Source: an optimization exercise on an open RTL-to-GDS flow (aim: small area and a short achievable clock period). Production flows keep margins and buffers that such runs may drop. Where RTL was checked, it was by simulation tests only, not by an equivalence proof against the original. Some runs may be left out. An edit can pass the tests and still lose a function that they never use. The RTL of runs 2, 8, 9 and 15 was laid out without a check of its function. Power and IR drop assume default switching activity.

$ cat design/flow/flow/run.sh
#!/bin/bash
set -o pipefail
bash standard.sh ADDER_MAP_FILE= "BUFFER_PORTS_ARGS=-buffer_cell sky130_fd_sc_hd__buf_2" finish > flow_make.log 2>&1
$ cat design/flow/standard.sh
#!/bin/bash
# synth_recipe.tcl (not shown) runs the flow's synth.tcl, then flattens the netlist and writes it again
# the make line also repeats each setting of config.mk as NAME=value (left out here)
make -C /OpenROAD-flow-scripts/flow DESIGN_CONFIG=/design/flow/config.mk WORK_HOME=/design/flow/orfs CLKGATE_MAP_FILE= SYNTH_SCRIPT=/design/flow/synth_recipe.tcl "${@:-finish}"
$ cat design/flow/design.v
module mul_s1(
    input  [22:0] a,
    input  [25:0] a3,
    input  [39:0] dg,
    output [71:0] z,
    output cout
);
    wire pp1 = ((dg[0] & a[0]) | (dg[2] & a3[0])) ^ dg[4];
    wire pp2 = ((dg[0] & a[1]) | (dg[1] & a[0]) | (dg[2] & a3[1])) ^ dg[4];
    wire pp3 = ((dg[0] & a[2]) | (dg[1] & a[1]) | (dg[2] & a3[2]) | (dg[3] & a[0])) ^ dg[4];
    wire pp4 = ((dg[0] & a[3]) | (dg[1] & a[2]) | (dg[2] & a3[3]) | (dg[3] & a[1])) ^ dg[4];
    wire pp5 = ((dg[0] & a[4]) | (dg[1] & a[3]) | (dg[2] & a3[4]) | (dg[3] & a[2])) ^ dg[4];
    wire pp6 = ((dg[0] & a[5]) | (dg[1] & a[4]) | (dg[2] & a3[5]) | (dg[3] & a[3])) ^ dg[4];
    wire pp7 = ((dg[0] & a[6]) | (dg[1] & a[5]) | (dg[2] & a3[6]) | (dg[3] & a[4])) ^ dg[4];
    wire pp8 = ((dg[0] & a[7]) | (dg[1] & a[6]) | (dg[2] & a3[7]) | (dg[3] & a[5])) ^ dg[4];
    wire pp9 = ((dg[0] & a[8]) | (dg[1] & a[7]) | (dg[2] & a3[8]) | (dg[3] & a[6])) ^ dg[4];
    wire pp10 = ((dg[0] & a[9]) | (dg[1] & a[8]) | (dg[2] & a3[9]) | (dg[3] & a[7])) ^ dg[4];
    wire pp11 = ((dg[0] & a[10]) | (dg[1] & a[9]) | (dg[2] & a3[10]) | (dg[3] & a[8])) ^ dg[4];
    wire pp12 = ((dg[0] & a[11]) | (dg[1] & a[10]) | (dg[2] & a3[11]) | (dg[3] & a[9])) ^ dg[4];
    wire pp13 = ((dg[0] & a[12]) | (dg[1] & a[11]) | (dg[2] & a3[12]) | (dg[3] & a[10])) ^ dg[4];
    wire pp14 = ((dg[0] & a[13]) | (dg[1] & a[12]) | (dg[2] & a3[13]) | (dg[3] & a[11])) ^ dg[4];
    wire pp15 = ((dg[0] & a[14]) | (dg[1] & a[13]) | (dg[2] & a3[14]) | (dg[3] & a[12])) ^ dg[4];
    wire pp16 = ((dg[0] & a[15]) | (dg[1] & a[14]) | (dg[2] & a3[15]) | (dg[3] & a[13])) ^ dg[4];
    wire pp17 = ((dg[0] & a[16]) | (dg[1] & a[15]) | (dg[2] & a3[16]) | (dg[3] & a[14])) ^ dg[4];
    wire pp18 = ((dg[0] & a[17]) | (dg[1] & a[16]) | (dg[2] & a3[17]) | (dg[3] & a[15])) ^ dg[4];
    wire pp19 = ((dg[0] & a[18]) | (dg[1] & a[17]) | (dg[2] & a3[18]) | (dg[3] & a[16])) ^ dg[4];
    wire pp20 = ((dg[0] & a[19]) | (dg[1] & a[18]) | (dg[2] & a3[19]) | (dg[3] & a[17])) ^ dg[4];
    wire pp21 = ((dg[0] & a[20]) | (dg[1] & a[19]) | (dg[2] & a3[20]) | (dg[3] & a[18])) ^ dg[4];
    wire pp22 = ((dg[0] & a[21]) | (dg[1] & a[20]) | (dg[2] & a3[21]) | (dg[3] & a[19])) ^ dg[4];
    wire pp23 = ((dg[0] & a[22]) | (dg[1] & a[21]) | (dg[2] & a3[22]) | (dg[3] & a[20])) ^ dg[4];
    wire pp24 = (dg[0] | (dg[1] & a[22]) | (dg[2] & a3[23]) | (dg[3] & a[21])) ^ dg[4];
    wire pp25 = (dg[1] | (dg[2] & a3[24]) | (dg[3] & a[22])) ^ dg[4];
    wire pp26 = ((dg[2] & a3[25]) | dg[3]) ^ dg[4];
    wire nn27 = ~dg[4];
    wire pp28 = ((dg[5] & a[0]) | (dg[7] & a3[0])) ^ dg[9];
    wire pp29 = ((dg[5] & a[1]) | (dg[6] & a[0]) | (dg[7] & a3[1])) ^ dg[9];
    wire pp30 = ((dg[5] & a[2]) | (dg[6] & a[1]) | (dg[7] & a3[2]) | (dg[8] & a[0])) ^ dg[9];
    wire pp31 = ((dg[5] & a[3]) | (dg[6] & a[2]) | (dg[7] & a3[3]) | (dg[8] & a[1])) ^ dg[9];
    wire pp32 = ((dg[5] & a[4]) | (dg[6] & a[3]) | (dg[7] & a3[4]) | (dg[8] & a[2])) ^ dg[9];
    wire pp33 = ((dg[5] & a[5]) | (dg[6] & a[4]) | (dg[7] & a3[5]) | (dg[8] & a[3])) ^ dg[9];
    wire pp34 = ((dg[5] & a[6]) | (dg[6] & a[5]) | (dg[7] & a3[6]) | (dg[8] & a[4])) ^ dg[9];
    wire pp35 = ((dg[5] & a[7]) | (dg[6] & a[6]) | (dg[7] & a3[7]) | (dg[8] & a[5])) ^ dg[9];
    wire pp36 = ((dg[5] & a[8]) | (dg[6] & a[7]) | (dg[7] & a3[8]) | (dg[8] & a[6])) ^ dg[9];
    wire pp37 = ((dg[5] & a[9]) | (dg[6] & a[8]) | (dg[7] & a3[9]) | (dg[8] & a[7])) ^ dg[9];
    wire pp38 = ((dg[5] & a[10]) | (dg[6] & a[9]) | (dg[7] & a3[10]) | (dg[8] & a[8])) ^ dg[9];
    wire pp39 = ((dg[5] & a[11]) | (dg[6] & a[10]) | (dg[7] & a3[11]) | (dg[8] & a[9])) ^ dg[9];
    wire pp40 = ((dg[5] & a[12]) | (dg[6] & a[11]) | (dg[7] & a3[12]) | (dg[8] & a[10])) ^ dg[9];
    wire pp41 = ((dg[5] & a[13]) | (dg[6] & a[12]) | (dg[7] & a3[13]) | (dg[8] & a[11])) ^ dg[9];
    wire pp42 = ((dg[5] & a[14]) | (dg[6] & a[13]) | (dg[7] & a3[14]) | (dg[8] & a[12])) ^ dg[9];
    wire pp43 = ((dg[5] & a[15]) | (dg[6] & a[14]) | (dg[7] & a3[15]) | (dg[8] & a[13])) ^ dg[9];
    wire pp44 = ((dg[5] & a[16]) | (dg[6] & a[15]) | (dg[7] & a3[16]) | (dg[8] & a[14])) ^ dg[9];
    wire pp45 = ((dg[5] & a[17]) | (dg[6] & a[16]) | (dg[7] & a3[17]) | (dg[8] & a[15])) ^ dg[9];
    wire pp46 = ((dg[5] & a[18]) | (dg[6] & a[17]) | (dg[7] & a3[18]) | (dg[8] & a[16])) ^ dg[9];
    wire pp47 = ((dg[5] & a[19]) | (dg[6] & a[18]) | (dg[7] & a3[19]) | (dg[8] & a[17])) ^ dg[9];
    wire pp48 = ((dg[5] & a[20]) | (dg[6] & a[19]) | (dg[7] & a3[20]) | (dg[8] & a[18])) ^ dg[9];
    wire pp49 = ((dg[5] & a[21]) | (dg[6] & a[20]) | (dg[7] & a3[21]) | (dg[8] & a[19])) ^ dg[9];
    wire pp50 = ((dg[5] & a[22]) | (dg[6] & a[21]) | (dg[7] & a3[22]) | (dg[8] & a[20])) ^ dg[9];
    wire pp51 = (dg[5] | (dg[6] & a[22]) | (dg[7] & a3[23]) | (dg[8] & a[21])) ^ dg[9];
    wire pp52 = (dg[6] | (dg[7] & a3[24]) | (dg[8] & a[22])) ^ dg[9];
    wire pp53 = ((dg[7] & a3[25]) | dg[8]) ^ dg[9];
    wire nn54 = ~dg[9];
    wire pp55 = ((dg[10] & a[0]) | (dg[12] & a3[0])) ^ dg[14];
    wire pp56 = ((dg[10] & a[1]) | (dg[11] & a[0]) | (dg[12] & a3[1])) ^ dg[14];
    wire pp57 = ((dg[10] & a[2]) | (dg[11] & a[1]) | (dg[12] & a3[2]) | (dg[13] & a[0])) ^ dg[14];
    wire pp58 = ((dg[10] & a[3]) | (dg[11] & a[2]) | (dg[12] & a3[3]) | (dg[13] & a[1])) ^ dg[14];
    wire pp59 = ((dg[10] & a[4]) | (dg[11] & a[3]) | (dg[12] & a3[4]) | (dg[13] & a[2])) ^ dg[14];
    wire pp60 = ((dg[10] & a[5]) | (dg[11] & a[4]) | (dg[12] & a3[5]) | (dg[13] & a[3])) ^ dg[14];
    wire pp61 = ((dg[10] & a[6]) | (dg[11] & a[5]) | (dg[12] & a3[6]) | (dg[13] & a[4])) ^ dg[14];
    wire pp62 = ((dg[10] & a[7]) | (dg[11] & a[6]) | (dg[12] & a3[7]) | (dg[13] & a[5])) ^ dg[14];
    wire pp63 = ((dg[10] & a[8]) | (dg[11] & a[7]) | (dg[12] & a3[8]) | (dg[13] & a[6])) ^ dg[14];
    wire pp64 = ((dg[10] & a[9]) | (dg[11] & a[8]) | (dg[12] & a3[9]) | (dg[13] & a[7])) ^ dg[14];
    wire pp65 = ((dg[10] & a[10]) | (dg[11] & a[9]) | (dg[12] & a3[10]) | (dg[13] & a[8])) ^ dg[14];
    wire pp66 = ((dg[10] & a[11]) | (dg[11] & a[10]) | (dg[12] & a3[11]) | (dg[13] & a[9])) ^ dg[14];
    wire pp67 = ((dg[10] & a[12]) | (dg[11] & a[11]) | (dg[12] & a3[12]) | (dg[13] & a[10])) ^ dg[14];
    wire pp68 = ((dg[10] & a[13]) | (dg[11] & a[12]) | (dg[12] & a3[13]) | (dg[13] & a[11])) ^ dg[14];
    wire pp69 = ((dg[10] & a[14]) | (dg[11] & a[13]) | (dg[12] & a3[14]) | (dg[13] & a[12])) ^ dg[14];
    wire pp70 = ((dg[10] & a[15]) | (dg[11] & a[14]) | (dg[12] & a3[15]) | (dg[13] & a[13])) ^ dg[14];
    wire pp71 = ((dg[10] & a[16]) | (dg[11] & a[15]) | (dg[12] & a3[16]) | (dg[13] & a[14])) ^ dg[14];
    wire pp72 = ((dg[10] & a[17]) | (dg[11] & a[16]) | (dg[12] & a3[17]) | (dg[13] & a[15])) ^ dg[14];
    wire pp73 = ((dg[10] & a[18]) | (dg[11] & a[17]) | (dg[12] & a3[18]) | (dg[13] & a[16])) ^ dg[14];
    wire pp74 = ((dg[10] & a[19]) | (dg[11] & a[18]) | (dg[12] & a3[19]) | (dg[13] & a[17])) ^ dg[14];
    wire pp75 = ((dg[10] & a[20]) | (dg[11] & a[19]) | (dg[12] & a3[20]) | (dg[13] & a[18])) ^ dg[14];
    wire pp76 = ((dg[10] & a[21]) | (dg[11] & a[20]) | (dg[12] & a3[21]) | (dg[13] & a[19])) ^ dg[14];
    wire pp77 = ((dg[10] & a[22]) | (dg[11] & a[21]) | (dg[12] & a3[22]) | (dg[13] & a[20])) ^ dg[14];
    wire pp78 = (dg[10] | (dg[11] & a[22]) | (dg[12] & a3[23]) | (dg[13] & a[21])) ^ dg[14];
    wire pp79 = (dg[11] | (dg[12] & a3[24]) | (dg[13] & a[22])) ^ dg[14];
    wire pp80 = ((dg[12] & a3[25]) | dg[13]) ^ dg[14];
    wire nn81 = ~dg[14];
    wire pp82 = ((dg[15] & a[0]) | (dg[17] & a3[0])) ^ dg[19];
    wire pp83 = ((dg[15] & a[1]) | (dg[16] & a[0]) | (dg[17] & a3[1])) ^ dg[19];
    wire pp84 = ((dg[15] & a[2]) | (dg[16] & a[1]) | (dg[17] & a3[2]) | (dg[18] & a[0])) ^ dg[19];
    wire pp85 = ((dg[15] & a[3]) | (dg[16] & a[2]) | (dg[17] & a3[3]) | (dg[18] & a[1])) ^ dg[19];
    wire pp86 = ((dg[15] & a[4]) | (dg[16] & a[3]) | (dg[17] & a3[4]) | (dg[18] & a[2])) ^ dg[19];
    wire pp87 = ((dg[15] & a[5]) | (dg[16] & a[4]) | (dg[17] & a3[5]) | (dg[18] & a[3])) ^ dg[19];
    wire pp88 = ((dg[15] & a[6]) | (dg[16] & a[5]) | (dg[17] & a3[6]) | (dg[18] & a[4])) ^ dg[19];
    wire pp89 = ((dg[15] & a[7]) | (dg[16] & a[6]) | (dg[17] & a3[7]) | (dg[18] & a[5])) ^ dg[19];
    wire pp90 = ((dg[15] & a[8]) | (dg[16] & a[7]) | (dg[17] & a3[8]) | (dg[18] & a[6])) ^ dg[19];
    wire pp91 = ((dg[15] & a[9]) | (dg[16] & a[8]) | (dg[17] & a3[9]) | (dg[18] & a[7])) ^ dg[19];
    wire pp92 = ((dg[15] & a[10]) | (dg[16] & a[9]) | (dg[17] & a3[10]) | (dg[18] & a[8])) ^ dg[19];
    wire pp93 = ((dg[15] & a[11]) | (dg[16] & a[10]) | (dg[17] & a3[11]) | (dg[18] & a[9])) ^ dg[19];
    wire pp94 = ((dg[15] & a[12]) | (dg[16] & a[11]) | (dg[17] & a3[12]) | (dg[18] & a[10])) ^ dg[19];
    wire pp95 = ((dg[15] & a[13]) | (dg[16] & a[12]) | (dg[17] & a3[13]) | (dg[18] & a[11])) ^ dg[19];
    wire pp96 = ((dg[15] & a[14]) | (dg[16] & a[13]) | (dg[17] & a3[14]) | (dg[18] & a[12])) ^ dg[19];
    wire pp97 = ((dg[15] & a[15]) | (dg[16] & a[14]) | (dg[17] & a3[15]) | (dg[18] & a[13])) ^ dg[19];
    wire pp98 = ((dg[15] & a[16]) | (dg[16] & a[15]) | (dg[17] & a3[16]) | (dg[18] & a[14])) ^ dg[19];
    wire pp99 = ((dg[15] & a[17]) | (dg[16] & a[16]) | (dg[17] & a3[17]) | (dg[18] & a[15])) ^ dg[19];
    wire pp100 = ((dg[15] & a[18]) | (dg[16] & a[17]) | (dg[17] & a3[18]) | (dg[18] & a[16])) ^ dg[19];
    wire pp101 = ((dg[15] & a[19]) | (dg[16] & a[18]) | (dg[17] & a3[19]) | (dg[18] & a[17])) ^ dg[19];
    wire pp102 = ((dg[15] & a[20]) | (dg[16] & a[19]) | (dg[17] & a3[20]) | (dg[18] & a[18])) ^ dg[19];
    wire pp103 = ((dg[15] & a[21]) | (dg[16] & a[20]) | (dg[17] & a3[21]) | (dg[18] & a[19])) ^ dg[19];
    wire pp104 = ((dg[15] & a[22]) | (dg[16] & a[21]) | (dg[17] & a3[22]) | (dg[18] & a[20])) ^ dg[19];
    wire pp105 = (dg[15] | (dg[16] & a[22]) | (dg[17] & a3[23]) | (dg[18] & a[21])) ^ dg[19];
    wire pp106 = (dg[16] | (dg[17] & a3[24]) | (dg[18] & a[22])) ^ dg[19];
    wire pp107 = ((dg[17] & a3[25]) | dg[18]) ^ dg[19];
    wire nn108 = ~dg[19];
    wire pp109 = ((dg[20] & a[0]) | (dg[22] & a3[0])) ^ dg[24];
    wire pp110 = ((dg[20] & a[1]) | (dg[21] & a[0]) | (dg[22] & a3[1])) ^ dg[24];
    wire pp111 = ((dg[20] & a[2]) | (dg[21] & a[1]) | (dg[22] & a3[2]) | (dg[23] & a[0])) ^ dg[24];
    wire pp112 = ((dg[20] & a[3]) | (dg[21] & a[2]) | (dg[22] & a3[3]) | (dg[23] & a[1])) ^ dg[24];
    wire pp113 = ((dg[20] & a[4]) | (dg[21] & a[3]) | (dg[22] & a3[4]) | (dg[23] & a[2])) ^ dg[24];
    wire pp114 = ((dg[20] & a[5]) | (dg[21] & a[4]) | (dg[22] & a3[5]) | (dg[23] & a[3])) ^ dg[24];
    wire pp115 = ((dg[20] & a[6]) | (dg[21] & a[5]) | (dg[22] & a3[6]) | (dg[23] & a[4])) ^ dg[24];
    wire pp116 = ((dg[20] & a[7]) | (dg[21] & a[6]) | (dg[22] & a3[7]) | (dg[23] & a[5])) ^ dg[24];
    wire pp117 = ((dg[20] & a[8]) | (dg[21] & a[7]) | (dg[22] & a3[8]) | (dg[23] & a[6])) ^ dg[24];
    wire pp118 = ((dg[20] & a[9]) | (dg[21] & a[8]) | (dg[22] & a3[9]) | (dg[23] & a[7])) ^ dg[24];
    wire pp119 = ((dg[20] & a[10]) | (dg[21] & a[9]) | (dg[22] & a3[10]) | (dg[23] & a[8])) ^ dg[24];
    wire pp120 = ((dg[20] & a[11]) | (dg[21] & a[10]) | (dg[22] & a3[11]) | (dg[23] & a[9])) ^ dg[24];
    wire pp121 = ((dg[20] & a[12]) | (dg[21] & a[11]) | (dg[22] & a3[12]) | (dg[23] & a[10])) ^ dg[24];
    wire pp122 = ((dg[20] & a[13]) | (dg[21] & a[12]) | (dg[22] & a3[13]) | (dg[23] & a[11])) ^ dg[24];
    wire pp123 = ((dg[20] & a[14]) | (dg[21] & a[13]) | (dg[22] & a3[14]) | (dg[23] & a[12])) ^ dg[24];
    wire pp124 = ((dg[20] & a[15]) | (dg[21] & a[14]) | (dg[22] & a3[15]) | (dg[23] & a[13])) ^ dg[24];
    wire pp125 = ((dg[20] & a[16]) | (dg[21] & a[15]) | (dg[22] & a3[16]) | (dg[23] & a[14])) ^ dg[24];
    wire pp126 = ((dg[20] & a[17]) | (dg[21] & a[16]) | (dg[22] & a3[17]) | (dg[23] & a[15])) ^ dg[24];
    wire pp127 = ((dg[20] & a[18]) | (dg[21] & a[17]) | (dg[22] & a3[18]) | (dg[23] & a[16])) ^ dg[24];
    wire pp128 = ((dg[20] & a[19]) | (dg[21] & a[18]) | (dg[22] & a3[19]) | (dg[23] & a[17])) ^ dg[24];
    wire pp129 = ((dg[20] & a[20]) | (dg[21] & a[19]) | (dg[22] & a3[20]) | (dg[23] & a[18])) ^ dg[24];
    wire pp130 = ((dg[20] & a[21]) | (dg[21] & a[20]) | (dg[22] & a3[21]) | (dg[23] & a[19])) ^ dg[24];
    wire pp131 = ((dg[20] & a[22]) | (dg[21] & a[21]) | (dg[22] & a3[22]) | (dg[23] & a[20])) ^ dg[24];
    wire pp132 = (dg[20] | (dg[21] & a[22]) | (dg[22] & a3[23]) | (dg[23] & a[21])) ^ dg[24];
    wire pp133 = (dg[21] | (dg[22] & a3[24]) | (dg[23] & a[22])) ^ dg[24];
    wire pp134 = ((dg[22] & a3[25]) | dg[23]) ^ dg[24];
    wire nn135 = ~dg[24];
    wire pp136 = ((dg[25] & a[0]) | (dg[27] & a3[0])) ^ dg[29];
    wire pp137 = ((dg[25] & a[1]) | (dg[26] & a[0]) | (dg[27] & a3[1])) ^ dg[29];
    wire pp138 = ((dg[25] & a[2]) | (dg[26] & a[1]) | (dg[27] & a3[2]) | (dg[28] & a[0])) ^ dg[29];
    wire pp139 = ((dg[25] & a[3]) | (dg[26] & a[2]) | (dg[27] & a3[3]) | (dg[28] & a[1])) ^ dg[29];
    wire pp140 = ((dg[25] & a[4]) | (dg[26] & a[3]) | (dg[27] & a3[4]) | (dg[28] & a[2])) ^ dg[29];
    wire pp141 = ((dg[25] & a[5]) | (dg[26] & a[4]) | (dg[27] & a3[5]) | (dg[28] & a[3])) ^ dg[29];
    wire pp142 = ((dg[25] & a[6]) | (dg[26] & a[5]) | (dg[27] & a3[6]) | (dg[28] & a[4])) ^ dg[29];
    wire pp143 = ((dg[25] & a[7]) | (dg[26] & a[6]) | (dg[27] & a3[7]) | (dg[28] & a[5])) ^ dg[29];
    wire pp144 = ((dg[25] & a[8]) | (dg[26] & a[7]) | (dg[27] & a3[8]) | (dg[28] & a[6])) ^ dg[29];
    wire pp145 = ((dg[25] & a[9]) | (dg[26] & a[8]) | (dg[27] & a3[9]) | (dg[28] & a[7])) ^ dg[29];
    wire pp146 = ((dg[25] & a[10]) | (dg[26] & a[9]) | (dg[27] & a3[10]) | (dg[28] & a[8])) ^ dg[29];
    wire pp147 = ((dg[25] & a[11]) | (dg[26] & a[10]) | (dg[27] & a3[11]) | (dg[28] & a[9])) ^ dg[29];
    wire pp148 = ((dg[25] & a[12]) | (dg[26] & a[11]) | (dg[27] & a3[12]) | (dg[28] & a[10])) ^ dg[29];
    wire pp149 = ((dg[25] & a[13]) | (dg[26] & a[12]) | (dg[27] & a3[13]) | (dg[28] & a[11])) ^ dg[29];
    wire pp150 = ((dg[25] & a[14]) | (dg[26] & a[13]) | (dg[27] & a3[14]) | (dg[28] & a[12])) ^ dg[29];
    wire pp151 = ((dg[25] & a[15]) | (dg[26] & a[14]) | (dg[27] & a3[15]) | (dg[28] & a[13])) ^ dg[29];
    wire pp152 = ((dg[25] & a[16]) | (dg[26] & a[15]) | (dg[27] & a3[16]) | (dg[28] & a[14])) ^ dg[29];
    wire pp153 = ((dg[25] & a[17]) | (dg[26] & a[16]) | (dg[27] & a3[17]) | (dg[28] & a[15])) ^ dg[29];
    wire pp154 = ((dg[25] & a[18]) | (dg[26] & a[17]) | (dg[27] & a3[18]) | (dg[28] & a[16])) ^ dg[29];
    wire pp155 = ((dg[25] & a[19]) | (dg[26] & a[18]) | (dg[27] & a3[19]) | (dg[28] & a[17])) ^ dg[29];
    wire pp156 = ((dg[25] & a[20]) | (dg[26] & a[19]) | (dg[27] & a3[20]) | (dg[28] & a[18])) ^ dg[29];
    wire pp157 = ((dg[25] & a[21]) | (dg[26] & a[20]) | (dg[27] & a3[21]) | (dg[28] & a[19])) ^ dg[29];
    wire pp158 = ((dg[25] & a[22]) | (dg[26] & a[21]) | (dg[27] & a3[22]) | (dg[28] & a[20])) ^ dg[29];
    wire pp159 = (dg[25] | (dg[26] & a[22]) | (dg[27] & a3[23]) | (dg[28] & a[21])) ^ dg[29];
    wire pp160 = (dg[26] | (dg[27] & a3[24]) | (dg[28] & a[22])) ^ dg[29];
    wire pp161 = ((dg[27] & a3[25]) | dg[28]) ^ dg[29];
    wire nn162 = ~dg[29];
    wire pp163 = ((dg[30] & a[0]) | (dg[32] & a3[0])) ^ dg[34];
    wire pp164 = ((dg[30] & a[1]) | (dg[31] & a[0]) | (dg[32] & a3[1])) ^ dg[34];
    wire pp165 = ((dg[30] & a[2]) | (dg[31] & a[1]) | (dg[32] & a3[2]) | (dg[33] & a[0])) ^ dg[34];
    wire pp166 = ((dg[30] & a[3]) | (dg[31] & a[2]) | (dg[32] & a3[3]) | (dg[33] & a[1])) ^ dg[34];
    wire pp167 = ((dg[30] & a[4]) | (dg[31] & a[3]) | (dg[32] & a3[4]) | (dg[33] & a[2])) ^ dg[34];
    wire pp168 = ((dg[30] & a[5]) | (dg[31] & a[4]) | (dg[32] & a3[5]) | (dg[33] & a[3])) ^ dg[34];
    wire pp169 = ((dg[30] & a[6]) | (dg[31] & a[5]) | (dg[32] & a3[6]) | (dg[33] & a[4])) ^ dg[34];
    wire pp170 = ((dg[30] & a[7]) | (dg[31] & a[6]) | (dg[32] & a3[7]) | (dg[33] & a[5])) ^ dg[34];
    wire pp171 = ((dg[30] & a[8]) | (dg[31] & a[7]) | (dg[32] & a3[8]) | (dg[33] & a[6])) ^ dg[34];
    wire pp172 = ((dg[30] & a[9]) | (dg[31] & a[8]) | (dg[32] & a3[9]) | (dg[33] & a[7])) ^ dg[34];
    wire pp173 = ((dg[30] & a[10]) | (dg[31] & a[9]) | (dg[32] & a3[10]) | (dg[33] & a[8])) ^ dg[34];
    wire pp174 = ((dg[30] & a[11]) | (dg[31] & a[10]) | (dg[32] & a3[11]) | (dg[33] & a[9])) ^ dg[34];
    wire pp175 = ((dg[30] & a[12]) | (dg[31] & a[11]) | (dg[32] & a3[12]) | (dg[33] & a[10])) ^ dg[34];
    wire pp176 = ((dg[30] & a[13]) | (dg[31] & a[12]) | (dg[32] & a3[13]) | (dg[33] & a[11])) ^ dg[34];
    wire pp177 = ((dg[30] & a[14]) | (dg[31] & a[13]) | (dg[32] & a3[14]) | (dg[33] & a[12])) ^ dg[34];
    wire pp178 = ((dg[30] & a[15]) | (dg[31] & a[14]) | (dg[32] & a3[15]) | (dg[33] & a[13])) ^ dg[34];
    wire pp179 = ((dg[30] & a[16]) | (dg[31] & a[15]) | (dg[32] & a3[16]) | (dg[33] & a[14])) ^ dg[34];
    wire pp180 = ((dg[30] & a[17]) | (dg[31] & a[16]) | (dg[32] & a3[17]) | (dg[33] & a[15])) ^ dg[34];
    wire pp181 = ((dg[30] & a[18]) | (dg[31] & a[17]) | (dg[32] & a3[18]) | (dg[33] & a[16])) ^ dg[34];
    wire pp182 = ((dg[30] & a[19]) | (dg[31] & a[18]) | (dg[32] & a3[19]) | (dg[33] & a[17])) ^ dg[34];
    wire pp183 = ((dg[30] & a[20]) | (dg[31] & a[19]) | (dg[32] & a3[20]) | (dg[33] & a[18])) ^ dg[34];
    wire pp184 = ((dg[30] & a[21]) | (dg[31] & a[20]) | (dg[32] & a3[21]) | (dg[33] & a[19])) ^ dg[34];
    wire pp185 = ((dg[30] & a[22]) | (dg[31] & a[21]) | (dg[32] & a3[22]) | (dg[33] & a[20])) ^ dg[34];
    wire pp186 = (dg[30] | (dg[31] & a[22]) | (dg[32] & a3[23]) | (dg[33] & a[21])) ^ dg[34];
    wire pp187 = (dg[31] | (dg[32] & a3[24]) | (dg[33] & a[22])) ^ dg[34];
    wire pp188 = ((dg[32] & a3[25]) | dg[33]) ^ dg[34];
    wire nn189 = ~dg[34];
    wire pp190 = ((dg[35] & a[0]) | (dg[37] & a3[0])) ^ dg[39];
    wire pp191 = ((dg[35] & a[1]) | (dg[36] & a[0]) | (dg[37] & a3[1])) ^ dg[39];
    wire pp192 = ((dg[35] & a[2]) | (dg[36] & a[1]) | (dg[37] & a3[2]) | (dg[38] & a[0])) ^ dg[39];
    wire pp193 = ((dg[35] & a[3]) | (dg[36] & a[2]) | (dg[37] & a3[3]) | (dg[38] & a[1])) ^ dg[39];
    wire pp194 = ((dg[35] & a[4]) | (dg[36] & a[3]) | (dg[37] & a3[4]) | (dg[38] & a[2])) ^ dg[39];
    wire pp195 = ((dg[35] & a[5]) | (dg[36] & a[4]) | (dg[37] & a3[5]) | (dg[38] & a[3])) ^ dg[39];
    wire pp196 = ((dg[35] & a[6]) | (dg[36] & a[5]) | (dg[37] & a3[6]) | (dg[38] & a[4])) ^ dg[39];
    wire pp197 = ((dg[35] & a[7]) | (dg[36] & a[6]) | (dg[37] & a3[7]) | (dg[38] & a[5])) ^ dg[39];
    wire pp198 = ((dg[35] & a[8]) | (dg[36] & a[7]) | (dg[37] & a3[8]) | (dg[38] & a[6])) ^ dg[39];
    wire pp199 = ((dg[35] & a[9]) | (dg[36] & a[8]) | (dg[37] & a3[9]) | (dg[38] & a[7])) ^ dg[39];
    wire pp200 = ((dg[35] & a[10]) | (dg[36] & a[9]) | (dg[37] & a3[10]) | (dg[38] & a[8])) ^ dg[39];
    wire pp201 = ((dg[35] & a[11]) | (dg[36] & a[10]) | (dg[37] & a3[11]) | (dg[38] & a[9])) ^ dg[39];
    wire pp202 = ((dg[35] & a[12]) | (dg[36] & a[11]) | (dg[37] & a3[12]) | (dg[38] & a[10])) ^ dg[39];
    wire pp203 = ((dg[35] & a[13]) | (dg[36] & a[12]) | (dg[37] & a3[13]) | (dg[38] & a[11])) ^ dg[39];
    wire pp204 = ((dg[35] & a[14]) | (dg[36] & a[13]) | (dg[37] & a3[14]) | (dg[38] & a[12])) ^ dg[39];
    wire pp205 = ((dg[35] & a[15]) | (dg[36] & a[14]) | (dg[37] & a3[15]) | (dg[38] & a[13])) ^ dg[39];
    wire pp206 = ((dg[35] & a[16]) | (dg[36] & a[15]) | (dg[37] & a3[16]) | (dg[38] & a[14])) ^ dg[39];
    wire pp207 = ((dg[35] & a[17]) | (dg[36] & a[16]) | (dg[37] & a3[17]) | (dg[38] & a[15])) ^ dg[39];
    wire pp208 = ((dg[35] & a[18]) | (dg[36] & a[17]) | (dg[37] & a3[18]) | (dg[38] & a[16])) ^ dg[39];
    wire pp209 = ((dg[35] & a[19]) | (dg[36] & a[18]) | (dg[37] & a3[19]) | (dg[38] & a[17])) ^ dg[39];
    wire pp210 = ((dg[35] & a[20]) | (dg[36] & a[19]) | (dg[37] & a3[20]) | (dg[38] & a[18])) ^ dg[39];
    wire pp211 = ((dg[35] & a[21]) | (dg[36] & a[20]) | (dg[37] & a3[21]) | (dg[38] & a[19])) ^ dg[39];
    wire pp212 = ((dg[35] & a[22]) | (dg[36] & a[21]) | (dg[37] & a3[22]) | (dg[38] & a[20])) ^ dg[39];
    wire pp213 = (dg[35] | (dg[36] & a[22]) | (dg[37] & a3[23]) | (dg[38] & a[21])) ^ dg[39];
    wire pp214 = (dg[36] | (dg[37] & a3[24]) | (dg[38] & a[22])) ^ dg[39];
    wire pp215 = ((dg[37] & a3[25]) | dg[38]) ^ dg[39];
    wire nn216 = ~dg[39];
    wire s217 = dg[9] ^ pp4;
    wire c218 = dg[9] & pp4;
    wire s219 = pp5 ^ pp29;
    wire c220 = pp5 & pp29;
    wire s221 = pp6 ^ pp30;
    wire c222 = pp6 & pp30;
    wire s223 = (dg[14] ^ pp7) ^ pp31;
    wire c224 = (dg[14] & pp7) | (pp31 & (dg[14] ^ pp7));
    wire s225 = pp55 ^ c222;
    wire c226 = pp55 & c222;
    wire s227 = (pp8 ^ pp32) ^ pp56;
    wire c228 = (pp8 & pp32) | (pp56 & (pp8 ^ pp32));
    wire s229 = c226 ^ c224;
    wire c230 = c226 & c224;
    wire s231 = (pp9 ^ pp33) ^ pp57;
    wire c232 = (pp9 & pp33) | (pp57 & (pp9 ^ pp33));
    wire s233 = c228 ^ s231;
    wire c234 = c228 & s231;
    wire s235 = (dg[19] ^ pp10) ^ pp34;
    wire c236 = (dg[19] & pp10) | (pp34 & (dg[19] ^ pp10));
    wire s237 = (pp58 ^ pp82) ^ c232;
    wire c238 = (pp58 & pp82) | (c232 & (pp58 ^ pp82));
    wire s239 = s235 ^ c234;
    wire c240 = s235 & c234;
    wire s241 = (pp11 ^ pp35) ^ pp59;
    wire c242 = (pp11 & pp35) | (pp59 & (pp11 ^ pp35));
    wire s243 = (pp83 ^ c236) ^ s241;
    wire c244 = (pp83 & c236) | (s241 & (pp83 ^ c236));
    wire s245 = c238 ^ c240;
    wire c246 = c238 & c240;
    wire s247 = (pp12 ^ pp36) ^ pp60;
    wire c248 = (pp12 & pp36) | (pp60 & (pp12 ^ pp36));
    wire s249 = (pp84 ^ c242) ^ s247;
    wire c250 = (pp84 & c242) | (s247 & (pp84 ^ c242));
    wire s251 = c244 ^ s249;
    wire c252 = c244 & s249;
    wire s253 = (dg[24] ^ pp13) ^ pp37;
    wire c254 = (dg[24] & pp13) | (pp37 & (dg[24] ^ pp13));
    wire s255 = (pp61 ^ pp85) ^ pp109;
    wire c256 = (pp61 & pp85) | (pp109 & (pp61 ^ pp85));
    wire s257 = (c248 ^ s253) ^ s255;
    wire c258 = (c248 & s253) | (s255 & (c248 ^ s253));
    wire s259 = c250 ^ s257;
    wire c260 = c250 & s257;
    wire s261 = (pp14 ^ pp38) ^ pp62;
    wire c262 = (pp14 & pp38) | (pp62 & (pp14 ^ pp38));
    wire s263 = (pp86 ^ pp110) ^ c254;
    wire c264 = (pp86 & pp110) | (c254 & (pp86 ^ pp110));
    wire s265 = (c256 ^ s261) ^ c258;
    wire c266 = (c256 & s261) | (c258 & (c256 ^ s261));
    wire s267 = s263 ^ c260;
    wire c268 = s263 & c260;
    wire s269 = (pp15 ^ pp39) ^ pp63;
    wire c270 = (pp15 & pp39) | (pp63 & (pp15 ^ pp39));
    wire s271 = (pp87 ^ pp111) ^ c262;
    wire c272 = (pp87 & pp111) | (c262 & (pp87 ^ pp111));
    wire s273 = (s269 ^ c264) ^ s271;
    wire c274 = (s269 & c264) | (s271 & (s269 ^ c264));
    wire s275 = c268 ^ c266;
    wire c276 = c268 & c266;
    wire s277 = (dg[29] ^ pp16) ^ pp40;
    wire c278 = (dg[29] & pp16) | (pp40 & (dg[29] ^ pp16));
    wire s279 = (pp64 ^ pp88) ^ pp112;
    wire c280 = (pp64 & pp88) | (pp112 & (pp64 ^ pp88));
    wire s281 = (pp136 ^ c270) ^ s277;
    wire c282 = (pp136 & c270) | (s277 & (pp136 ^ c270));
    wire s283 = (s279 ^ c272) ^ s281;
    wire c284 = (s279 & c272) | (s281 & (s279 ^ c272));
    wire s285 = c274 ^ s283;
    wire c286 = c274 & s283;
    wire s287 = (pp17 ^ pp41) ^ pp65;
    wire c288 = (pp17 & pp41) | (pp65 & (pp17 ^ pp41));
    wire s289 = (pp89 ^ pp113) ^ pp137;
    wire c290 = (pp89 & pp113) | (pp137 & (pp89 ^ pp113));
    wire s291 = (c278 ^ c280) ^ s287;
    wire c292 = (c278 & c280) | (s287 & (c278 ^ c280));
    wire s293 = (s289 ^ c282) ^ s291;
    wire c294 = (s289 & c282) | (s291 & (s289 ^ c282));
    wire s295 = c284 ^ s293;
    wire c296 = c284 & s293;
    wire s297 = (pp18 ^ pp42) ^ pp66;
    wire c298 = (pp18 & pp42) | (pp66 & (pp18 ^ pp42));
    wire s299 = (pp90 ^ pp114) ^ pp138;
    wire c300 = (pp90 & pp114) | (pp138 & (pp90 ^ pp114));
    wire s301 = (c288 ^ c290) ^ s297;
    wire c302 = (c288 & c290) | (s297 & (c288 ^ c290));
    wire s303 = (s299 ^ c292) ^ s301;
    wire c304 = (s299 & c292) | (s301 & (s299 ^ c292));
    wire s305 = c294 ^ s303;
    wire c306 = c294 & s303;
    wire s307 = (dg[34] ^ pp19) ^ pp43;
    wire c308 = (dg[34] & pp19) | (pp43 & (dg[34] ^ pp19));
    wire s309 = (pp67 ^ pp91) ^ pp115;
    wire c310 = (pp67 & pp91) | (pp115 & (pp67 ^ pp91));
    wire s311 = (pp139 ^ pp163) ^ c298;
    wire c312 = (pp139 & pp163) | (c298 & (pp139 ^ pp163));
    wire s313 = (c300 ^ s307) ^ s309;
    wire c314 = (c300 & s307) | (s309 & (c300 ^ s307));
    wire s315 = (c302 ^ s311) ^ s313;
    wire c316 = (c302 & s311) | (s313 & (c302 ^ s311));
    wire s317 = c304 ^ s315;
    wire c318 = c304 & s315;
    wire s319 = (pp20 ^ pp44) ^ pp68;
    wire c320 = (pp20 & pp44) | (pp68 & (pp20 ^ pp44));
    wire s321 = (pp92 ^ pp116) ^ pp140;
    wire c322 = (pp92 & pp116) | (pp140 & (pp92 ^ pp116));
    wire s323 = (pp164 ^ c308) ^ c310;
    wire c324 = (pp164 & c308) | (c310 & (pp164 ^ c308));
    wire s325 = (s319 ^ s321) ^ c312;
    wire c326 = (s319 & s321) | (c312 & (s319 ^ s321));
    wire s327 = (c314 ^ s323) ^ s325;
    wire c328 = (c314 & s323) | (s325 & (c314 ^ s323));
    wire s329 = c316 ^ c318;
    wire c330 = c316 & c318;
    wire s331 = (pp21 ^ pp45) ^ pp69;
    wire c332 = (pp21 & pp45) | (pp69 & (pp21 ^ pp45));
    wire s333 = (pp93 ^ pp117) ^ pp141;
    wire c334 = (pp93 & pp117) | (pp141 & (pp93 ^ pp117));
    wire s335 = (pp165 ^ c320) ^ c322;
    wire c336 = (pp165 & c320) | (c322 & (pp165 ^ c320));
    wire s337 = (s331 ^ s333) ^ c324;
    wire c338 = (s331 & s333) | (c324 & (s331 ^ s333));
    wire s339 = (s335 ^ c326) ^ s337;
    wire c340 = (s335 & c326) | (s337 & (s335 ^ c326));
    wire s341 = c328 ^ c330;
    wire c342 = c328 & c330;
    wire s343 = (dg[39] ^ pp22) ^ pp46;
    wire c344 = (dg[39] & pp22) | (pp46 & (dg[39] ^ pp22));
    wire s345 = (pp70 ^ pp94) ^ pp118;
    wire c346 = (pp70 & pp94) | (pp118 & (pp70 ^ pp94));
    wire s347 = (pp142 ^ pp166) ^ pp190;
    wire c348 = (pp142 & pp166) | (pp190 & (pp142 ^ pp166));
    wire s349 = (c332 ^ c334) ^ s343;
    wire c350 = (c332 & c334) | (s343 & (c332 ^ c334));
    wire s351 = (s345 ^ s347) ^ c336;
    wire c352 = (s345 & s347) | (c336 & (s345 ^ s347));
    wire s353 = (s349 ^ c338) ^ s351;
    wire c354 = (s349 & c338) | (s351 & (s349 ^ c338));
    wire s355 = c340 ^ s353;
    wire c356 = c340 & s353;
    wire s357 = (pp23 ^ pp47) ^ pp71;
    wire c358 = (pp23 & pp47) | (pp71 & (pp23 ^ pp47));
    wire s359 = (pp95 ^ pp119) ^ pp143;
    wire c360 = (pp95 & pp119) | (pp143 & (pp95 ^ pp119));
    wire s361 = (pp167 ^ pp191) ^ c344;
    wire c362 = (pp167 & pp191) | (c344 & (pp167 ^ pp191));
    wire s363 = (c346 ^ c348) ^ s357;
    wire c364 = (c346 & c348) | (s357 & (c346 ^ c348));
    wire s365 = (s359 ^ c350) ^ s361;
    wire c366 = (s359 & c350) | (s361 & (s359 ^ c350));
    wire s367 = (s363 ^ c352) ^ s365;
    wire c368 = (s363 & c352) | (s365 & (s363 ^ c352));
    wire s369 = c354 ^ s367;
    wire c370 = c354 & s367;
    wire s371 = (pp24 ^ pp48) ^ pp72;
    wire c372 = (pp24 & pp48) | (pp72 & (pp24 ^ pp48));
    wire s373 = (pp96 ^ pp120) ^ pp144;
    wire c374 = (pp96 & pp120) | (pp144 & (pp96 ^ pp120));
    wire s375 = (pp168 ^ pp192) ^ c358;
    wire c376 = (pp168 & pp192) | (c358 & (pp168 ^ pp192));
    wire s377 = (c360 ^ s371) ^ s373;
    wire c378 = (c360 & s371) | (s373 & (c360 ^ s371));
    wire s379 = (c362 ^ c364) ^ s375;
    wire c380 = (c362 & c364) | (s375 & (c362 ^ c364));
    wire s381 = (s377 ^ c366) ^ s379;
    wire c382 = (s377 & c366) | (s379 & (s377 ^ c366));
    wire s383 = c368 ^ s381;
    wire c384 = c368 & s381;
    wire s385 = (a[0] ^ pp25) ^ pp49;
    wire c386 = (a[0] & pp25) | (pp49 & (a[0] ^ pp25));
    wire s387 = (pp73 ^ pp97) ^ pp121;
    wire c388 = (pp73 & pp97) | (pp121 & (pp73 ^ pp97));
    wire s389 = (pp145 ^ pp169) ^ pp193;
    wire c390 = (pp145 & pp169) | (pp193 & (pp145 ^ pp169));
    wire s391 = (c372 ^ c374) ^ s385;
    wire c392 = (c372 & c374) | (s385 & (c372 ^ c374));
    wire s393 = (s387 ^ s389) ^ c376;
    wire c394 = (s387 & s389) | (c376 & (s387 ^ s389));
    wire s395 = (c378 ^ s391) ^ c380;
    wire c396 = (c378 & s391) | (c380 & (c378 ^ s391));
    wire s397 = (s393 ^ c382) ^ s395;
    wire c398 = (s393 & c382) | (s395 & (s393 ^ c382));
    wire s399 = (a[1] ^ pp26) ^ pp50;
    wire c400 = (a[1] & pp26) | (pp50 & (a[1] ^ pp26));
    wire s401 = (pp74 ^ pp98) ^ pp122;
    wire c402 = (pp74 & pp98) | (pp122 & (pp74 ^ pp98));
    wire s403 = (pp146 ^ pp170) ^ pp194;
    wire c404 = (pp146 & pp170) | (pp194 & (pp146 ^ pp170));
    wire s405 = (c386 ^ c388) ^ c390;
    wire c406 = (c386 & c388) | (c390 & (c386 ^ c388));
    wire s407 = (s399 ^ s401) ^ s403;
    wire c408 = (s399 & s401) | (s403 & (s399 ^ s401));
    wire s409 = (c392 ^ s405) ^ s407;
    wire c410 = (c392 & s405) | (s407 & (c392 ^ s405));
    wire s411 = (c394 ^ s409) ^ c396;
    wire c412 = (c394 & s409) | (c396 & (c394 ^ s409));
    wire s413 = (a[2] ^ nn27) ^ pp51;
    wire c414 = (a[2] & nn27) | (pp51 & (a[2] ^ nn27));
    wire s415 = (pp75 ^ pp99) ^ pp123;
    wire c416 = (pp75 & pp99) | (pp123 & (pp75 ^ pp99));
    wire s417 = (pp147 ^ pp171) ^ pp195;
    wire c418 = (pp147 & pp171) | (pp195 & (pp147 ^ pp171));
    wire s419 = (c400 ^ c402) ^ c404;
    wire c420 = (c400 & c402) | (c404 & (c400 ^ c402));
    wire s421 = (s413 ^ s415) ^ s417;
    wire c422 = (s413 & s415) | (s417 & (s413 ^ s415));
    wire s423 = (c406 ^ c408) ^ s419;
    wire c424 = (c406 & c408) | (s419 & (c406 ^ c408));
    wire s425 = (s421 ^ c410) ^ s423;
    wire c426 = (s421 & c410) | (s423 & (s421 ^ c410));
    wire s427 = (a[3] ^ pp52) ^ pp76;
    wire c428 = (a[3] & pp52) | (pp76 & (a[3] ^ pp52));
    wire s429 = (pp100 ^ pp124) ^ pp148;
    wire c430 = (pp100 & pp124) | (pp148 & (pp100 ^ pp124));
    wire s431 = (pp172 ^ pp196) ^ c414;
    wire c432 = (pp172 & pp196) | (c414 & (pp172 ^ pp196));
    wire s433 = (c416 ^ c418) ^ s427;
    wire c434 = (c416 & c418) | (s427 & (c416 ^ c418));
    wire s435 = (s429 ^ c420) ^ c422;
    wire c436 = (s429 & c420) | (c422 & (s429 ^ c420));
    wire s437 = (s431 ^ s433) ^ c424;
    wire c438 = (s431 & s433) | (c424 & (s431 ^ s433));
    wire s439 = s435 ^ c426;
    wire c440 = s435 & c426;
    wire s441 = (a[4] ^ pp53) ^ pp77;
    wire c442 = (a[4] & pp53) | (pp77 & (a[4] ^ pp53));
    wire s443 = (pp101 ^ pp125) ^ pp149;
    wire c444 = (pp101 & pp125) | (pp149 & (pp101 ^ pp125));
    wire s445 = (pp173 ^ pp197) ^ c428;
    wire c446 = (pp173 & pp197) | (c428 & (pp173 ^ pp197));
    wire s447 = (c430 ^ s441) ^ s443;
    wire c448 = (c430 & s441) | (s443 & (c430 ^ s441));
    wire s449 = (c432 ^ c434) ^ s445;
    wire c450 = (c432 & c434) | (s445 & (c432 ^ c434));
    wire s451 = (s447 ^ c436) ^ s449;
    wire c452 = (s447 & c436) | (s449 & (s447 ^ c436));
    wire s453 = c438 ^ s451;
    wire c454 = c438 & s451;
    wire s455 = (a[5] ^ nn54) ^ pp78;
    wire c456 = (a[5] & nn54) | (pp78 & (a[5] ^ nn54));
    wire s457 = (pp102 ^ pp126) ^ pp150;
    wire c458 = (pp102 & pp126) | (pp150 & (pp102 ^ pp126));
    wire s459 = (pp174 ^ pp198) ^ c442;
    wire c460 = (pp174 & pp198) | (c442 & (pp174 ^ pp198));
    wire s461 = (c444 ^ s455) ^ s457;
    wire c462 = (c444 & s455) | (s457 & (c444 ^ s455));
    wire s463 = (c446 ^ c448) ^ s459;
    wire c464 = (c446 & c448) | (s459 & (c446 ^ c448));
    wire s465 = (s461 ^ c450) ^ s463;
    wire c466 = (s461 & c450) | (s463 & (s461 ^ c450));
    wire s467 = c452 ^ s465;
    wire c468 = c452 & s465;
    wire s469 = (a[6] ^ pp79) ^ pp103;
    wire c470 = (a[6] & pp79) | (pp103 & (a[6] ^ pp79));
    wire s471 = (pp127 ^ pp151) ^ pp175;
    wire c472 = (pp127 & pp151) | (pp175 & (pp127 ^ pp151));
    wire s473 = (pp199 ^ c456) ^ c458;
    wire c474 = (pp199 & c456) | (c458 & (pp199 ^ c456));
    wire s475 = (s469 ^ s471) ^ c460;
    wire c476 = (s469 & s471) | (c460 & (s469 ^ s471));
    wire s477 = (c462 ^ s473) ^ c464;
    wire c478 = (c462 & s473) | (c464 & (c462 ^ s473));
    wire s479 = (s475 ^ c466) ^ s477;
    wire c480 = (s475 & c466) | (s477 & (s475 ^ c466));
    wire s481 = (a[7] ^ pp80) ^ pp104;
    wire c482 = (a[7] & pp80) | (pp104 & (a[7] ^ pp80));
    wire s483 = (pp128 ^ pp152) ^ pp176;
    wire c484 = (pp128 & pp152) | (pp176 & (pp128 ^ pp152));
    wire s485 = (pp200 ^ c470) ^ c472;
    wire c486 = (pp200 & c470) | (c472 & (pp200 ^ c470));
    wire s487 = (s481 ^ s483) ^ c474;
    wire c488 = (s481 & s483) | (c474 & (s481 ^ s483));
    wire s489 = (s485 ^ c476) ^ s487;
    wire c490 = (s485 & c476) | (s487 & (s485 ^ c476));
    wire s491 = c478 ^ s489;
    wire c492 = c478 & s489;
    wire s493 = (a[8] ^ nn81) ^ pp105;
    wire c494 = (a[8] & nn81) | (pp105 & (a[8] ^ nn81));
    wire s495 = (pp129 ^ pp153) ^ pp177;
    wire c496 = (pp129 & pp153) | (pp177 & (pp129 ^ pp153));
    wire s497 = (pp201 ^ c482) ^ c484;
    wire c498 = (pp201 & c482) | (c484 & (pp201 ^ c482));
    wire s499 = (s493 ^ s495) ^ c486;
    wire c500 = (s493 & s495) | (c486 & (s493 ^ s495));
    wire s501 = (s497 ^ c488) ^ s499;
    wire c502 = (s497 & c488) | (s499 & (s497 ^ c488));
    wire s503 = c490 ^ s501;
    wire c504 = c490 & s501;
    wire s505 = (a[9] ^ pp106) ^ pp130;
    wire c506 = (a[9] & pp106) | (pp130 & (a[9] ^ pp106));
    wire s507 = (pp154 ^ pp178) ^ pp202;
    wire c508 = (pp154 & pp178) | (pp202 & (pp154 ^ pp178));
    wire s509 = (c494 ^ c496) ^ s505;
    wire c510 = (c494 & c496) | (s505 & (c494 ^ c496));
    wire s511 = (s507 ^ c498) ^ s509;
    wire c512 = (s507 & c498) | (s509 & (s507 ^ c498));
    wire s513 = (c500 ^ s511) ^ c502;
    wire c514 = (c500 & s511) | (c502 & (c500 ^ s511));
    wire s515 = (a[10] ^ pp107) ^ pp131;
    wire c516 = (a[10] & pp107) | (pp131 & (a[10] ^ pp107));
    wire s517 = (pp155 ^ pp179) ^ pp203;
    wire c518 = (pp155 & pp179) | (pp203 & (pp155 ^ pp179));
    wire s519 = (c506 ^ c508) ^ s515;
    wire c520 = (c506 & c508) | (s515 & (c506 ^ c508));
    wire s521 = (s517 ^ c510) ^ s519;
    wire c522 = (s517 & c510) | (s519 & (s517 ^ c510));
    wire s523 = c512 ^ s521;
    wire c524 = c512 & s521;
    wire s525 = (a[11] ^ nn108) ^ pp132;
    wire c526 = (a[11] & nn108) | (pp132 & (a[11] ^ nn108));
    wire s527 = (pp156 ^ pp180) ^ pp204;
    wire c528 = (pp156 & pp180) | (pp204 & (pp156 ^ pp180));
    wire s529 = (c516 ^ c518) ^ s525;
    wire c530 = (c516 & c518) | (s525 & (c516 ^ c518));
    wire s531 = (s527 ^ c520) ^ s529;
    wire c532 = (s527 & c520) | (s529 & (s527 ^ c520));
    wire s533 = c522 ^ s531;
    wire c534 = c522 & s531;
    wire s535 = (a[12] ^ pp133) ^ pp157;
    wire c536 = (a[12] & pp133) | (pp157 & (a[12] ^ pp133));
    wire s537 = (pp181 ^ pp205) ^ c526;
    wire c538 = (pp181 & pp205) | (c526 & (pp181 ^ pp205));
    wire s539 = (c528 ^ s535) ^ c530;
    wire c540 = (c528 & s535) | (c530 & (c528 ^ s535));
    wire s541 = (s537 ^ c532) ^ s539;
    wire c542 = (s537 & c532) | (s539 & (s537 ^ c532));
    wire s543 = (a[13] ^ pp134) ^ pp158;
    wire c544 = (a[13] & pp134) | (pp158 & (a[13] ^ pp134));
    wire s545 = (pp182 ^ pp206) ^ c536;
    wire c546 = (pp182 & pp206) | (c536 & (pp182 ^ pp206));
    wire s547 = (s543 ^ c538) ^ s545;
    wire c548 = (s543 & c538) | (s545 & (s543 ^ c538));
    wire s549 = c540 ^ s547;
    wire c550 = c540 & s547;
    wire s551 = (a[14] ^ nn135) ^ pp159;
    wire c552 = (a[14] & nn135) | (pp159 & (a[14] ^ nn135));
    wire s553 = (pp183 ^ pp207) ^ c544;
    wire c554 = (pp183 & pp207) | (c544 & (pp183 ^ pp207));
    wire s555 = (s551 ^ c546) ^ s553;
    wire c556 = (s551 & c546) | (s553 & (s551 ^ c546));
    wire s557 = c548 ^ s555;
    wire c558 = c548 & s555;
    wire s559 = (a[15] ^ pp160) ^ pp184;
    wire c560 = (a[15] & pp160) | (pp184 & (a[15] ^ pp160));
    wire s561 = (pp208 ^ c552) ^ s559;
    wire c562 = (pp208 & c552) | (s559 & (pp208 ^ c552));
    wire s563 = (c554 ^ s561) ^ c556;
    wire c564 = (c554 & s561) | (c556 & (c554 ^ s561));
    wire s565 = (a[16] ^ pp161) ^ pp185;
    wire c566 = (a[16] & pp161) | (pp185 & (a[16] ^ pp161));
    wire s567 = (pp209 ^ c560) ^ s565;
    wire c568 = (pp209 & c560) | (s565 & (pp209 ^ c560));
    wire s569 = c562 ^ s567;
    wire c570 = c562 & s567;
    wire s571 = (a[17] ^ nn162) ^ pp186;
    wire c572 = (a[17] & nn162) | (pp186 & (a[17] ^ nn162));
    wire s573 = (pp210 ^ c566) ^ s571;
    wire c574 = (pp210 & c566) | (s571 & (pp210 ^ c566));
    wire s575 = c568 ^ s573;
    wire c576 = c568 & s573;
    wire s577 = (a[18] ^ pp187) ^ pp211;
    wire c578 = (a[18] & pp187) | (pp211 & (a[18] ^ pp187));
    wire s579 = (c572 ^ s577) ^ c574;
    wire c580 = (c572 & s577) | (c574 & (c572 ^ s577));
    wire s581 = (a[19] ^ pp188) ^ pp212;
    wire c582 = (a[19] & pp188) | (pp212 & (a[19] ^ pp188));
    wire s583 = c578 ^ s581;
    wire c584 = c578 & s581;
    wire s585 = (a[20] ^ nn189) ^ pp213;
    wire c586 = (a[20] & nn189) | (pp213 & (a[20] ^ nn189));
    wire s587 = c582 ^ s585;
    wire c588 = c582 & s585;
    wire s589 = (a[21] ^ pp214) ^ c586;
    wire c590 = (a[21] & pp214) | (c586 & (a[21] ^ pp214));
    wire s591 = a[22] ^ pp215;
    wire c592 = a[22] & pp215;
    wire [11:0] lr0 = {c246, s243, s237, c230, s227, s225, c220, c218, pp28, pp3, pp2, dg[4]};
    wire [11:0] lr1 = {s251, s245, s239, s233, s229, s223, s221, s219, s217, 1'b0, 1'b0, pp1};
    wire [12:0] lsum = {1'b0, lr0} + {1'b0, lr1};
    assign cout = lsum[12];
    assign z = {c592, nn216, c590, s591, s589, c588, s587, c584, c580, s583, s579, c576, s575, c570, c564, s569, s563, c558, s557, c550, c542, s549, s541, c534, s533, c524, c514, s523, s513, c504, s503, c492, c480, s491, s479, c468, s467, c454, s453, c440, s439, s437, c412, s425, s411, c398, s397, c384, s383, c370, s369, c356, s355, c342, s341, s339, s329, s327, s317, c306, s305, c296, s295, c286, s285, c276, s275, s273, s267, s265, s259, c252};
endmodule
module mul_s2(
    input  [71:0] z,
    input  cin,
    output hi,
    output [22:0] ml,
    output [22:0] mh,
    output [22:0] m
);
    wire s593 = z[0] ^ z[1];
    wire c594 = z[0] & z[1];
    wire s595 = z[2] ^ z[3];
    wire c596 = z[2] & z[3];
    wire s597 = z[4] ^ z[5];
    wire c598 = z[4] & z[5];
    wire s599 = z[6] ^ z[7];
    wire c600 = z[6] & z[7];
    wire s601 = z[8] ^ z[9];
    wire c602 = z[8] & z[9];
    wire s603 = z[10] ^ z[11];
    wire c604 = z[10] & z[11];
    wire s605 = z[12] ^ z[13];
    wire c606 = z[12] & z[13];
    wire s607 = z[14] ^ z[15];
    wire c608 = z[14] & z[15];
    wire s609 = z[16] ^ z[17];
    wire c610 = z[16] & z[17];
    wire s611 = z[18] ^ z[19];
    wire c612 = z[18] & z[19];
    wire s613 = (z[20] ^ z[21]) ^ 1'b1;
    wire c614 = (z[20] & z[21]) | (1'b1 & (z[20] ^ z[21]));
    wire s615 = c612 ^ s613;
    wire c616 = c612 & s613;
    wire s617 = (z[22] ^ z[23]) ^ c614;
    wire c618 = (z[22] & z[23]) | (c614 & (z[22] ^ z[23]));
    wire s619 = z[24] ^ z[25];
    wire c620 = z[24] & z[25];
    wire s621 = z[26] ^ z[27];
    wire c622 = z[26] & z[27];
    wire s623 = (z[28] ^ z[29]) ^ 1'b1;
    wire c624 = (z[28] & z[29]) | (1'b1 & (z[28] ^ z[29]));
    wire s625 = (z[30] ^ z[31]) ^ 1'b1;
    wire c626 = (z[30] & z[31]) | (1'b1 & (z[30] ^ z[31]));
    wire s627 = (z[32] ^ z[33]) ^ 1'b1;
    wire c628 = (z[32] & z[33]) | (1'b1 & (z[32] ^ z[33]));
    wire s629 = z[34] ^ z[35];
    wire c630 = z[34] & z[35];
    wire s631 = (z[36] ^ z[37]) ^ 1'b1;
    wire c632 = (z[36] & z[37]) | (1'b1 & (z[36] ^ z[37]));
    wire s633 = (z[38] ^ z[39]) ^ 1'b1;
    wire c634 = (z[38] & z[39]) | (1'b1 & (z[38] ^ z[39]));
    wire s635 = z[40] ^ z[41];
    wire c636 = z[40] & z[41];
    wire s637 = (z[42] ^ z[43]) ^ 1'b1;
    wire c638 = (z[42] & z[43]) | (1'b1 & (z[42] ^ z[43]));
    wire s639 = (z[44] ^ z[45]) ^ 1'b1;
    wire c640 = (z[44] & z[45]) | (1'b1 & (z[44] ^ z[45]));
    wire s641 = z[46] ^ z[47];
    wire c642 = z[46] & z[47];
    wire s643 = (z[48] ^ z[49]) ^ 1'b1;
    wire c644 = (z[48] & z[49]) | (1'b1 & (z[48] ^ z[49]));
    wire s645 = (z[50] ^ z[51]) ^ 1'b1;
    wire c646 = (z[50] & z[51]) | (1'b1 & (z[50] ^ z[51]));
    wire s647 = z[52] ^ z[53];
    wire c648 = z[52] & z[53];
    wire s649 = (z[54] ^ z[55]) ^ 1'b1;
    wire c650 = (z[54] & z[55]) | (1'b1 & (z[54] ^ z[55]));
    wire s651 = (z[56] ^ z[57]) ^ 1'b1;
    wire c652 = (z[56] & z[57]) | (1'b1 & (z[56] ^ z[57]));
    wire s653 = z[58] ^ z[59];
    wire c654 = z[58] & z[59];
    wire s655 = (z[60] ^ z[61]) ^ 1'b1;
    wire c656 = (z[60] & z[61]) | (1'b1 & (z[60] ^ z[61]));
    wire s657 = (z[62] ^ z[63]) ^ 1'b1;
    wire c658 = (z[62] & z[63]) | (1'b1 & (z[62] ^ z[63]));
    wire s659 = z[64] ^ z[65];
    wire c660 = z[64] & z[65];
    wire s661 = (z[66] ^ z[67]) ^ 1'b1;
    wire c662 = (z[66] & z[67]) | (1'b1 & (z[66] ^ z[67]));
    wire s663 = (z[68] ^ z[69]) ^ 1'b1;
    wire c664 = (z[68] & z[69]) | (1'b1 & (z[68] ^ z[69]));
    wire s665 = (z[70] ^ z[71]) ^ 1'b1;
    wire c666 = (z[70] & z[71]) | (1'b1 & (z[70] ^ z[71]));
    wire [47:12] x = {c664, c662, c660, s659, c656, c654, s653, c650, c648, s647, c644, c642, s641, c638, c636, s635, c632, c630, s629, c626, c624, c622, c620, s619, c616, s615, c610, c608, c606, c604, c602, c600, c598, c596, c594, cin};
    wire [47:12] y = {s665, s663, s661, c658, s657, s655, c652, s651, s649, c646, s645, s643, c640, s639, s637, c634, s633, s631, c628, s627, s625, s623, s621, c618, s617, 1'b0, s611, s609, s607, s605, s603, s601, s599, s597, s595, s593};
    wire [13:0] lp = x[24:12] + y[24:12];
    wire [13:0] lhi = lp + 14'd1024;
    wire kp = lp[13], khi = lhi[13];
    wire g25_25 = x[25] & y[25];
    wire p25_25 = x[25] ^ y[25];
    wire g26_26 = x[26] & y[26];
    wire p26_26 = x[26] ^ y[26];
    wire g27_27 = x[27] & y[27];
    wire p27_27 = x[27] ^ y[27];
    wire g28_28 = x[28] & y[28];
    wire p28_28 = x[28] ^ y[28];
    wire g29_29 = x[29] & y[29];
    wire p29_29 = x[29] ^ y[29];
    wire g30_30 = x[30] & y[30];
    wire p30_30 = x[30] ^ y[30];
    wire g31_31 = x[31] & y[31];
    wire p31_31 = x[31] ^ y[31];
    wire g32_32 = x[32] & y[32];
    wire p32_32 = x[32] ^ y[32];
    wire g33_33 = x[33] & y[33];
    wire p33_33 = x[33] ^ y[33];
    wire g34_34 = x[34] & y[34];
    wire p34_34 = x[34] ^ y[34];
    wire g35_35 = x[35] & y[35];
    wire p35_35 = x[35] ^ y[35];
    wire g36_36 = x[36] & y[36];
    wire p36_36 = x[36] ^ y[36];
    wire g37_37 = x[37] & y[37];
    wire p37_37 = x[37] ^ y[37];
    wire g38_38 = x[38] & y[38];
    wire p38_38 = x[38] ^ y[38];
    wire g39_39 = x[39] & y[39];
    wire p39_39 = x[39] ^ y[39];
    wire g40_40 = x[40] & y[40];
    wire p40_40 = x[40] ^ y[40];
    wire g41_41 = x[41] & y[41];
    wire p41_41 = x[41] ^ y[41];
    wire g42_42 = x[42] & y[42];
    wire p42_42 = x[42] ^ y[42];
    wire g43_43 = x[43] & y[43];
    wire p43_43 = x[43] ^ y[43];
    wire g44_44 = x[44] & y[44];
    wire p44_44 = x[44] ^ y[44];
    wire g45_45 = x[45] & y[45];
    wire p45_45 = x[45] ^ y[45];
    wire g46_46 = x[46] & y[46];
    wire p46_46 = x[46] ^ y[46];
    wire g47_47 = x[47] & y[47];
    wire p47_47 = x[47] ^ y[47];
    wire G26_25 = g26_26 | (p26_26 & g25_25);
    wire P26_25 = p26_26 & p25_25;
    wire G27_26 = g27_27 | (p27_27 & g26_26);
    wire P27_26 = p27_27 & p26_26;
    wire G28_27 = g28_28 | (p28_28 & g27_27);
    wire P28_27 = p28_28 & p27_27;
    wire G29_28 = g29_29 | (p29_29 & g28_28);
    wire P29_28 = p29_29 & p28_28;
    wire G30_29 = g30_30 | (p30_30 & g29_29);
    wire P30_29 = p30_30 & p29_29;
    wire G31_30 = g31_31 | (p31_31 & g30_30);
    wire P31_30 = p31_31 & p30_30;
    wire G32_31 = g32_32 | (p32_32 & g31_31);
    wire P32_31 = p32_32 & p31_31;
    wire G33_32 = g33_33 | (p33_33 & g32_32);
    wire P33_32 = p33_33 & p32_32;
    wire G34_33 = g34_34 | (p34_34 & g33_33);
    wire P34_33 = p34_34 & p33_33;
    wire G35_34 = g35_35 | (p35_35 & g34_34);
    wire P35_34 = p35_35 & p34_34;
    wire G36_35 = g36_36 | (p36_36 & g35_35);
    wire P36_35 = p36_36 & p35_35;
    wire G37_36 = g37_37 | (p37_37 & g36_36);
    wire P37_36 = p37_37 & p36_36;
    wire G38_37 = g38_38 | (p38_38 & g37_37);
    wire P38_37 = p38_38 & p37_37;
    wire G39_38 = g39_39 | (p39_39 & g38_38);
    wire P39_38 = p39_39 & p38_38;
    wire G40_39 = g40_40 | (p40_40 & g39_39);
    wire P40_39 = p40_40 & p39_39;
    wire G41_40 = g41_41 | (p41_41 & g40_40);
    wire P41_40 = p41_41 & p40_40;
    wire G42_41 = g42_42 | (p42_42 & g41_41);
    wire P42_41 = p42_42 & p41_41;
    wire G43_42 = g43_43 | (p43_43 & g42_42);
    wire P43_42 = p43_43 & p42_42;
    wire G44_43 = g44_44 | (p44_44 & g43_43);
    wire P44_43 = p44_44 & p43_43;
    wire G45_44 = g45_45 | (p45_45 & g44_44);
    wire P45_44 = p45_45 & p44_44;
    wire G46_45 = g46_46 | (p46_46 & g45_45);
    wire P46_45 = p46_46 & p45_45;
    wire G47_46 = g47_47 | (p47_47 & g46_46);
    wire P47_46 = p47_47 & p46_46;
    wire G27_25 = G27_26 | (P27_26 & g25_25);
    wire P27_25 = P27_26 & p25_25;
    wire G28_25 = G28_27 | (P28_27 & G26_25);
    wire P28_25 = P28_27 & P26_25;
    wire G29_26 = G29_28 | (P29_28 & G27_26);
    wire P29_26 = P29_28 & P27_26;
    wire G30_27 = G30_29 | (P30_29 & G28_27);
    wire P30_27 = P30_29 & P28_27;
    wire G31_28 = G31_30 | (P31_30 & G29_28);
    wire P31_28 = P31_30 & P29_28;
    wire G32_29 = G32_31 | (P32_31 & G30_29);
    wire P32_29 = P32_31 & P30_29;
    wire G33_30 = G33_32 | (P33_32 & G31_30);
    wire P33_30 = P33_32 & P31_30;
    wire G34_31 = G34_33 | (P34_33 & G32_31);
    wire P34_31 = P34_33 & P32_31;
    wire G35_32 = G35_34 | (P35_34 & G33_32);
    wire P35_32 = P35_34 & P33_32;
    wire G36_33 = G36_35 | (P36_35 & G34_33);
    wire P36_33 = P36_35 & P34_33;
    wire G37_34 = G37_36 | (P37_36 & G35_34);
    wire P37_34 = P37_36 & P35_34;
    wire G38_35 = G38_37 | (P38_37 & G36_35);
    wire P38_35 = P38_37 & P36_35;
    wire G39_36 = G39_38 | (P39_38 & G37_36);
    wire P39_36 = P39_38 & P37_36;
    wire G40_37 = G40_39 | (P40_39 & G38_37);
    wire P40_37 = P40_39 & P38_37;
    wire G41_38 = G41_40 | (P41_40 & G39_38);
    wire P41_38 = P41_40 & P39_38;
    wire G42_39 = G42_41 | (P42_41 & G40_39);
    wire P42_39 = P42_41 & P40_39;
    wire G43_40 = G43_42 | (P43_42 & G41_40);
    wire P43_40 = P43_42 & P41_40;
    wire G44_41 = G44_43 | (P44_43 & G42_41);
    wire P44_41 = P44_43 & P42_41;
    wire G45_42 = G45_44 | (P45_44 & G43_42);
    wire P45_42 = P45_44 & P43_42;
    wire G46_43 = G46_45 | (P46_45 & G44_43);
    wire P46_43 = P46_45 & P44_43;
    wire G47_44 = G47_46 | (P47_46 & G45_44);
    wire P47_44 = P47_46 & P45_44;
    wire G29_25 = G29_26 | (P29_26 & g25_25);
    wire P29_25 = P29_26 & p25_25;
    wire G30_25 = G30_27 | (P30_27 & G26_25);
    wire P30_25 = P30_27 & P26_25;
    wire G31_25 = G31_28 | (P31_28 & G27_25);
    wire P31_25 = P31_28 & P27_25;
    wire G32_25 = G32_29 | (P32_29 & G28_25);
    wire P32_25 = P32_29 & P28_25;
    wire G33_26 = G33_30 | (P33_30 & G29_26);
    wire P33_26 = P33_30 & P29_26;
    wire G34_27 = G34_31 | (P34_31 & G30_27);
    wire P34_27 = P34_31 & P30_27;
    wire G35_28 = G35_32 | (P35_32 & G31_28);
    wire P35_28 = P35_32 & P31_28;
    wire G36_29 = G36_33 | (P36_33 & G32_29);
    wire P36_29 = P36_33 & P32_29;
    wire G37_30 = G37_34 | (P37_34 & G33_30);
    wire P37_30 = P37_34 & P33_30;
    wire G38_31 = G38_35 | (P38_35 & G34_31);
    wire P38_31 = P38_35 & P34_31;
    wire G39_32 = G39_36 | (P39_36 & G35_32);
    wire P39_32 = P39_36 & P35_32;
    wire G40_33 = G40_37 | (P40_37 & G36_33);
    wire P40_33 = P40_37 & P36_33;
    wire G41_34 = G41_38 | (P41_38 & G37_34);
    wire P41_34 = P41_38 & P37_34;
    wire G42_35 = G42_39 | (P42_39 & G38_35);
    wire P42_35 = P42_39 & P38_35;
    wire G43_36 = G43_40 | (P43_40 & G39_36);
    wire P43_36 = P43_40 & P39_36;
    wire G44_37 = G44_41 | (P44_41 & G40_37);
    wire P44_37 = P44_41 & P40_37;
    wire G45_38 = G45_42 | (P45_42 & G41_38);
    wire P45_38 = P45_42 & P41_38;
    wire G46_39 = G46_43 | (P46_43 & G42_39);
    wire P46_39 = P46_43 & P42_39;
    wire G47_40 = G47_44 | (P47_44 & G43_40);
    wire P47_40 = P47_44 & P43_40;
    wire G33_25 = G33_26 | (P33_26 & g25_25);
    wire P33_25 = P33_26 & p25_25;
    wire G34_25 = G34_27 | (P34_27 & G26_25);
    wire P34_25 = P34_27 & P26_25;
    wire G35_25 = G35_28 | (P35_28 & G27_25);
    wire P35_25 = P35_28 & P27_25;
    wire G36_25 = G36_29 | (P36_29 & G28_25);
    wire P36_25 = P36_29 & P28_25;
    wire G37_25 = G37_30 | (P37_30 & G29_25);
    wire P37_25 = P37_30 & P29_25;
    wire G38_25 = G38_31 | (P38_31 & G30_25);
    wire P38_25 = P38_31 & P30_25;
    wire G39_25 = G39_32 | (P39_32 & G31_25);
    wire P39_25 = P39_32 & P31_25;
    wire G40_25 = G40_33 | (P40_33 & G32_25);
    wire P40_25 = P40_33 & P32_25;
    wire G41_26 = G41_34 | (P41_34 & G33_26);
    wire P41_26 = P41_34 & P33_26;
    wire G42_27 = G42_35 | (P42_35 & G34_27);
    wire P42_27 = P42_35 & P34_27;
    wire G43_28 = G43_36 | (P43_36 & G35_28);
    wire P43_28 = P43_36 & P35_28;
    wire G44_29 = G44_37 | (P44_37 & G36_29);
    wire P44_29 = P44_37 & P36_29;
    wire G45_30 = G45_38 | (P45_38 & G37_30);
    wire P45_30 = P45_38 & P37_30;
    wire G46_31 = G46_39 | (P46_39 & G38_31);
    wire P46_31 = P46_39 & P38_31;
    wire G47_32 = G47_40 | (P47_40 & G39_32);
    wire P47_32 = P47_40 & P39_32;
    wire G41_25 = G41_26 | (P41_26 & g25_25);
    wire P41_25 = P41_26 & p25_25;
    wire G42_25 = G42_27 | (P42_27 & G26_25);
    wire P42_25 = P42_27 & P26_25;
    wire G43_25 = G43_28 | (P43_28 & G27_25);
    wire P43_25 = P43_28 & P27_25;
    wire G44_25 = G44_29 | (P44_29 & G28_25);
    wire P44_25 = P44_29 & P28_25;
    wire G45_25 = G45_30 | (P45_30 & G29_25);
    wire P45_25 = P45_30 & P29_25;
    wire G46_25 = G46_31 | (P46_31 & G30_25);
    wire P46_25 = P46_31 & P30_25;
    wire G47_25 = G47_32 | (P47_32 & G31_25);
    wire P47_25 = P47_32 & P31_25;
    wire [10:0] lz = x[21:12] + y[21:12];
    wire c22 = lz[10];    
    wire [46:22] xp = x[46:22] ^ y[46:22];
    wire [46:22] xo = x[46:22] | y[46:22];
    wire zero = (xp[22] == c22) & (xp[46:23] == xo[45:22]);
    wire plo47 = (p47_47 ^ (G46_25 | (P46_25 & kp)));
    assign hi = plo47 & ~zero;
    assign ml[0] = lp[11];
    assign mh[0] = lhi[12];
    assign ml[1] = lp[12];
    assign mh[1] = (p25_25 ^ khi);
    assign ml[2] = (p25_25 ^ kp);
    assign mh[2] = (p26_26 ^ (g25_25 | (p25_25 & khi)));
    assign ml[3] = (p26_26 ^ (g25_25 | (p25_25 & kp)));
    assign mh[3] = (p27_27 ^ (G26_25 | (P26_25 & khi)));
    assign ml[4] = (p27_27 ^ (G26_25 | (P26_25 & kp)));
    assign mh[4] = (p28_28 ^ (G27_25 | (P27_25 & khi)));
    assign ml[5] = (p28_28 ^ (G27_25 | (P27_25 & kp)));
    assign mh[5] = (p29_29 ^ (G28_25 | (P28_25 & khi)));
    assign ml[6] = (p29_29 ^ (G28_25 | (P28_25 & kp)));
    assign mh[6] = (p30_30 ^ (G29_25 | (P29_25 & khi)));
    assign ml[7] = (p30_30 ^ (G29_25 | (P29_25 & kp)));
    assign mh[7] = (p31_31 ^ (G30_25 | (P30_25 & khi)));
    assign ml[8] = (p31_31 ^ (G30_25 | (P30_25 & kp)));
    assign mh[8] = (p32_32 ^ (G31_25 | (P31_25 & khi)));
    assign ml[9] = (p32_32 ^ (G31_25 | (P31_25 & kp)));
    assign mh[9] = (p33_33 ^ (G32_25 | (P32_25 & khi)));
    assign ml[10] = (p33_33 ^ (G32_25 | (P32_25 & kp)));
    assign mh[10] = (p34_34 ^ (G33_25 | (P33_25 & khi)));
    assign ml[11] = (p34_34 ^ (G33_25 | (P33_25 & kp)));
    assign mh[11] = (p35_35 ^ (G34_25 | (P34_25 & khi)));
    assign ml[12] = (p35_35 ^ (G34_25 | (P34_25 & kp)));
    assign mh[12] = (p36_36 ^ (G35_25 | (P35_25 & khi)));
    assign ml[13] = (p36_36 ^ (G35_25 | (P35_25 & kp)));
    assign mh[13] = (p37_37 ^ (G36_25 | (P36_25 & khi)));
    assign ml[14] = (p37_37 ^ (G36_25 | (P36_25 & kp)));
    assign mh[14] = (p38_38 ^ (G37_25 | (P37_25 & khi)));
    assign ml[15] = (p38_38 ^ (G37_25 | (P37_25 & kp)));
    assign mh[15] = (p39_39 ^ (G38_25 | (P38_25 & khi)));
    assign ml[16] = (p39_39 ^ (G38_25 | (P38_25 & kp)));
    assign mh[16] = (p40_40 ^ (G39_25 | (P39_25 & khi)));
    assign ml[17] = (p40_40 ^ (G39_25 | (P39_25 & kp)));
    assign mh[17] = (p41_41 ^ (G40_25 | (P40_25 & khi)));
    assign ml[18] = (p41_41 ^ (G40_25 | (P40_25 & kp)));
    assign mh[18] = (p42_42 ^ (G41_25 | (P41_25 & khi)));
    assign ml[19] = (p42_42 ^ (G41_25 | (P41_25 & kp)));
    assign mh[19] = (p43_43 ^ (G42_25 | (P42_25 & khi)));
    assign ml[20] = (p43_43 ^ (G42_25 | (P42_25 & kp)));
    assign mh[20] = (p44_44 ^ (G43_25 | (P43_25 & khi)));
    assign ml[21] = (p44_44 ^ (G43_25 | (P43_25 & kp)));
    assign mh[21] = (p45_45 ^ (G44_25 | (P44_25 & khi)));
    assign ml[22] = (p45_45 ^ (G44_25 | (P44_25 & kp)));
    assign mh[22] = (p46_46 ^ (G45_25 | (P45_25 & khi)));
    assign m = hi ? mh : ml;
endmodule
module booth8_enc(
    input  [22:0] b,
    output [39:0] dg
);
    wire [25:0] y = {2'b00, 1'b1, b};
    wire [2:0] t0 = {1'b0, y[1], 1'b0} + {2'b00, y[0]} + {2'b00, 1'b0};
    wire [2:0] g0 = y[2] ? 3'd4 - t0 : t0;
    assign dg[0] = g0 == 3'd1;
    assign dg[1] = g0 == 3'd2;
    assign dg[2] = g0 == 3'd3;
    assign dg[3] = g0 == 3'd4;
    assign dg[4] = y[2];
    wire [2:0] t1 = {1'b0, y[4], 1'b0} + {2'b00, y[3]} + {2'b00, y[2]};
    wire [2:0] g1 = y[5] ? 3'd4 - t1 : t1;
    assign dg[5] = g1 == 3'd1;
    assign dg[6] = g1 == 3'd2;
    assign dg[7] = g1 == 3'd3;
    assign dg[8] = g1 == 3'd4;
    assign dg[9] = y[5];
    wire [2:0] t2 = {1'b0, y[7], 1'b0} + {2'b00, y[6]} + {2'b00, y[5]};
    wire [2:0] g2 = y[8] ? 3'd4 - t2 : t2;
    assign dg[10] = g2 == 3'd1;
    assign dg[11] = g2 == 3'd2;
    assign dg[12] = g2 == 3'd3;
    assign dg[13] = g2 == 3'd4;
    assign dg[14] = y[8];
    wire [2:0] t3 = {1'b0, y[10], 1'b0} + {2'b00, y[9]} + {2'b00, y[8]};
    wire [2:0] g3 = y[11] ? 3'd4 - t3 : t3;
    assign dg[15] = g3 == 3'd1;
    assign dg[16] = g3 == 3'd2;
    assign dg[17] = g3 == 3'd3;
    assign dg[18] = g3 == 3'd4;
    assign dg[19] = y[11];
    wire [2:0] t4 = {1'b0, y[13], 1'b0} + {2'b00, y[12]} + {2'b00, y[11]};
    wire [2:0] g4 = y[14] ? 3'd4 - t4 : t4;
    assign dg[20] = g4 == 3'd1;
    assign dg[21] = g4 == 3'd2;
    assign dg[22] = g4 == 3'd3;
    assign dg[23] = g4 == 3'd4;
    assign dg[24] = y[14];
    wire [2:0] t5 = {1'b0, y[16], 1'b0} + {2'b00, y[15]} + {2'b00, y[14]};
    wire [2:0] g5 = y[17] ? 3'd4 - t5 : t5;
    assign dg[25] = g5 == 3'd1;
    assign dg[26] = g5 == 3'd2;
    assign dg[27] = g5 == 3'd3;
    assign dg[28] = g5 == 3'd4;
    assign dg[29] = y[17];
    wire [2:0] t6 = {1'b0, y[19], 1'b0} + {2'b00, y[18]} + {2'b00, y[17]};
    wire [2:0] g6 = y[20] ? 3'd4 - t6 : t6;
    assign dg[30] = g6 == 3'd1;
    assign dg[31] = g6 == 3'd2;
    assign dg[32] = g6 == 3'd3;
    assign dg[33] = g6 == 3'd4;
    assign dg[34] = y[20];
    wire [2:0] t7 = {1'b0, y[22], 1'b0} + {2'b00, y[21]} + {2'b00, y[20]};
    wire [2:0] g7 = y[23] ? 3'd4 - t7 : t7;
    assign dg[35] = g7 == 3'd1;
    assign dg[36] = g7 == 3'd2;
    assign dg[37] = g7 == 3'd3;
    assign dg[38] = g7 == 3'd4;
    assign dg[39] = y[23];
endmodule
module FLP_multiplier_4(
    input [31:0] A,
    input [31:0] B,
    input rst,
    input clk,
    output [31:0] result
);
    reg [22:0] a1, b1;
    reg s1;
    reg [7:0] ea1, eb1;
    always @(posedge clk) begin
        a1 <= A[22:0];
        b1 <= B[22:0];
        ea1 <= A[30:23];
        eb1 <= B[30:23];
        s1 <= A[31] ^ B[31];
    end
    wire [7:0] e1 = ea1 + eb1 + 8'd129;
    wire [25:0] a3_0 = {2'b01, A[22:0]} + {1'b1, A[22:0], 1'b0};
    reg [25:0] a3_1;
    always @(posedge clk) a3_1 <= a3_0;
    wire [39:0] dg0;
    booth8_enc enc(.b(B[22:0]), .dg(dg0));
    reg [39:0] dg1;
    always @(posedge clk) dg1 <= dg0;
    wire [71:0] z;
    wire zc;
    mul_s1 st1(.a(a1), .a3(a3_1), .dg(dg1), .z(z), .cout(zc));
    reg [71:0] z2;
    reg c2;
    reg [7:0] e2;
    reg sg2;
    always @(posedge clk) begin
        z2 <= z;
        c2 <= zc;
        e2 <= e1;
        sg2 <= s1;
    end
    wire hi;
    wire [22:0] m, ml, mh;
    mul_s2 st2(.z(z2), .cin(c2), .hi(hi), .ml(ml), .mh(mh), .m(m));
    wire [7:0] e2i = e2 + 8'd1;
    reg [22:0] ml3, mh3;
    reg [7:0] e3, e3i;
    reg hi3, sg3;
    always @(posedge clk) begin
        ml3 <= ml;
        mh3 <= mh;
        e3 <= e2;
        e3i <= e2i;
        hi3 <= hi;
        sg3 <= sg2;
    end
    assign result = {sg3, hi3 ? e3i : e3, hi3 ? mh3 : ml3};
endmodule
$ cat design/flow/constraint.sdc
create_clock -name core_clock -period 7.0 [get_ports {clk}]
set_input_delay 1.4000 -clock core_clock [delete_from_list [all_inputs] [get_ports {clk}]]
set_output_delay 1.4000 -clock core_clock [all_outputs]
set_load 0.01 [all_outputs]
$ cat design/flow/config.mk
export PLATFORM = sky130hd
export DESIGN_NAME = FLP_multiplier_4
export DESIGN_NICKNAME = FLP_multiplier_4
export VERILOG_FILES = /design/flow/design.v
export SDC_FILE = /design/flow/constraint.sdc
export NUM_CORES = 4
export LEC_CHECK = 0
export CAP_MARGIN = 20
export CORE_MARGIN = 2
export CORE_UTILIZATION = 40
export SETUP_SLACK_MARGIN = 3.5
export SLEW_MARGIN = 20
Figure 1. Cells coloured by class (run 1).
The bar under the picture is 50 µm long. Fill, decap, tap and diode cells in grey.
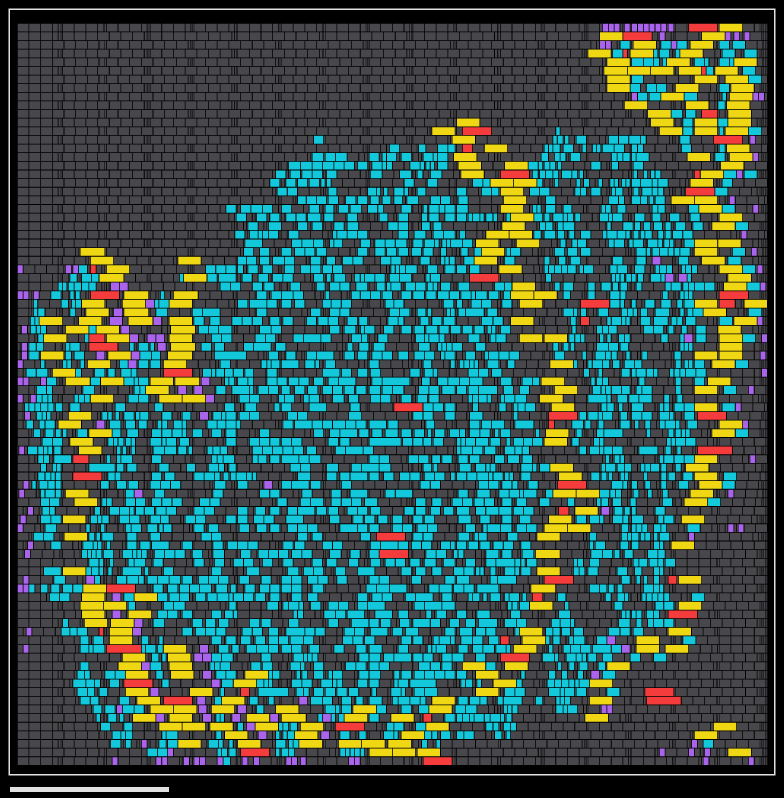
| class | colour | cells | share of their area |
|---|---|---|---|
| other buffers and delay cells | purple | 150 | 3.9% |
| flip-flops | yellow | 249 | 22% |
| all other logic | cyan | 2,148 | 70% |
| clock drivers and dummy loads | red | 50 | 4.2% |

Figure 2. Power grid (run 1).
The bar under the picture is 50 µm long. Pins as bars on the die edge. Tap cells in grey.
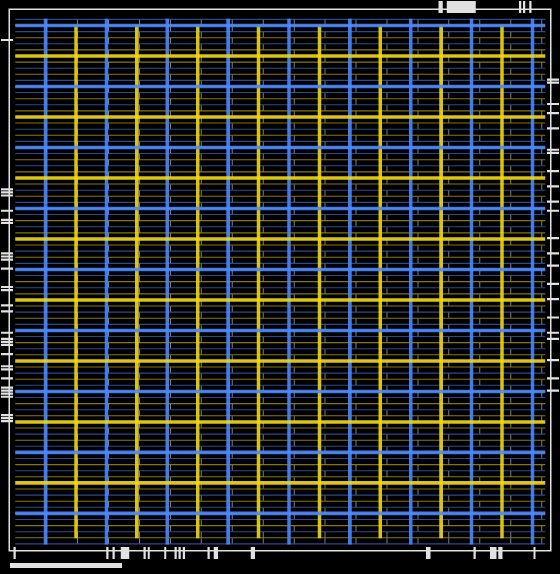
| net | colour |
|---|---|
| VSS | blue |
| VDD | yellow |
met4 straps: 17
signal pins: 98

==> impl_metrics.env, run 1 <==
export IMPL_outcome="timing/DRC/antenna clean"
export IMPL_num_tap_cells=748
export IMPL_reg_largest_list="z2 (71), dg1 (39), a3_1 (25)"
export IMPL_worst_ep_arrival_time_ns=3.82
export IMPL_crit_fanout=25
export IMPL_crit_end="z2[32]$_DFF_P_"
export IMPL_endpoint_kind="register"
export IMPL_p_seq_mw=2.56
export IMPL_nClkBuffers=36
export IMPL_seqCellArea_um2=5000
export IMPL_multi_input_area_share_pct=66.7
export IMPL_grt_util_met2_pct=36.5
export IMPL_synth_area_leaders="dfxtp_1 22%, xnor2_1 21%, a22o_1 5.9%"
export IMPL_p_clk_share_pct=12.0
export IMPL_worstHoldEndpoint="sg2$_DFF_P_"
export IMPL_async_flop_share_pct=0
export IMPL_synthCells=2644
export IMPL_ys_ff_latch=249
export IMPL_holdPathStages=0
export IMPL_placed_area_um2=22900
export IMPL_synthMuxAreaShare_pct=2.14
export IMPL_die_w_um=241
export IMPL_core_area_um2=55300
export IMPL_slew_viol_final=0
export IMPL_timing_hold_ws_ns=0.326
export IMPL_cts_setup_buffers=2
export IMPL_first_pass_iters=8
export IMPL_grt_pass1_vias=18400
export IMPL_synth_most_common_cell="xnor2_1"
export IMPL_grt_pass1_wl_um=105000
export IMPL_multiInputGateArea_um2=16000
export IMPL_r2r_end="z2[32]$_DFF_P_"
export IMPL_ys_seq_area_share_pct=22.2
export IMPL_crit_type="register to register"
export IMPL_p_total_mw=12.4
export IMPL_syn_to_final_growth_pct=7.03
export IMPL_place_congestion=0.894
export IMPL_netSwitchingPower_mw=5.76
export IMPL_yosysTopAreaCell="dfxtp_1"
export IMPL_rr_worst_depth=11
export IMPL_startpoint_type="register"
export IMPL_synth_top_area_share_pct=22.2
export IMPL_cpLargestDelayFamily="XOR/XNOR gates"
export IMPL_path_common_cell="xnor2_1"
export IMPL_switching_share_pct=46.3
export IMPL_synthFlopType="dfxtp_1"
export IMPL_max_freq_ghz=0.296
export IMPL_post_synth_cell_area_avg_um2=8.49
export IMPL_cap_viol_max_count=0
export IMPL_period_share_pct=48.3
export IMPL_ys_top_cells_by_count="530 x xnor2_1, 249 x dfxtp_1, 176 x nand2_1, 152 x a22o_1, 139 x nor2_1"
export IMPL_antenna_cells=0
export IMPL_sh_seq_area_pct=20.8
export IMPL_setup_tns_ns=0
export IMPL_fin_ws_ns=3.62
export IMPL_htreeDepth=1
export IMPL_mostFrequentLayoutCell="xnor2_1"
export IMPL_path_buf_inv=3
export IMPL_power_frac_comb_pct=67.5
export IMPL_grt_overflow=0
export IMPL_busiest_layer="met2"
export IMPL_layout_common_cells="530 x xnor2_1, 235 x dfxtp_1, 176 x nand2_1"
export IMPL_timing_critical_path_cells="buf_4 -> clkinvlp_4 -> xnor2_1 -> xnor2_1 -> xnor2_1 -> maj3_1 -> xor2_1 -> xnor2_1 -> inv_1 -> maj3_2 -> nor2b_1"
export IMPL_instances_no_fill=3345
export IMPL_design_seq_count=249
export IMPL_cp_slowest_cell="clkinvlp_4"
export IMPL_power_density_nw_per_um2=518
export IMPL_irDropWorstVdd_v=0.000229
export IMPL_ant_nets=0
export IMPL_r2r_start="dg1[29]$_DFF_P_"
export IMPL_p_comb_mw=8.40
export IMPL_wl_met1_um=28900
export IMPL_clk_pin_slew_ns=0.06
export IMPL_drt_initial_drc_count=1940
export IMPL_cp_startpoint="dg1[29]$_DFF_P_"
export IMPL_cts_resized=3
export IMPL_vias_per_cell=5.90
export IMPL_synth_adder_area_share_pct=6.08
export IMPL_ys_warn_count=1
export IMPL_clk_share_pct=4.00
export IMPL_dominant_cells="multi-input combinational cells"
export IMPL_yosys_area_share_simple_pct=10.2
export IMPL_floorplan_die_area_um2=58000
export IMPL_max_flop_register="z2"
export IMPL_numCtsBuffers=28
export IMPL_internal_power_mw=6.68
export IMPL_n_all_inverters=50
export IMPL_portBuffers=96
export IMPL_drive_above_1_share_pct=13.9
export IMPL_cp_slowest_stage_delay_ns=0.49
export IMPL_worst_ep_required_time_ns=7.43
export IMPL_met1_usage_pct=29.3
export IMPL_slew_headroom_pct=19.3
export IMPL_worst_path_stages=11
export IMPL_hold_buffers=0
export IMPL_hold_start="s1$_DFF_P_"
export IMPL_skew_ns=0.0230
export IMPL_signal_buffers=150
export IMPL_reg2reg_setup_slack_ns=3.62
export IMPL_rsz0062_at_grt="yes"
export IMPL_worst_slew_pin_slew_ns=1.21
export IMPL_syn_area_um2=22400
export IMPL_fin_nets=2643
export IMPL_synth_compound_area_share_pct=25.4
export IMPL_clk_power_mw=1.49
export IMPL_met3_length_um=5070
export IMPL_start_util_pct=40.6
export IMPL_drc=0
export IMPL_synth_xor_area_share_pct=27.4
export IMPL_synth_fp_nets=2710
export IMPL_synth_edf_count=0
export IMPL_p_leak_nw=8.55
export IMPL_pwr_share_seq_pct=20.6
export IMPL_placed_cells=3290
export IMPL_final_setup_viol_count=0
export IMPL_grt_util_met3_pct=3.56
export IMPL_dpl_hpwl_um=47100
export IMPL_hold_viol_final=0
export IMPL_top_layer="met4"
export IMPL_hold_class="register to register"
export IMPL_largest_reg_flops=71
export IMPL_synth_cell_type_count=90
export IMPL_die_height_um=241
export IMPL_grt_max_degree=32
export IMPL_place_ws_ns=3.06
export IMPL_fillers=5500
export IMPL_power_top_group="combinational logic"
export IMPL_buf_share_pct=3.70
export IMPL_met2_length_um=30400
export IMPL_cts_tree="yes"
export IMPL_num_multi_input_gates=2098
export IMPL_clockBufferDepth=3
export IMPL_cts_num_sinks=249
export IMPL_antenna_found_initial=0
export IMPL_period_needed_ns=3.38
export IMPL_worst_skew_pair_late_latency_ns=0.57
export IMPL_root_buffer="clkbuf_16"
export IMPL_synth_top_family_by_area="XOR/XNOR gates"
Figure 3. Finished layout with every layer on (run 1).
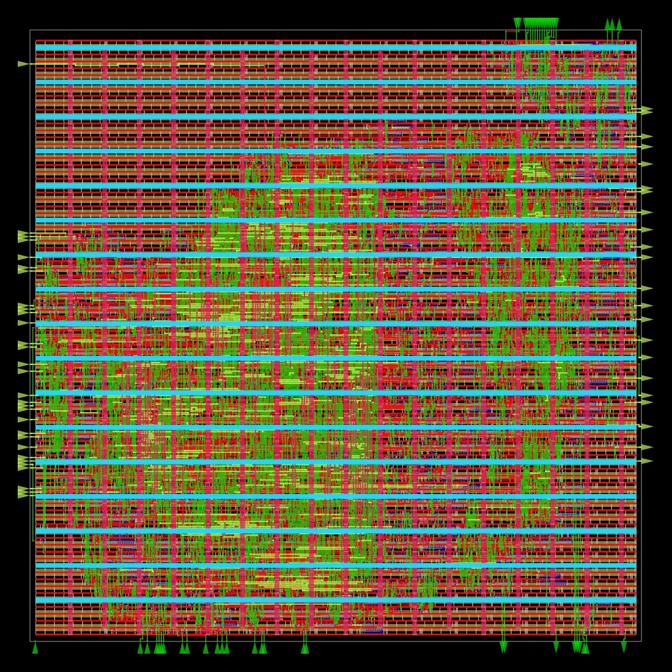
final instance area: 24,000 µm²
FP Rows: 86
io pins: 98
Util after Layout: 43.4%

Figure 4. Routed metal, one colour a layer (run 1).
The bar under the picture is 50 µm long. Only two layers are drawn.
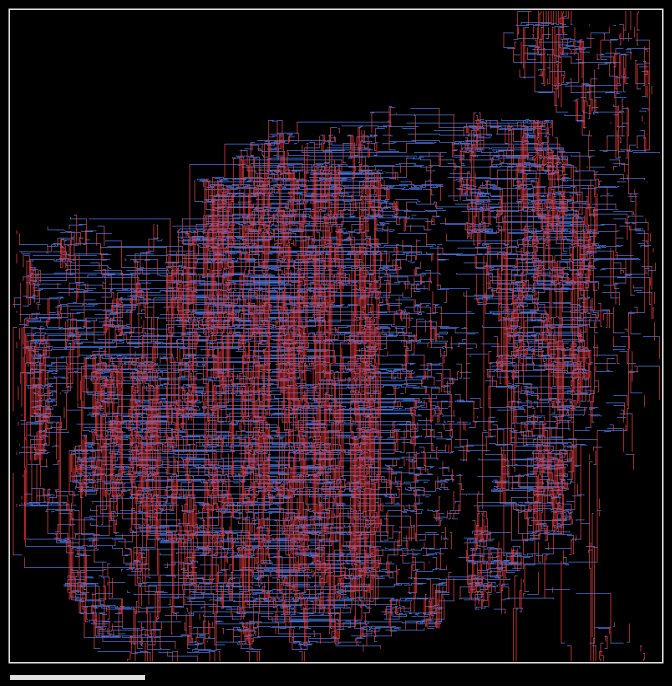
| layer | colour | wire length |
|---|---|---|
| met1 | blue | 28.9 mm |
| met2 | red | 30.4 mm |
routed wire length: 67,200 µm
via count: 19,700
DR WL/cell: 20.1 µm
total track usage: 22.4%

Figure 5. Nets reached from selected ports (run 1).
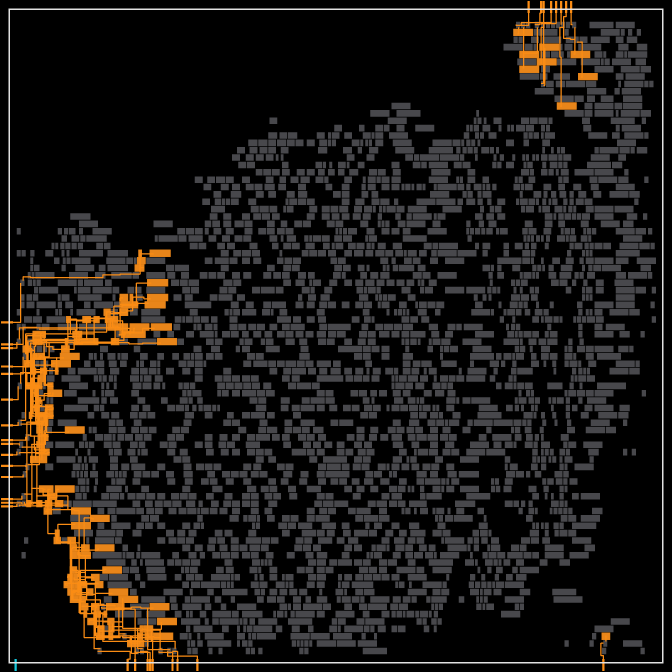

==> run 2, diff against run 1 <==
--- a/design/flow/design.v
+++ b/design/flow/design.v
@@ -1030,15 +1030,14 @@
 );
     reg [22:0] a1, b1;
     reg s1;
-    reg [7:0] ea1, eb1;
+    reg [7:0] e1;
+    wire [7:0] e0 = A[30:23] + B[30:23] + 8'd129;    
     always @(posedge clk) begin
         a1 <= A[22:0];
         b1 <= B[22:0];
-        ea1 <= A[30:23];
-        eb1 <= B[30:23];
+        e1 <= e0;
         s1 <= A[31] ^ B[31];
     end
-    wire [7:0] e1 = ea1 + eb1 + 8'd129;
     wire [25:0] a3_0 = {2'b01, A[22:0]} + {1'b1, A[22:0], 1'b0};
     reg [25:0] a3_1;
     always @(posedge clk) a3_1 <= a3_0;
Figure 6. Nets reached from selected ports (run 2).
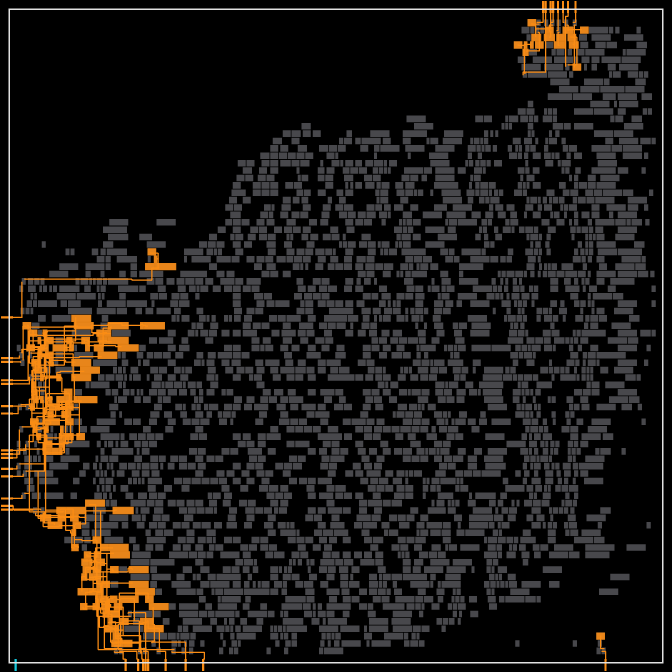
| port | colour | bits | direction | edge | end cells | buffers |
|---|---|---|---|---|---|---|
| A | orange | 32 | input | 15 left, 9 bottom, 8 top | 147 | 32 |
| rst | cyan | 1 | input | bottom | 0 | 0 |
IO Port Bufs: 96

Figure 7. Finished layout with every layer on (run 2).
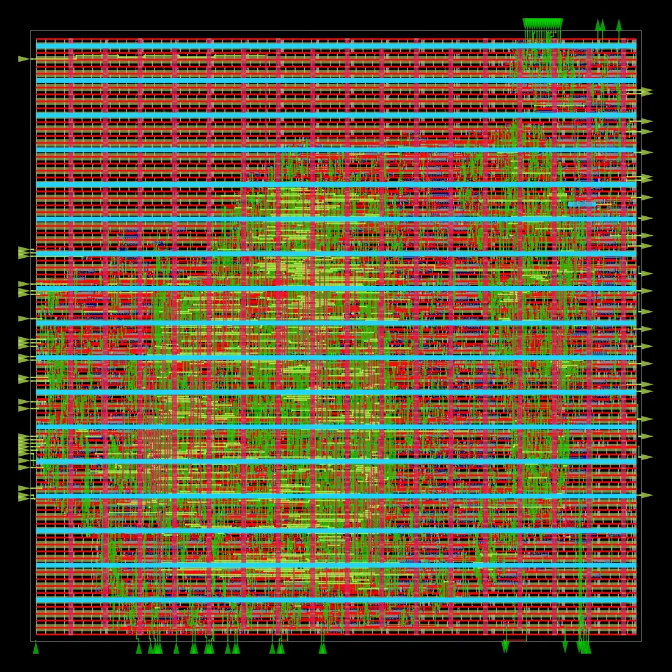
routed wire length: 64,900 µm
Die Y: 240 µm
final instance area: 23,800 µm²

==> run 2 against run 1 <==
- via count down 0.50%
- utilization down 0.20 points
- total power down 1.6%
- critical path depth up 1
- largest cell class unchanged
- wire length down 3.4%
==> impl_metrics.env, run 2 <==
export IMPL_cp_slowest_cell="nor4_2"
export IMPL_worstHoldEndpoint="e2[2]$_DFF_P_"
export IMPL_cap_viol_max_count=0
export IMPL_syn_to_final_growth_pct=6.89
export IMPL_multi_input_area_share_pct=67.4
export IMPL_synth_most_common_cell="xnor2_1"
export IMPL_io_pins=98
export IMPL_fin_ws_ns=3.62
export IMPL_numCtsBuffers=27
export IMPL_worst_path_stages=12
export IMPL_power_frac_comb_pct=67.8
export IMPL_signal_buffers=147
export IMPL_ys_seq_area_share_pct=21.7
export IMPL_met3_length_um=5440
export IMPL_p_comb_mw=8.31
export IMPL_power_top_group="combinational logic"
export IMPL_antenna_cells=0
export IMPL_synth_adder_area_share_pct=6.13
export IMPL_synthMuxAreaShare_pct=2.15
export IMPL_p_total_mw=12.3
export IMPL_clk_share_pct=3.80
export IMPL_design_seq_count=241
export IMPL_cp_slowest_stage_delay_ns=0.43
export IMPL_synthCells=2636
export IMPL_vias_per_cell=5.90
export IMPL_first_pass_iters=8
export IMPL_placed_cells=3277
export IMPL_place_congestion=0.890
export IMPL_hold_class="register to register"
export IMPL_r2r_end="mh3[17]$_DFF_P_"
export IMPL_std_cell_rows=86
export IMPL_core_area_um2=55100
export IMPL_startpoint_type="register"
export IMPL_ys_warn_count=1
export IMPL_irDropWorstVdd_v=0.000235
export IMPL_grt_util_met2_pct=35.1
export IMPL_sh_seq_area_pct=20.4
export IMPL_drive_above_1_share_pct=14.4
export IMPL_grt_pass1_vias=18300
export IMPL_outcome="timing/DRC/antenna clean"
export IMPL_synth_fp_nets=2702
export IMPL_skew_ns=0.0276
export IMPL_placed_area_um2=22800
export IMPL_synth_area_leaders="dfxtp_1 22%, xnor2_1 21%, a22o_1 6.0%"
export IMPL_die_w_um=240
export IMPL_busiest_layer="met2"
export IMPL_path_buf_inv=1
export IMPL_grt_util_met3_pct=3.73
export IMPL_grt_pass1_wl_um=102000
export IMPL_rsz0062_at_grt="no"
export IMPL_synth_top_area_share_pct=21.7
export IMPL_worst_skew_pair_late_latency_ns=0.57
export IMPL_num_tap_cells=748
export IMPL_reg_largest_list="z2 (71), dg1 (39), a3_1 (25)"
export IMPL_place_ws_ns=3.07
export IMPL_multiInputGateArea_um2=16100
export IMPL_cts_setup_buffers=0
export IMPL_floorplan_die_area_um2=57600
export IMPL_root_buffer="clkbuf_16"
export IMPL_reg2reg_setup_slack_ns=3.62
export IMPL_dominant_cells="multi-input combinational cells"
export IMPL_seqCellArea_um2=4850
export IMPL_internal_power_mw=6.57
export IMPL_slew_headroom_pct=22.0
export IMPL_switching_share_pct=46.4
export IMPL_cts_num_sinks=241
Figure 8. Cells coloured by class (run 2).
The bar under the picture is 50 µm long. Fill, decap, tap and diode cells in grey.
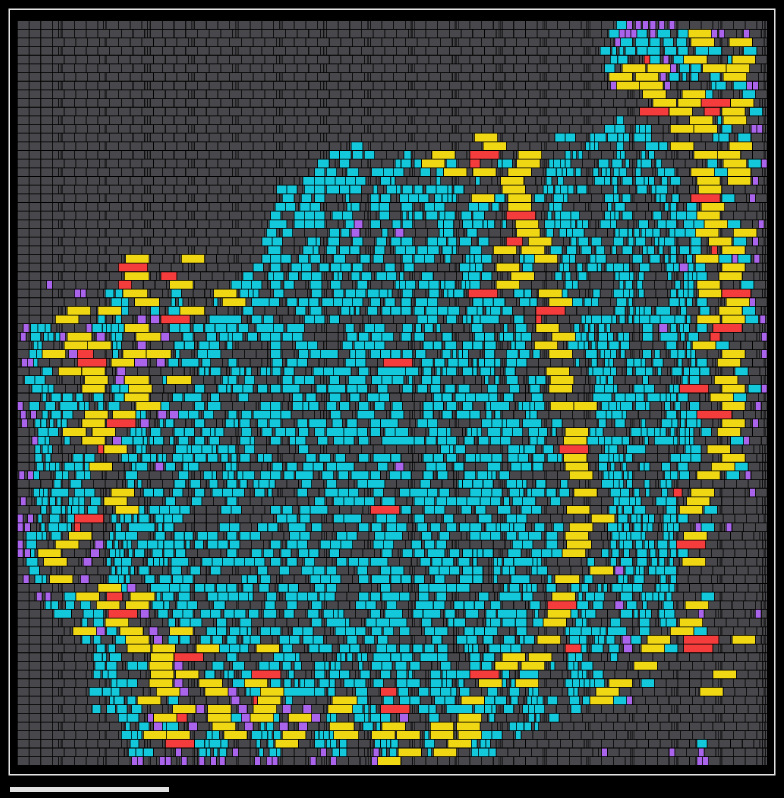

==> run 3, diff against run 2 <==
--- a/design/flow/design.v
+++ b/design/flow/design.v
@@ -1063,15 +1063,15 @@
     mul_s2 st2(.z(z2), .cin(c2), .hi(hi), .ml(ml), .mh(mh), .m(m));
     wire [7:0] e2i = e2 + 8'd1;
     reg [22:0] ml3, mh3;
-    reg [7:0] e3, e3i;
+    reg [7:0] e3;
     reg hi3, sg3;
     always @(posedge clk) begin
         ml3 <= ml;
         mh3 <= mh;
         e3 <= e2;
-        e3i <= e2i;
         hi3 <= hi;
         sg3 <= sg2;
     end
+    wire [7:0] e3i = e3 + 8'd1;
     assign result = {sg3, hi3 ? e3i : e3, hi3 ? mh3 : ml3};
 endmodule
Figure 9. Cells coloured by class (run 3).
The bar under the picture is 50 µm long. Fill, decap, tap and diode cells in grey.
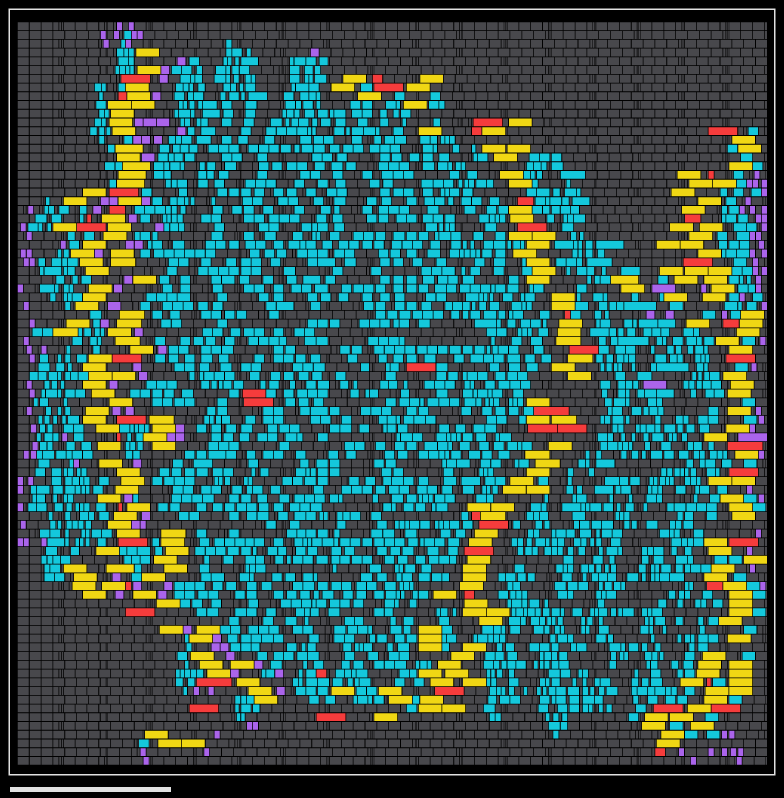
| class | colour | cells | share of their area |
|---|---|---|---|
| all other logic | cyan | 2,202 | 71% |
| other buffers and delay cells | purple | 155 | 4.3% |
| flip-flops | yellow | 233 | 21% |
| clock drivers and dummy loads | red | 50 | 4.1% |

==> run 3 against run 2 <==
- clock power is essentially flat
- die area shrank 2.0%
- utilization grew 0.91 points
- sequential share of layout area shrank 0.60 points
- still clean
- design area is essentially flat
- clock skew shrank 0.015 ns
- non-clock buffer count grew 8
- critical endpoint is now z2[37]$_DFF_P_
- largest power group unchanged
- largest cell class unchanged
- synthesized cell count grew 1.6%
==> impl_metrics.env, run 3 <==
export IMPL_worst_skew_pair_late_latency_ns=0.58
export IMPL_synth_fp_nets=2744
export IMPL_reg2reg_setup_slack_ns=3.62
export IMPL_place_congestion=0.914
export IMPL_vias=19900
export IMPL_pwr_share_seq_pct=19.7
export IMPL_timing_hold_ws_ns=0.324
export IMPL_place_ws_ns=3.12
export IMPL_root_buffer="clkbuf_16"
export IMPL_synth_xor_area_share_pct=27.2
export IMPL_synthFlopType="dfxtp_1"
export IMPL_ant_nets=0
export IMPL_grt_overflow=0
export IMPL_drive_above_1_share_pct=12.6
export IMPL_placed_area_um2=22600
export IMPL_post_synth_cell_area_avg_um2=8.15
export IMPL_power_top_group="combinational logic"
export IMPL_met2_length_um=29200
export IMPL_cp_slowest_stage_delay_ns=0.47
export IMPL_slew_headroom_pct=26.6
export IMPL_ys_top_cells_by_count="529 x xnor2_1, 233 x dfxtp_1, 176 x nand2_1, 158 x a22o_1"
export IMPL_floorplan_die_area_um2=56400
export IMPL_final_setup_viol_count=0
export IMPL_async_flop_share_pct=0
export IMPL_met3_length_um=6190
export IMPL_n_all_inverters=58
export IMPL_sh_seq_area_pct=19.8
export IMPL_grt_util_met3_pct=4.97
export IMPL_period_needed_ns=3.38
export IMPL_skew_ns=0.0129
export IMPL_synthMuxAreaShare_pct=1.67
export IMPL_setup_tns_ns=0
export IMPL_yosysTopAreaCell="dfxtp_1"
export IMPL_largest_reg_flops=71
export IMPL_synth_area_leaders="dfxtp_1 21%, xnor2_1 21%, a22o_1 6.3%"
export IMPL_cp_startpoint="dg1[14]$_DFF_P_"
export IMPL_cts_setup_buffers=1
export IMPL_outcome="timing/DRC/antenna clean"
export IMPL_cp_slowest_cell="buf_4"
export IMPL_grt_max_degree=34
export IMPL_multi_input_area_share_pct=67.6
export IMPL_hold_viol_final=0
export IMPL_cts_tree="yes"
export IMPL_fin_ws_ns=3.62
export IMPL_cpLargestDelayFamily="XOR/XNOR gates"
export IMPL_worst_ep_required_time_ns=7.45
export IMPL_wl_met1_um=29300
export IMPL_synth_most_common_cell="xnor2_1"
export IMPL_grt_usage_pct=23.1
export IMPL_r2r_end="z2[37]$_DFF_P_"
export IMPL_max_freq_ghz=0.296
export IMPL_path_common_cell="xnor2_1"
export IMPL_crit_type="register to register"
export IMPL_holdPathStages=0
export IMPL_antenna_found_initial=1
export IMPL_yosys_area_share_simple_pct=11.2
export IMPL_htreeDepth=1
export IMPL_synth_cell_type_count=90
export IMPL_grt_pass1_wl_um=105000
export IMPL_synth_top_area_share_pct=21.4
export IMPL_grt_pass1_vias=18800
export IMPL_nClkBuffers=36
export IMPL_numCtsBuffers=27
export IMPL_hold_class="register to register"
export IMPL_std_cell_rows=85
export IMPL_fin_nets=2685
export IMPL_switching_share_pct=47.2
export IMPL_fillers=5364
export IMPL_p_clk_share_pct=11.6
export IMPL_die_height_um=238
export IMPL_syn_to_final_growth_pct=9.03
export IMPL_wl_per_cell_um=20.3
export IMPL_ys_warn_count=1
export IMPL_clk_share_pct=3.96
export IMPL_timing_critical_path_cells="buf_4 -> inv_1 -> xnor2_1 -> o21ai_0 -> a21boi_1 -> xnor2_1 -> xnor2_1 -> xnor2_1 -> xnor2_2 -> xor2_1 -> xnor2_1"
export IMPL_hold_start="e2[5]$_DFF_P_"
export IMPL_io_pins=98
export IMPL_syn_area_um2=21800
export IMPL_worstHoldEndpoint="e3[5]$_DFF_P_"
export IMPL_num_tap_cells=696
export IMPL_first_pass_iters=6
export IMPL_p_seq_mw=2.46
export IMPL_internal_power_mw=6.59
export IMPL_buf_share_pct=4.12
export IMPL_seqCellArea_um2=4700
export IMPL_path_buf_inv=2
export IMPL_design_seq_count=233
export IMPL_hold_buffers=0
export IMPL_num_multi_input_gates=2144
export IMPL_clk_power_mw=1.44
export IMPL_multiInputGateArea_um2=16100
export IMPL_met1_usage_pct=30.7
export IMPL_drc=0
export IMPL_grt_util_met2_pct=36.4
export IMPL_irDropWorstVdd_v=0.000249
export IMPL_ys_seq_area_share_pct=21.4
export IMPL_worst_ep_arrival_time_ns=3.82
export IMPL_endpoint_kind="register"
export IMPL_r2r_start="dg1[14]$_DFF_P_"
export IMPL_clockBufferDepth=3
export IMPL_synthCells=2678
export IMPL_portBuffers=96
export IMPL_mostFrequentLayoutCell="xnor2_1"
export IMPL_p_comb_mw=8.57
export IMPL_rr_worst_depth=11
export IMPL_post_route_util_pct=44.1
export IMPL_crit_fanout=33
export IMPL_power_density_nw_per_um2=524
export IMPL_cap_viol_max_count=0
export IMPL_start_util_pct=40.5
export IMPL_worst_path_stages=11
export IMPL_busiest_layer="met2"
export IMPL_synth_edf_count=0
export IMPL_slew_viol_final=0
export IMPL_routed_wl_um=67600
export IMPL_instances_no_fill=3336
export IMPL_dominant_cells="multi-input combinational cells"
export IMPL_design_area_um2=23800
export IMPL_synth_top_family_by_area="XOR/XNOR gates"
export IMPL_vias_per_cell=5.97
export IMPL_period_share_pct=48.2
export IMPL_synth_compound_area_share_pct=26.5
export IMPL_ys_ff_latch=233
export IMPL_rsz0062_at_grt="no"
export IMPL_placed_cells=3279
export IMPL_worst_slew_pin_slew_ns=1.10
export IMPL_synth_adder_area_share_pct=6.23
export IMPL_top_layer="met5"
export IMPL_layout_common_cells="525 x xnor2_1, 214 x dfxtp_1, 175 x nand2_1"
export IMPL_power_frac_comb_pct=68.7
export IMPL_p_leak_nw=8.40
export IMPL_reg_largest_list="z2 (71), dg1 (39), a3_1 (25)"
export IMPL_netSwitchingPower_mw=5.88
export IMPL_startpoint_type="register"
export IMPL_antenna_cells=0
export IMPL_cts_resized=12
export IMPL_p_total_mw=12.5
export IMPL_die_w_um=238
export IMPL_crit_end="z2[37]$_DFF_P_"
export IMPL_core_area_um2=53900
export IMPL_dpl_hpwl_um=47100
export IMPL_drt_initial_drc_count=1894
export IMPL_max_flop_register="z2"
export IMPL_signal_buffers=155
export IMPL_clk_pin_slew_ns=0.06
export IMPL_cts_num_sinks=233
Figure 10. Nets reached from selected ports (run 3).
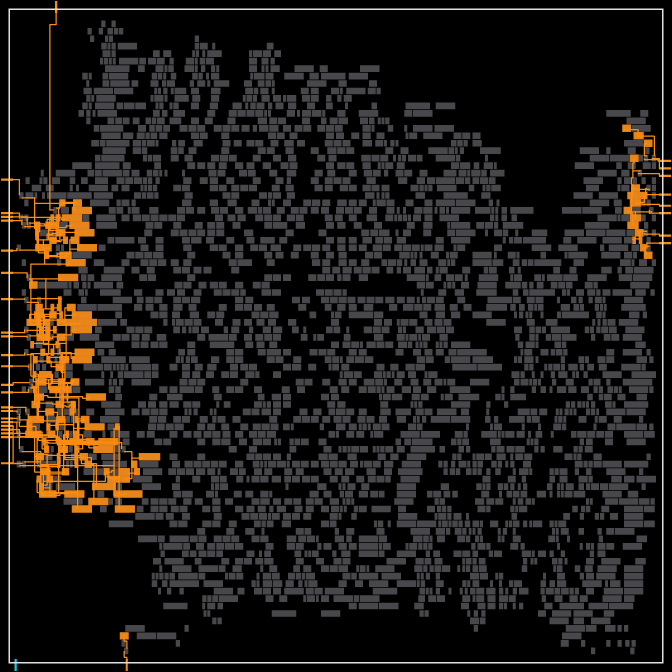
| port | colour | bits | direction | edge | end cells | buffers |
|---|---|---|---|---|---|---|
| A | orange | 32 | input | 22 left, 8 right, 1 top, 1 bottom | 150 | 32 |
| rst | cyan | 1 | input | bottom | 0 | 0 |

Figure 11. Routed metal, one colour a layer (run 3).
The bar under the picture is 50 µm long. Only two layers are drawn.
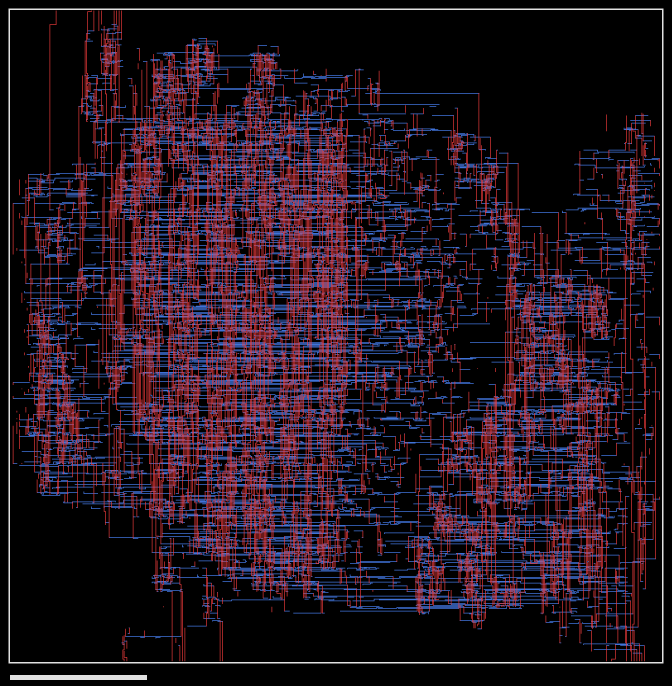

==> run 4, diff against run 3 <==
--- a/design/flow/config.mk
+++ b/design/flow/config.mk
@@ -5,6 +5,7 @@
 export SDC_FILE = /design/flow/constraint.sdc
 export NUM_CORES = 4
 export LEC_CHECK = 0
+export ABC_AREA = 1
 export CAP_MARGIN = 20
 export CORE_MARGIN = 2
 export CORE_UTILIZATION = 40
Figure 12. Routed metal, one colour a layer (run 4).
The bar under the picture is 50 µm long. Only two layers are drawn.
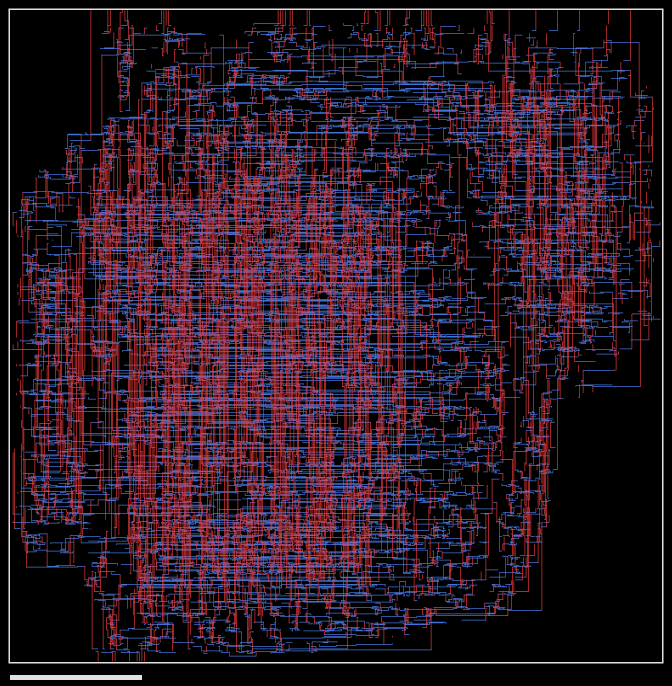
| layer | colour | wire length |
|---|---|---|
| met2 | red | 36.8 mm |
| met1 | blue | 35.3 mm |
DR WL/cell: 17.6 µm
via count: 25,200

==> run 4 against run 3 <==
- largest cell class unchanged
- clock power barely moved
- critical path type is now register to primary output
- combinational power fell by 16%
- still clean
- wire length rose by 24%
- largest power group unchanged
- worst hold slack got worse by 0.0018 ns
- fmax fell by 0.57%
- non-clock buffer count fell by 32
==> impl_metrics.env, run 4 <==
export IMPL_max_flop_register="z2"
export IMPL_grt_usage_pct=26.9
export IMPL_hold_viol_final=0
export IMPL_std_cell_rows=88
export IMPL_sh_seq_area_pct=18.6
export IMPL_cts_tree="yes"
export IMPL_die_height_um=247
export IMPL_num_multi_input_gates=3108
export IMPL_multiInputGateArea_um2=16000
export IMPL_seqCellArea_um2=4670
export IMPL_syn_area_um2=23600
export IMPL_path_buf_inv=2
export IMPL_grt_overflow=0
export IMPL_yosysTopAreaCell="dfxtp_1"
export IMPL_wl_met1_um=35300
export IMPL_hold_start="e2[5]$_DFF_P_"
export IMPL_internal_power_mw=5.19
export IMPL_root_buffer="clkbuf_16"
export IMPL_layout_common_cells="1,240 x nand2_1, 456 x nor2_1, 408 x inv_1"
export IMPL_post_route_util_pct=43.5
export IMPL_clockBufferDepth=3
export IMPL_place_congestion=1.03
export IMPL_num_tap_cells=765
export IMPL_ant_nets=0
export IMPL_hold_buffers=0
export IMPL_slew_viol_final=0
export IMPL_first_pass_iters=8
export IMPL_reg_largest_list="z2 (71), dg1 (39), a3_1 (25)"
export IMPL_worstHoldEndpoint="e3[5]$_DFF_P_"
export IMPL_outcome="timing/DRC/antenna clean"
export IMPL_vias_per_cell=5.28
export IMPL_netSwitchingPower_mw=5.65
export IMPL_timing_hold_ws_ns=0.323
export IMPL_grt_util_met2_pct=43.8
export IMPL_worst_skew_pair_late_latency_ns=0.57
export IMPL_fillers=6416
export IMPL_synthMuxAreaShare_pct=1.10
export IMPL_synthCells=3973
export IMPL_crit_end="result[30]"
export IMPL_placed_area_um2=24100
export IMPL_cts_setup_buffers=0
export IMPL_worst_path_stages=8
export IMPL_placed_cells=4707
export IMPL_period_needed_ns=3.40
export IMPL_rsz0062_at_grt="yes"
export IMPL_hold_class="register to register"
export IMPL_floorplan_die_area_um2=60900
export IMPL_setup_tns_ns=0
export IMPL_fin_ws_ns=3.60
export IMPL_clk_power_mw=1.46
export IMPL_crit_type="register to primary output"
export IMPL_rr_worst_depth=13
export IMPL_r2r_end="z2[30]$_DFF_P_"
export IMPL_top_layer="met4"
export IMPL_synth_compound_area_share_pct=17.6
export IMPL_cp_slowest_stage_delay_ns=0.38
export IMPL_dpl_hpwl_um=62600
export IMPL_place_ws_ns=3.39
export IMPL_worst_ep_required_time_ns=5.60
export IMPL_synth_top_family_by_area="simple AND/OR/NAND/NOR gates"
Figure 13. Cells coloured by class (run 4).
The bar under the picture is 50 µm long. Fill, decap, tap and diode cells in grey.
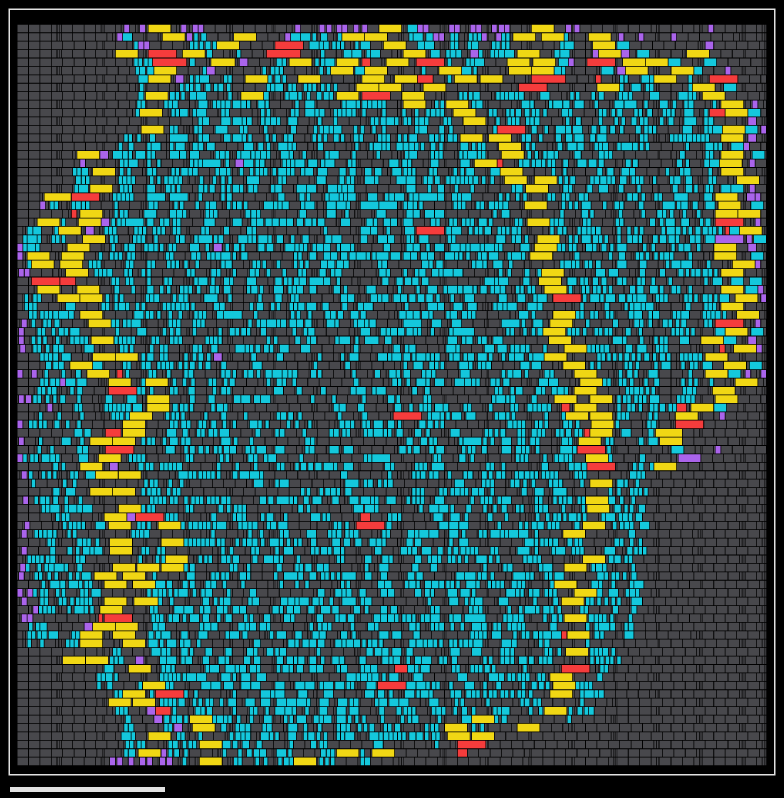
| class | colour | cells | share of their area |
|---|---|---|---|
| other buffers and delay cells | purple | 123 | 2.9% |
| all other logic | cyan | 3,599 | 74% |
| flip-flops | yellow | 233 | 19% |
| clock drivers and dummy loads | red | 50 | 3.8% |

Figure 14. Finished layout with every layer on (run 4).
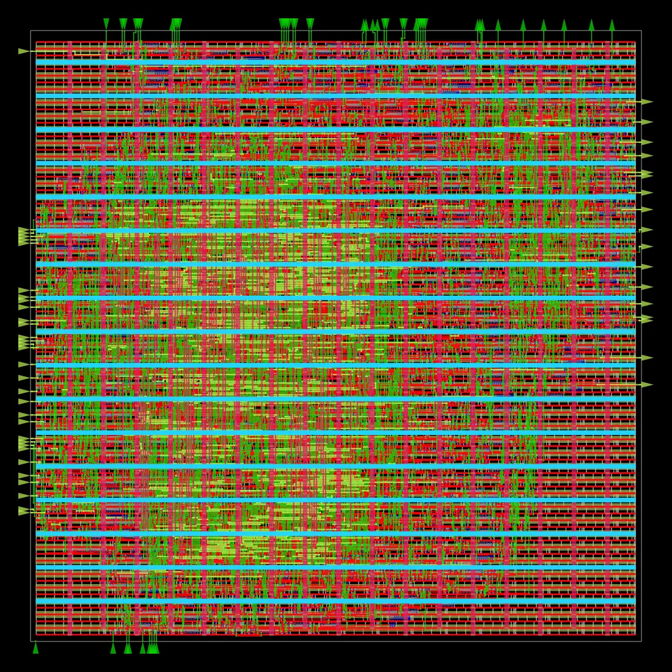

==> run 5, diff against run 4 <==
--- a/design/flow/config.mk
+++ b/design/flow/config.mk
@@ -5,9 +5,9 @@
 export SDC_FILE = /design/flow/constraint.sdc
 export NUM_CORES = 4
 export LEC_CHECK = 0
-export ABC_AREA = 1
 export CAP_MARGIN = 20
 export CORE_MARGIN = 2
 export CORE_UTILIZATION = 40
+export CTS_BUF_LIST = sky130_fd_sc_hd__clkbuf_4 sky130_fd_sc_hd__clkbuf_8
 export SETUP_SLACK_MARGIN = 3.5
 export SLEW_MARGIN = 20
Figure 15. Finished layout with every layer on (run 5).
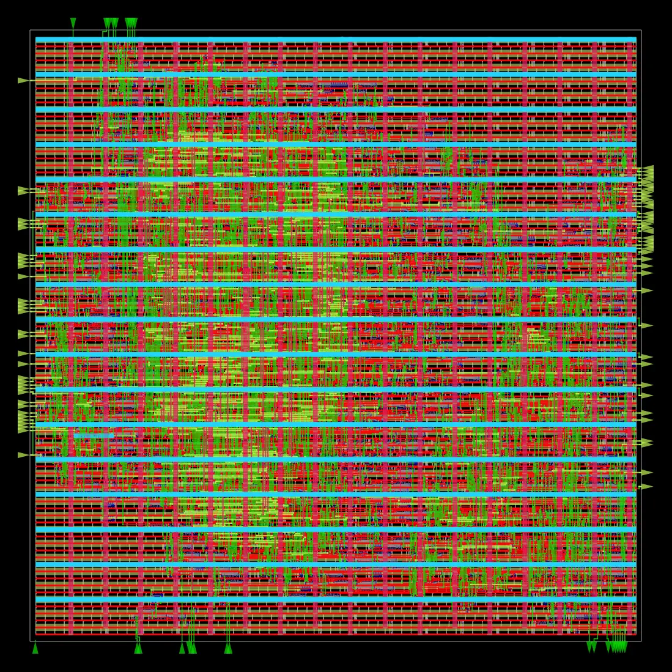
Die Y: 238 µm
die area: 56,400 µm²
FP Rows: 85
Util after Layout: 44.1%
Final Instance Count excl. Fillers: 3,361

Figure 16. Nets reached from selected ports (run 5).
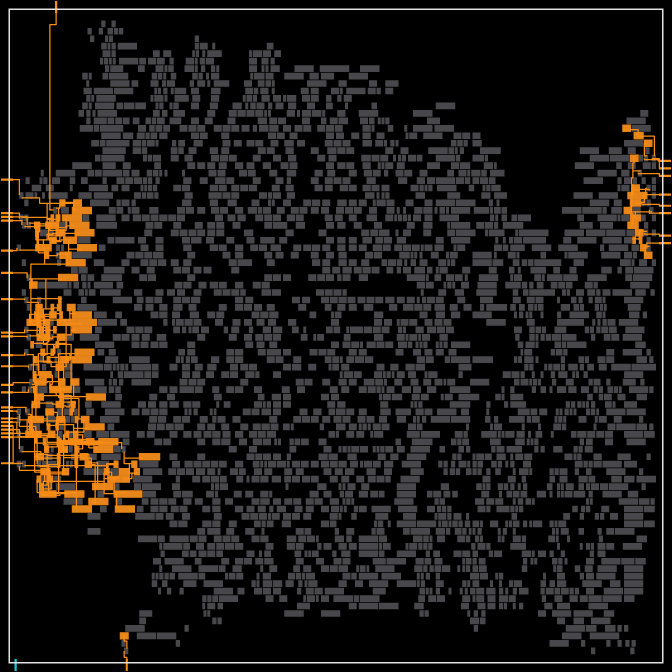
| port | colour | bits | direction | edge | end cells | buffers |
|---|---|---|---|---|---|---|
| A | orange | 32 | input | 22 left, 8 right, 1 top, 1 bottom | 150 | 32 |
| rst | cyan | 1 | input | bottom | 0 | 0 |

==> run 5 against run 4 <==
- still clean
- clock skew up 0.031 ns
- worst hold slack better by 0.00077 ns
- utilization up 0.64 points
- clock-buffer cell count up 21
- wire length down 19%
- clock power down 6%
- critical path depth down 2
- first-iteration DRC count down 14%
- design area down 5.5%
- register-to-register slack better by 0.06 ns
==> impl_metrics.env, run 5 <==
export IMPL_reg2reg_setup_slack_ns=3.68
export IMPL_cts_tree="yes"
export IMPL_grt_usage_pct=23.4
export IMPL_grt_util_met2_pct=36.6
export IMPL_synth_area_leaders="dfxtp_1 21%, xnor2_1 21%, a22o_1 6.3%"
export IMPL_synth_top_family_by_area="XOR/XNOR gates"
export IMPL_internal_power_mw=6.54
export IMPL_antenna_found_initial=1
export IMPL_clockBufferDepth=3
export IMPL_first_pass_iters=9
export IMPL_dpl_hpwl_um=47100
export IMPL_cpLargestDelayFamily="simple AND/OR/NAND/NOR gates"
export IMPL_timing_hold_ws_ns=0.323
export IMPL_numCtsBuffers=40
export IMPL_power_top_group="combinational logic"
export IMPL_worst_ep_required_time_ns=5.60
export IMPL_slew_headroom_pct=27.6
export IMPL_netSwitchingPower_mw=5.91
export IMPL_portBuffers=96
export IMPL_pwr_share_seq_pct=19.8
export IMPL_num_tap_cells=696
export IMPL_worst_skew_pair_late_latency_ns=0.64
export IMPL_reg_largest_list="z2 (71), dg1 (39), a3_1 (25)"
export IMPL_vias=20100
export IMPL_max_flop_register="z2"
export IMPL_synthCells=2678
export IMPL_place_congestion=0.914
export IMPL_placed_cells=3279
export IMPL_cts_setup_buffers=1
export IMPL_worst_ep_arrival_time_ns=1.96
export IMPL_placed_area_um2=22600
export IMPL_root_buffer="clkbuf_8"
export IMPL_skew_ns=0.0437
export IMPL_worstHoldEndpoint="sg3$_DFF_P_"
export IMPL_synth_edf_count=0
export IMPL_r2r_end="mh3[5]$_DFF_P_"
export IMPL_worst_slew_pin_slew_ns=1.08
export IMPL_top_layer="met5"
export IMPL_outcome="timing/DRC/antenna clean"
export IMPL_hold_class="register to register"
export IMPL_rr_worst_depth=13
export IMPL_period_needed_ns=3.36
export IMPL_drc=0
export IMPL_place_ws_ns=3.12
export IMPL_synth_compound_area_share_pct=26.5
export IMPL_start_util_pct=40.5
export IMPL_design_area_um2=23800
export IMPL_signal_buffers=157
export IMPL_path_buf_inv=2
export IMPL_wl_per_cell_um=20.3
export IMPL_hold_viol_final=0
export IMPL_multiInputGateArea_um2=16100
export IMPL_io_pins=98
export IMPL_fin_nets=2700
export IMPL_syn_area_um2=21800
export IMPL_hold_start="sg2$_DFF_P_"
export IMPL_multi_input_area_share_pct=67.6
export IMPL_rsz0062_at_grt="yes"
export IMPL_layout_common_cells="525 x xnor2_1, 213 x dfxtp_1, 175 x nand2_1"
export IMPL_die_w_um=238
export IMPL_fillers=5366
export IMPL_crit_end="result[30]"
export IMPL_clk_power_mw=1.37
export IMPL_p_clk_share_pct=11.0
export IMPL_fin_ws_ns=3.64
export IMPL_mostFrequentLayoutCell="xnor2_1"
export IMPL_cp_slowest_stage_delay_ns=0.39
export IMPL_worst_path_stages=6
export IMPL_slew_viol_final=0
export IMPL_yosysTopAreaCell="dfxtp_1"
export IMPL_ant_nets=0
export IMPL_power_frac_comb_pct=69.2
export IMPL_sh_seq_area_pct=19.8
export IMPL_synthMuxAreaShare_pct=1.67
export IMPL_crit_type="register to primary output"
export IMPL_setup_tns_ns=0
export IMPL_grt_overflow=0
export IMPL_vias_per_cell=5.97
export IMPL_seqCellArea_um2=4700
export IMPL_cts_resized=13
export IMPL_cts_num_sinks=233
export IMPL_core_area_um2=53900
export IMPL_grt_pass1_vias=18900
export IMPL_num_multi_input_gates=2144
export IMPL_cap_viol_max_count=0
export IMPL_hold_buffers=0
export IMPL_wl_met1_um=29600
Figure 17. Routed metal, one colour a layer (run 5).
The bar under the picture is 50 µm long. Only two layers are drawn.
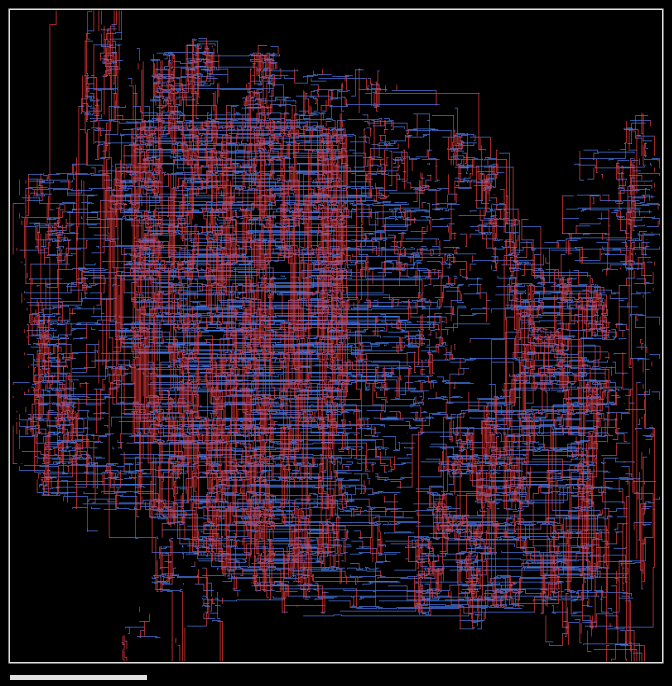

==> run 6, diff against run 5 <==
==> design/flow/flow/run.sh (replaced) <==
#!/bin/bash
set -o pipefail
bash standard.sh ADDER_MAP_FILE= SYNTH_ARGS=-noabc "BUFFER_PORTS_ARGS=-buffer_cell sky130_fd_sc_hd__buf_2" finish > flow_make.log 2>&1
Figure 18. Routed metal, one colour a layer (run 6).
The bar under the picture is 50 µm long. Only two layers are drawn.
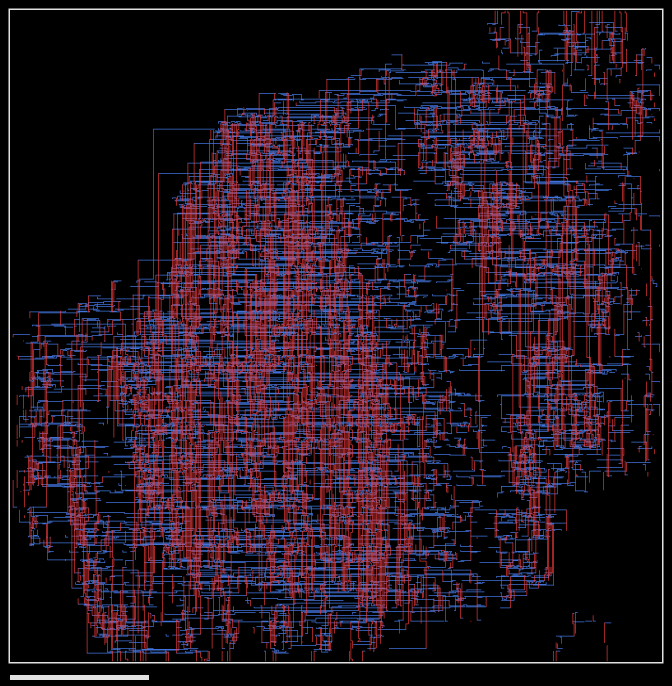
| layer | colour | wire length |
|---|---|---|
| met1 | blue | 28.4 mm |
| met2 | red | 28.5 mm |
total track usage: 23.0%
via count: 19,400

==> run 6 against run 5 <==
- largest cell class unchanged
- worst hold slack lost 0.024 ns
- final cell count shrank 2.8%
- non-clock buffer count fell by 16
- first-iteration DRC count is 4.4% higher
==> impl_metrics.env, run 6 <==
export IMPL_outcome="timing/DRC/antenna clean"
export IMPL_timing_critical_path_cells="xnor2_2 -> mux2i_2 -> o22ai_2 -> o41a_1 -> a2111oi_4 -> o21ai_1 -> a21o_1 -> o31a_1 -> o211ai_2 -> nand3_1 -> mux2_4"
export IMPL_layout_common_cells="527 x xnor2_1, 211 x dfxtp_1, 164 x nand2_1"
export IMPL_nClkBuffers=62
export IMPL_rr_worst_depth=11
export IMPL_synth_adder_area_share_pct=6.17
export IMPL_cts_num_sinks=233
export IMPL_worst_ep_arrival_time_ns=3.89
export IMPL_power_frac_comb_pct=68.4
export IMPL_synth_fp_nets=2658
export IMPL_core_area_um2=52800
export IMPL_cts_resized=14
export IMPL_reg2reg_setup_slack_ns=3.57
export IMPL_max_flop_register="z2"
export IMPL_place_congestion=0.909
export IMPL_num_tap_cells=688
export IMPL_floorplan_die_area_um2=55400
export IMPL_setup_tns_ns=0
export IMPL_clk_share_pct=4.05
export IMPL_irDropWorstVdd_v=0.000196
export IMPL_internal_power_mw=6.42
export IMPL_hold_start="e2[6]$_DFF_P_"
export IMPL_grt_util_met3_pct=5.44
export IMPL_crit_end="hi3$_DFF_P_"
export IMPL_grt_util_met2_pct=35.9
export IMPL_cts_setup_buffers=0
export IMPL_endpoint_kind="register"
export IMPL_instances_no_fill=3267
export IMPL_rsz0062_at_grt="yes"
export IMPL_worst_ep_required_time_ns=7.47
export IMPL_dpl_hpwl_um=46000
export IMPL_multi_input_area_share_pct=67.9
export IMPL_power_density_nw_per_um2=523
export IMPL_met3_length_um=5810
export IMPL_grt_pass1_vias=18500
export IMPL_worst_skew_pair_late_latency_ns=0.60
export IMPL_drive_above_1_share_pct=13.5
export IMPL_timing_hold_ws_ns=0.300
export IMPL_power_top_group="combinational logic"
export IMPL_die_height_um=235
export IMPL_worst_slew_pin_slew_ns=1.18
export IMPL_buf_share_pct=3.61
export IMPL_fin_nets=2610
export IMPL_place_ws_ns=3.16
export IMPL_drc=0
export IMPL_netSwitchingPower_mw=5.76
export IMPL_routed_wl_um=65600
export IMPL_cp_slowest_stage_delay_ns=0.50
export IMPL_p_clk_share_pct=11.3
export IMPL_skew_ns=0.0359
export IMPL_io_pins=98
export IMPL_wl_per_cell_um=20.1
export IMPL_wl_met1_um=28400
export IMPL_synth_edf_count=0
export IMPL_grt_overflow=0
export IMPL_root_buffer="clkbuf_8"
export IMPL_multiInputGateArea_um2=15800
export IMPL_reg_largest_list="z2 (71), dg1 (39), a3_1 (25)"
export IMPL_met1_usage_pct=30.0
export IMPL_first_pass_iters=7
export IMPL_die_w_um=235
export IMPL_worstHoldEndpoint="e3[6]$_DFF_P_"
export IMPL_design_area_um2=23300
export IMPL_seqCellArea_um2=4690
export IMPL_fillers=5254
export IMPL_slew_headroom_pct=21.1
export IMPL_cp_startpoint="z2[19]$_DFF_P_"
export IMPL_design_seq_count=233
export IMPL_met2_length_um=28500
export IMPL_p_total_mw=12.2
export IMPL_std_cell_rows=84
export IMPL_cpLargestDelayFamily="compound AO/OA/AOI/OAI gates"
export IMPL_yosys_area_share_simple_pct=11.4
export IMPL_grt_pass1_wl_um=104000
export IMPL_worst_path_stages=11
export IMPL_clk_power_mw=1.38
export IMPL_p_leak_nw=8.24
export IMPL_period_share_pct=49.0
export IMPL_holdPathStages=0
export IMPL_hold_class="register to register"
export IMPL_syn_area_um2=21400
export IMPL_synthMuxAreaShare_pct=1.90
export IMPL_antenna_found_initial=0
export IMPL_top_layer="met4"
export IMPL_hold_buffers=0
export IMPL_p_comb_mw=8.32
export IMPL_crit_type="register to register"
export IMPL_pwr_share_seq_pct=20.3
export IMPL_placed_area_um2=22100
export IMPL_yosysTopAreaCell="dfxtp_1"
export IMPL_cap_viol_max_count=0
export IMPL_synth_area_leaders="dfxtp_1 22%, xnor2_1 22%, a221oi_1 6.4%"
export IMPL_start_util_pct=40.6
export IMPL_synth_compound_area_share_pct=25.1
export IMPL_clk_pin_slew_ns=0.06
export IMPL_r2r_start="z2[19]$_DFF_P_"
export IMPL_portBuffers=96
export IMPL_p_seq_mw=2.47
export IMPL_synth_top_family_by_area="XOR/XNOR gates"
export IMPL_crit_fanout=5
export IMPL_cts_tree="yes"
export IMPL_synth_cell_type_count=90
export IMPL_synthCells=2592
export IMPL_ys_ff_latch=233
export IMPL_startpoint_type="register"
export IMPL_post_route_util_pct=44.2
export IMPL_vias_per_cell=5.94
export IMPL_ant_nets=0
export IMPL_numCtsBuffers=43
export IMPL_num_multi_input_gates=2086
export IMPL_async_flop_share_pct=0
export IMPL_clockBufferDepth=3
export IMPL_fin_ws_ns=3.57
export IMPL_placed_cells=3185
export IMPL_r2r_end="hi3$_DFF_P_"
export IMPL_mostFrequentLayoutCell="xnor2_1"
export IMPL_period_needed_ns=3.43
export IMPL_signal_buffers=141
export IMPL_path_buf_inv=0
export IMPL_antenna_cells=1
export IMPL_ys_warn_count=1
export IMPL_sh_seq_area_pct=20.1
export IMPL_slew_viol_final=0
export IMPL_hold_viol_final=0
export IMPL_synth_most_common_cell="xnor2_1"
Figure 19. Nets reached from selected ports (run 6).
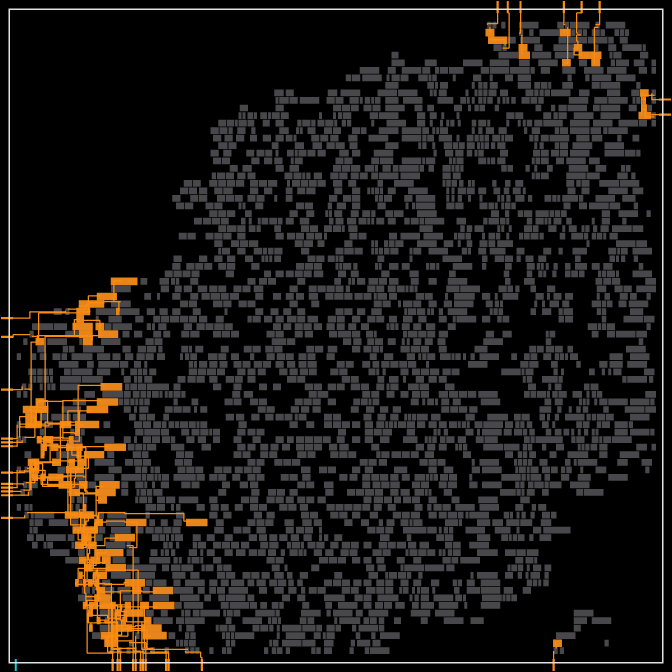
| port | colour | bits | direction | edge | end cells | buffers |
|---|---|---|---|---|---|---|
| A | orange | 32 | input | 12 bottom, 12 left, 6 top, 2 right | 139 | 32 |
| rst | cyan | 1 | input | bottom | 0 | 0 |

Figure 20. Zoomed window (run 6).
Window x 46 to 71, y 164 to 189 µm. Cells in grey, sequential cells in the stronger grey; small squares are vias.
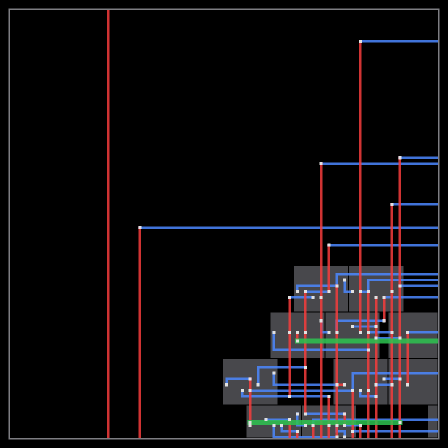

==> run 7, diff against run 6 <==
==> design/flow/flow/run.sh (replaced) <==
#!/bin/bash
set -o pipefail
bash standard.sh SYNTH_ARGS=-noabc "BUFFER_PORTS_ARGS=-buffer_cell sky130_fd_sc_hd__buf_2" finish > flow_make.log 2>&1
Figure 21. Zoomed window (run 7).
Window x 45 to 70, y 159 to 184 µm. Cells in grey, sequential cells in the stronger grey; small squares are vias.
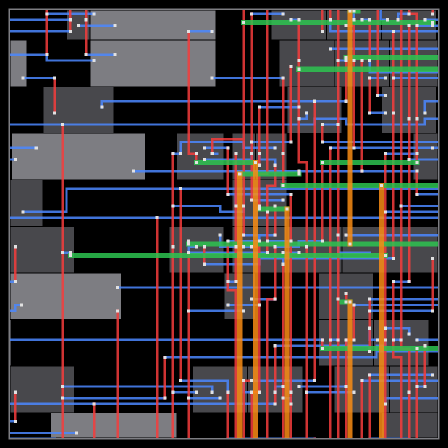
| layer | colour |
|---|---|
| met1 | blue |
| met4 | orange |
| met2 | red |
| met3 | green |
most frequent: xnor2_1 (7), a221oi_1 (6), a22o_1 (5)
sequential cells in the window: 5
netlist names of flops here include: a3_1 (5)
cells with their middle in the window: 33

Figure 22. Routed metal, one colour a layer (run 7).
The bar under the picture is 50 µm long. Only two layers are drawn.
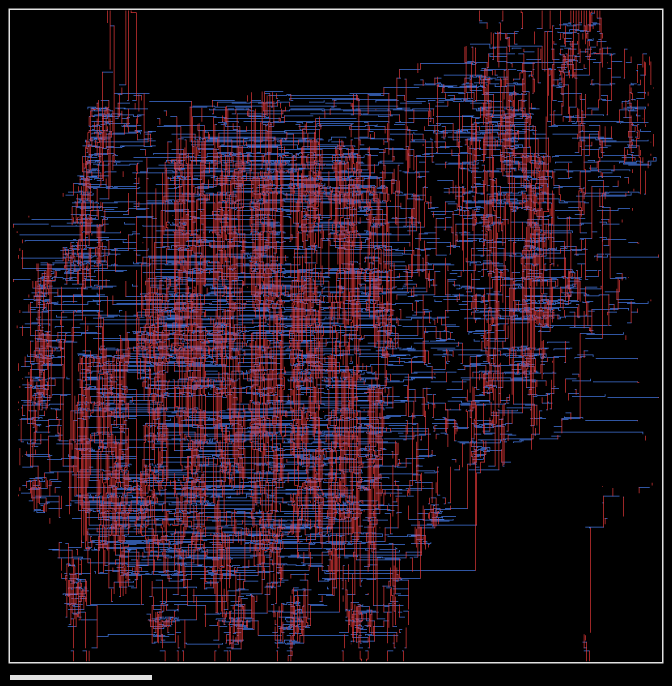
| layer | colour | wire length |
|---|---|---|
| met2 | red | 26.6 mm |
| met1 | blue | 24.1 mm |

==> run 7 against run 6 <==
- still clean on timing, DRC and antenna
- via count shrank 16%
- final cell count shrank 14%
- first-iteration DRC count shrank 39%
==> impl_metrics.env, run 7 <==
export IMPL_drc=0
export IMPL_ys_warn_count=1
export IMPL_synth_fp_nets=2527
export IMPL_root_buffer="clkbuf_8"
export IMPL_max_flop_register="z2"
export IMPL_cp_slowest_stage_delay_ns=0.63
export IMPL_place_congestion=0.874
export IMPL_signal_buffers=165
export IMPL_placed_area_um2=21200
export IMPL_synth_edf_count=0
export IMPL_vias=16300
export IMPL_nClkBuffers=56
export IMPL_clk_pin_slew_ns=0.06
export IMPL_met3_length_um=4670
export IMPL_hold_class="register to register"
export IMPL_startpoint_type="register"
export IMPL_r2r_start="a3_1[16]$_DFF_P_"
export IMPL_mostFrequentLayoutCell="xnor2_1"
export IMPL_timing_critical_path_cells="a22o_1 -> a221oi_2 -> xnor2_1 -> fa_2 -> fa_2 -> fa_2 -> fa_1 -> fa_2"
export IMPL_cap_viol_max_count=0
export IMPL_dpl_hpwl_um=39800
export IMPL_wl_met1_um=24100
export IMPL_syn_area_um2=20300
export IMPL_num_tap_cells=672
export IMPL_buf_share_pct=5.18
export IMPL_hold_buffers=0
export IMPL_clk_power_mw=1.31
export IMPL_cp_startpoint="a3_1[16]$_DFF_P_"
export IMPL_cts_num_sinks=233
export IMPL_design_area_um2=22900
export IMPL_post_route_util_pct=45.7
export IMPL_crit_type="register to register"
export IMPL_crit_end="z2[25]$_DFF_P_"
export IMPL_pwr_share_seq_pct=19.0
export IMPL_async_flop_share_pct=0
export IMPL_clockBufferDepth=3
export IMPL_worst_ep_required_time_ns=7.48
export IMPL_fin_ws_ns=3.40
export IMPL_synth_area_leaders="dfxtp_1 23%, fa_1 16%, ha_1 12%"
export IMPL_period_share_pct=51.4
export IMPL_cts_setup_buffers=13
export IMPL_power_top_group="combinational logic"
export IMPL_period_needed_ns=3.60
export IMPL_worst_ep_arrival_time_ns=4.08
export IMPL_grt_overflow=0
export IMPL_synth_top_family_by_area="adder cells"
export IMPL_holdPathStages=0
export IMPL_grt_pass1_vias=16300
export IMPL_hold_start="s1$_DFF_P_"
export IMPL_worstHoldEndpoint="sg2$_DFF_P_"
export IMPL_synthMuxAreaShare_pct=1.48
export IMPL_slew_headroom_pct=55.5
export IMPL_ant_nets=0
export IMPL_routed_wl_um=57500
export IMPL_placed_cells=2723
export IMPL_p_seq_mw=2.27
export IMPL_synth_compound_area_share_pct=21.8
export IMPL_grt_util_met3_pct=4.12
export IMPL_synthCells=2102
export IMPL_crit_fanout=8
export IMPL_antenna_cells=1
export IMPL_vias_per_cell=5.79
export IMPL_cpLargestDelayFamily="adder cells"
export IMPL_synth_most_common_cell="dfxtp_1"
export IMPL_seqCellArea_um2=4730
export IMPL_path_buf_inv=0
export IMPL_num_multi_input_gates=1461
export IMPL_irDropWorstVdd_v=0.000234
export IMPL_endpoint_kind="register"
export IMPL_design_seq_count=233
export IMPL_reg_largest_list="z2 (71), dg1 (39), a3_1 (25)"
export IMPL_clk_share_pct=3.75
export IMPL_grt_util_met2_pct=35.1
export IMPL_floorplan_die_area_um2=52500
export IMPL_p_comb_mw=8.35
export IMPL_worst_slew_pin_slew_ns=0.667
export IMPL_cts_tree="yes"
export IMPL_outcome="timing/DRC/antenna clean"
export IMPL_synth_adder_area_share_pct=28.0
export IMPL_top_layer="met4"
export IMPL_multiInputGateArea_um2=14500
export IMPL_yosysTopAreaCell="dfxtp_1"
export IMPL_setup_tns_ns=0
export IMPL_sh_seq_area_pct=20.7
export IMPL_std_cell_rows=82
export IMPL_place_ws_ns=2.96
Figure 23. Nets reached from selected ports (run 7).
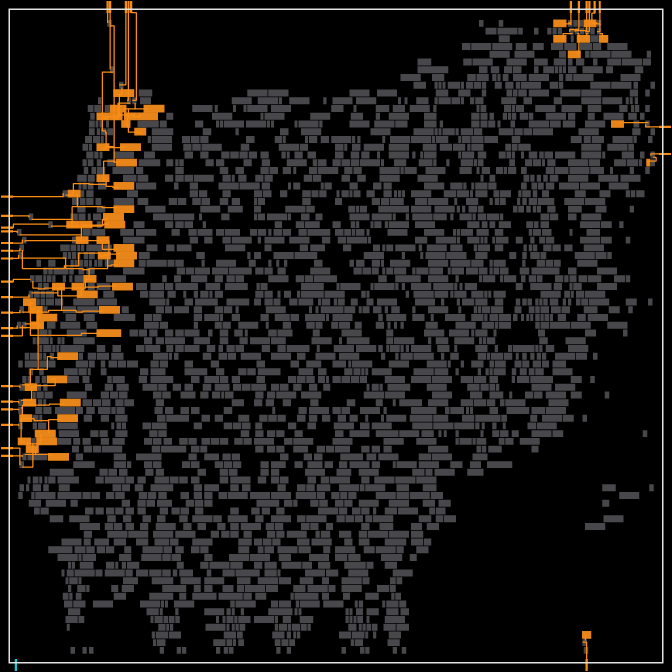

==> run 8, diff against run 7 <==
--- a/design/flow/design.v
+++ b/design/flow/design.v
@@ -2,7 +2,7 @@
     input  [22:0] a,
     input  [25:0] a3,
     input  [39:0] dg,
-    output [71:0] z,
+    output [63:0] z,
     output cout
 );
     wire pp1 = ((dg[0] & a[0]) | (dg[2] & a3[0])) ^ dg[4];
@@ -597,14 +597,14 @@
     wire c590 = (a[21] & pp214) | (c586 & (a[21] ^ pp214));
     wire s591 = a[22] ^ pp215;
     wire c592 = a[22] & pp215;
-    wire [11:0] lr0 = {c246, s243, s237, c230, s227, s225, c220, c218, pp28, pp3, pp2, dg[4]};
-    wire [11:0] lr1 = {s251, s245, s239, s233, s229, s223, s221, s219, s217, 1'b0, 1'b0, pp1};
-    wire [12:0] lsum = {1'b0, lr0} + {1'b0, lr1};
-    assign cout = lsum[12];
-    assign z = {c592, nn216, c590, s591, s589, c588, s587, c584, c580, s583, s579, c576, s575, c570, c564, s569, s563, c558, s557, c550, c542, s549, s541, c534, s533, c524, c514, s523, s513, c504, s503, c492, c480, s491, s479, c468, s467, c454, s453, c440, s439, s437, c412, s425, s411, c398, s397, c384, s383, c370, s369, c356, s355, c342, s341, s339, s329, s327, s317, c306, s305, c296, s295, c286, s285, c276, s275, s273, s267, s265, s259, c252};
+    wire [15:0] lr0 = {c276, s273, s265, c252, c246, s243, s237, c230, s227, s225, c220, c218, pp28, pp3, pp2, dg[4]};
+    wire [15:0] lr1 = {s285, s275, s267, s259, s251, s245, s239, s233, s229, s223, s221, s219, s217, 1'b0, 1'b0, pp1};
+    wire [16:0] lsum = {1'b0, lr0} + {1'b0, lr1};
+    assign cout = lsum[16];
+    assign z = {c592, nn216, c590, s591, s589, c588, s587, c584, c580, s583, s579, c576, s575, c570, c564, s569, s563, c558, s557, c550, c542, s549, s541, c534, s533, c524, c514, s523, s513, c504, s503, c492, c480, s491, s479, c468, s467, c454, s453, c440, s439, s437, c412, s425, s411, c398, s397, c384, s383, c370, s369, c356, s355, c342, s341, s339, s329, s327, s317, c306, s305, c296, s295, c286};
 endmodule
 module mul_s2(
-    input  [71:0] z,
+    input  [63:0] z,
     input  cin,
     output hi,
     output [22:0] ml,
@@ -623,73 +623,65 @@
     wire c602 = z[8] & z[9];
     wire s603 = z[10] ^ z[11];
     wire c604 = z[10] & z[11];
-    wire s605 = z[12] ^ z[13];
-    wire c606 = z[12] & z[13];
-    wire s607 = z[14] ^ z[15];
-    wire c608 = z[14] & z[15];
-    wire s609 = z[16] ^ z[17];
-    wire c610 = z[16] & z[17];
-    wire s611 = z[18] ^ z[19];
-    wire c612 = z[18] & z[19];
-    wire s613 = (z[20] ^ z[21]) ^ 1'b1;
-    wire c614 = (z[20] & z[21]) | (1'b1 & (z[20] ^ z[21]));
-    wire s615 = c612 ^ s613;
-    wire c616 = c612 & s613;
-    wire s617 = (z[22] ^ z[23]) ^ c614;
-    wire c618 = (z[22] & z[23]) | (c614 & (z[22] ^ z[23]));
-    wire s619 = z[24] ^ z[25];
-    wire c620 = z[24] & z[25];
+    wire s605 = (z[12] ^ z[13]) ^ 1'b1;
+    wire c606 = (z[12] & z[13]) | (1'b1 & (z[12] ^ z[13]));
+    wire s607 = c604 ^ s605;
+    wire c608 = c604 & s605;
+    wire s609 = (z[14] ^ z[15]) ^ c606;
+    wire c610 = (z[14] & z[15]) | (c606 & (z[14] ^ z[15]));
+    wire s611 = z[16] ^ z[17];
+    wire c612 = z[16] & z[17];
+    wire s613 = z[18] ^ z[19];
+    wire c614 = z[18] & z[19];
+    wire s615 = (z[20] ^ z[21]) ^ 1'b1;
+    wire c616 = (z[20] & z[21]) | (1'b1 & (z[20] ^ z[21]));
+    wire s617 = (z[22] ^ z[23]) ^ 1'b1;
+    wire c618 = (z[22] & z[23]) | (1'b1 & (z[22] ^ z[23]));
+    wire s619 = (z[24] ^ z[25]) ^ 1'b1;
+    wire c620 = (z[24] & z[25]) | (1'b1 & (z[24] ^ z[25]));
     wire s621 = z[26] ^ z[27];
     wire c622 = z[26] & z[27];
     wire s623 = (z[28] ^ z[29]) ^ 1'b1;
     wire c624 = (z[28] & z[29]) | (1'b1 & (z[28] ^ z[29]));
     wire s625 = (z[30] ^ z[31]) ^ 1'b1;
     wire c626 = (z[30] & z[31]) | (1'b1 & (z[30] ^ z[31]));
-    wire s627 = (z[32] ^ z[33]) ^ 1'b1;
-    wire c628 = (z[32] & z[33]) | (1'b1 & (z[32] ^ z[33]));
-    wire s629 = z[34] ^ z[35];
-    wire c630 = z[34] & z[35];
+    wire s627 = z[32] ^ z[33];
+    wire c628 = z[32] & z[33];
+    wire s629 = (z[34] ^ z[35]) ^ 1'b1;
+    wire c630 = (z[34] & z[35]) | (1'b1 & (z[34] ^ z[35]));
     wire s631 = (z[36] ^ z[37]) ^ 1'b1;
     wire c632 = (z[36] & z[37]) | (1'b1 & (z[36] ^ z[37]));
-    wire s633 = (z[38] ^ z[39]) ^ 1'b1;
-    wire c634 = (z[38] & z[39]) | (1'b1 & (z[38] ^ z[39]));
-    wire s635 = z[40] ^ z[41];
-    wire c636 = z[40] & z[41];
+    wire s633 = z[38] ^ z[39];
+    wire c634 = z[38] & z[39];
+    wire s635 = (z[40] ^ z[41]) ^ 1'b1;
+    wire c636 = (z[40] & z[41]) | (1'b1 & (z[40] ^ z[41]));
     wire s637 = (z[42] ^ z[43]) ^ 1'b1;
     wire c638 = (z[42] & z[43]) | (1'b1 & (z[42] ^ z[43]));
-    wire s639 = (z[44] ^ z[45]) ^ 1'b1;
-    wire c640 = (z[44] & z[45]) | (1'b1 & (z[44] ^ z[45]));
-    wire s641 = z[46] ^ z[47];
-    wire c642 = z[46] & z[47];
+    wire s639 = z[44] ^ z[45];
+    wire c640 = z[44] & z[45];
+    wire s641 = (z[46] ^ z[47]) ^ 1'b1;
+    wire c642 = (z[46] & z[47]) | (1'b1 & (z[46] ^ z[47]));
     wire s643 = (z[48] ^ z[49]) ^ 1'b1;
     wire c644 = (z[48] & z[49]) | (1'b1 & (z[48] ^ z[49]));
-    wire s645 = (z[50] ^ z[51]) ^ 1'b1;
-    wire c646 = (z[50] & z[51]) | (1'b1 & (z[50] ^ z[51]));
-    wire s647 = z[52] ^ z[53];
-    wire c648 = z[52] & z[53];
+    wire s645 = z[50] ^ z[51];
+    wire c646 = z[50] & z[51];
+    wire s647 = (z[52] ^ z[53]) ^ 1'b1;
+    wire c648 = (z[52] & z[53]) | (1'b1 & (z[52] ^ z[53]));
     wire s649 = (z[54] ^ z[55]) ^ 1'b1;
     wire c650 = (z[54] & z[55]) | (1'b1 & (z[54] ^ z[55]));
-    wire s651 = (z[56] ^ z[57]) ^ 1'b1;
-    wire c652 = (z[56] & z[57]) | (1'b1 & (z[56] ^ z[57]));
-    wire s653 = z[58] ^ z[59];
-    wire c654 = z[58] & z[59];
+    wire s651 = z[56] ^ z[57];
+    wire c652 = z[56] & z[57];
+    wire s653 = (z[58] ^ z[59]) ^ 1'b1;
+    wire c654 = (z[58] & z[59]) | (1'b1 & (z[58] ^ z[59]));
     wire s655 = (z[60] ^ z[61]) ^ 1'b1;
     wire c656 = (z[60] & z[61]) | (1'b1 & (z[60] ^ z[61]));
     wire s657 = (z[62] ^ z[63]) ^ 1'b1;
     wire c658 = (z[62] & z[63]) | (1'b1 & (z[62] ^ z[63]));
-    wire s659 = z[64] ^ z[65];
-    wire c660 = z[64] & z[65];
-    wire s661 = (z[66] ^ z[67]) ^ 1'b1;
-    wire c662 = (z[66] & z[67]) | (1'b1 & (z[66] ^ z[67]));
-    wire s663 = (z[68] ^ z[69]) ^ 1'b1;
-    wire c664 = (z[68] & z[69]) | (1'b1 & (z[68] ^ z[69]));
-    wire s665 = (z[70] ^ z[71]) ^ 1'b1;
-    wire c666 = (z[70] & z[71]) | (1'b1 & (z[70] ^ z[71]));
-    wire [47:12] x = {c664, c662, c660, s659, c656, c654, s653, c650, c648, s647, c644, c642, s641, c638, c636, s635, c632, c630, s629, c626, c624, c622, c620, s619, c616, s615, c610, c608, c606, c604, c602, c600, c598, c596, c594, cin};
-    wire [47:12] y = {s665, s663, s661, c658, s657, s655, c652, s651, s649, c646, s645, s643, c640, s639, s637, c634, s633, s631, c628, s627, s625, s623, s621, c618, s617, 1'b0, s611, s609, s607, s605, s603, s601, s599, s597, s595, s593};
-    wire [13:0] lp = x[24:12] + y[24:12];
-    wire [13:0] lhi = lp + 14'd1024;
-    wire kp = lp[13], khi = lhi[13];
+    wire [47:16] x = {c656, c654, c652, s651, c648, c646, s645, c642, c640, s639, c636, c634, s633, c630, c628, s627, c624, c622, s621, c618, c616, c614, c612, s611, c608, s607, c602, c600, c598, c596, c594, cin};
+    wire [47:16] y = {s657, s655, s653, c650, s649, s647, c644, s643, s641, c638, s637, s635, c632, s631, s629, c626, s625, s623, c620, s619, s617, s615, s613, c610, s609, 1'b0, s603, s601, s599, s597, s595, s593};
+    wire [9:0] lp = x[24:16] + y[24:16];
+    wire [9:0] lhi = lp + 10'd64;
+    wire kp = lp[9], khi = lhi[9];
     wire g25_25 = x[25] & y[25];
     wire p25_25 = x[25] ^ y[25];
     wire g26_26 = x[26] & y[26];
@@ -904,16 +896,16 @@
     wire P46_25 = P46_31 & P30_25;
     wire G47_25 = G47_32 | (P47_32 & G31_25);
     wire P47_25 = P47_32 & P31_25;
-    wire [10:0] lz = x[21:12] + y[21:12];
-    wire c22 = lz[10];    
+    wire [6:0] lz = x[21:16] + y[21:16];
+    wire c22 = lz[6];    
     wire [46:22] xp = x[46:22] ^ y[46:22];
     wire [46:22] xo = x[46:22] | y[46:22];
     wire zero = (xp[22] == c22) & (xp[46:23] == xo[45:22]);
     wire plo47 = (p47_47 ^ (G46_25 | (P46_25 & kp)));
     assign hi = plo47 & ~zero;
-    assign ml[0] = lp[11];
-    assign mh[0] = lhi[12];
-    assign ml[1] = lp[12];
+    assign ml[0] = lp[7];
+    assign mh[0] = lhi[8];
+    assign ml[1] = lp[8];
     assign mh[1] = (p25_25 ^ khi);
     assign ml[2] = (p25_25 ^ kp);
     assign mh[2] = (p26_26 ^ (g25_25 | (p25_25 & khi)));
@@ -1045,10 +1037,10 @@
     booth8_enc enc(.b(B[22:0]), .dg(dg0));
     reg [39:0] dg1;
     always @(posedge clk) dg1 <= dg0;
-    wire [71:0] z;
+    wire [63:0] z;
     wire zc;
     mul_s1 st1(.a(a1), .a3(a3_1), .dg(dg1), .z(z), .cout(zc));
-    reg [71:0] z2;
+    reg [63:0] z2;
     reg c2;
     reg [7:0] e2;
     reg sg2;
==> design/flow/flow/run.sh (replaced) <==
#!/bin/bash
set -o pipefail
bash standard.sh ADDER_MAP_FILE= "BUFFER_PORTS_ARGS=-buffer_cell sky130_fd_sc_hd__buf_2" finish > flow_make.log 2>&1
--- a/design/flow/config.mk
+++ b/design/flow/config.mk
@@ -8,6 +8,5 @@
 export CAP_MARGIN = 20
 export CORE_MARGIN = 2
 export CORE_UTILIZATION = 40
-export CTS_BUF_LIST = sky130_fd_sc_hd__clkbuf_4 sky130_fd_sc_hd__clkbuf_8
 export SETUP_SLACK_MARGIN = 3.5
 export SLEW_MARGIN = 20
Figure 24. Nets reached from selected ports (run 8).
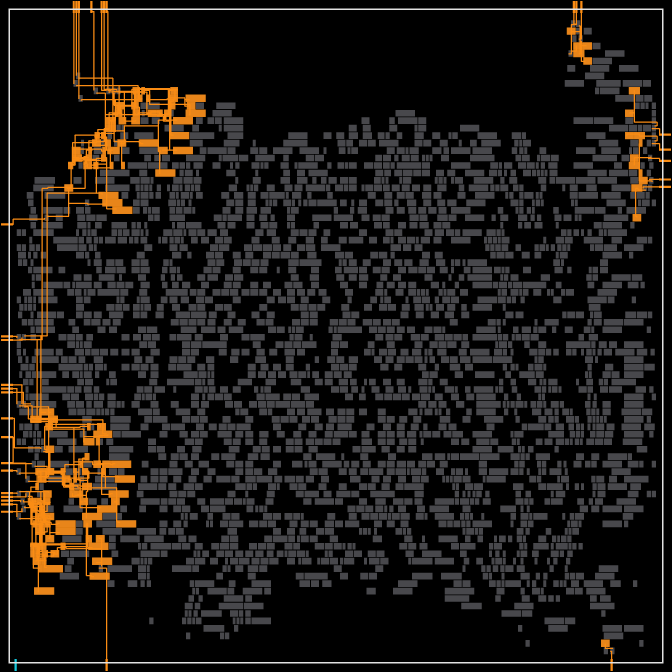
| port | colour | bits | direction | edge | end cells | buffers |
|---|---|---|---|---|---|---|
| A | orange | 32 | input | 15 left, 10 top, 5 right, 2 bottom | 145 | 32 |
| rst | cyan | 1 | input | bottom | 0 | 0 |

==> run 8 against run 7 <==
- fmax up 4.8%
- critical path depth up 2
- total power up 2.4%
- highest routed layer unchanged
- utilization down 2.4 points
- wire length up 20%
- first-iteration DRC count up 79%
- via count up 21%
- clock power up 8%
- die area up 7.5%
- design area up 2.0%
- still clean
==> impl_metrics.env, run 8 <==
export IMPL_outcome="timing/DRC/antenna clean"
export IMPL_irDropWorstVdd_v=0.000239
export IMPL_ys_warn_count=1
export IMPL_p_comb_mw=8.41
export IMPL_ys_seq_area_share_pct=20.6
export IMPL_design_seq_count=225
export IMPL_ys_ff_latch=225
export IMPL_synth_compound_area_share_pct=25.8
export IMPL_synthFlopType="dfxtp_1"
export IMPL_drc=0
export IMPL_clk_share_pct=3.85
export IMPL_std_cell_rows=85
export IMPL_synth_cell_type_count=95
export IMPL_place_ws_ns=3.04
export IMPL_largest_reg_flops=63
export IMPL_met3_length_um=5790
export IMPL_instances_no_fill=3253
export IMPL_met2_length_um=31500
export IMPL_top_layer="met4"
export IMPL_slew_viol_final=0
export IMPL_design_area_um2=23400
export IMPL_switching_share_pct=48.0
export IMPL_antenna_found_initial=1
export IMPL_r2r_end="c2$_DFF_P_"
export IMPL_final_setup_viol_count=0
export IMPL_num_tap_cells=696
export IMPL_synth_top_area_share_pct=21.2
export IMPL_routed_wl_um=69000
export IMPL_die_w_um=238
export IMPL_yosysTopAreaCell="xnor2_1"
export IMPL_fin_nets=2602
export IMPL_path_buf_inv=1
export IMPL_met1_usage_pct=29.1
export IMPL_start_util_pct=40.5
export IMPL_cp_slowest_cell="dfxtp_2"
export IMPL_buf_share_pct=3.73
export IMPL_numCtsBuffers=26
export IMPL_dominant_cells="multi-input combinational cells"
export IMPL_crit_type="register to register"
export IMPL_post_synth_cell_area_avg_um2=8.40
export IMPL_layout_common_cells="522 x xnor2_1, 208 x dfxtp_1, 166 x nand2_1"
export IMPL_grt_pass1_vias=18700
export IMPL_placed_cells=3201
export IMPL_syn_area_um2=21800
export IMPL_cap_viol_max_count=0
export IMPL_synth_top_family_by_area="XOR/XNOR gates"
export IMPL_cts_resized=14
export IMPL_p_clk_share_pct=11.5
export IMPL_synthCells=2596
export IMPL_path_common_cell="xnor2_1"
export IMPL_timing_critical_path_cells="clkinv_1 -> xnor2_1 -> xnor2_1 -> xnor2_1 -> xnor2_1 -> nand2_2 -> or2_2 -> o21bai_1 -> a32oi_1 -> a32oi_1"
export IMPL_io_pins=98
export IMPL_clk_pin_slew_ns=0.06
export IMPL_place_congestion=0.898
export IMPL_worst_ep_arrival_time_ns=3.93
export IMPL_num_multi_input_gates=2077
export IMPL_htreeDepth=1
export IMPL_hold_buffers=0
export IMPL_multiInputGateArea_um2=16000
export IMPL_vias=19700
export IMPL_worst_ep_required_time_ns=7.49
export IMPL_pwr_share_seq_pct=19.6
export IMPL_crit_fanout=15
export IMPL_synth_adder_area_share_pct=6.57
export IMPL_yosys_area_share_simple_pct=10.8
export IMPL_grt_pass1_wl_um=106000
export IMPL_grt_util_met2_pct=39.3
export IMPL_syn_to_final_growth_pct=7.06
export IMPL_skew_ns=0.0125
export IMPL_clk_power_mw=1.41
export IMPL_drive_above_1_share_pct=15.3
export IMPL_seqCellArea_um2=4530
export IMPL_slew_headroom_pct=26.6
export IMPL_fin_ws_ns=3.56
export IMPL_worst_path_stages=10
export IMPL_synthMuxAreaShare_pct=1.47
export IMPL_setup_tns_ns=0
export IMPL_period_share_pct=49.1
export IMPL_grt_util_met3_pct=4.39
export IMPL_cp_slowest_stage_delay_ns=0.68
export IMPL_post_route_util_pct=43.3
export IMPL_drt_initial_drc_count=2173
export IMPL_async_flop_share_pct=0
export IMPL_hold_class="register to register"
export IMPL_multi_input_area_share_pct=68.3
export IMPL_cts_num_sinks=225
export IMPL_power_top_group="combinational logic"
export IMPL_timing_hold_ws_ns=0.325
export IMPL_rr_worst_depth=10
export IMPL_internal_power_mw=6.36
export IMPL_power_density_nw_per_um2=523
export IMPL_max_flop_register="z2"
export IMPL_antenna_cells=1
export IMPL_cp_startpoint="dg1[19]$_DFF_P_"
export IMPL_p_seq_mw=2.39
export IMPL_hold_start="e2[6]$_DFF_P_"
export IMPL_root_buffer="clkbuf_16"
export IMPL_rsz0062_at_grt="yes"
export IMPL_fillers=5350
export IMPL_reg2reg_setup_slack_ns=3.56
export IMPL_first_pass_iters=6
export IMPL_synth_fp_nets=2662
export IMPL_grt_overflow=0
export IMPL_crit_end="c2$_DFF_P_"
export IMPL_cpLargestDelayFamily="XOR/XNOR gates"
export IMPL_worst_skew_pair_late_latency_ns=0.57
export IMPL_netSwitchingPower_mw=5.86
export IMPL_signal_buffers=148
export IMPL_portBuffers=96
export IMPL_endpoint_kind="register"
export IMPL_synth_area_leaders="xnor2_1 21%, dfxtp_1 21%, a22o_1 5.9%"
export IMPL_sh_seq_area_pct=19.4
export IMPL_cts_setup_buffers=0
export IMPL_worstHoldEndpoint="e3[6]$_DFF_P_"
export IMPL_mostFrequentLayoutCell="xnor2_1"
export IMPL_dpl_hpwl_um=47100
export IMPL_max_freq_ghz=0.291
export IMPL_clockBufferDepth=3
export IMPL_wl_per_cell_um=21.2
export IMPL_vias_per_cell=6.04
export IMPL_hold_viol_final=0
export IMPL_holdPathStages=0
export IMPL_period_needed_ns=3.44
export IMPL_n_all_inverters=58
export IMPL_synth_edf_count=0
export IMPL_power_frac_comb_pct=68.9
export IMPL_core_area_um2=53900
export IMPL_cts_tree="yes"
export IMPL_wl_met1_um=28000
export IMPL_placed_area_um2=22300
export IMPL_synth_most_common_cell="xnor2_1"
export IMPL_synth_xor_area_share_pct=27.7
export IMPL_reg_largest_list="z2 (63), dg1 (39), a3_1 (25)"
export IMPL_r2r_start="dg1[19]$_DFF_P_"
export IMPL_startpoint_type="register"
export IMPL_busiest_layer="met2"
export IMPL_grt_usage_pct=23.5
export IMPL_ant_nets=0
export IMPL_grt_max_degree=30
export IMPL_ys_top_cells_by_count="527 x xnor2_1, 225 x dfxtp_1, 166 x nand2_1, 151 x nor2_1, 147 x a22o_1"
export IMPL_p_total_mw=12.2
export IMPL_nClkBuffers=30
export IMPL_p_leak_nw=8.26
export IMPL_worst_slew_pin_slew_ns=1.10
Figure 25. Finished layout with every layer on (run 8).
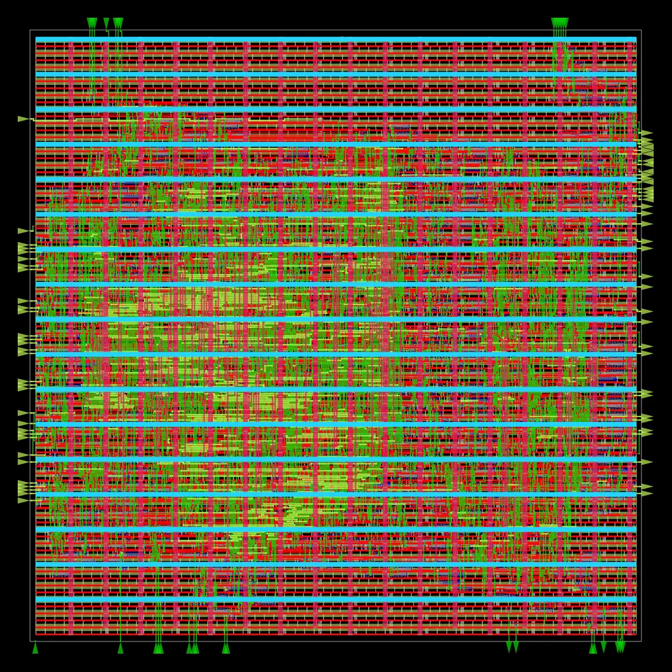
Die Y: 238 µm
die area: 56,400 µm²

Figure 26. Zoomed window (run 8).
Window x 47 to 72, y 166 to 191 µm. Cells in grey, sequential cells in the stronger grey; small squares are vias.
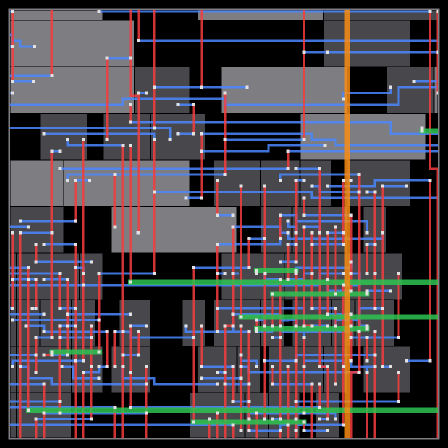

==> run 9, diff against run 8 <==
--- a/design/flow/design.v
+++ b/design/flow/design.v
@@ -2,7 +2,7 @@
     input  [22:0] a,
     input  [25:0] a3,
     input  [39:0] dg,
-    output [63:0] z,
+    output [71:0] z,
     output cout
 );
     wire pp1 = ((dg[0] & a[0]) | (dg[2] & a3[0])) ^ dg[4];
@@ -597,14 +597,14 @@
     wire c590 = (a[21] & pp214) | (c586 & (a[21] ^ pp214));
     wire s591 = a[22] ^ pp215;
     wire c592 = a[22] & pp215;
-    wire [15:0] lr0 = {c276, s273, s265, c252, c246, s243, s237, c230, s227, s225, c220, c218, pp28, pp3, pp2, dg[4]};
-    wire [15:0] lr1 = {s285, s275, s267, s259, s251, s245, s239, s233, s229, s223, s221, s219, s217, 1'b0, 1'b0, pp1};
-    wire [16:0] lsum = {1'b0, lr0} + {1'b0, lr1};
-    assign cout = lsum[16];
-    assign z = {c592, nn216, c590, s591, s589, c588, s587, c584, c580, s583, s579, c576, s575, c570, c564, s569, s563, c558, s557, c550, c542, s549, s541, c534, s533, c524, c514, s523, s513, c504, s503, c492, c480, s491, s479, c468, s467, c454, s453, c440, s439, s437, c412, s425, s411, c398, s397, c384, s383, c370, s369, c356, s355, c342, s341, s339, s329, s327, s317, c306, s305, c296, s295, c286};
+    wire [11:0] lr0 = {c246, s243, s237, c230, s227, s225, c220, c218, pp28, pp3, pp2, dg[4]};
+    wire [11:0] lr1 = {s251, s245, s239, s233, s229, s223, s221, s219, s217, 1'b0, 1'b0, pp1};
+    wire [12:0] lsum = {1'b0, lr0} + {1'b0, lr1};
+    assign cout = lsum[12];
+    assign z = {c592, nn216, c590, s591, s589, c588, s587, c584, c580, s583, s579, c576, s575, c570, c564, s569, s563, c558, s557, c550, c542, s549, s541, c534, s533, c524, c514, s523, s513, c504, s503, c492, c480, s491, s479, c468, s467, c454, s453, c440, s439, s437, c412, s425, s411, c398, s397, c384, s383, c370, s369, c356, s355, c342, s341, s339, s329, s327, s317, c306, s305, c296, s295, c286, s285, c276, s275, s273, s267, s265, s259, c252};
 endmodule
 module mul_s2(
-    input  [63:0] z,
+    input  [71:0] z,
     input  cin,
     output hi,
     output [22:0] ml,
@@ -623,65 +623,77 @@
     wire c602 = z[8] & z[9];
     wire s603 = z[10] ^ z[11];
     wire c604 = z[10] & z[11];
-    wire s605 = (z[12] ^ z[13]) ^ 1'b1;
-    wire c606 = (z[12] & z[13]) | (1'b1 & (z[12] ^ z[13]));
-    wire s607 = c604 ^ s605;
-    wire c608 = c604 & s605;
-    wire s609 = (z[14] ^ z[15]) ^ c606;
-    wire c610 = (z[14] & z[15]) | (c606 & (z[14] ^ z[15]));
-    wire s611 = z[16] ^ z[17];
-    wire c612 = z[16] & z[17];
-    wire s613 = z[18] ^ z[19];
-    wire c614 = z[18] & z[19];
-    wire s615 = (z[20] ^ z[21]) ^ 1'b1;
-    wire c616 = (z[20] & z[21]) | (1'b1 & (z[20] ^ z[21]));
-    wire s617 = (z[22] ^ z[23]) ^ 1'b1;
-    wire c618 = (z[22] & z[23]) | (1'b1 & (z[22] ^ z[23]));
-    wire s619 = (z[24] ^ z[25]) ^ 1'b1;
-    wire c620 = (z[24] & z[25]) | (1'b1 & (z[24] ^ z[25]));
+    wire s605 = z[12] ^ z[13];
+    wire c606 = z[12] & z[13];
+    wire s607 = z[14] ^ z[15];
+    wire c608 = z[14] & z[15];
+    wire s609 = z[16] ^ z[17];
+    wire c610 = z[16] & z[17];
+    wire s611 = z[18] ^ z[19];
+    wire c612 = z[18] & z[19];
+    wire s613 = (z[20] ^ z[21]) ^ 1'b1;
+    wire c614 = (z[20] & z[21]) | (1'b1 & (z[20] ^ z[21]));
+    wire s615 = c612 ^ s613;
+    wire c616 = c612 & s613;
+    wire s617 = (z[22] ^ z[23]) ^ c614;
+    wire c618 = (z[22] & z[23]) | (c614 & (z[22] ^ z[23]));
+    wire s619 = z[24] ^ z[25];
+    wire c620 = z[24] & z[25];
     wire s621 = z[26] ^ z[27];
     wire c622 = z[26] & z[27];
     wire s623 = (z[28] ^ z[29]) ^ 1'b1;
     wire c624 = (z[28] & z[29]) | (1'b1 & (z[28] ^ z[29]));
     wire s625 = (z[30] ^ z[31]) ^ 1'b1;
     wire c626 = (z[30] & z[31]) | (1'b1 & (z[30] ^ z[31]));
-    wire s627 = z[32] ^ z[33];
-    wire c628 = z[32] & z[33];
-    wire s629 = (z[34] ^ z[35]) ^ 1'b1;
-    wire c630 = (z[34] & z[35]) | (1'b1 & (z[34] ^ z[35]));
+    wire s627 = (z[32] ^ z[33]) ^ 1'b1;
+    wire c628 = (z[32] & z[33]) | (1'b1 & (z[32] ^ z[33]));
+    wire s629 = z[34] ^ z[35];
+    wire c630 = z[34] & z[35];
     wire s631 = (z[36] ^ z[37]) ^ 1'b1;
     wire c632 = (z[36] & z[37]) | (1'b1 & (z[36] ^ z[37]));
-    wire s633 = z[38] ^ z[39];
-    wire c634 = z[38] & z[39];
-    wire s635 = (z[40] ^ z[41]) ^ 1'b1;
-    wire c636 = (z[40] & z[41]) | (1'b1 & (z[40] ^ z[41]));
+    wire s633 = (z[38] ^ z[39]) ^ 1'b1;
+    wire c634 = (z[38] & z[39]) | (1'b1 & (z[38] ^ z[39]));
+    wire s635 = z[40] ^ z[41];
+    wire c636 = z[40] & z[41];
     wire s637 = (z[42] ^ z[43]) ^ 1'b1;
     wire c638 = (z[42] & z[43]) | (1'b1 & (z[42] ^ z[43]));
-    wire s639 = z[44] ^ z[45];
-    wire c640 = z[44] & z[45];
-    wire s641 = (z[46] ^ z[47]) ^ 1'b1;
-    wire c642 = (z[46] & z[47]) | (1'b1 & (z[46] ^ z[47]));
+    wire s639 = (z[44] ^ z[45]) ^ 1'b1;
+    wire c640 = (z[44] & z[45]) | (1'b1 & (z[44] ^ z[45]));
+    wire s641 = z[46] ^ z[47];
+    wire c642 = z[46] & z[47];
     wire s643 = (z[48] ^ z[49]) ^ 1'b1;
     wire c644 = (z[48] & z[49]) | (1'b1 & (z[48] ^ z[49]));
-    wire s645 = z[50] ^ z[51];
-    wire c646 = z[50] & z[51];
-    wire s647 = (z[52] ^ z[53]) ^ 1'b1;
-    wire c648 = (z[52] & z[53]) | (1'b1 & (z[52] ^ z[53]));
+    wire s645 = (z[50] ^ z[51]) ^ 1'b1;
+    wire c646 = (z[50] & z[51]) | (1'b1 & (z[50] ^ z[51]));
+    wire s647 = z[52] ^ z[53];
+    wire c648 = z[52] & z[53];
     wire s649 = (z[54] ^ z[55]) ^ 1'b1;
     wire c650 = (z[54] & z[55]) | (1'b1 & (z[54] ^ z[55]));
-    wire s651 = z[56] ^ z[57];
-    wire c652 = z[56] & z[57];
-    wire s653 = (z[58] ^ z[59]) ^ 1'b1;
-    wire c654 = (z[58] & z[59]) | (1'b1 & (z[58] ^ z[59]));
+    wire s651 = (z[56] ^ z[57]) ^ 1'b1;
+    wire c652 = (z[56] & z[57]) | (1'b1 & (z[56] ^ z[57]));
+    wire s653 = z[58] ^ z[59];
+    wire c654 = z[58] & z[59];
     wire s655 = (z[60] ^ z[61]) ^ 1'b1;
     wire c656 = (z[60] & z[61]) | (1'b1 & (z[60] ^ z[61]));
     wire s657 = (z[62] ^ z[63]) ^ 1'b1;
     wire c658 = (z[62] & z[63]) | (1'b1 & (z[62] ^ z[63]));
-    wire [47:16] x = {c656, c654, c652, s651, c648, c646, s645, c642, c640, s639, c636, c634, s633, c630, c628, s627, c624, c622, s621, c618, c616, c614, c612, s611, c608, s607, c602, c600, c598, c596, c594, cin};
-    wire [47:16] y = {s657, s655, s653, c650, s649, s647, c644, s643, s641, c638, s637, s635, c632, s631, s629, c626, s625, s623, c620, s619, s617, s615, s613, c610, s609, 1'b0, s603, s601, s599, s597, s595, s593};
-    wire [9:0] lp = x[24:16] + y[24:16];
-    wire [9:0] lhi = lp + 10'd64;
-    wire kp = lp[9], khi = lhi[9];
+    wire s659 = z[64] ^ z[65];
+    wire c660 = z[64] & z[65];
+    wire s661 = (z[66] ^ z[67]) ^ 1'b1;
+    wire c662 = (z[66] & z[67]) | (1'b1 & (z[66] ^ z[67]));
+    wire s663 = (z[68] ^ z[69]) ^ 1'b1;
+    wire c664 = (z[68] & z[69]) | (1'b1 & (z[68] ^ z[69]));
+    wire s665 = (z[70] ^ z[71]) ^ 1'b1;
+    wire c666 = (z[70] & z[71]) | (1'b1 & (z[70] ^ z[71]));
+    wire [47:12] x = {c664, c662, c660, s659, c656, c654, s653, c650, c648, s647, c644, c642, s641, c638, c636, s635, c632, c630, s629, c626, c624, c622, c620, s619, c616, s615, c610, c608, c606, c604, c602, c600, c598, c596, c594, cin};
+    wire [47:12] y = {s665, s663, s661, c658, s657, s655, c652, s651, s649, c646, s645, s643, c640, s639, s637, c634, s633, s631, c628, s627, s625, s623, s621, c618, s617, 1'b0, s611, s609, s607, s605, s603, s601, s599, s597, s595, s593};
+    wire [10:0] lz = x[21:12] + y[21:12];
+    wire c22 = lz[10];    
+    wire kp = x[22] & c22, khi = x[22] | c22;
+    wire g23_23 = x[23] & y[23];
+    wire p23_23 = x[23] ^ y[23];
+    wire g24_24 = x[24] & y[24];
+    wire p24_24 = x[24] ^ y[24];
     wire g25_25 = x[25] & y[25];
     wire p25_25 = x[25] ^ y[25];
     wire g26_26 = x[26] & y[26];
@@ -728,6 +740,10 @@
     wire p46_46 = x[46] ^ y[46];
     wire g47_47 = x[47] & y[47];
     wire p47_47 = x[47] ^ y[47];
+    wire G24_23 = g24_24 | (p24_24 & g23_23);
+    wire P24_23 = p24_24 & p23_23;
+    wire G25_24 = g25_25 | (p25_25 & g24_24);
+    wire P25_24 = p25_25 & p24_24;
     wire G26_25 = g26_26 | (p26_26 & g25_25);
     wire P26_25 = p26_26 & p25_25;
     wire G27_26 = g27_27 | (p27_27 & g26_26);
@@ -772,8 +788,12 @@
     wire P46_45 = p46_46 & p45_45;
     wire G47_46 = g47_47 | (p47_47 & g46_46);
     wire P47_46 = p47_47 & p46_46;
-    wire G27_25 = G27_26 | (P27_26 & g25_25);
-    wire P27_25 = P27_26 & p25_25;
+    wire G25_23 = G25_24 | (P25_24 & g23_23);
+    wire P25_23 = P25_24 & p23_23;
+    wire G26_23 = G26_25 | (P26_25 & G24_23);
+    wire P26_23 = P26_25 & P24_23;
+    wire G27_24 = G27_26 | (P27_26 & G25_24);
+    wire P27_24 = P27_26 & P25_24;
     wire G28_25 = G28_27 | (P28_27 & G26_25);
     wire P28_25 = P28_27 & P26_25;
     wire G29_26 = G29_28 | (P29_28 & G27_26);
@@ -814,12 +834,16 @@
     wire P46_43 = P46_45 & P44_43;
     wire G47_44 = G47_46 | (P47_46 & G45_44);
     wire P47_44 = P47_46 & P45_44;
-    wire G29_25 = G29_26 | (P29_26 & g25_25);
-    wire P29_25 = P29_26 & p25_25;
-    wire G30_25 = G30_27 | (P30_27 & G26_25);
-    wire P30_25 = P30_27 & P26_25;
-    wire G31_25 = G31_28 | (P31_28 & G27_25);
-    wire P31_25 = P31_28 & P27_25;
+    wire G27_23 = G27_24 | (P27_24 & g23_23);
+    wire P27_23 = P27_24 & p23_23;
+    wire G28_23 = G28_25 | (P28_25 & G24_23);
+    wire P28_23 = P28_25 & P24_23;
+    wire G29_23 = G29_26 | (P29_26 & G25_23);
+    wire P29_23 = P29_26 & P25_23;
+    wire G30_23 = G30_27 | (P30_27 & G26_23);
+    wire P30_23 = P30_27 & P26_23;
+    wire G31_24 = G31_28 | (P31_28 & G27_24);
+    wire P31_24 = P31_28 & P27_24;
     wire G32_25 = G32_29 | (P32_29 & G28_25);
     wire P32_25 = P32_29 & P28_25;
     wire G33_26 = G33_30 | (P33_30 & G29_26);
@@ -852,20 +876,24 @@
     wire P46_39 = P46_43 & P42_39;
     wire G47_40 = G47_44 | (P47_44 & G43_40);
     wire P47_40 = P47_44 & P43_40;
-    wire G33_25 = G33_26 | (P33_26 & g25_25);
-    wire P33_25 = P33_26 & p25_25;
-    wire G34_25 = G34_27 | (P34_27 & G26_25);
-    wire P34_25 = P34_27 & P26_25;
-    wire G35_25 = G35_28 | (P35_28 & G27_25);
-    wire P35_25 = P35_28 & P27_25;
-    wire G36_25 = G36_29 | (P36_29 & G28_25);
-    wire P36_25 = P36_29 & P28_25;
-    wire G37_25 = G37_30 | (P37_30 & G29_25);
-    wire P37_25 = P37_30 & P29_25;
-    wire G38_25 = G38_31 | (P38_31 & G30_25);
-    wire P38_25 = P38_31 & P30_25;
-    wire G39_25 = G39_32 | (P39_32 & G31_25);
-    wire P39_25 = P39_32 & P31_25;
+    wire G31_23 = G31_24 | (P31_24 & g23_23);
+    wire P31_23 = P31_24 & p23_23;
+    wire G32_23 = G32_25 | (P32_25 & G24_23);
+    wire P32_23 = P32_25 & P24_23;
+    wire G33_23 = G33_26 | (P33_26 & G25_23);
+    wire P33_23 = P33_26 & P25_23;
+    wire G34_23 = G34_27 | (P34_27 & G26_23);
+    wire P34_23 = P34_27 & P26_23;
+    wire G35_23 = G35_28 | (P35_28 & G27_23);
+    wire P35_23 = P35_28 & P27_23;
+    wire G36_23 = G36_29 | (P36_29 & G28_23);
+    wire P36_23 = P36_29 & P28_23;
+    wire G37_23 = G37_30 | (P37_30 & G29_23);
+    wire P37_23 = P37_30 & P29_23;
+    wire G38_23 = G38_31 | (P38_31 & G30_23);
+    wire P38_23 = P38_31 & P30_23;
+    wire G39_24 = G39_32 | (P39_32 & G31_24);
+    wire P39_24 = P39_32 & P31_24;
     wire G40_25 = G40_33 | (P40_33 & G32_25);
     wire P40_25 = P40_33 & P32_25;
     wire G41_26 = G41_34 | (P41_34 & G33_26);
@@ -882,73 +910,75 @@
     wire P46_31 = P46_39 & P38_31;
     wire G47_32 = G47_40 | (P47_40 & G39_32);
     wire P47_32 = P47_40 & P39_32;
-    wire G41_25 = G41_26 | (P41_26 & g25_25);
-    wire P41_25 = P41_26 & p25_25;
-    wire G42_25 = G42_27 | (P42_27 & G26_25);
-    wire P42_25 = P42_27 & P26_25;
-    wire G43_25 = G43_28 | (P43_28 & G27_25);
-    wire P43_25 = P43_28 & P27_25;
-    wire G44_25 = G44_29 | (P44_29 & G28_25);
-    wire P44_25 = P44_29 & P28_25;
-    wire G45_25 = G45_30 | (P45_30 & G29_25);
-    wire P45_25 = P45_30 & P29_25;
-    wire G46_25 = G46_31 | (P46_31 & G30_25);
-    wire P46_25 = P46_31 & P30_25;
-    wire G47_25 = G47_32 | (P47_32 & G31_25);
-    wire P47_25 = P47_32 & P31_25;
-    wire [6:0] lz = x[21:16] + y[21:16];
-    wire c22 = lz[6];    
+    wire G39_23 = G39_24 | (P39_24 & g23_23);
+    wire P39_23 = P39_24 & p23_23;
+    wire G40_23 = G40_25 | (P40_25 & G24_23);
+    wire P40_23 = P40_25 & P24_23;
+    wire G41_23 = G41_26 | (P41_26 & G25_23);
+    wire P41_23 = P41_26 & P25_23;
+    wire G42_23 = G42_27 | (P42_27 & G26_23);
+    wire P42_23 = P42_27 & P26_23;
+    wire G43_23 = G43_28 | (P43_28 & G27_23);
+    wire P43_23 = P43_28 & P27_23;
+    wire G44_23 = G44_29 | (P44_29 & G28_23);
+    wire P44_23 = P44_29 & P28_23;
+    wire G45_23 = G45_30 | (P45_30 & G29_23);
+    wire P45_23 = P45_30 & P29_23;
+    wire G46_23 = G46_31 | (P46_31 & G30_23);
+    wire P46_23 = P46_31 & P30_23;
+    wire G47_23 = G47_32 | (P47_32 & G31_23);
+    wire P47_23 = P47_32 & P31_23;
     wire [46:22] xp = x[46:22] ^ y[46:22];
     wire [46:22] xo = x[46:22] | y[46:22];
     wire zero = (xp[22] == c22) & (xp[46:23] == xo[45:22]);
-    wire plo47 = (p47_47 ^ (G46_25 | (P46_25 & kp)));
+    wire plo47 = (p47_47 ^ (G46_23 | (P46_23 & kp)));
     assign hi = plo47 & ~zero;
-    assign ml[0] = lp[7];
-    assign mh[0] = lhi[8];
-    assign ml[1] = lp[8];
-    assign mh[1] = (p25_25 ^ khi);
-    assign ml[2] = (p25_25 ^ kp);
-    assign mh[2] = (p26_26 ^ (g25_25 | (p25_25 & khi)));
-    assign ml[3] = (p26_26 ^ (g25_25 | (p25_25 & kp)));
-    assign mh[3] = (p27_27 ^ (G26_25 | (P26_25 & khi)));
-    assign ml[4] = (p27_27 ^ (G26_25 | (P26_25 & kp)));
-    assign mh[4] = (p28_28 ^ (G27_25 | (P27_25 & khi)));
-    assign ml[5] = (p28_28 ^ (G27_25 | (P27_25 & kp)));
-    assign mh[5] = (p29_29 ^ (G28_25 | (P28_25 & khi)));
-    assign ml[6] = (p29_29 ^ (G28_25 | (P28_25 & kp)));
-    assign mh[6] = (p30_30 ^ (G29_25 | (P29_25 & khi)));
-    assign ml[7] = (p30_30 ^ (G29_25 | (P29_25 & kp)));
-    assign mh[7] = (p31_31 ^ (G30_25 | (P30_25 & khi)));
-    assign ml[8] = (p31_31 ^ (G30_25 | (P30_25 & kp)));
-    assign mh[8] = (p32_32 ^ (G31_25 | (P31_25 & khi)));
-    assign ml[9] = (p32_32 ^ (G31_25 | (P31_25 & kp)));
-    assign mh[9] = (p33_33 ^ (G32_25 | (P32_25 & khi)));
-    assign ml[10] = (p33_33 ^ (G32_25 | (P32_25 & kp)));
-    assign mh[10] = (p34_34 ^ (G33_25 | (P33_25 & khi)));
-    assign ml[11] = (p34_34 ^ (G33_25 | (P33_25 & kp)));
-    assign mh[11] = (p35_35 ^ (G34_25 | (P34_25 & khi)));
-    assign ml[12] = (p35_35 ^ (G34_25 | (P34_25 & kp)));
-    assign mh[12] = (p36_36 ^ (G35_25 | (P35_25 & khi)));
-    assign ml[13] = (p36_36 ^ (G35_25 | (P35_25 & kp)));
-    assign mh[13] = (p37_37 ^ (G36_25 | (P36_25 & khi)));
-    assign ml[14] = (p37_37 ^ (G36_25 | (P36_25 & kp)));
-    assign mh[14] = (p38_38 ^ (G37_25 | (P37_25 & khi)));
-    assign ml[15] = (p38_38 ^ (G37_25 | (P37_25 & kp)));
-    assign mh[15] = (p39_39 ^ (G38_25 | (P38_25 & khi)));
-    assign ml[16] = (p39_39 ^ (G38_25 | (P38_25 & kp)));
-    assign mh[16] = (p40_40 ^ (G39_25 | (P39_25 & khi)));
-    assign ml[17] = (p40_40 ^ (G39_25 | (P39_25 & kp)));
-    assign mh[17] = (p41_41 ^ (G40_25 | (P40_25 & khi)));
-    assign ml[18] = (p41_41 ^ (G40_25 | (P40_25 & kp)));
-    assign mh[18] = (p42_42 ^ (G41_25 | (P41_25 & khi)));
-    assign ml[19] = (p42_42 ^ (G41_25 | (P41_25 & kp)));
-    assign mh[19] = (p43_43 ^ (G42_25 | (P42_25 & khi)));
-    assign ml[20] = (p43_43 ^ (G42_25 | (P42_25 & kp)));
-    assign mh[20] = (p44_44 ^ (G43_25 | (P43_25 & khi)));
-    assign ml[21] = (p44_44 ^ (G43_25 | (P43_25 & kp)));
-    assign mh[21] = (p45_45 ^ (G44_25 | (P44_25 & khi)));
-    assign ml[22] = (p45_45 ^ (G44_25 | (P44_25 & kp)));
-    assign mh[22] = (p46_46 ^ (G45_25 | (P45_25 & khi)));
+    assign ml[0] = (p23_23 ^ kp);
+    assign mh[0] = (p24_24 ^ (g23_23 | (p23_23 & khi)));
+    assign ml[1] = (p24_24 ^ (g23_23 | (p23_23 & kp)));
+    assign mh[1] = (p25_25 ^ (G24_23 | (P24_23 & khi)));
+    assign ml[2] = (p25_25 ^ (G24_23 | (P24_23 & kp)));
+    assign mh[2] = (p26_26 ^ (G25_23 | (P25_23 & khi)));
+    assign ml[3] = (p26_26 ^ (G25_23 | (P25_23 & kp)));
+    assign mh[3] = (p27_27 ^ (G26_23 | (P26_23 & khi)));
+    assign ml[4] = (p27_27 ^ (G26_23 | (P26_23 & kp)));
+    assign mh[4] = (p28_28 ^ (G27_23 | (P27_23 & khi)));
+    assign ml[5] = (p28_28 ^ (G27_23 | (P27_23 & kp)));
+    assign mh[5] = (p29_29 ^ (G28_23 | (P28_23 & khi)));
+    assign ml[6] = (p29_29 ^ (G28_23 | (P28_23 & kp)));
+    assign mh[6] = (p30_30 ^ (G29_23 | (P29_23 & khi)));
+    assign ml[7] = (p30_30 ^ (G29_23 | (P29_23 & kp)));
+    assign mh[7] = (p31_31 ^ (G30_23 | (P30_23 & khi)));
+    assign ml[8] = (p31_31 ^ (G30_23 | (P30_23 & kp)));
+    assign mh[8] = (p32_32 ^ (G31_23 | (P31_23 & khi)));
+    assign ml[9] = (p32_32 ^ (G31_23 | (P31_23 & kp)));
+    assign mh[9] = (p33_33 ^ (G32_23 | (P32_23 & khi)));
+    assign ml[10] = (p33_33 ^ (G32_23 | (P32_23 & kp)));
+    assign mh[10] = (p34_34 ^ (G33_23 | (P33_23 & khi)));
+    assign ml[11] = (p34_34 ^ (G33_23 | (P33_23 & kp)));
+    assign mh[11] = (p35_35 ^ (G34_23 | (P34_23 & khi)));
+    assign ml[12] = (p35_35 ^ (G34_23 | (P34_23 & kp)));
+    assign mh[12] = (p36_36 ^ (G35_23 | (P35_23 & khi)));
+    assign ml[13] = (p36_36 ^ (G35_23 | (P35_23 & kp)));
+    assign mh[13] = (p37_37 ^ (G36_23 | (P36_23 & khi)));
+    assign ml[14] = (p37_37 ^ (G36_23 | (P36_23 & kp)));
+    assign mh[14] = (p38_38 ^ (G37_23 | (P37_23 & khi)));
+    assign ml[15] = (p38_38 ^ (G37_23 | (P37_23 & kp)));
+    assign mh[15] = (p39_39 ^ (G38_23 | (P38_23 & khi)));
+    assign ml[16] = (p39_39 ^ (G38_23 | (P38_23 & kp)));
+    assign mh[16] = (p40_40 ^ (G39_23 | (P39_23 & khi)));
+    assign ml[17] = (p40_40 ^ (G39_23 | (P39_23 & kp)));
+    assign mh[17] = (p41_41 ^ (G40_23 | (P40_23 & khi)));
+    assign ml[18] = (p41_41 ^ (G40_23 | (P40_23 & kp)));
+    assign mh[18] = (p42_42 ^ (G41_23 | (P41_23 & khi)));
+    assign ml[19] = (p42_42 ^ (G41_23 | (P41_23 & kp)));
+    assign mh[19] = (p43_43 ^ (G42_23 | (P42_23 & khi)));
+    assign ml[20] = (p43_43 ^ (G42_23 | (P42_23 & kp)));
+    assign mh[20] = (p44_44 ^ (G43_23 | (P43_23 & khi)));
+    assign ml[21] = (p44_44 ^ (G43_23 | (P43_23 & kp)));
+    assign mh[21] = (p45_45 ^ (G44_23 | (P44_23 & khi)));
+    assign ml[22] = (p45_45 ^ (G44_23 | (P44_23 & kp)));
+    assign mh[22] = (p46_46 ^ (G45_23 | (P45_23 & khi)));
     assign m = hi ? mh : ml;
 endmodule
 module booth8_enc(
@@ -1037,10 +1067,10 @@
     booth8_enc enc(.b(B[22:0]), .dg(dg0));
     reg [39:0] dg1;
     always @(posedge clk) dg1 <= dg0;
-    wire [63:0] z;
+    wire [71:0] z;
     wire zc;
     mul_s1 st1(.a(a1), .a3(a3_1), .dg(dg1), .z(z), .cout(zc));
-    reg [63:0] z2;
+    reg [71:0] z2;
     reg c2;
     reg [7:0] e2;
     reg sg2;
Figure 27. Zoomed window (run 9).
Window x 48 to 73, y 168 to 193 µm. Cells in grey, sequential cells in the stronger grey; small squares are vias.
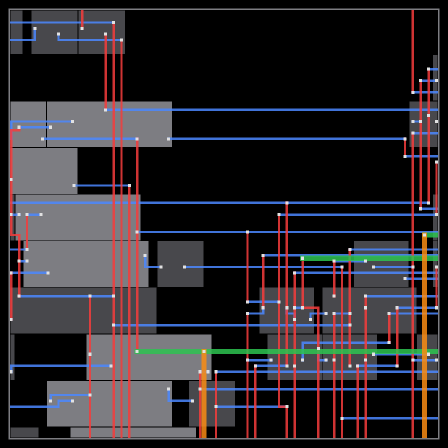
| layer | colour |
|---|---|
| met2 | red |
| met1 | blue |
| met4 | orange |
| met3 | green |
cells with their middle in the window: 17
sequential cells in the window: 6
most frequent: dfxtp_1 (6), buf_4 (4), a22o_1 (3)
netlist names of flops here include: a3_1 (4), a1 (2)

==> run 9 against run 8 <==
- final cell count up 2.1%
- clock skew up 0.015 ns
- critical path depth down 2
- via count down 0.35%
- sequential power up 3%
- setup slack better by 0.047 ns
- design area up 2.3%
- flip-flop and latch count up 8
- register-to-register slack better by 0.05 ns
- largest power group unchanged
==> impl_metrics.env, run 9 <==
export IMPL_switching_share_pct=47.0
export IMPL_synth_top_area_share_pct=20.8
export IMPL_synth_compound_area_share_pct=25.8
export IMPL_multi_input_area_share_pct=68.3
export IMPL_portBuffers=96
export IMPL_design_seq_count=233
export IMPL_rr_worst_depth=8
export IMPL_grt_pass1_vias=18400
export IMPL_synth_area_leaders="dfxtp_1 21%, xnor2_1 20%, a22o_1 6.1%"
export IMPL_r2r_start="dg1[14]$_DFF_P_"
export IMPL_max_freq_ghz=0.295
export IMPL_synthCells=2626
export IMPL_hold_start="sg2$_DFF_P_"
export IMPL_dominant_cells="multi-input combinational cells"
export IMPL_drive_above_1_share_pct=14.5
export IMPL_ys_top_cells_by_count="511 x xnor2_1, 233 x dfxtp_1, 168 x nand2_1, 155 x a22o_1, 138 x xor2_1"
export IMPL_skew_ns=0.0275
export IMPL_die_height_um=241
export IMPL_routed_wl_um=65900
export IMPL_syn_to_final_growth_pct=6.53
export IMPL_place_ws_ns=3.12
export IMPL_nClkBuffers=34
export IMPL_vias=19600
export IMPL_io_pins=98
export IMPL_largest_reg_flops=71
export IMPL_wl_per_cell_um=19.8
export IMPL_cap_viol_max_count=0
export IMPL_post_route_util_pct=43.2
export IMPL_start_util_pct=40.6
export IMPL_clk_power_mw=1.38
export IMPL_seqCellArea_um2=4690
export IMPL_period_share_pct=48.4
export IMPL_power_top_group="combinational logic"
export IMPL_worst_ep_required_time_ns=7.44
export IMPL_rsz0062_at_grt="yes"
export IMPL_root_buffer="clkbuf_16"
export IMPL_layout_common_cells="510 x xnor2_1, 218 x dfxtp_1, 168 x nand2_1"
export IMPL_reg_largest_list="z2 (71), dg1 (39), a3_1 (25)"
export IMPL_synth_top_family_by_area="XOR/XNOR gates"
export IMPL_timing_critical_path_cells="buf_4 -> xnor2_1 -> maj3_1 -> nor2_1 -> a21oi_1 -> maj3_2 -> maj3_2 -> maj3_1"
export IMPL_placed_cells=3273
export IMPL_multiInputGateArea_um2=16300
export IMPL_startpoint_type="register"
export IMPL_dpl_hpwl_um=46300
export IMPL_period_needed_ns=3.39
export IMPL_sh_seq_area_pct=19.6
export IMPL_cp_slowest_stage_delay_ns=0.94
export IMPL_antenna_found_initial=0
export IMPL_std_cell_rows=86
export IMPL_hold_class="register to register"
export IMPL_fillers=5574
export IMPL_reg2reg_setup_slack_ns=3.61
export IMPL_grt_util_met2_pct=34.9
export IMPL_busiest_layer="met2"
export IMPL_outcome="timing/DRC/antenna clean"
export IMPL_grt_overflow=0
export IMPL_pwr_share_seq_pct=19.7
export IMPL_synth_cell_type_count=91
export IMPL_fin_ws_ns=3.61
export IMPL_num_multi_input_gates=2096
export IMPL_signal_buffers=144
export IMPL_synthMuxAreaShare_pct=1.92
export IMPL_crit_fanout=15
export IMPL_p_seq_mw=2.47
export IMPL_worst_path_stages=8
export IMPL_power_frac_comb_pct=69.2
export IMPL_p_total_mw=12.5
export IMPL_antenna_cells=0
export IMPL_vias_per_cell=5.90
export IMPL_place_congestion=0.901
export IMPL_cp_slowest_cell="dfxtp_1"
export IMPL_cts_num_sinks=233
export IMPL_cts_resized=5
export IMPL_hold_buffers=0
export IMPL_placed_area_um2=22900
export IMPL_first_pass_iters=6
export IMPL_numCtsBuffers=27
Figure 28. Cells coloured by class (run 9).
The bar under the picture is 50 µm long. Fill, decap, tap and diode cells in grey.
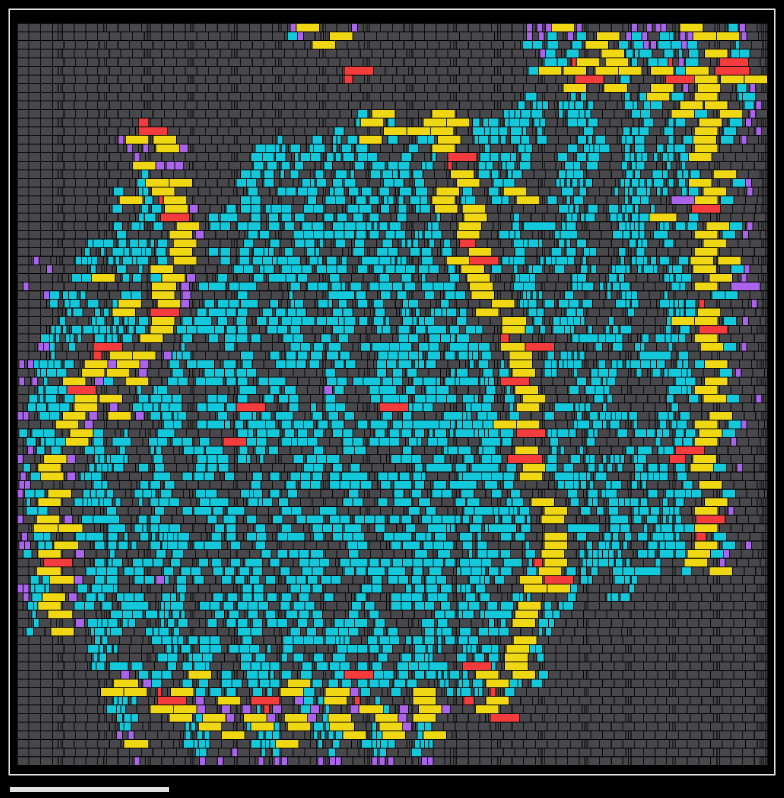
| class | colour | cells | share of their area |
|---|---|---|---|
| other buffers and delay cells | purple | 144 | 3.8% |
| all other logic | cyan | 2,149 | 72% |
| flip-flops | yellow | 233 | 20% |
| clock drivers and dummy loads | red | 48 | 3.8% |

Figure 29. Routed metal, one colour a layer (run 9).
The bar under the picture is 50 µm long. Only two layers are drawn.
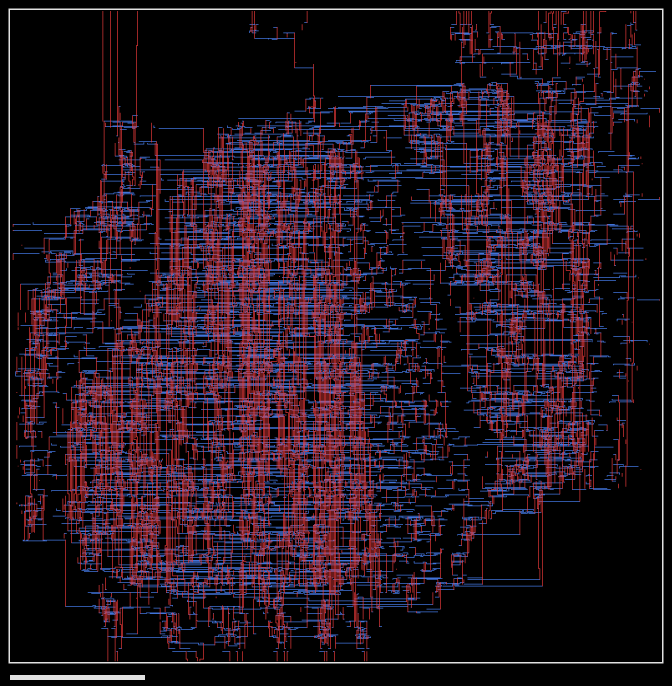

==> run 10, diff against run 9 <==
--- a/design/flow/design.v
+++ b/design/flow/design.v
@@ -1084,16 +1084,8 @@
     wire [22:0] m, ml, mh;
     mul_s2 st2(.z(z2), .cin(c2), .hi(hi), .ml(ml), .mh(mh), .m(m));
     wire [7:0] e2i = e2 + 8'd1;
-    reg [22:0] ml3, mh3;
-    reg [7:0] e3;
-    reg hi3, sg3;
-    always @(posedge clk) begin
-        ml3 <= ml;
-        mh3 <= mh;
-        e3 <= e2;
-        hi3 <= hi;
-        sg3 <= sg2;
-    end
-    wire [7:0] e3i = e3 + 8'd1;
-    assign result = {sg3, hi3 ? e3i : e3, hi3 ? mh3 : ml3};
+    wire [7:0] e = hi ? e2i : e2;
+    reg [31:0] r3;
+    always @(posedge clk) r3 <= {sg2, e, m};
+    assign result = r3;
 endmodule
--- a/design/flow/config.mk
+++ b/design/flow/config.mk
@@ -8,5 +8,6 @@
 export CAP_MARGIN = 20
 export CORE_MARGIN = 2
 export CORE_UTILIZATION = 40
+export CTS_BUF_LIST = sky130_fd_sc_hd__clkbuf_4 sky130_fd_sc_hd__clkbuf_8
 export SETUP_SLACK_MARGIN = 3.5
 export SLEW_MARGIN = 20
Figure 30. Routed metal, one colour a layer (run 10).
The bar under the picture is 50 µm long. Only two layers are drawn.
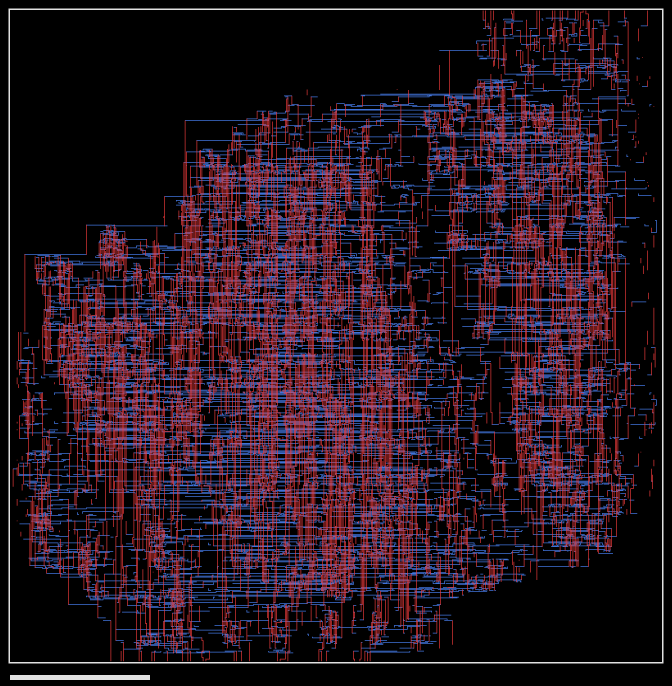
| layer | colour | wire length |
|---|---|---|
| met2 | red | 31.4 mm |
| met1 | blue | 29.1 mm |
via count: 20,100
DR WL/cell: 21.0 µm
routed wire length: 69,800 µm
total track usage: 25.0%

Figure 31. Nets reached from selected ports (run 10).
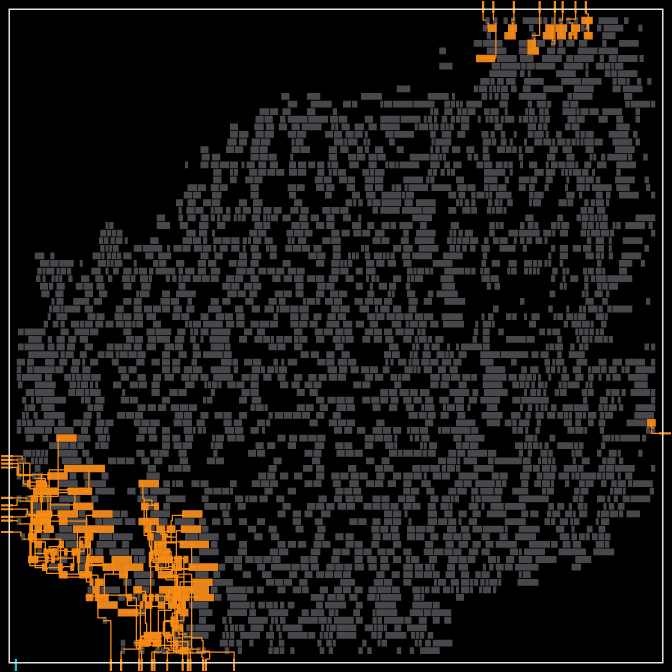
| port | colour | bits | direction | edge | end cells | buffers |
|---|---|---|---|---|---|---|
| A | orange | 32 | input | 13 bottom, 10 left, 8 top, 1 right | 144 | 32 |
| rst | cyan | 1 | input | bottom | 0 | 0 |

==> run 10 against run 9 <==
- worst hold slack improved by 0.0016 ns
- sequential power fell by 7%
- non-clock buffer count up 12
- final cell count up 0.12%
- clock skew is 0.041 ns higher
- via count up 2.9%
- die area fell by 5.9%
- global-route usage rose by 2.8 points
- sequential share of layout area decreased by 1.2 points
- combinational power increased by 1%
- wire length up 6.0%
- critical path type unchanged
==> impl_metrics.env, run 10 <==
export IMPL_period_needed_ns=3.41
export IMPL_hold_class="register to register"
export IMPL_cap_viol_max_count=0
export IMPL_antenna_cells=1
export IMPL_reg2reg_setup_slack_ns=3.59
export IMPL_switching_share_pct=49.2
export IMPL_dominant_cells="multi-input combinational cells"
export IMPL_post_synth_cell_area_avg_um2=7.95
export IMPL_p_total_mw=12.3
export IMPL_grt_util_met3_pct=4.47
export IMPL_cts_tree="yes"
export IMPL_cp_slowest_stage_delay_ns=0.74
export IMPL_clk_power_mw=1.29
export IMPL_busiest_layer="met2"
export IMPL_ys_top_cells_by_count="531 x xnor2_1, 209 x dfxtp_1, 177 x nand2_1, 164 x clkbuf_1, 161 x nor2_1"
export IMPL_placed_cells=3245
export IMPL_clk_share_pct=3.80
export IMPL_place_congestion=0.939
export IMPL_reg_largest_list="z2 (71), dg1 (39), r3 (32)"
export IMPL_crit_fanout=8
export IMPL_synth_top_area_share_pct=22.1
export IMPL_start_util_pct=40.3
export IMPL_ys_ff_latch=209
export IMPL_portBuffers=96
export IMPL_period_share_pct=48.7
export IMPL_seqCellArea_um2=4240
export IMPL_startpoint_type="register"
export IMPL_synth_compound_area_share_pct=26.9
export IMPL_design_seq_count=209
export IMPL_outcome="timing/DRC/antenna clean"
export IMPL_antenna_found_initial=1
export IMPL_hold_start="e1[1]$_DFF_P_"
export IMPL_cts_setup_buffers=1
export IMPL_nClkBuffers=53
export IMPL_signal_buffers=156
export IMPL_numCtsBuffers=40
export IMPL_timing_critical_path_cells="a22oi_1 -> nand2_1 -> xnor2_1 -> nor3_1 -> nand2_1 -> maj3_1 -> a221oi_1 -> a31oi_1 -> o221ai_2 -> or3b_1 -> a211oi_1"
export IMPL_synth_area_leaders="xnor2_1 22%, dfxtp_1 20%, a221oi_1 6.6%"
export IMPL_first_pass_iters=6
export IMPL_cp_slowest_cell="dfxtp_1"
export IMPL_cts_num_sinks=209
export IMPL_die_height_um=234
export IMPL_r2r_start="a3_1[2]$_DFF_P_"
export IMPL_p_seq_mw=2.29
export IMPL_num_multi_input_gates=2149
export IMPL_cts_resized=22
export IMPL_place_ws_ns=3.13
export IMPL_drive_above_1_share_pct=12.3
export IMPL_fin_ws_ns=3.59
export IMPL_fillers=5250
export IMPL_rr_worst_depth=11
export IMPL_layout_common_cells="524 x xnor2_1, 177 x nand2_1, 172 x dfxtp_1"
export IMPL_grt_pass1_vias=19000
export IMPL_synthCells=2654
export IMPL_post_route_util_pct=44.1
export IMPL_met3_length_um=5810
export IMPL_syn_to_final_growth_pct=9.49
export IMPL_grt_overflow=0
export IMPL_largest_reg_flops=71
export IMPL_multiInputGateArea_um2=16000
export IMPL_std_cell_rows=84
export IMPL_synth_top_family_by_area="XOR/XNOR gates"
export IMPL_power_frac_comb_pct=71.0
export IMPL_worst_ep_required_time_ns=7.47
export IMPL_skew_ns=0.0681
export IMPL_hold_buffers=0
export IMPL_synth_cell_type_count=83
export IMPL_max_freq_ghz=0.293
export IMPL_vias_per_cell=6.06
export IMPL_worst_path_stages=11
export IMPL_pwr_share_seq_pct=18.5
export IMPL_placed_area_um2=21900
export IMPL_worst_skew_pair_late_latency_ns=0.62
export IMPL_multi_input_area_share_pct=69.1
export IMPL_rsz0062_at_grt="yes"
export IMPL_root_buffer="clkbuf_8"
export IMPL_grt_util_met2_pct=40.7
export IMPL_sh_seq_area_pct=18.4
export IMPL_io_pins=98
export IMPL_synthMuxAreaShare_pct=1.02
export IMPL_dpl_hpwl_um=48000
Figure 32. Cells coloured by class (run 10).
The bar under the picture is 50 µm long. Fill, decap, tap and diode cells in grey.
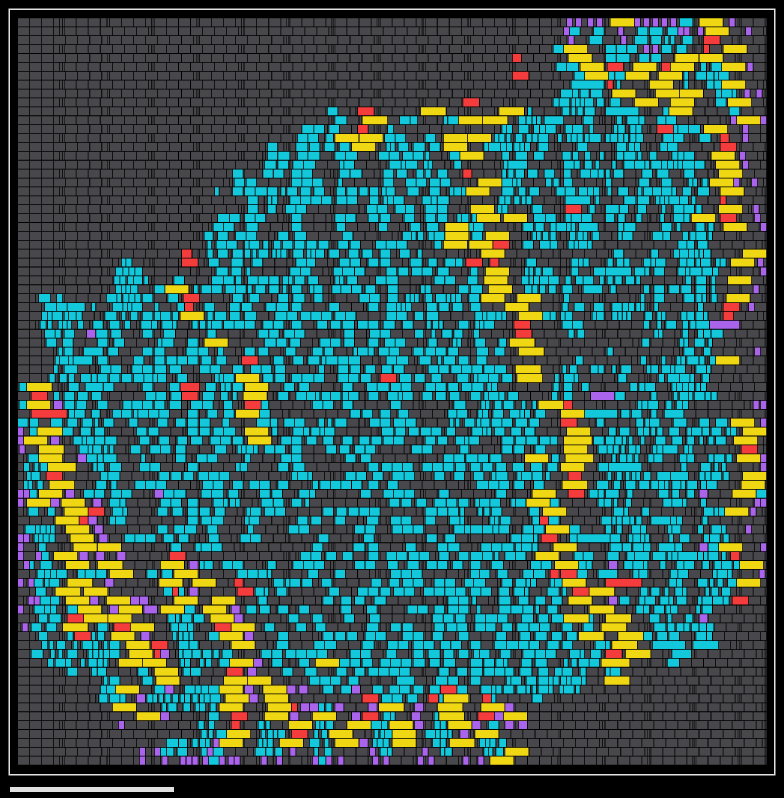

==> run 11, diff against run 10 <==
==> design/flow/flow/run.sh (replaced) <==
#!/bin/bash
set -o pipefail
bash standard.sh ADDER_MAP_FILE= SYNTH_ARGS=-noabc "BUFFER_PORTS_ARGS=-buffer_cell sky130_fd_sc_hd__buf_2" finish > flow_make.log 2>&1
--- a/design/flow/config.mk
+++ b/design/flow/config.mk
@@ -9,5 +9,5 @@
 export CORE_MARGIN = 2
 export CORE_UTILIZATION = 40
 export CTS_BUF_LIST = sky130_fd_sc_hd__clkbuf_4 sky130_fd_sc_hd__clkbuf_8
-export SETUP_SLACK_MARGIN = 3.5
+export SETUP_SLACK_MARGIN = 4.0
 export SLEW_MARGIN = 20
Figure 33. Cells coloured by class (run 11).
The bar under the picture is 50 µm long. Fill, decap, tap and diode cells in grey.
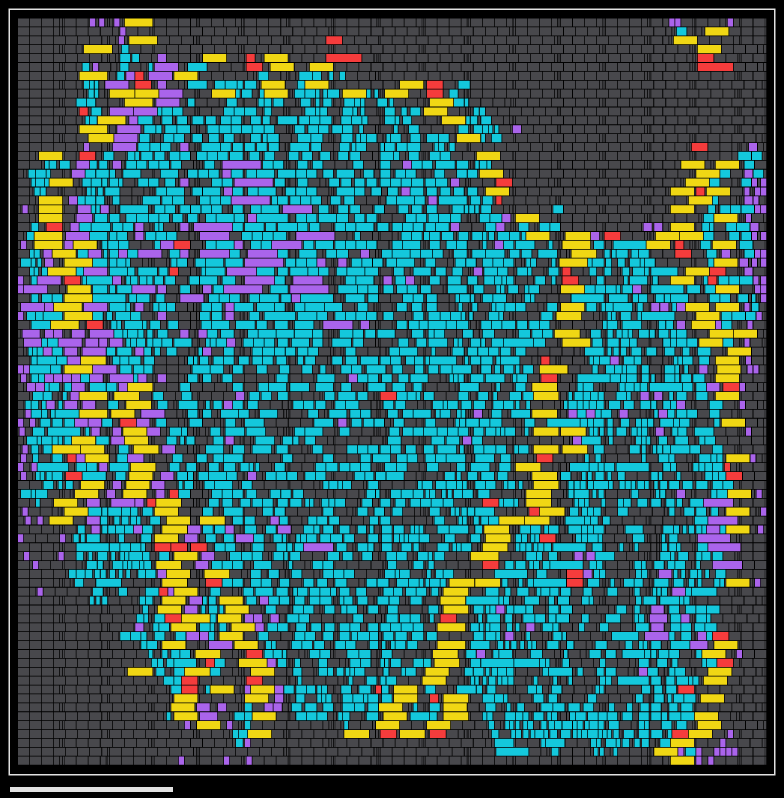
| class | colour | cells | share of their area |
|---|---|---|---|
| flip-flops | yellow | 209 | 17% |
| other buffers and delay cells | purple | 327 | 12% |
| clock drivers and dummy loads | red | 66 | 3.1% |
| all other logic | cyan | 2,190 | 68% |

==> run 11 against run 10 <==
- design area increased by 17%
- sequential share of layout area decreased by 2.3 points
- critical path depth increased by 1
==> impl_metrics.env, run 11 <==
export IMPL_design_seq_count=209
export IMPL_num_tap_cells=688
export IMPL_routed_wl_um=74900
export IMPL_vias_per_cell=6.08
export IMPL_synth_fp_nets=2718
export IMPL_signal_buffers=327
export IMPL_crit_fanout=7
export IMPL_drive_above_1_share_pct=28.9
export IMPL_synth_area_leaders="xnor2_1 21%, dfxtp_1 20%, a221oi_1 6.8%"
export IMPL_post_route_util_pct=51.8
export IMPL_grt_max_degree=32
export IMPL_switching_share_pct=47.6
export IMPL_p_clk_share_pct=8.9
export IMPL_place_congestion=0.917
export IMPL_met3_length_um=8080
export IMPL_place_ws_ns=3.06
export IMPL_numCtsBuffers=38
export IMPL_drc=0
export IMPL_grt_pass1_vias=19600
export IMPL_sh_seq_area_pct=16.0
export IMPL_busiest_layer="met2"
export IMPL_synth_compound_area_share_pct=27.2
export IMPL_std_cell_rows=84
export IMPL_dominant_cells="multi-input combinational cells"
export IMPL_placed_cells=3247
export IMPL_startpoint_type="register"
export IMPL_fillers=4841
export IMPL_hold_buffers=0
export IMPL_rsz0062_at_grt="yes"
export IMPL_antenna_found_initial=2
export IMPL_synth_cell_type_count=86
export IMPL_cap_viol_max_count=0
export IMPL_skew_ns=0.0153
export IMPL_layout_common_cells="449 x xnor2_1, 162 x nor2_1, 159 x nand2_1"
export IMPL_max_flop_register="z2"
export IMPL_outcome="timing/DRC/antenna clean"
export IMPL_fin_ws_ns=3.86
export IMPL_synthMuxAreaShare_pct=1.16
export IMPL_multi_input_area_share_pct=65.2
export IMPL_synth_edf_count=0
export IMPL_grt_util_met3_pct=6.40
export IMPL_p_seq_mw=2.28
export IMPL_nClkBuffers=57
export IMPL_root_buffer="clkbuf_8"
export IMPL_rr_worst_depth=12
export IMPL_ys_ff_latch=209
export IMPL_hold_start="e1[4]$_DFF_P_"
export IMPL_synthCells=2652
export IMPL_portBuffers=96
export IMPL_period_share_pct=44.8
export IMPL_cts_resized=242
export IMPL_cts_setup_buffers=58
export IMPL_largest_reg_flops=71
export IMPL_synth_top_area_share_pct=21.0
export IMPL_io_pins=98
export IMPL_cts_num_sinks=209
export IMPL_worst_path_stages=12
export IMPL_r2r_start="z2[22]$_DFF_P_"
export IMPL_cp_slowest_stage_delay_ns=0.36
export IMPL_worst_skew_pair_late_latency_ns=0.60
export IMPL_dpl_hpwl_um=46300
export IMPL_power_frac_comb_pct=74.6
export IMPL_pwr_share_seq_pct=16.5
export IMPL_antenna_cells=1
export IMPL_grt_overflow=0
export IMPL_grt_util_met2_pct=38.5
export IMPL_reg_largest_list="z2 (71), dg1 (39), r3 (32)"
export IMPL_synth_top_family_by_area="XOR/XNOR gates"
export IMPL_post_synth_cell_area_avg_um2=7.96
export IMPL_timing_critical_path_cells="xnor2_4 -> mux2_4 -> a21o_1 -> a31o_1 -> a211o_1 -> o2bb2ai_4 -> a311oi_4 -> mux2i_4 -> buf_12 -> and2_4 -> nand4_1 -> xnor2_1"
export IMPL_worstHoldEndpoint="e2[4]$_DFF_P_"
export IMPL_syn_to_final_growth_pct=28.6
export IMPL_start_util_pct=40.3
export IMPL_vias=21200
export IMPL_clk_share_pct=3.01
export IMPL_clk_power_mw=1.23
export IMPL_max_freq_ghz=0.319
export IMPL_reg2reg_setup_slack_ns=3.86
export IMPL_die_w_um=234
export IMPL_num_multi_input_gates=2152
export IMPL_wl_per_cell_um=21.5
export IMPL_ys_warn_count=1
export IMPL_first_pass_iters=9
export IMPL_placed_area_um2=22000
export IMPL_p_total_mw=13.9
export IMPL_hold_class="register to register"
export IMPL_seqCellArea_um2=4350
Figure 34. Nets reached from selected ports (run 11).
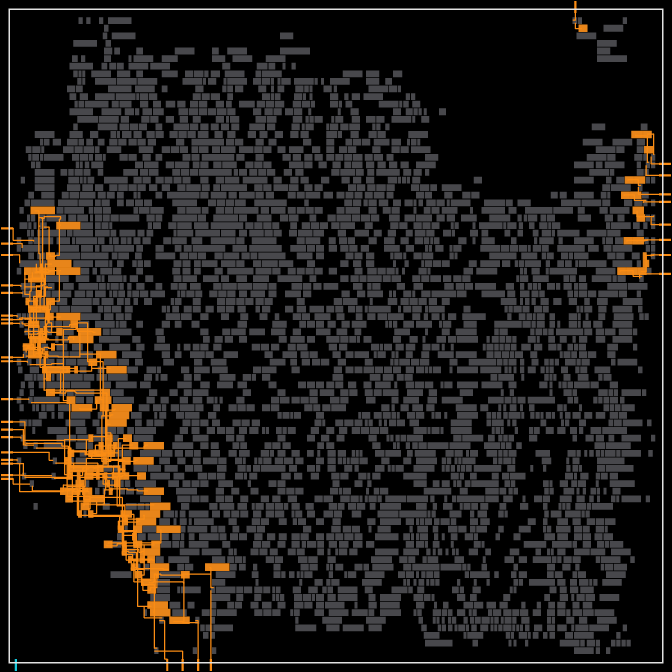
| port | colour | bits | direction | edge | end cells | buffers |
|---|---|---|---|---|---|---|
| rst | cyan | 1 | input | bottom | 0 | 0 |
| A | orange | 32 | input | 19 left, 8 right, 4 bottom, 1 top | 140 | 38 |

Figure 35. Finished layout with every layer on (run 11).
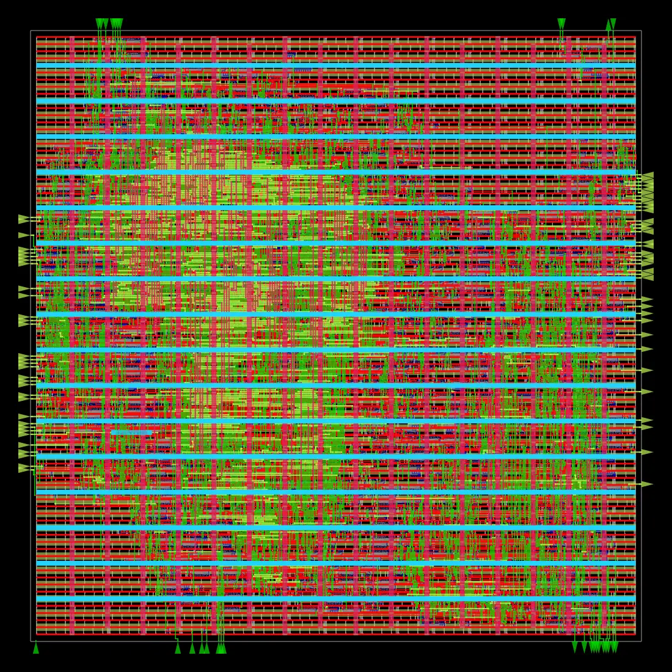

==> run 12, diff against run 11 <==
--- a/design/flow/config.mk
+++ b/design/flow/config.mk
@@ -9,5 +9,5 @@
 export CORE_MARGIN = 2
 export CORE_UTILIZATION = 40
 export CTS_BUF_LIST = sky130_fd_sc_hd__clkbuf_4 sky130_fd_sc_hd__clkbuf_8
-export SETUP_SLACK_MARGIN = 4.0
+export SETUP_SLACK_MARGIN = 3.85
 export SLEW_MARGIN = 20
Figure 36. Finished layout with every layer on (run 12).
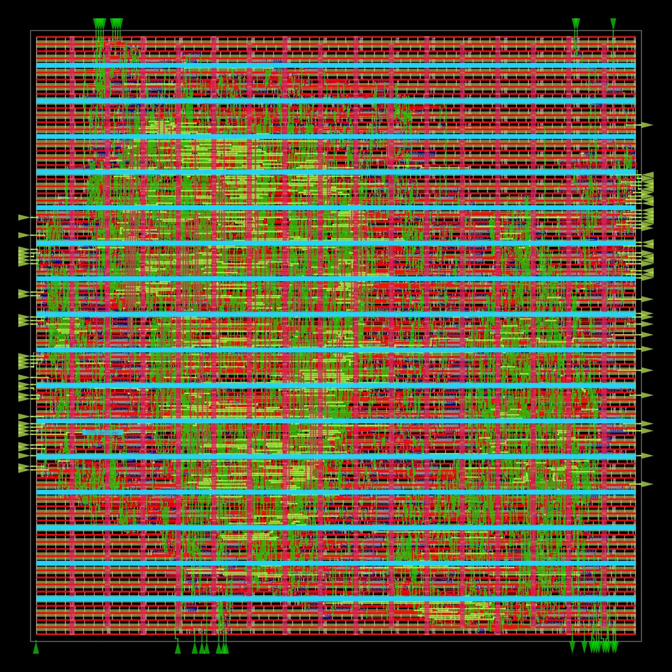
Util after Layout: 47.0%
FP Rows: 84
Final Instance Count excl. Fillers: 3,367

==> run 12 against run 11 <==
- still clean on timing, DRC and antenna
- combinational power decreased by 8%
- fmax decreased by 1.0%
- first-iteration DRC count decreased by 3.1%
- flip-flop and latch count unchanged
- sequential share of layout area increased by 1.3 points
- utilization decreased by 4.8 points
- sequential power about the same
- clock power increased by 6%
- wire length decreased by 9.0%
- largest power group unchanged
==> impl_metrics.env, run 12 <==
export IMPL_cts_setup_buffers=23
export IMPL_cp_slowest_stage_delay_ns=0.37
export IMPL_die_height_um=234
export IMPL_multi_input_area_share_pct=68.1
export IMPL_num_tap_cells=688
export IMPL_p_total_mw=13.1
export IMPL_reg2reg_setup_slack_ns=3.83
export IMPL_crit_fanout=5
export IMPL_hold_buffers=0
export IMPL_portBuffers=96
export IMPL_post_synth_cell_area_avg_um2=7.96
export IMPL_outcome="timing/DRC/antenna clean"
export IMPL_path_common_cell="a31o_1"
export IMPL_period_share_pct=45.2
export IMPL_vias=20200
export IMPL_drive_above_1_share_pct=19.2
export IMPL_p_seq_mw=2.26
export IMPL_max_flop_register="z2"
export IMPL_grt_max_degree=32
export IMPL_antenna_found_initial=2
export IMPL_p_clk_share_pct=9.9
export IMPL_rr_worst_depth=12
export IMPL_startpoint_type="register"
export IMPL_design_seq_count=209
export IMPL_setup_tns_ns=0
export IMPL_design_area_um2=24600
export IMPL_hold_start="sg2$_DFF_P_"
export IMPL_start_util_pct=40.3
export IMPL_cp_startpoint="z2[23]$_DFF_P_"
export IMPL_ys_warn_count=1
export IMPL_synth_fp_nets=2718
export IMPL_place_congestion=0.941
export IMPL_synth_cell_type_count=86
export IMPL_sh_seq_area_pct=17.3
export IMPL_yosysTopAreaCell="xnor2_1"
export IMPL_die_w_um=234
export IMPL_worst_skew_pair_late_latency_ns=0.61
export IMPL_antenna_cells=2
export IMPL_synth_area_leaders="xnor2_1 21%, dfxtp_1 20%, a221oi_1 6.8%"
export IMPL_timing_critical_path_cells="xnor2_4 -> mux2_4 -> a21o_1 -> a31o_1 -> a211o_1 -> buf_6 -> a31o_1 -> maj3_2 -> a22oi_2 -> o21ai_2 -> xor2_1 -> o21ai_1"
export IMPL_synthMuxAreaShare_pct=1.16
export IMPL_busiest_layer="met2"
export IMPL_grt_pass1_vias=19000
export IMPL_routed_wl_um=68200
export IMPL_max_freq_ghz=0.316
export IMPL_num_multi_input_gates=2152
export IMPL_crit_type="register to register"
export IMPL_cpLargestDelayFamily="compound AO/OA/AOI/OAI gates"
export IMPL_hold_class="register to register"
export IMPL_numCtsBuffers=40
export IMPL_placed_area_um2=22000
export IMPL_synth_edf_count=0
export IMPL_layout_common_cells="478 x xnor2_1, 172 x nor2_1, 164 x nand2_1"
export IMPL_r2r_end="r3[14]$_DFF_P_"
export IMPL_ys_top_cells_by_count="507 x xnor2_1, 209 x dfxtp_1, 181 x clkbuf_1, 181 x nor2_1, 166 x nand2_1"
export IMPL_fin_ws_ns=3.83
export IMPL_reg_largest_list="z2 (71), dg1 (39), r3 (32)"
export IMPL_cts_tree="yes"
export IMPL_r2r_start="z2[23]$_DFF_P_"
export IMPL_grt_util_met3_pct=4.90
export IMPL_power_frac_comb_pct=72.7
export IMPL_synth_compound_area_share_pct=27.2
export IMPL_skew_ns=0.0388
export IMPL_switching_share_pct=47.6
export IMPL_signal_buffers=208
export IMPL_vias_per_cell=6.00
export IMPL_largest_reg_flops=71
export IMPL_placed_cells=3247
export IMPL_worstHoldEndpoint="r3[31]$_DFF_P_"
export IMPL_fillers=5096
export IMPL_io_pins=98
export IMPL_dpl_hpwl_um=46100
export IMPL_clk_power_mw=1.30
export IMPL_grt_util_met2_pct=38.1
export IMPL_synthCells=2652
export IMPL_dominant_cells="multi-input combinational cells"
export IMPL_multiInputGateArea_um2=16800
export IMPL_pwr_share_seq_pct=17.3
export IMPL_rsz0062_at_grt="yes"
export IMPL_timing_hold_ws_ns=0.324
export IMPL_first_pass_iters=8
export IMPL_ys_ff_latch=209
export IMPL_htreeDepth=2
export IMPL_synth_top_area_share_pct=21.0
export IMPL_drc=0
export IMPL_root_buffer="clkbuf_8"
export IMPL_met3_length_um=5930
export IMPL_power_density_nw_per_um2=530
export IMPL_mostFrequentLayoutCell="xnor2_1"
export IMPL_clk_share_pct=3.52
export IMPL_nClkBuffers=59
export IMPL_synth_top_family_by_area="XOR/XNOR gates"
export IMPL_cts_num_sinks=209
export IMPL_path_buf_inv=1
export IMPL_wl_per_cell_um=20.3
export IMPL_cap_viol_max_count=0
export IMPL_cp_slowest_cell="dfxtp_4"
export IMPL_drt_initial_drc_count=1931
export IMPL_top_layer="met5"
export IMPL_worst_path_stages=12
export IMPL_place_ws_ns=2.99
export IMPL_seqCellArea_um2=4270
export IMPL_grt_overflow=0
export IMPL_worst_ep_arrival_time_ns=3.69
export IMPL_fin_nets=2715
export IMPL_cts_resized=107
export IMPL_syn_to_final_growth_pct=16.7
export IMPL_met1_usage_pct=31.4
Figure 37. Cells coloured by class (run 12).
The bar under the picture is 50 µm long. Fill, decap, tap and diode cells in grey.
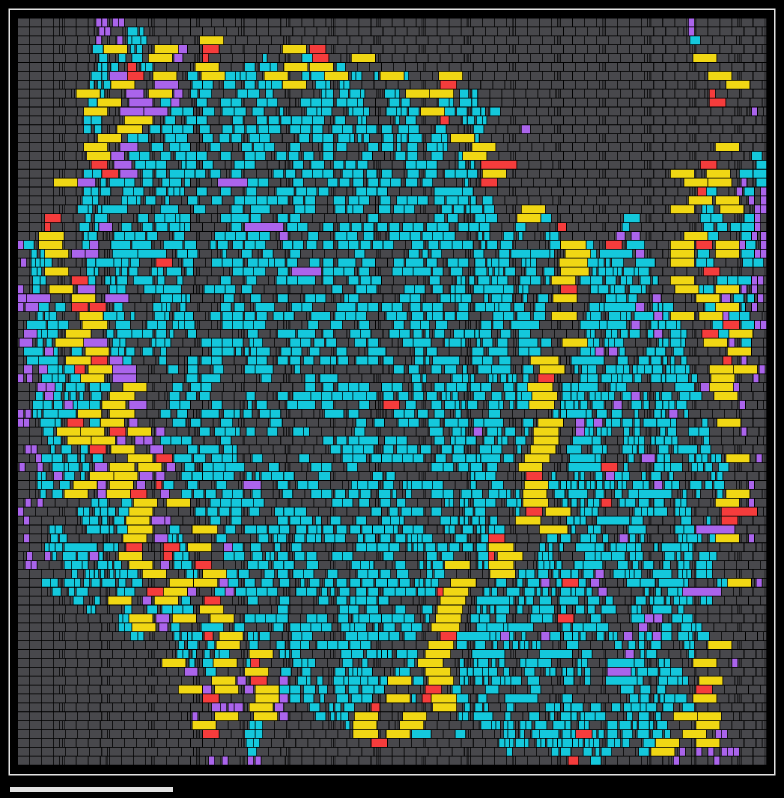
| class | colour | cells | share of their area |
|---|---|---|---|
| other buffers and delay cells | purple | 208 | 7.2% |
| all other logic | cyan | 2,190 | 71% |
| clock drivers and dummy loads | red | 70 | 3.6% |
| flip-flops | yellow | 209 | 18% |

Figure 38. Nets reached from selected ports (run 12).
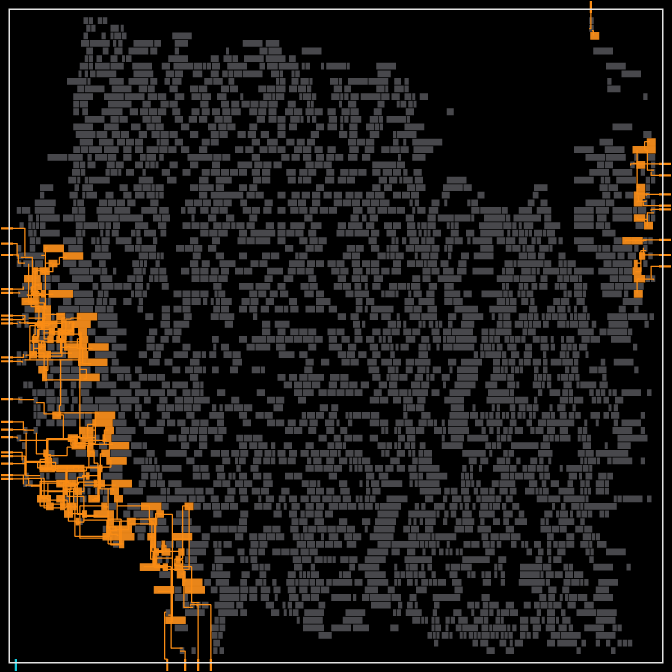

==> run 13, diff against run 12 <==
--- a/design/flow/config.mk
+++ b/design/flow/config.mk
@@ -9,5 +9,5 @@
 export CORE_MARGIN = 2
 export CORE_UTILIZATION = 40
 export CTS_BUF_LIST = sky130_fd_sc_hd__clkbuf_4 sky130_fd_sc_hd__clkbuf_8
-export SETUP_SLACK_MARGIN = 3.85
+export SETUP_SLACK_MARGIN = 3.5
 export SLEW_MARGIN = 20
Figure 39. Nets reached from selected ports (run 13).
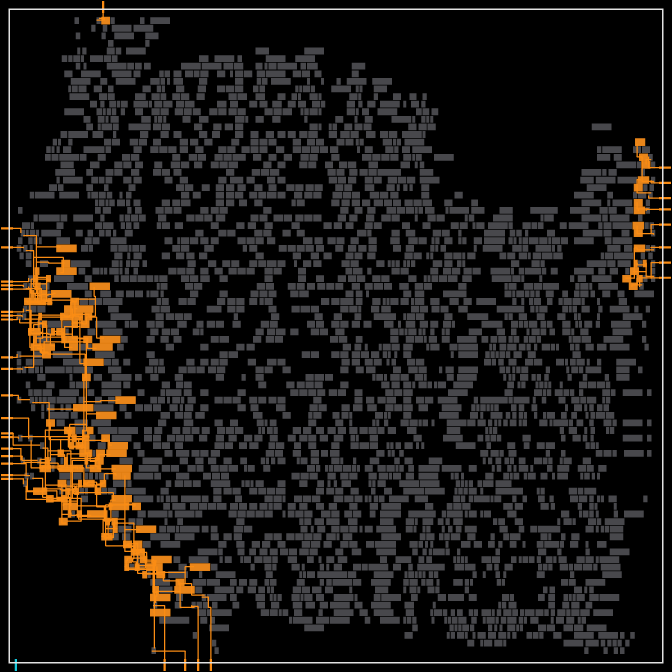
| port | colour | bits | direction | edge | end cells | buffers |
|---|---|---|---|---|---|---|
| rst | cyan | 1 | input | bottom | 0 | 0 |
| A | orange | 32 | input | 19 left, 8 right, 4 bottom, 1 top | 140 | 32 |

Figure 40. Finished layout with every layer on (run 13).
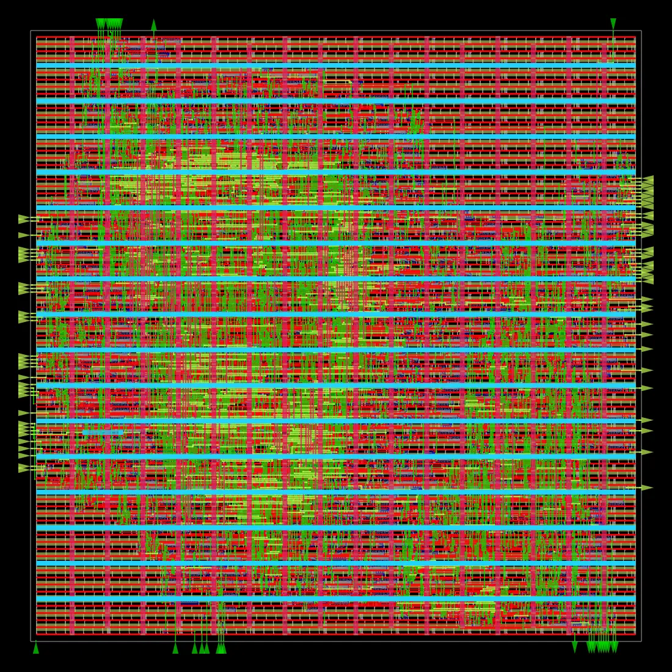
final instance area: 23,100 µm²
Die Y: 234 µm
Final Instance Count excl. Fillers: 3,318
Die Width: 234 µm

==> run 13 against run 12 <==
- synthesized cell count unchanged
- die area unchanged
- sequential power shrank 4%
- largest cell class unchanged
- critical path type unchanged
- setup slack got worse by 0.16 ns
- clock-buffer cell count decreased by 3
- utilization shrank 2.9 points
- flip-flop and latch count stayed put
==> impl_metrics.env, run 13 <==
export IMPL_outcome="timing/DRC/antenna clean"
export IMPL_first_pass_iters=7
export IMPL_cp_startpoint="a1[21]$_DFF_P_"
export IMPL_portBuffers=96
export IMPL_setup_tns_ns=0
export IMPL_synth_top_area_share_pct=21.0
export IMPL_cts_tree="yes"
export IMPL_io_pins=98
export IMPL_cts_resized=9
export IMPL_syn_to_final_growth_pct=9.48
export IMPL_vias_per_cell=5.95
export IMPL_p_clk_share_pct=10.1
export IMPL_placed_area_um2=22000
export IMPL_met3_length_um=5840
export IMPL_grt_overflow=0
export IMPL_internal_power_mw=6.22
export IMPL_drc=0
export IMPL_cts_num_sinks=209
export IMPL_synth_top_family_by_area="XOR/XNOR gates"
export IMPL_synthFlopType="dfxtp_1"
export IMPL_clockBufferDepth=3
export IMPL_netSwitchingPower_mw=5.80
export IMPL_synth_xor_area_share_pct=28.5
export IMPL_yosysTopAreaCell="xnor2_1"
export IMPL_met1_usage_pct=31.1
export IMPL_worst_skew_pair_late_latency_ns=0.61
export IMPL_final_setup_viol_count=0
export IMPL_cap_viol_max_count=0
export IMPL_drive_above_1_share_pct=12.3
export IMPL_synthCells=2652
export IMPL_endpoint_kind="register"
export IMPL_std_cell_rows=84
export IMPL_top_layer="met5"
export IMPL_dpl_hpwl_um=45800
export IMPL_sh_seq_area_pct=18.2
export IMPL_fillers=5278
export IMPL_fin_nets=2669
export IMPL_place_ws_ns=3.02
export IMPL_r2r_end="z2[29]$_DFF_P_"
export IMPL_placed_cells=3245
export IMPL_worst_ep_arrival_time_ns=3.77
export IMPL_grt_util_met3_pct=5.25
export IMPL_hold_viol_final=0
export IMPL_synthMuxAreaShare_pct=1.16
export IMPL_largest_reg_flops=71
export IMPL_antenna_found_initial=1
export IMPL_synth_fp_nets=2718
export IMPL_pwr_share_seq_pct=18.1
export IMPL_grt_util_met2_pct=35.4
export IMPL_layout_common_cells="500 x xnor2_1, 196 x dfxtp_1, 177 x nor2_1"
export IMPL_timing_hold_ws_ns=0.325
export IMPL_hold_start="e1[6]$_DFF_P_"
export IMPL_start_util_pct=40.3
export IMPL_grt_usage_pct=23.2
export IMPL_core_area_um2=52300
export IMPL_grt_max_degree=40
export IMPL_p_seq_mw=2.18
export IMPL_post_route_util_pct=44.1
export IMPL_hold_buffers=0
export IMPL_drt_initial_drc_count=1783
export IMPL_startpoint_type="register"
export IMPL_clk_share_pct=3.48
export IMPL_ys_warn_count=1
export IMPL_hold_class="register to register"
export IMPL_seqCellArea_um2=4200
export IMPL_ys_ff_latch=209
export IMPL_reg_largest_list="z2 (71), dg1 (39), r3 (32)"
export IMPL_num_multi_input_gates=2152
export IMPL_cts_setup_buffers=0
export IMPL_post_synth_cell_area_avg_um2=7.96
export IMPL_signal_buffers=165
export IMPL_synth_area_leaders="xnor2_1 21%, dfxtp_1 20%, a221oi_1 6.8%"
export IMPL_syn_area_um2=21100
export IMPL_reg2reg_setup_slack_ns=3.67
export IMPL_nClkBuffers=56
export IMPL_dominant_cells="multi-input combinational cells"
export IMPL_ys_seq_area_share_pct=19.8
export IMPL_switching_share_pct=48.2
export IMPL_synth_most_common_cell="xnor2_1"
export IMPL_buf_share_pct=4.44
export IMPL_htreeDepth=2
export IMPL_r2r_start="a1[21]$_DFF_P_"
export IMPL_worst_path_stages=10
export IMPL_antenna_cells=0
export IMPL_period_needed_ns=3.33
export IMPL_vias=19700
export IMPL_skew_ns=0.0560
export IMPL_slew_viol_final=0
export IMPL_fin_ws_ns=3.67
export IMPL_multiInputGateArea_um2=16100
export IMPL_synth_compound_area_share_pct=27.2
export IMPL_cp_slowest_cell="xnor2_1"
export IMPL_crit_type="register to register"
export IMPL_n_all_inverters=38
export IMPL_busiest_layer="met2"
export IMPL_p_total_mw=12.0
export IMPL_multi_input_area_share_pct=69.5
export IMPL_ant_nets=0
export IMPL_period_share_pct=47.5
export IMPL_design_seq_count=209
export IMPL_max_flop_register="z2"
export IMPL_crit_fanout=26
export IMPL_ys_top_cells_by_count="507 x xnor2_1, 209 x dfxtp_1, 181 x clkbuf_1, 181 x nor2_1, 166 x nand2_1"
export IMPL_cpLargestDelayFamily="adder cells"
export IMPL_power_density_nw_per_um2=521
export IMPL_path_buf_inv=1
export IMPL_numCtsBuffers=37
export IMPL_clk_pin_slew_ns=0.06
export IMPL_max_freq_ghz=0.301
export IMPL_worstHoldEndpoint="e2[6]$_DFF_P_"
export IMPL_rsz0062_at_grt="yes"
export IMPL_wl_per_cell_um=19.5
export IMPL_synth_cell_type_count=86
export IMPL_async_flop_share_pct=0
export IMPL_rr_worst_depth=10
export IMPL_routed_wl_um=64800
export IMPL_worst_slew_pin_slew_ns=0.970
export IMPL_mostFrequentLayoutCell="xnor2_1"
export IMPL_synth_edf_count=0
export IMPL_grt_pass1_vias=18200
export IMPL_root_buffer="clkbuf_8"
export IMPL_place_congestion=0.929
export IMPL_synth_adder_area_share_pct=5.84
export IMPL_clk_power_mw=1.22
export IMPL_timing_critical_path_cells="buf_4 -> a22o_1 -> a221oi_1 -> xnor2_1 -> xor2_1 -> xnor2_1 -> a21oi_1 -> maj3_1 -> maj3_1 -> maj3_1"
export IMPL_path_common_cell="maj3_1"
export IMPL_num_tap_cells=688
export IMPL_cp_slowest_stage_delay_ns=0.44
export IMPL_power_frac_comb_pct=71.8
Figure 41. Cells coloured by class (run 13).
The bar under the picture is 50 µm long. Fill, decap, tap and diode cells in grey.
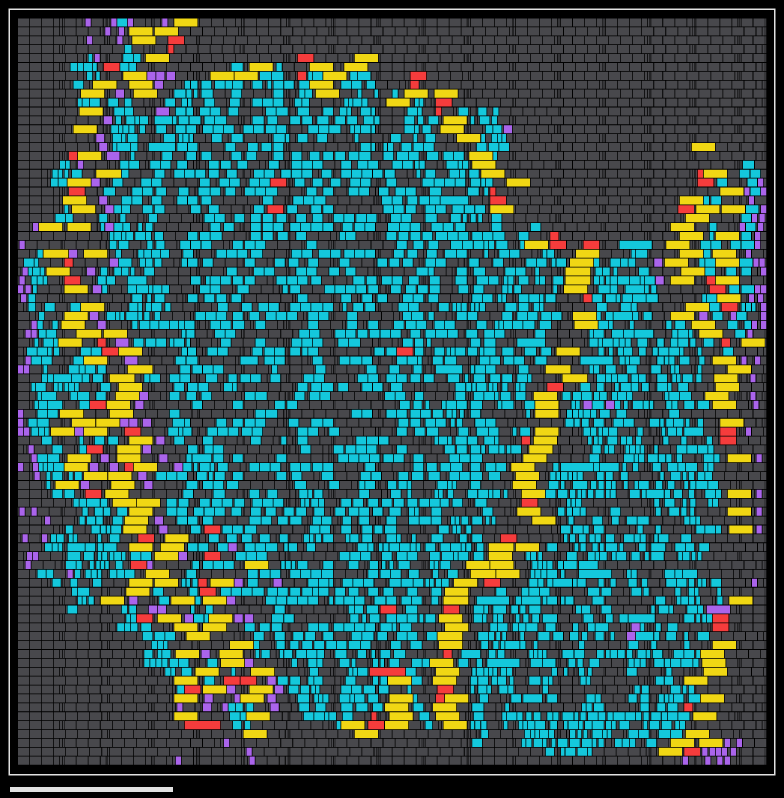

==> run 14, diff against run 13 <==
--- a/design/flow/config.mk
+++ b/design/flow/config.mk
@@ -9,5 +9,5 @@
 export CORE_MARGIN = 2
 export CORE_UTILIZATION = 40
 export CTS_BUF_LIST = sky130_fd_sc_hd__clkbuf_4 sky130_fd_sc_hd__clkbuf_8
-export SETUP_SLACK_MARGIN = 3.5
+export SETUP_SLACK_MARGIN = 3.75
 export SLEW_MARGIN = 20
Figure 42. Cells coloured by class (run 14).
The bar under the picture is 50 µm long. Fill, decap, tap and diode cells in grey.
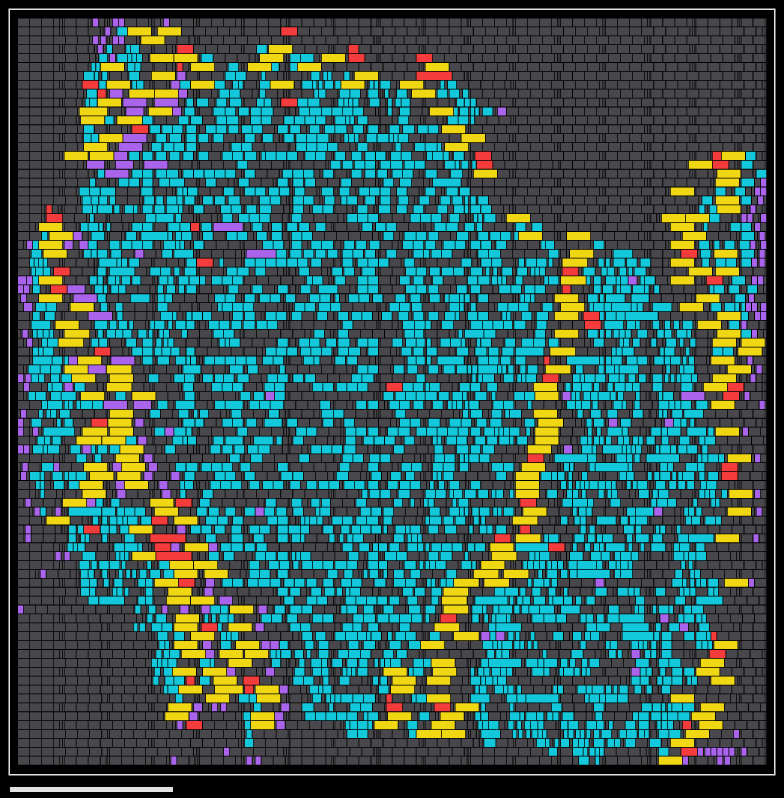
| class | colour | cells | share of their area |
|---|---|---|---|
| all other logic | cyan | 2,191 | 72% |
| flip-flops | yellow | 209 | 18% |
| clock drivers and dummy loads | red | 61 | 3.4% |
| other buffers and delay cells | purple | 179 | 5.8% |
core area: 52,300 µm²
final instance area: 23,800 µm²
Util after Layout: 45.5%

Figure 43. Zoomed window (run 14).
Window x 46 to 71, y 163 to 188 µm. Cells in grey, sequential cells in the stronger grey; small squares are vias.
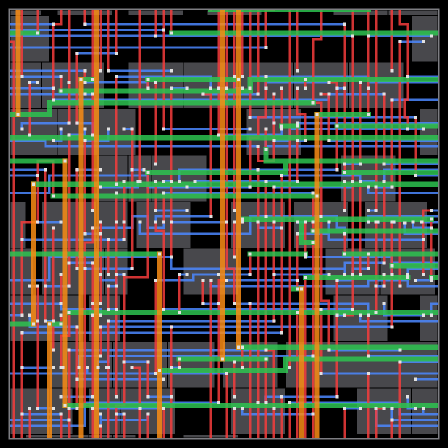
| layer | colour |
|---|---|
| met4 | orange |
| met2 | red |
| met1 | blue |
| met3 | green |
most frequent: a22o_1 (8), a221oi_1 (7), xnor2_1 (7)
cells with their middle in the window: 38
sequential cells in the window: 0

==> run 14 against run 13 <==
- still clean
- fmax increased by 4.3%
- sequential power grew 2%
- register-to-register slack gained 0.14 ns
- flip-flop and latch count is the same
- critical path type unchanged
- largest power group unchanged
- highest routed layer unchanged
==> impl_metrics.env, run 14 <==
export IMPL_worstHoldEndpoint="e2[2]$_DFF_P_"
export IMPL_largest_reg_flops=71
export IMPL_dpl_hpwl_um=46300
export IMPL_instances_no_fill=3328
export IMPL_top_layer="met5"
export IMPL_max_freq_ghz=0.313
export IMPL_cts_setup_buffers=5
export IMPL_design_seq_count=209
export IMPL_portBuffers=96
export IMPL_cts_tree="yes"
export IMPL_start_util_pct=40.3
export IMPL_drc=0
export IMPL_placed_area_um2=22000
export IMPL_place_ws_ns=2.74
export IMPL_met1_usage_pct=31.2
export IMPL_power_frac_comb_pct=72.2
export IMPL_vias=20000
export IMPL_antenna_cells=0
export IMPL_layout_common_cells="491 x xnor2_1, 181 x dfxtp_1, 176 x nor2_1"
export IMPL_startpoint_type="register"
export IMPL_die_w_um=234
export IMPL_p_total_mw=12.4
export IMPL_signal_buffers=179
export IMPL_nClkBuffers=50
export IMPL_place_congestion=0.933
export IMPL_synth_compound_area_share_pct=27.2
export IMPL_ys_warn_count=1
export IMPL_n_all_inverters=38
export IMPL_hold_viol_final=0
export IMPL_period_share_pct=45.6
export IMPL_final_setup_viol_count=0
export IMPL_r2r_start="z2[44]$_DFF_P_"
export IMPL_syn_area_um2=21100
export IMPL_ys_seq_area_share_pct=19.8
export IMPL_grt_overflow=0
export IMPL_drive_above_1_share_pct=14.7
export IMPL_met3_length_um=6060
export IMPL_synthCells=2652
export IMPL_synth_edf_count=0
export IMPL_synth_cell_type_count=86
export IMPL_multiInputGateArea_um2=16400
export IMPL_fin_nets=2685
export IMPL_synthMuxAreaShare_pct=1.16
export IMPL_synth_most_common_cell="xnor2_1"
export IMPL_cpLargestDelayFamily="compound AO/OA/AOI/OAI gates"
export IMPL_ant_nets=0
export IMPL_synth_adder_area_share_pct=5.84
export IMPL_first_pass_iters=6
export IMPL_outcome="timing/DRC/antenna clean"
export IMPL_pwr_share_seq_pct=18.0
export IMPL_clk_pin_slew_ns=0.05
export IMPL_switching_share_pct=48.1
export IMPL_crit_type="register to register"
export IMPL_vias_per_cell=6.00
export IMPL_hold_start="e1[2]$_DFF_P_"
export IMPL_rr_worst_depth=11
export IMPL_numCtsBuffers=38
export IMPL_grt_max_degree=32
export IMPL_netSwitchingPower_mw=5.95
export IMPL_synth_fp_nets=2718
export IMPL_synthFlopType="dfxtp_1"
export IMPL_synth_top_family_by_area="XOR/XNOR gates"
export IMPL_std_cell_rows=84
export IMPL_wl_per_cell_um=20.3
export IMPL_cp_startpoint="z2[44]$_DFF_P_"
export IMPL_clk_share_pct=3.32
export IMPL_io_pins=98
export IMPL_timing_hold_ws_ns=0.324
export IMPL_sh_seq_area_pct=17.7
export IMPL_cp_slowest_cell="mux2i_4"
export IMPL_r2r_end="r3[27]$_DFF_P_"
Figure 44. Nets reached from selected ports (run 14).
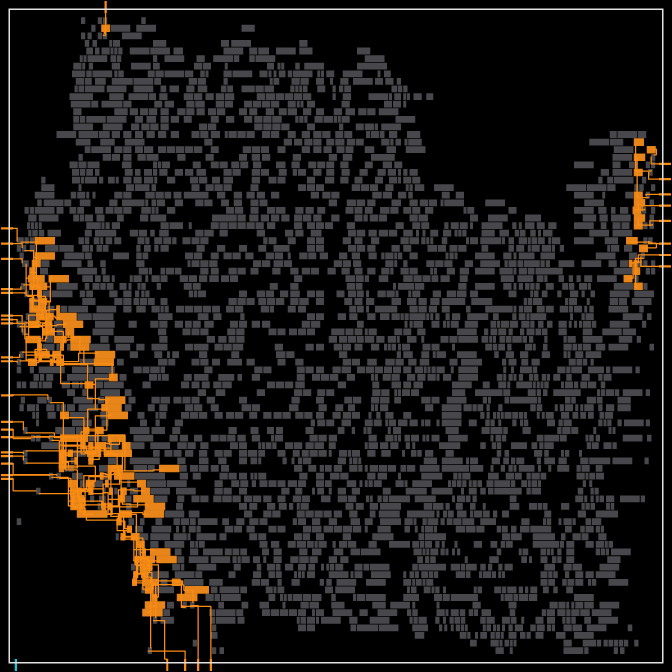

==> run 15, diff against run 14 <==
--- a/design/flow/design.v
+++ b/design/flow/design.v
@@ -1084,8 +1084,16 @@
     wire [22:0] m, ml, mh;
     mul_s2 st2(.z(z2), .cin(c2), .hi(hi), .ml(ml), .mh(mh), .m(m));
     wire [7:0] e2i = e2 + 8'd1;
-    wire [7:0] e = hi ? e2i : e2;
-    reg [31:0] r3;
-    always @(posedge clk) r3 <= {sg2, e, m};
-    assign result = r3;
+    reg [22:0] ml3, mh3;
+    reg [7:0] e3;
+    reg hi3, sg3;
+    always @(posedge clk) begin
+        ml3 <= ml;
+        mh3 <= mh;
+        e3 <= e2;
+        hi3 <= hi;
+        sg3 <= sg2;
+    end
+    wire [7:0] e3i = e3 + 8'd1;
+    assign result = {sg3, hi3 ? e3i : e3, hi3 ? mh3 : ml3};
 endmodule
Figure 45. Nets reached from selected ports (run 15).
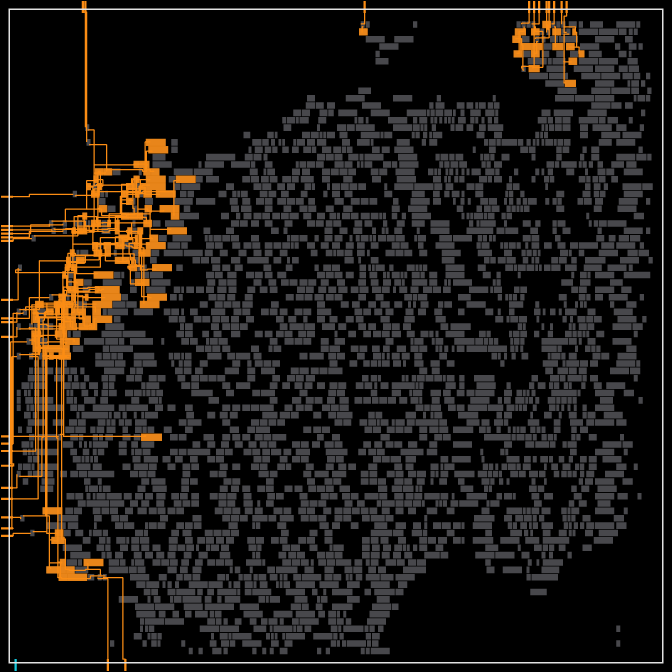
| port | colour | bits | direction | edge | end cells | buffers |
|---|---|---|---|---|---|---|
| rst | cyan | 1 | input | bottom | 0 | 0 |
| A | orange | 32 | input | 19 left, 11 top, 2 bottom | 148 | 32 |

==> run 15 against run 14 <==
- register-to-register slack got worse by 0.07 ns
- critical path type unchanged
- critical endpoint is now c2$_DFF_P_
- sequential power rose by 12%
- die area rose by 6.0%
- wire length rose by 0.11%
- synthesized area rose by 6.1%
- sequential share of layout area rose by 1.6 points
- first-iteration DRC count rose by 3.5%
==> impl_metrics.env, run 15 <==
export IMPL_outcome="timing/DRC/antenna clean"
export IMPL_place_congestion=0.916
export IMPL_startpoint_type="register"
export IMPL_cp_slowest_cell="or3_1"
export IMPL_num_multi_input_gates=2102
export IMPL_fin_nets=2657
export IMPL_layout_common_cells="500 x xnor2_1, 205 x dfxtp_1, 158 x a22o_1"
export IMPL_worstHoldEndpoint="sg3$_DFF_P_"
export IMPL_synth_fp_nets=2703
export IMPL_grt_util_met2_pct=36.6
export IMPL_post_route_util_pct=44.1
export IMPL_r2r_start="a1[3]$_DFF_P_"
export IMPL_grt_max_degree=32
export IMPL_top_layer="met4"
export IMPL_r2r_end="c2$_DFF_P_"
export IMPL_vias_per_cell=5.94
export IMPL_hold_viol_final=0
export IMPL_grt_util_met3_pct=4.48
export IMPL_largest_reg_flops=71
export IMPL_pwr_share_seq_pct=19.6
export IMPL_period_share_pct=46.6
export IMPL_portBuffers=96
export IMPL_numCtsBuffers=41
export IMPL_met3_length_um=5560
export IMPL_max_flop_register="z2"
export IMPL_holdPathStages=0
export IMPL_design_area_um2=24300
export IMPL_cts_tree="yes"
export IMPL_p_total_mw=12.7
export IMPL_cp_startpoint="a1[3]$_DFF_P_"
export IMPL_hold_class="register to register"
export IMPL_synthCells=2637
export IMPL_fin_ws_ns=3.74
export IMPL_hold_start="sg2$_DFF_P_"
export IMPL_netSwitchingPower_mw=5.97
export IMPL_synth_top_family_by_area="XOR/XNOR gates"
export IMPL_synth_edf_count=0
export IMPL_drc=0
export IMPL_die_w_um=241
export IMPL_design_seq_count=233
export IMPL_final_setup_viol_count=0
export IMPL_cts_setup_buffers=8
export IMPL_synth_cell_type_count=105
export IMPL_sh_seq_area_pct=19.4
export IMPL_power_frac_comb_pct=70.1
export IMPL_synth_most_common_cell="xnor2_1"
export IMPL_placed_area_um2=23000
export IMPL_ant_nets=0
export IMPL_syn_area_um2=22400
export IMPL_synthFlopType="dfxtp_1"
export IMPL_multi_input_area_share_pct=68.2
export IMPL_n_all_inverters=54
export IMPL_rr_worst_depth=12
export IMPL_clk_pin_slew_ns=0.06
export IMPL_met1_usage_pct=29.1
export IMPL_io_pins=98
export IMPL_cpLargestDelayFamily="compound AO/OA/AOI/OAI gates"
export IMPL_routed_wl_um=67500
export IMPL_crit_type="register to register"
export IMPL_wl_met1_um=28600
export IMPL_synthMuxAreaShare_pct=1.72
export IMPL_first_pass_iters=7
export IMPL_max_freq_ghz=0.306
export IMPL_crit_end="c2$_DFF_P_"
export IMPL_grt_overflow=0
export IMPL_clk_share_pct=3.54
export IMPL_signal_buffers=159
export IMPL_drive_above_1_share_pct=16.8
export IMPL_htreeDepth=2
export IMPL_antenna_cells=1
export IMPL_nClkBuffers=57
export IMPL_worst_path_stages=12
export IMPL_ys_seq_area_share_pct=20.8
export IMPL_place_ws_ns=3.27
export IMPL_synth_adder_area_share_pct=6.36
export IMPL_std_cell_rows=86
Figure 46. Zoomed window (run 15).
Window x 48 to 73, y 168 to 193 µm. Cells in grey, sequential cells in the stronger grey; small squares are vias.
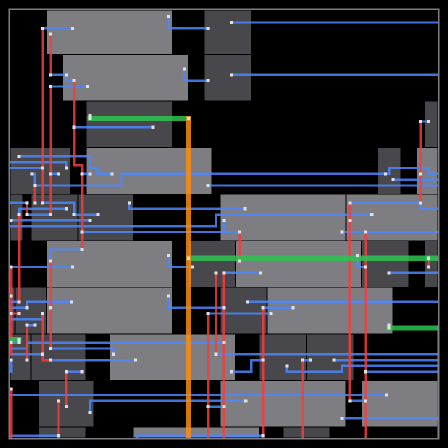
| layer | colour |
|---|---|
| met3 | green |
| met2 | red |
| met1 | blue |
| met4 | orange |
cells with their middle in the window: 29
most frequent: dfxtp_1 (12), buf_4 (7), xnor2_1 (3)
sequential cells in the window: 12
netlist names of flops here include: a1 (6), a3_1 (6)

## what the ideal ports hide
The flow's constraints put no driver on any port. The routed layouts listed below were extracted and timed again, unchanged, in two steps.
Step 1 assumes that a clkbuf_16 drives the clock port and a buf_2 every other input.
Step 2 moves the port delays by t, midway between the first and last clock arrival at a register: inputs arrive t later, outputs are due t later. That takes back most of the time a late clock gives input paths.
Three values: ideal, step 1, step 2; two values: the first two.
run | t (ns) | slack for setup (ns) | worst setup path after step 2 | clock arrival spread, ns | worst data-port slew with drivers (ns)
run 1 | 0.619 | 3.616 / 3.616 / 3.102 | input to register | 0.023 / 0.023 | 0.05
run 2 | 0.610 | 3.623 / 3.623 / 3.086 | input to register | 0.028 / 0.028 | 0.04
run 3 | 0.627 | 3.624 / 3.606 / 3.099 | input to register | 0.015 / 0.015 | 0.06
run 4 | 0.637 | 3.605 / 3.534 / 3.428 | input to register | 0.013 / 0.013 | 0.05
run 5 | 0.672 | 3.644 / 3.584 / 3.062 | input to register | 0.047 / 0.047 | 0.06
run 6 | 0.641 | 3.573 / 3.559 / 3.167 | input to register | 0.038 / 0.038 | 0.05
run 7 | 0.659 | 3.401 / 3.401 / 3.075 | input to register | 0.034 / 0.033 | 0.04
run 8 | 0.619 | 3.564 / 3.564 / 3.112 | input to register | 0.012 / 0.013 | 0.04
run 9 | 0.632 | 3.611 / 3.585 / 3.127 | input to register | 0.028 / 0.028 | 0.05
run 10 | 0.646 | 3.590 / 3.590 / 3.300 | input to register | 0.074 / 0.074 | 0.03
run 11 | 0.649 | 3.865 / 3.865 / 3.241 | input to register | 0.015 / 0.015 | 0.07
run 12 | 0.651 | 3.833 / 3.833 / 3.212 | input to register | 0.039 / 0.039 | 0.06
run 13 | 0.635 | 3.673 / 3.673 / 3.101 | input to register | 0.057 / 0.057 | 0.06
run 14 | 0.623 | 3.810 / 3.810 / 3.264 | input to register | 0.033 / 0.033 | 0.07
run 15 | 0.643 | 3.737 / 3.713 / 3.390 | input to register | 0.023 / 0.023 | 0.06
After both steps every run listed still meets setup and hold. The setup slack of run 11, which loses most, moves by 0.000 ns with the drivers and by -0.624 ns with both steps.
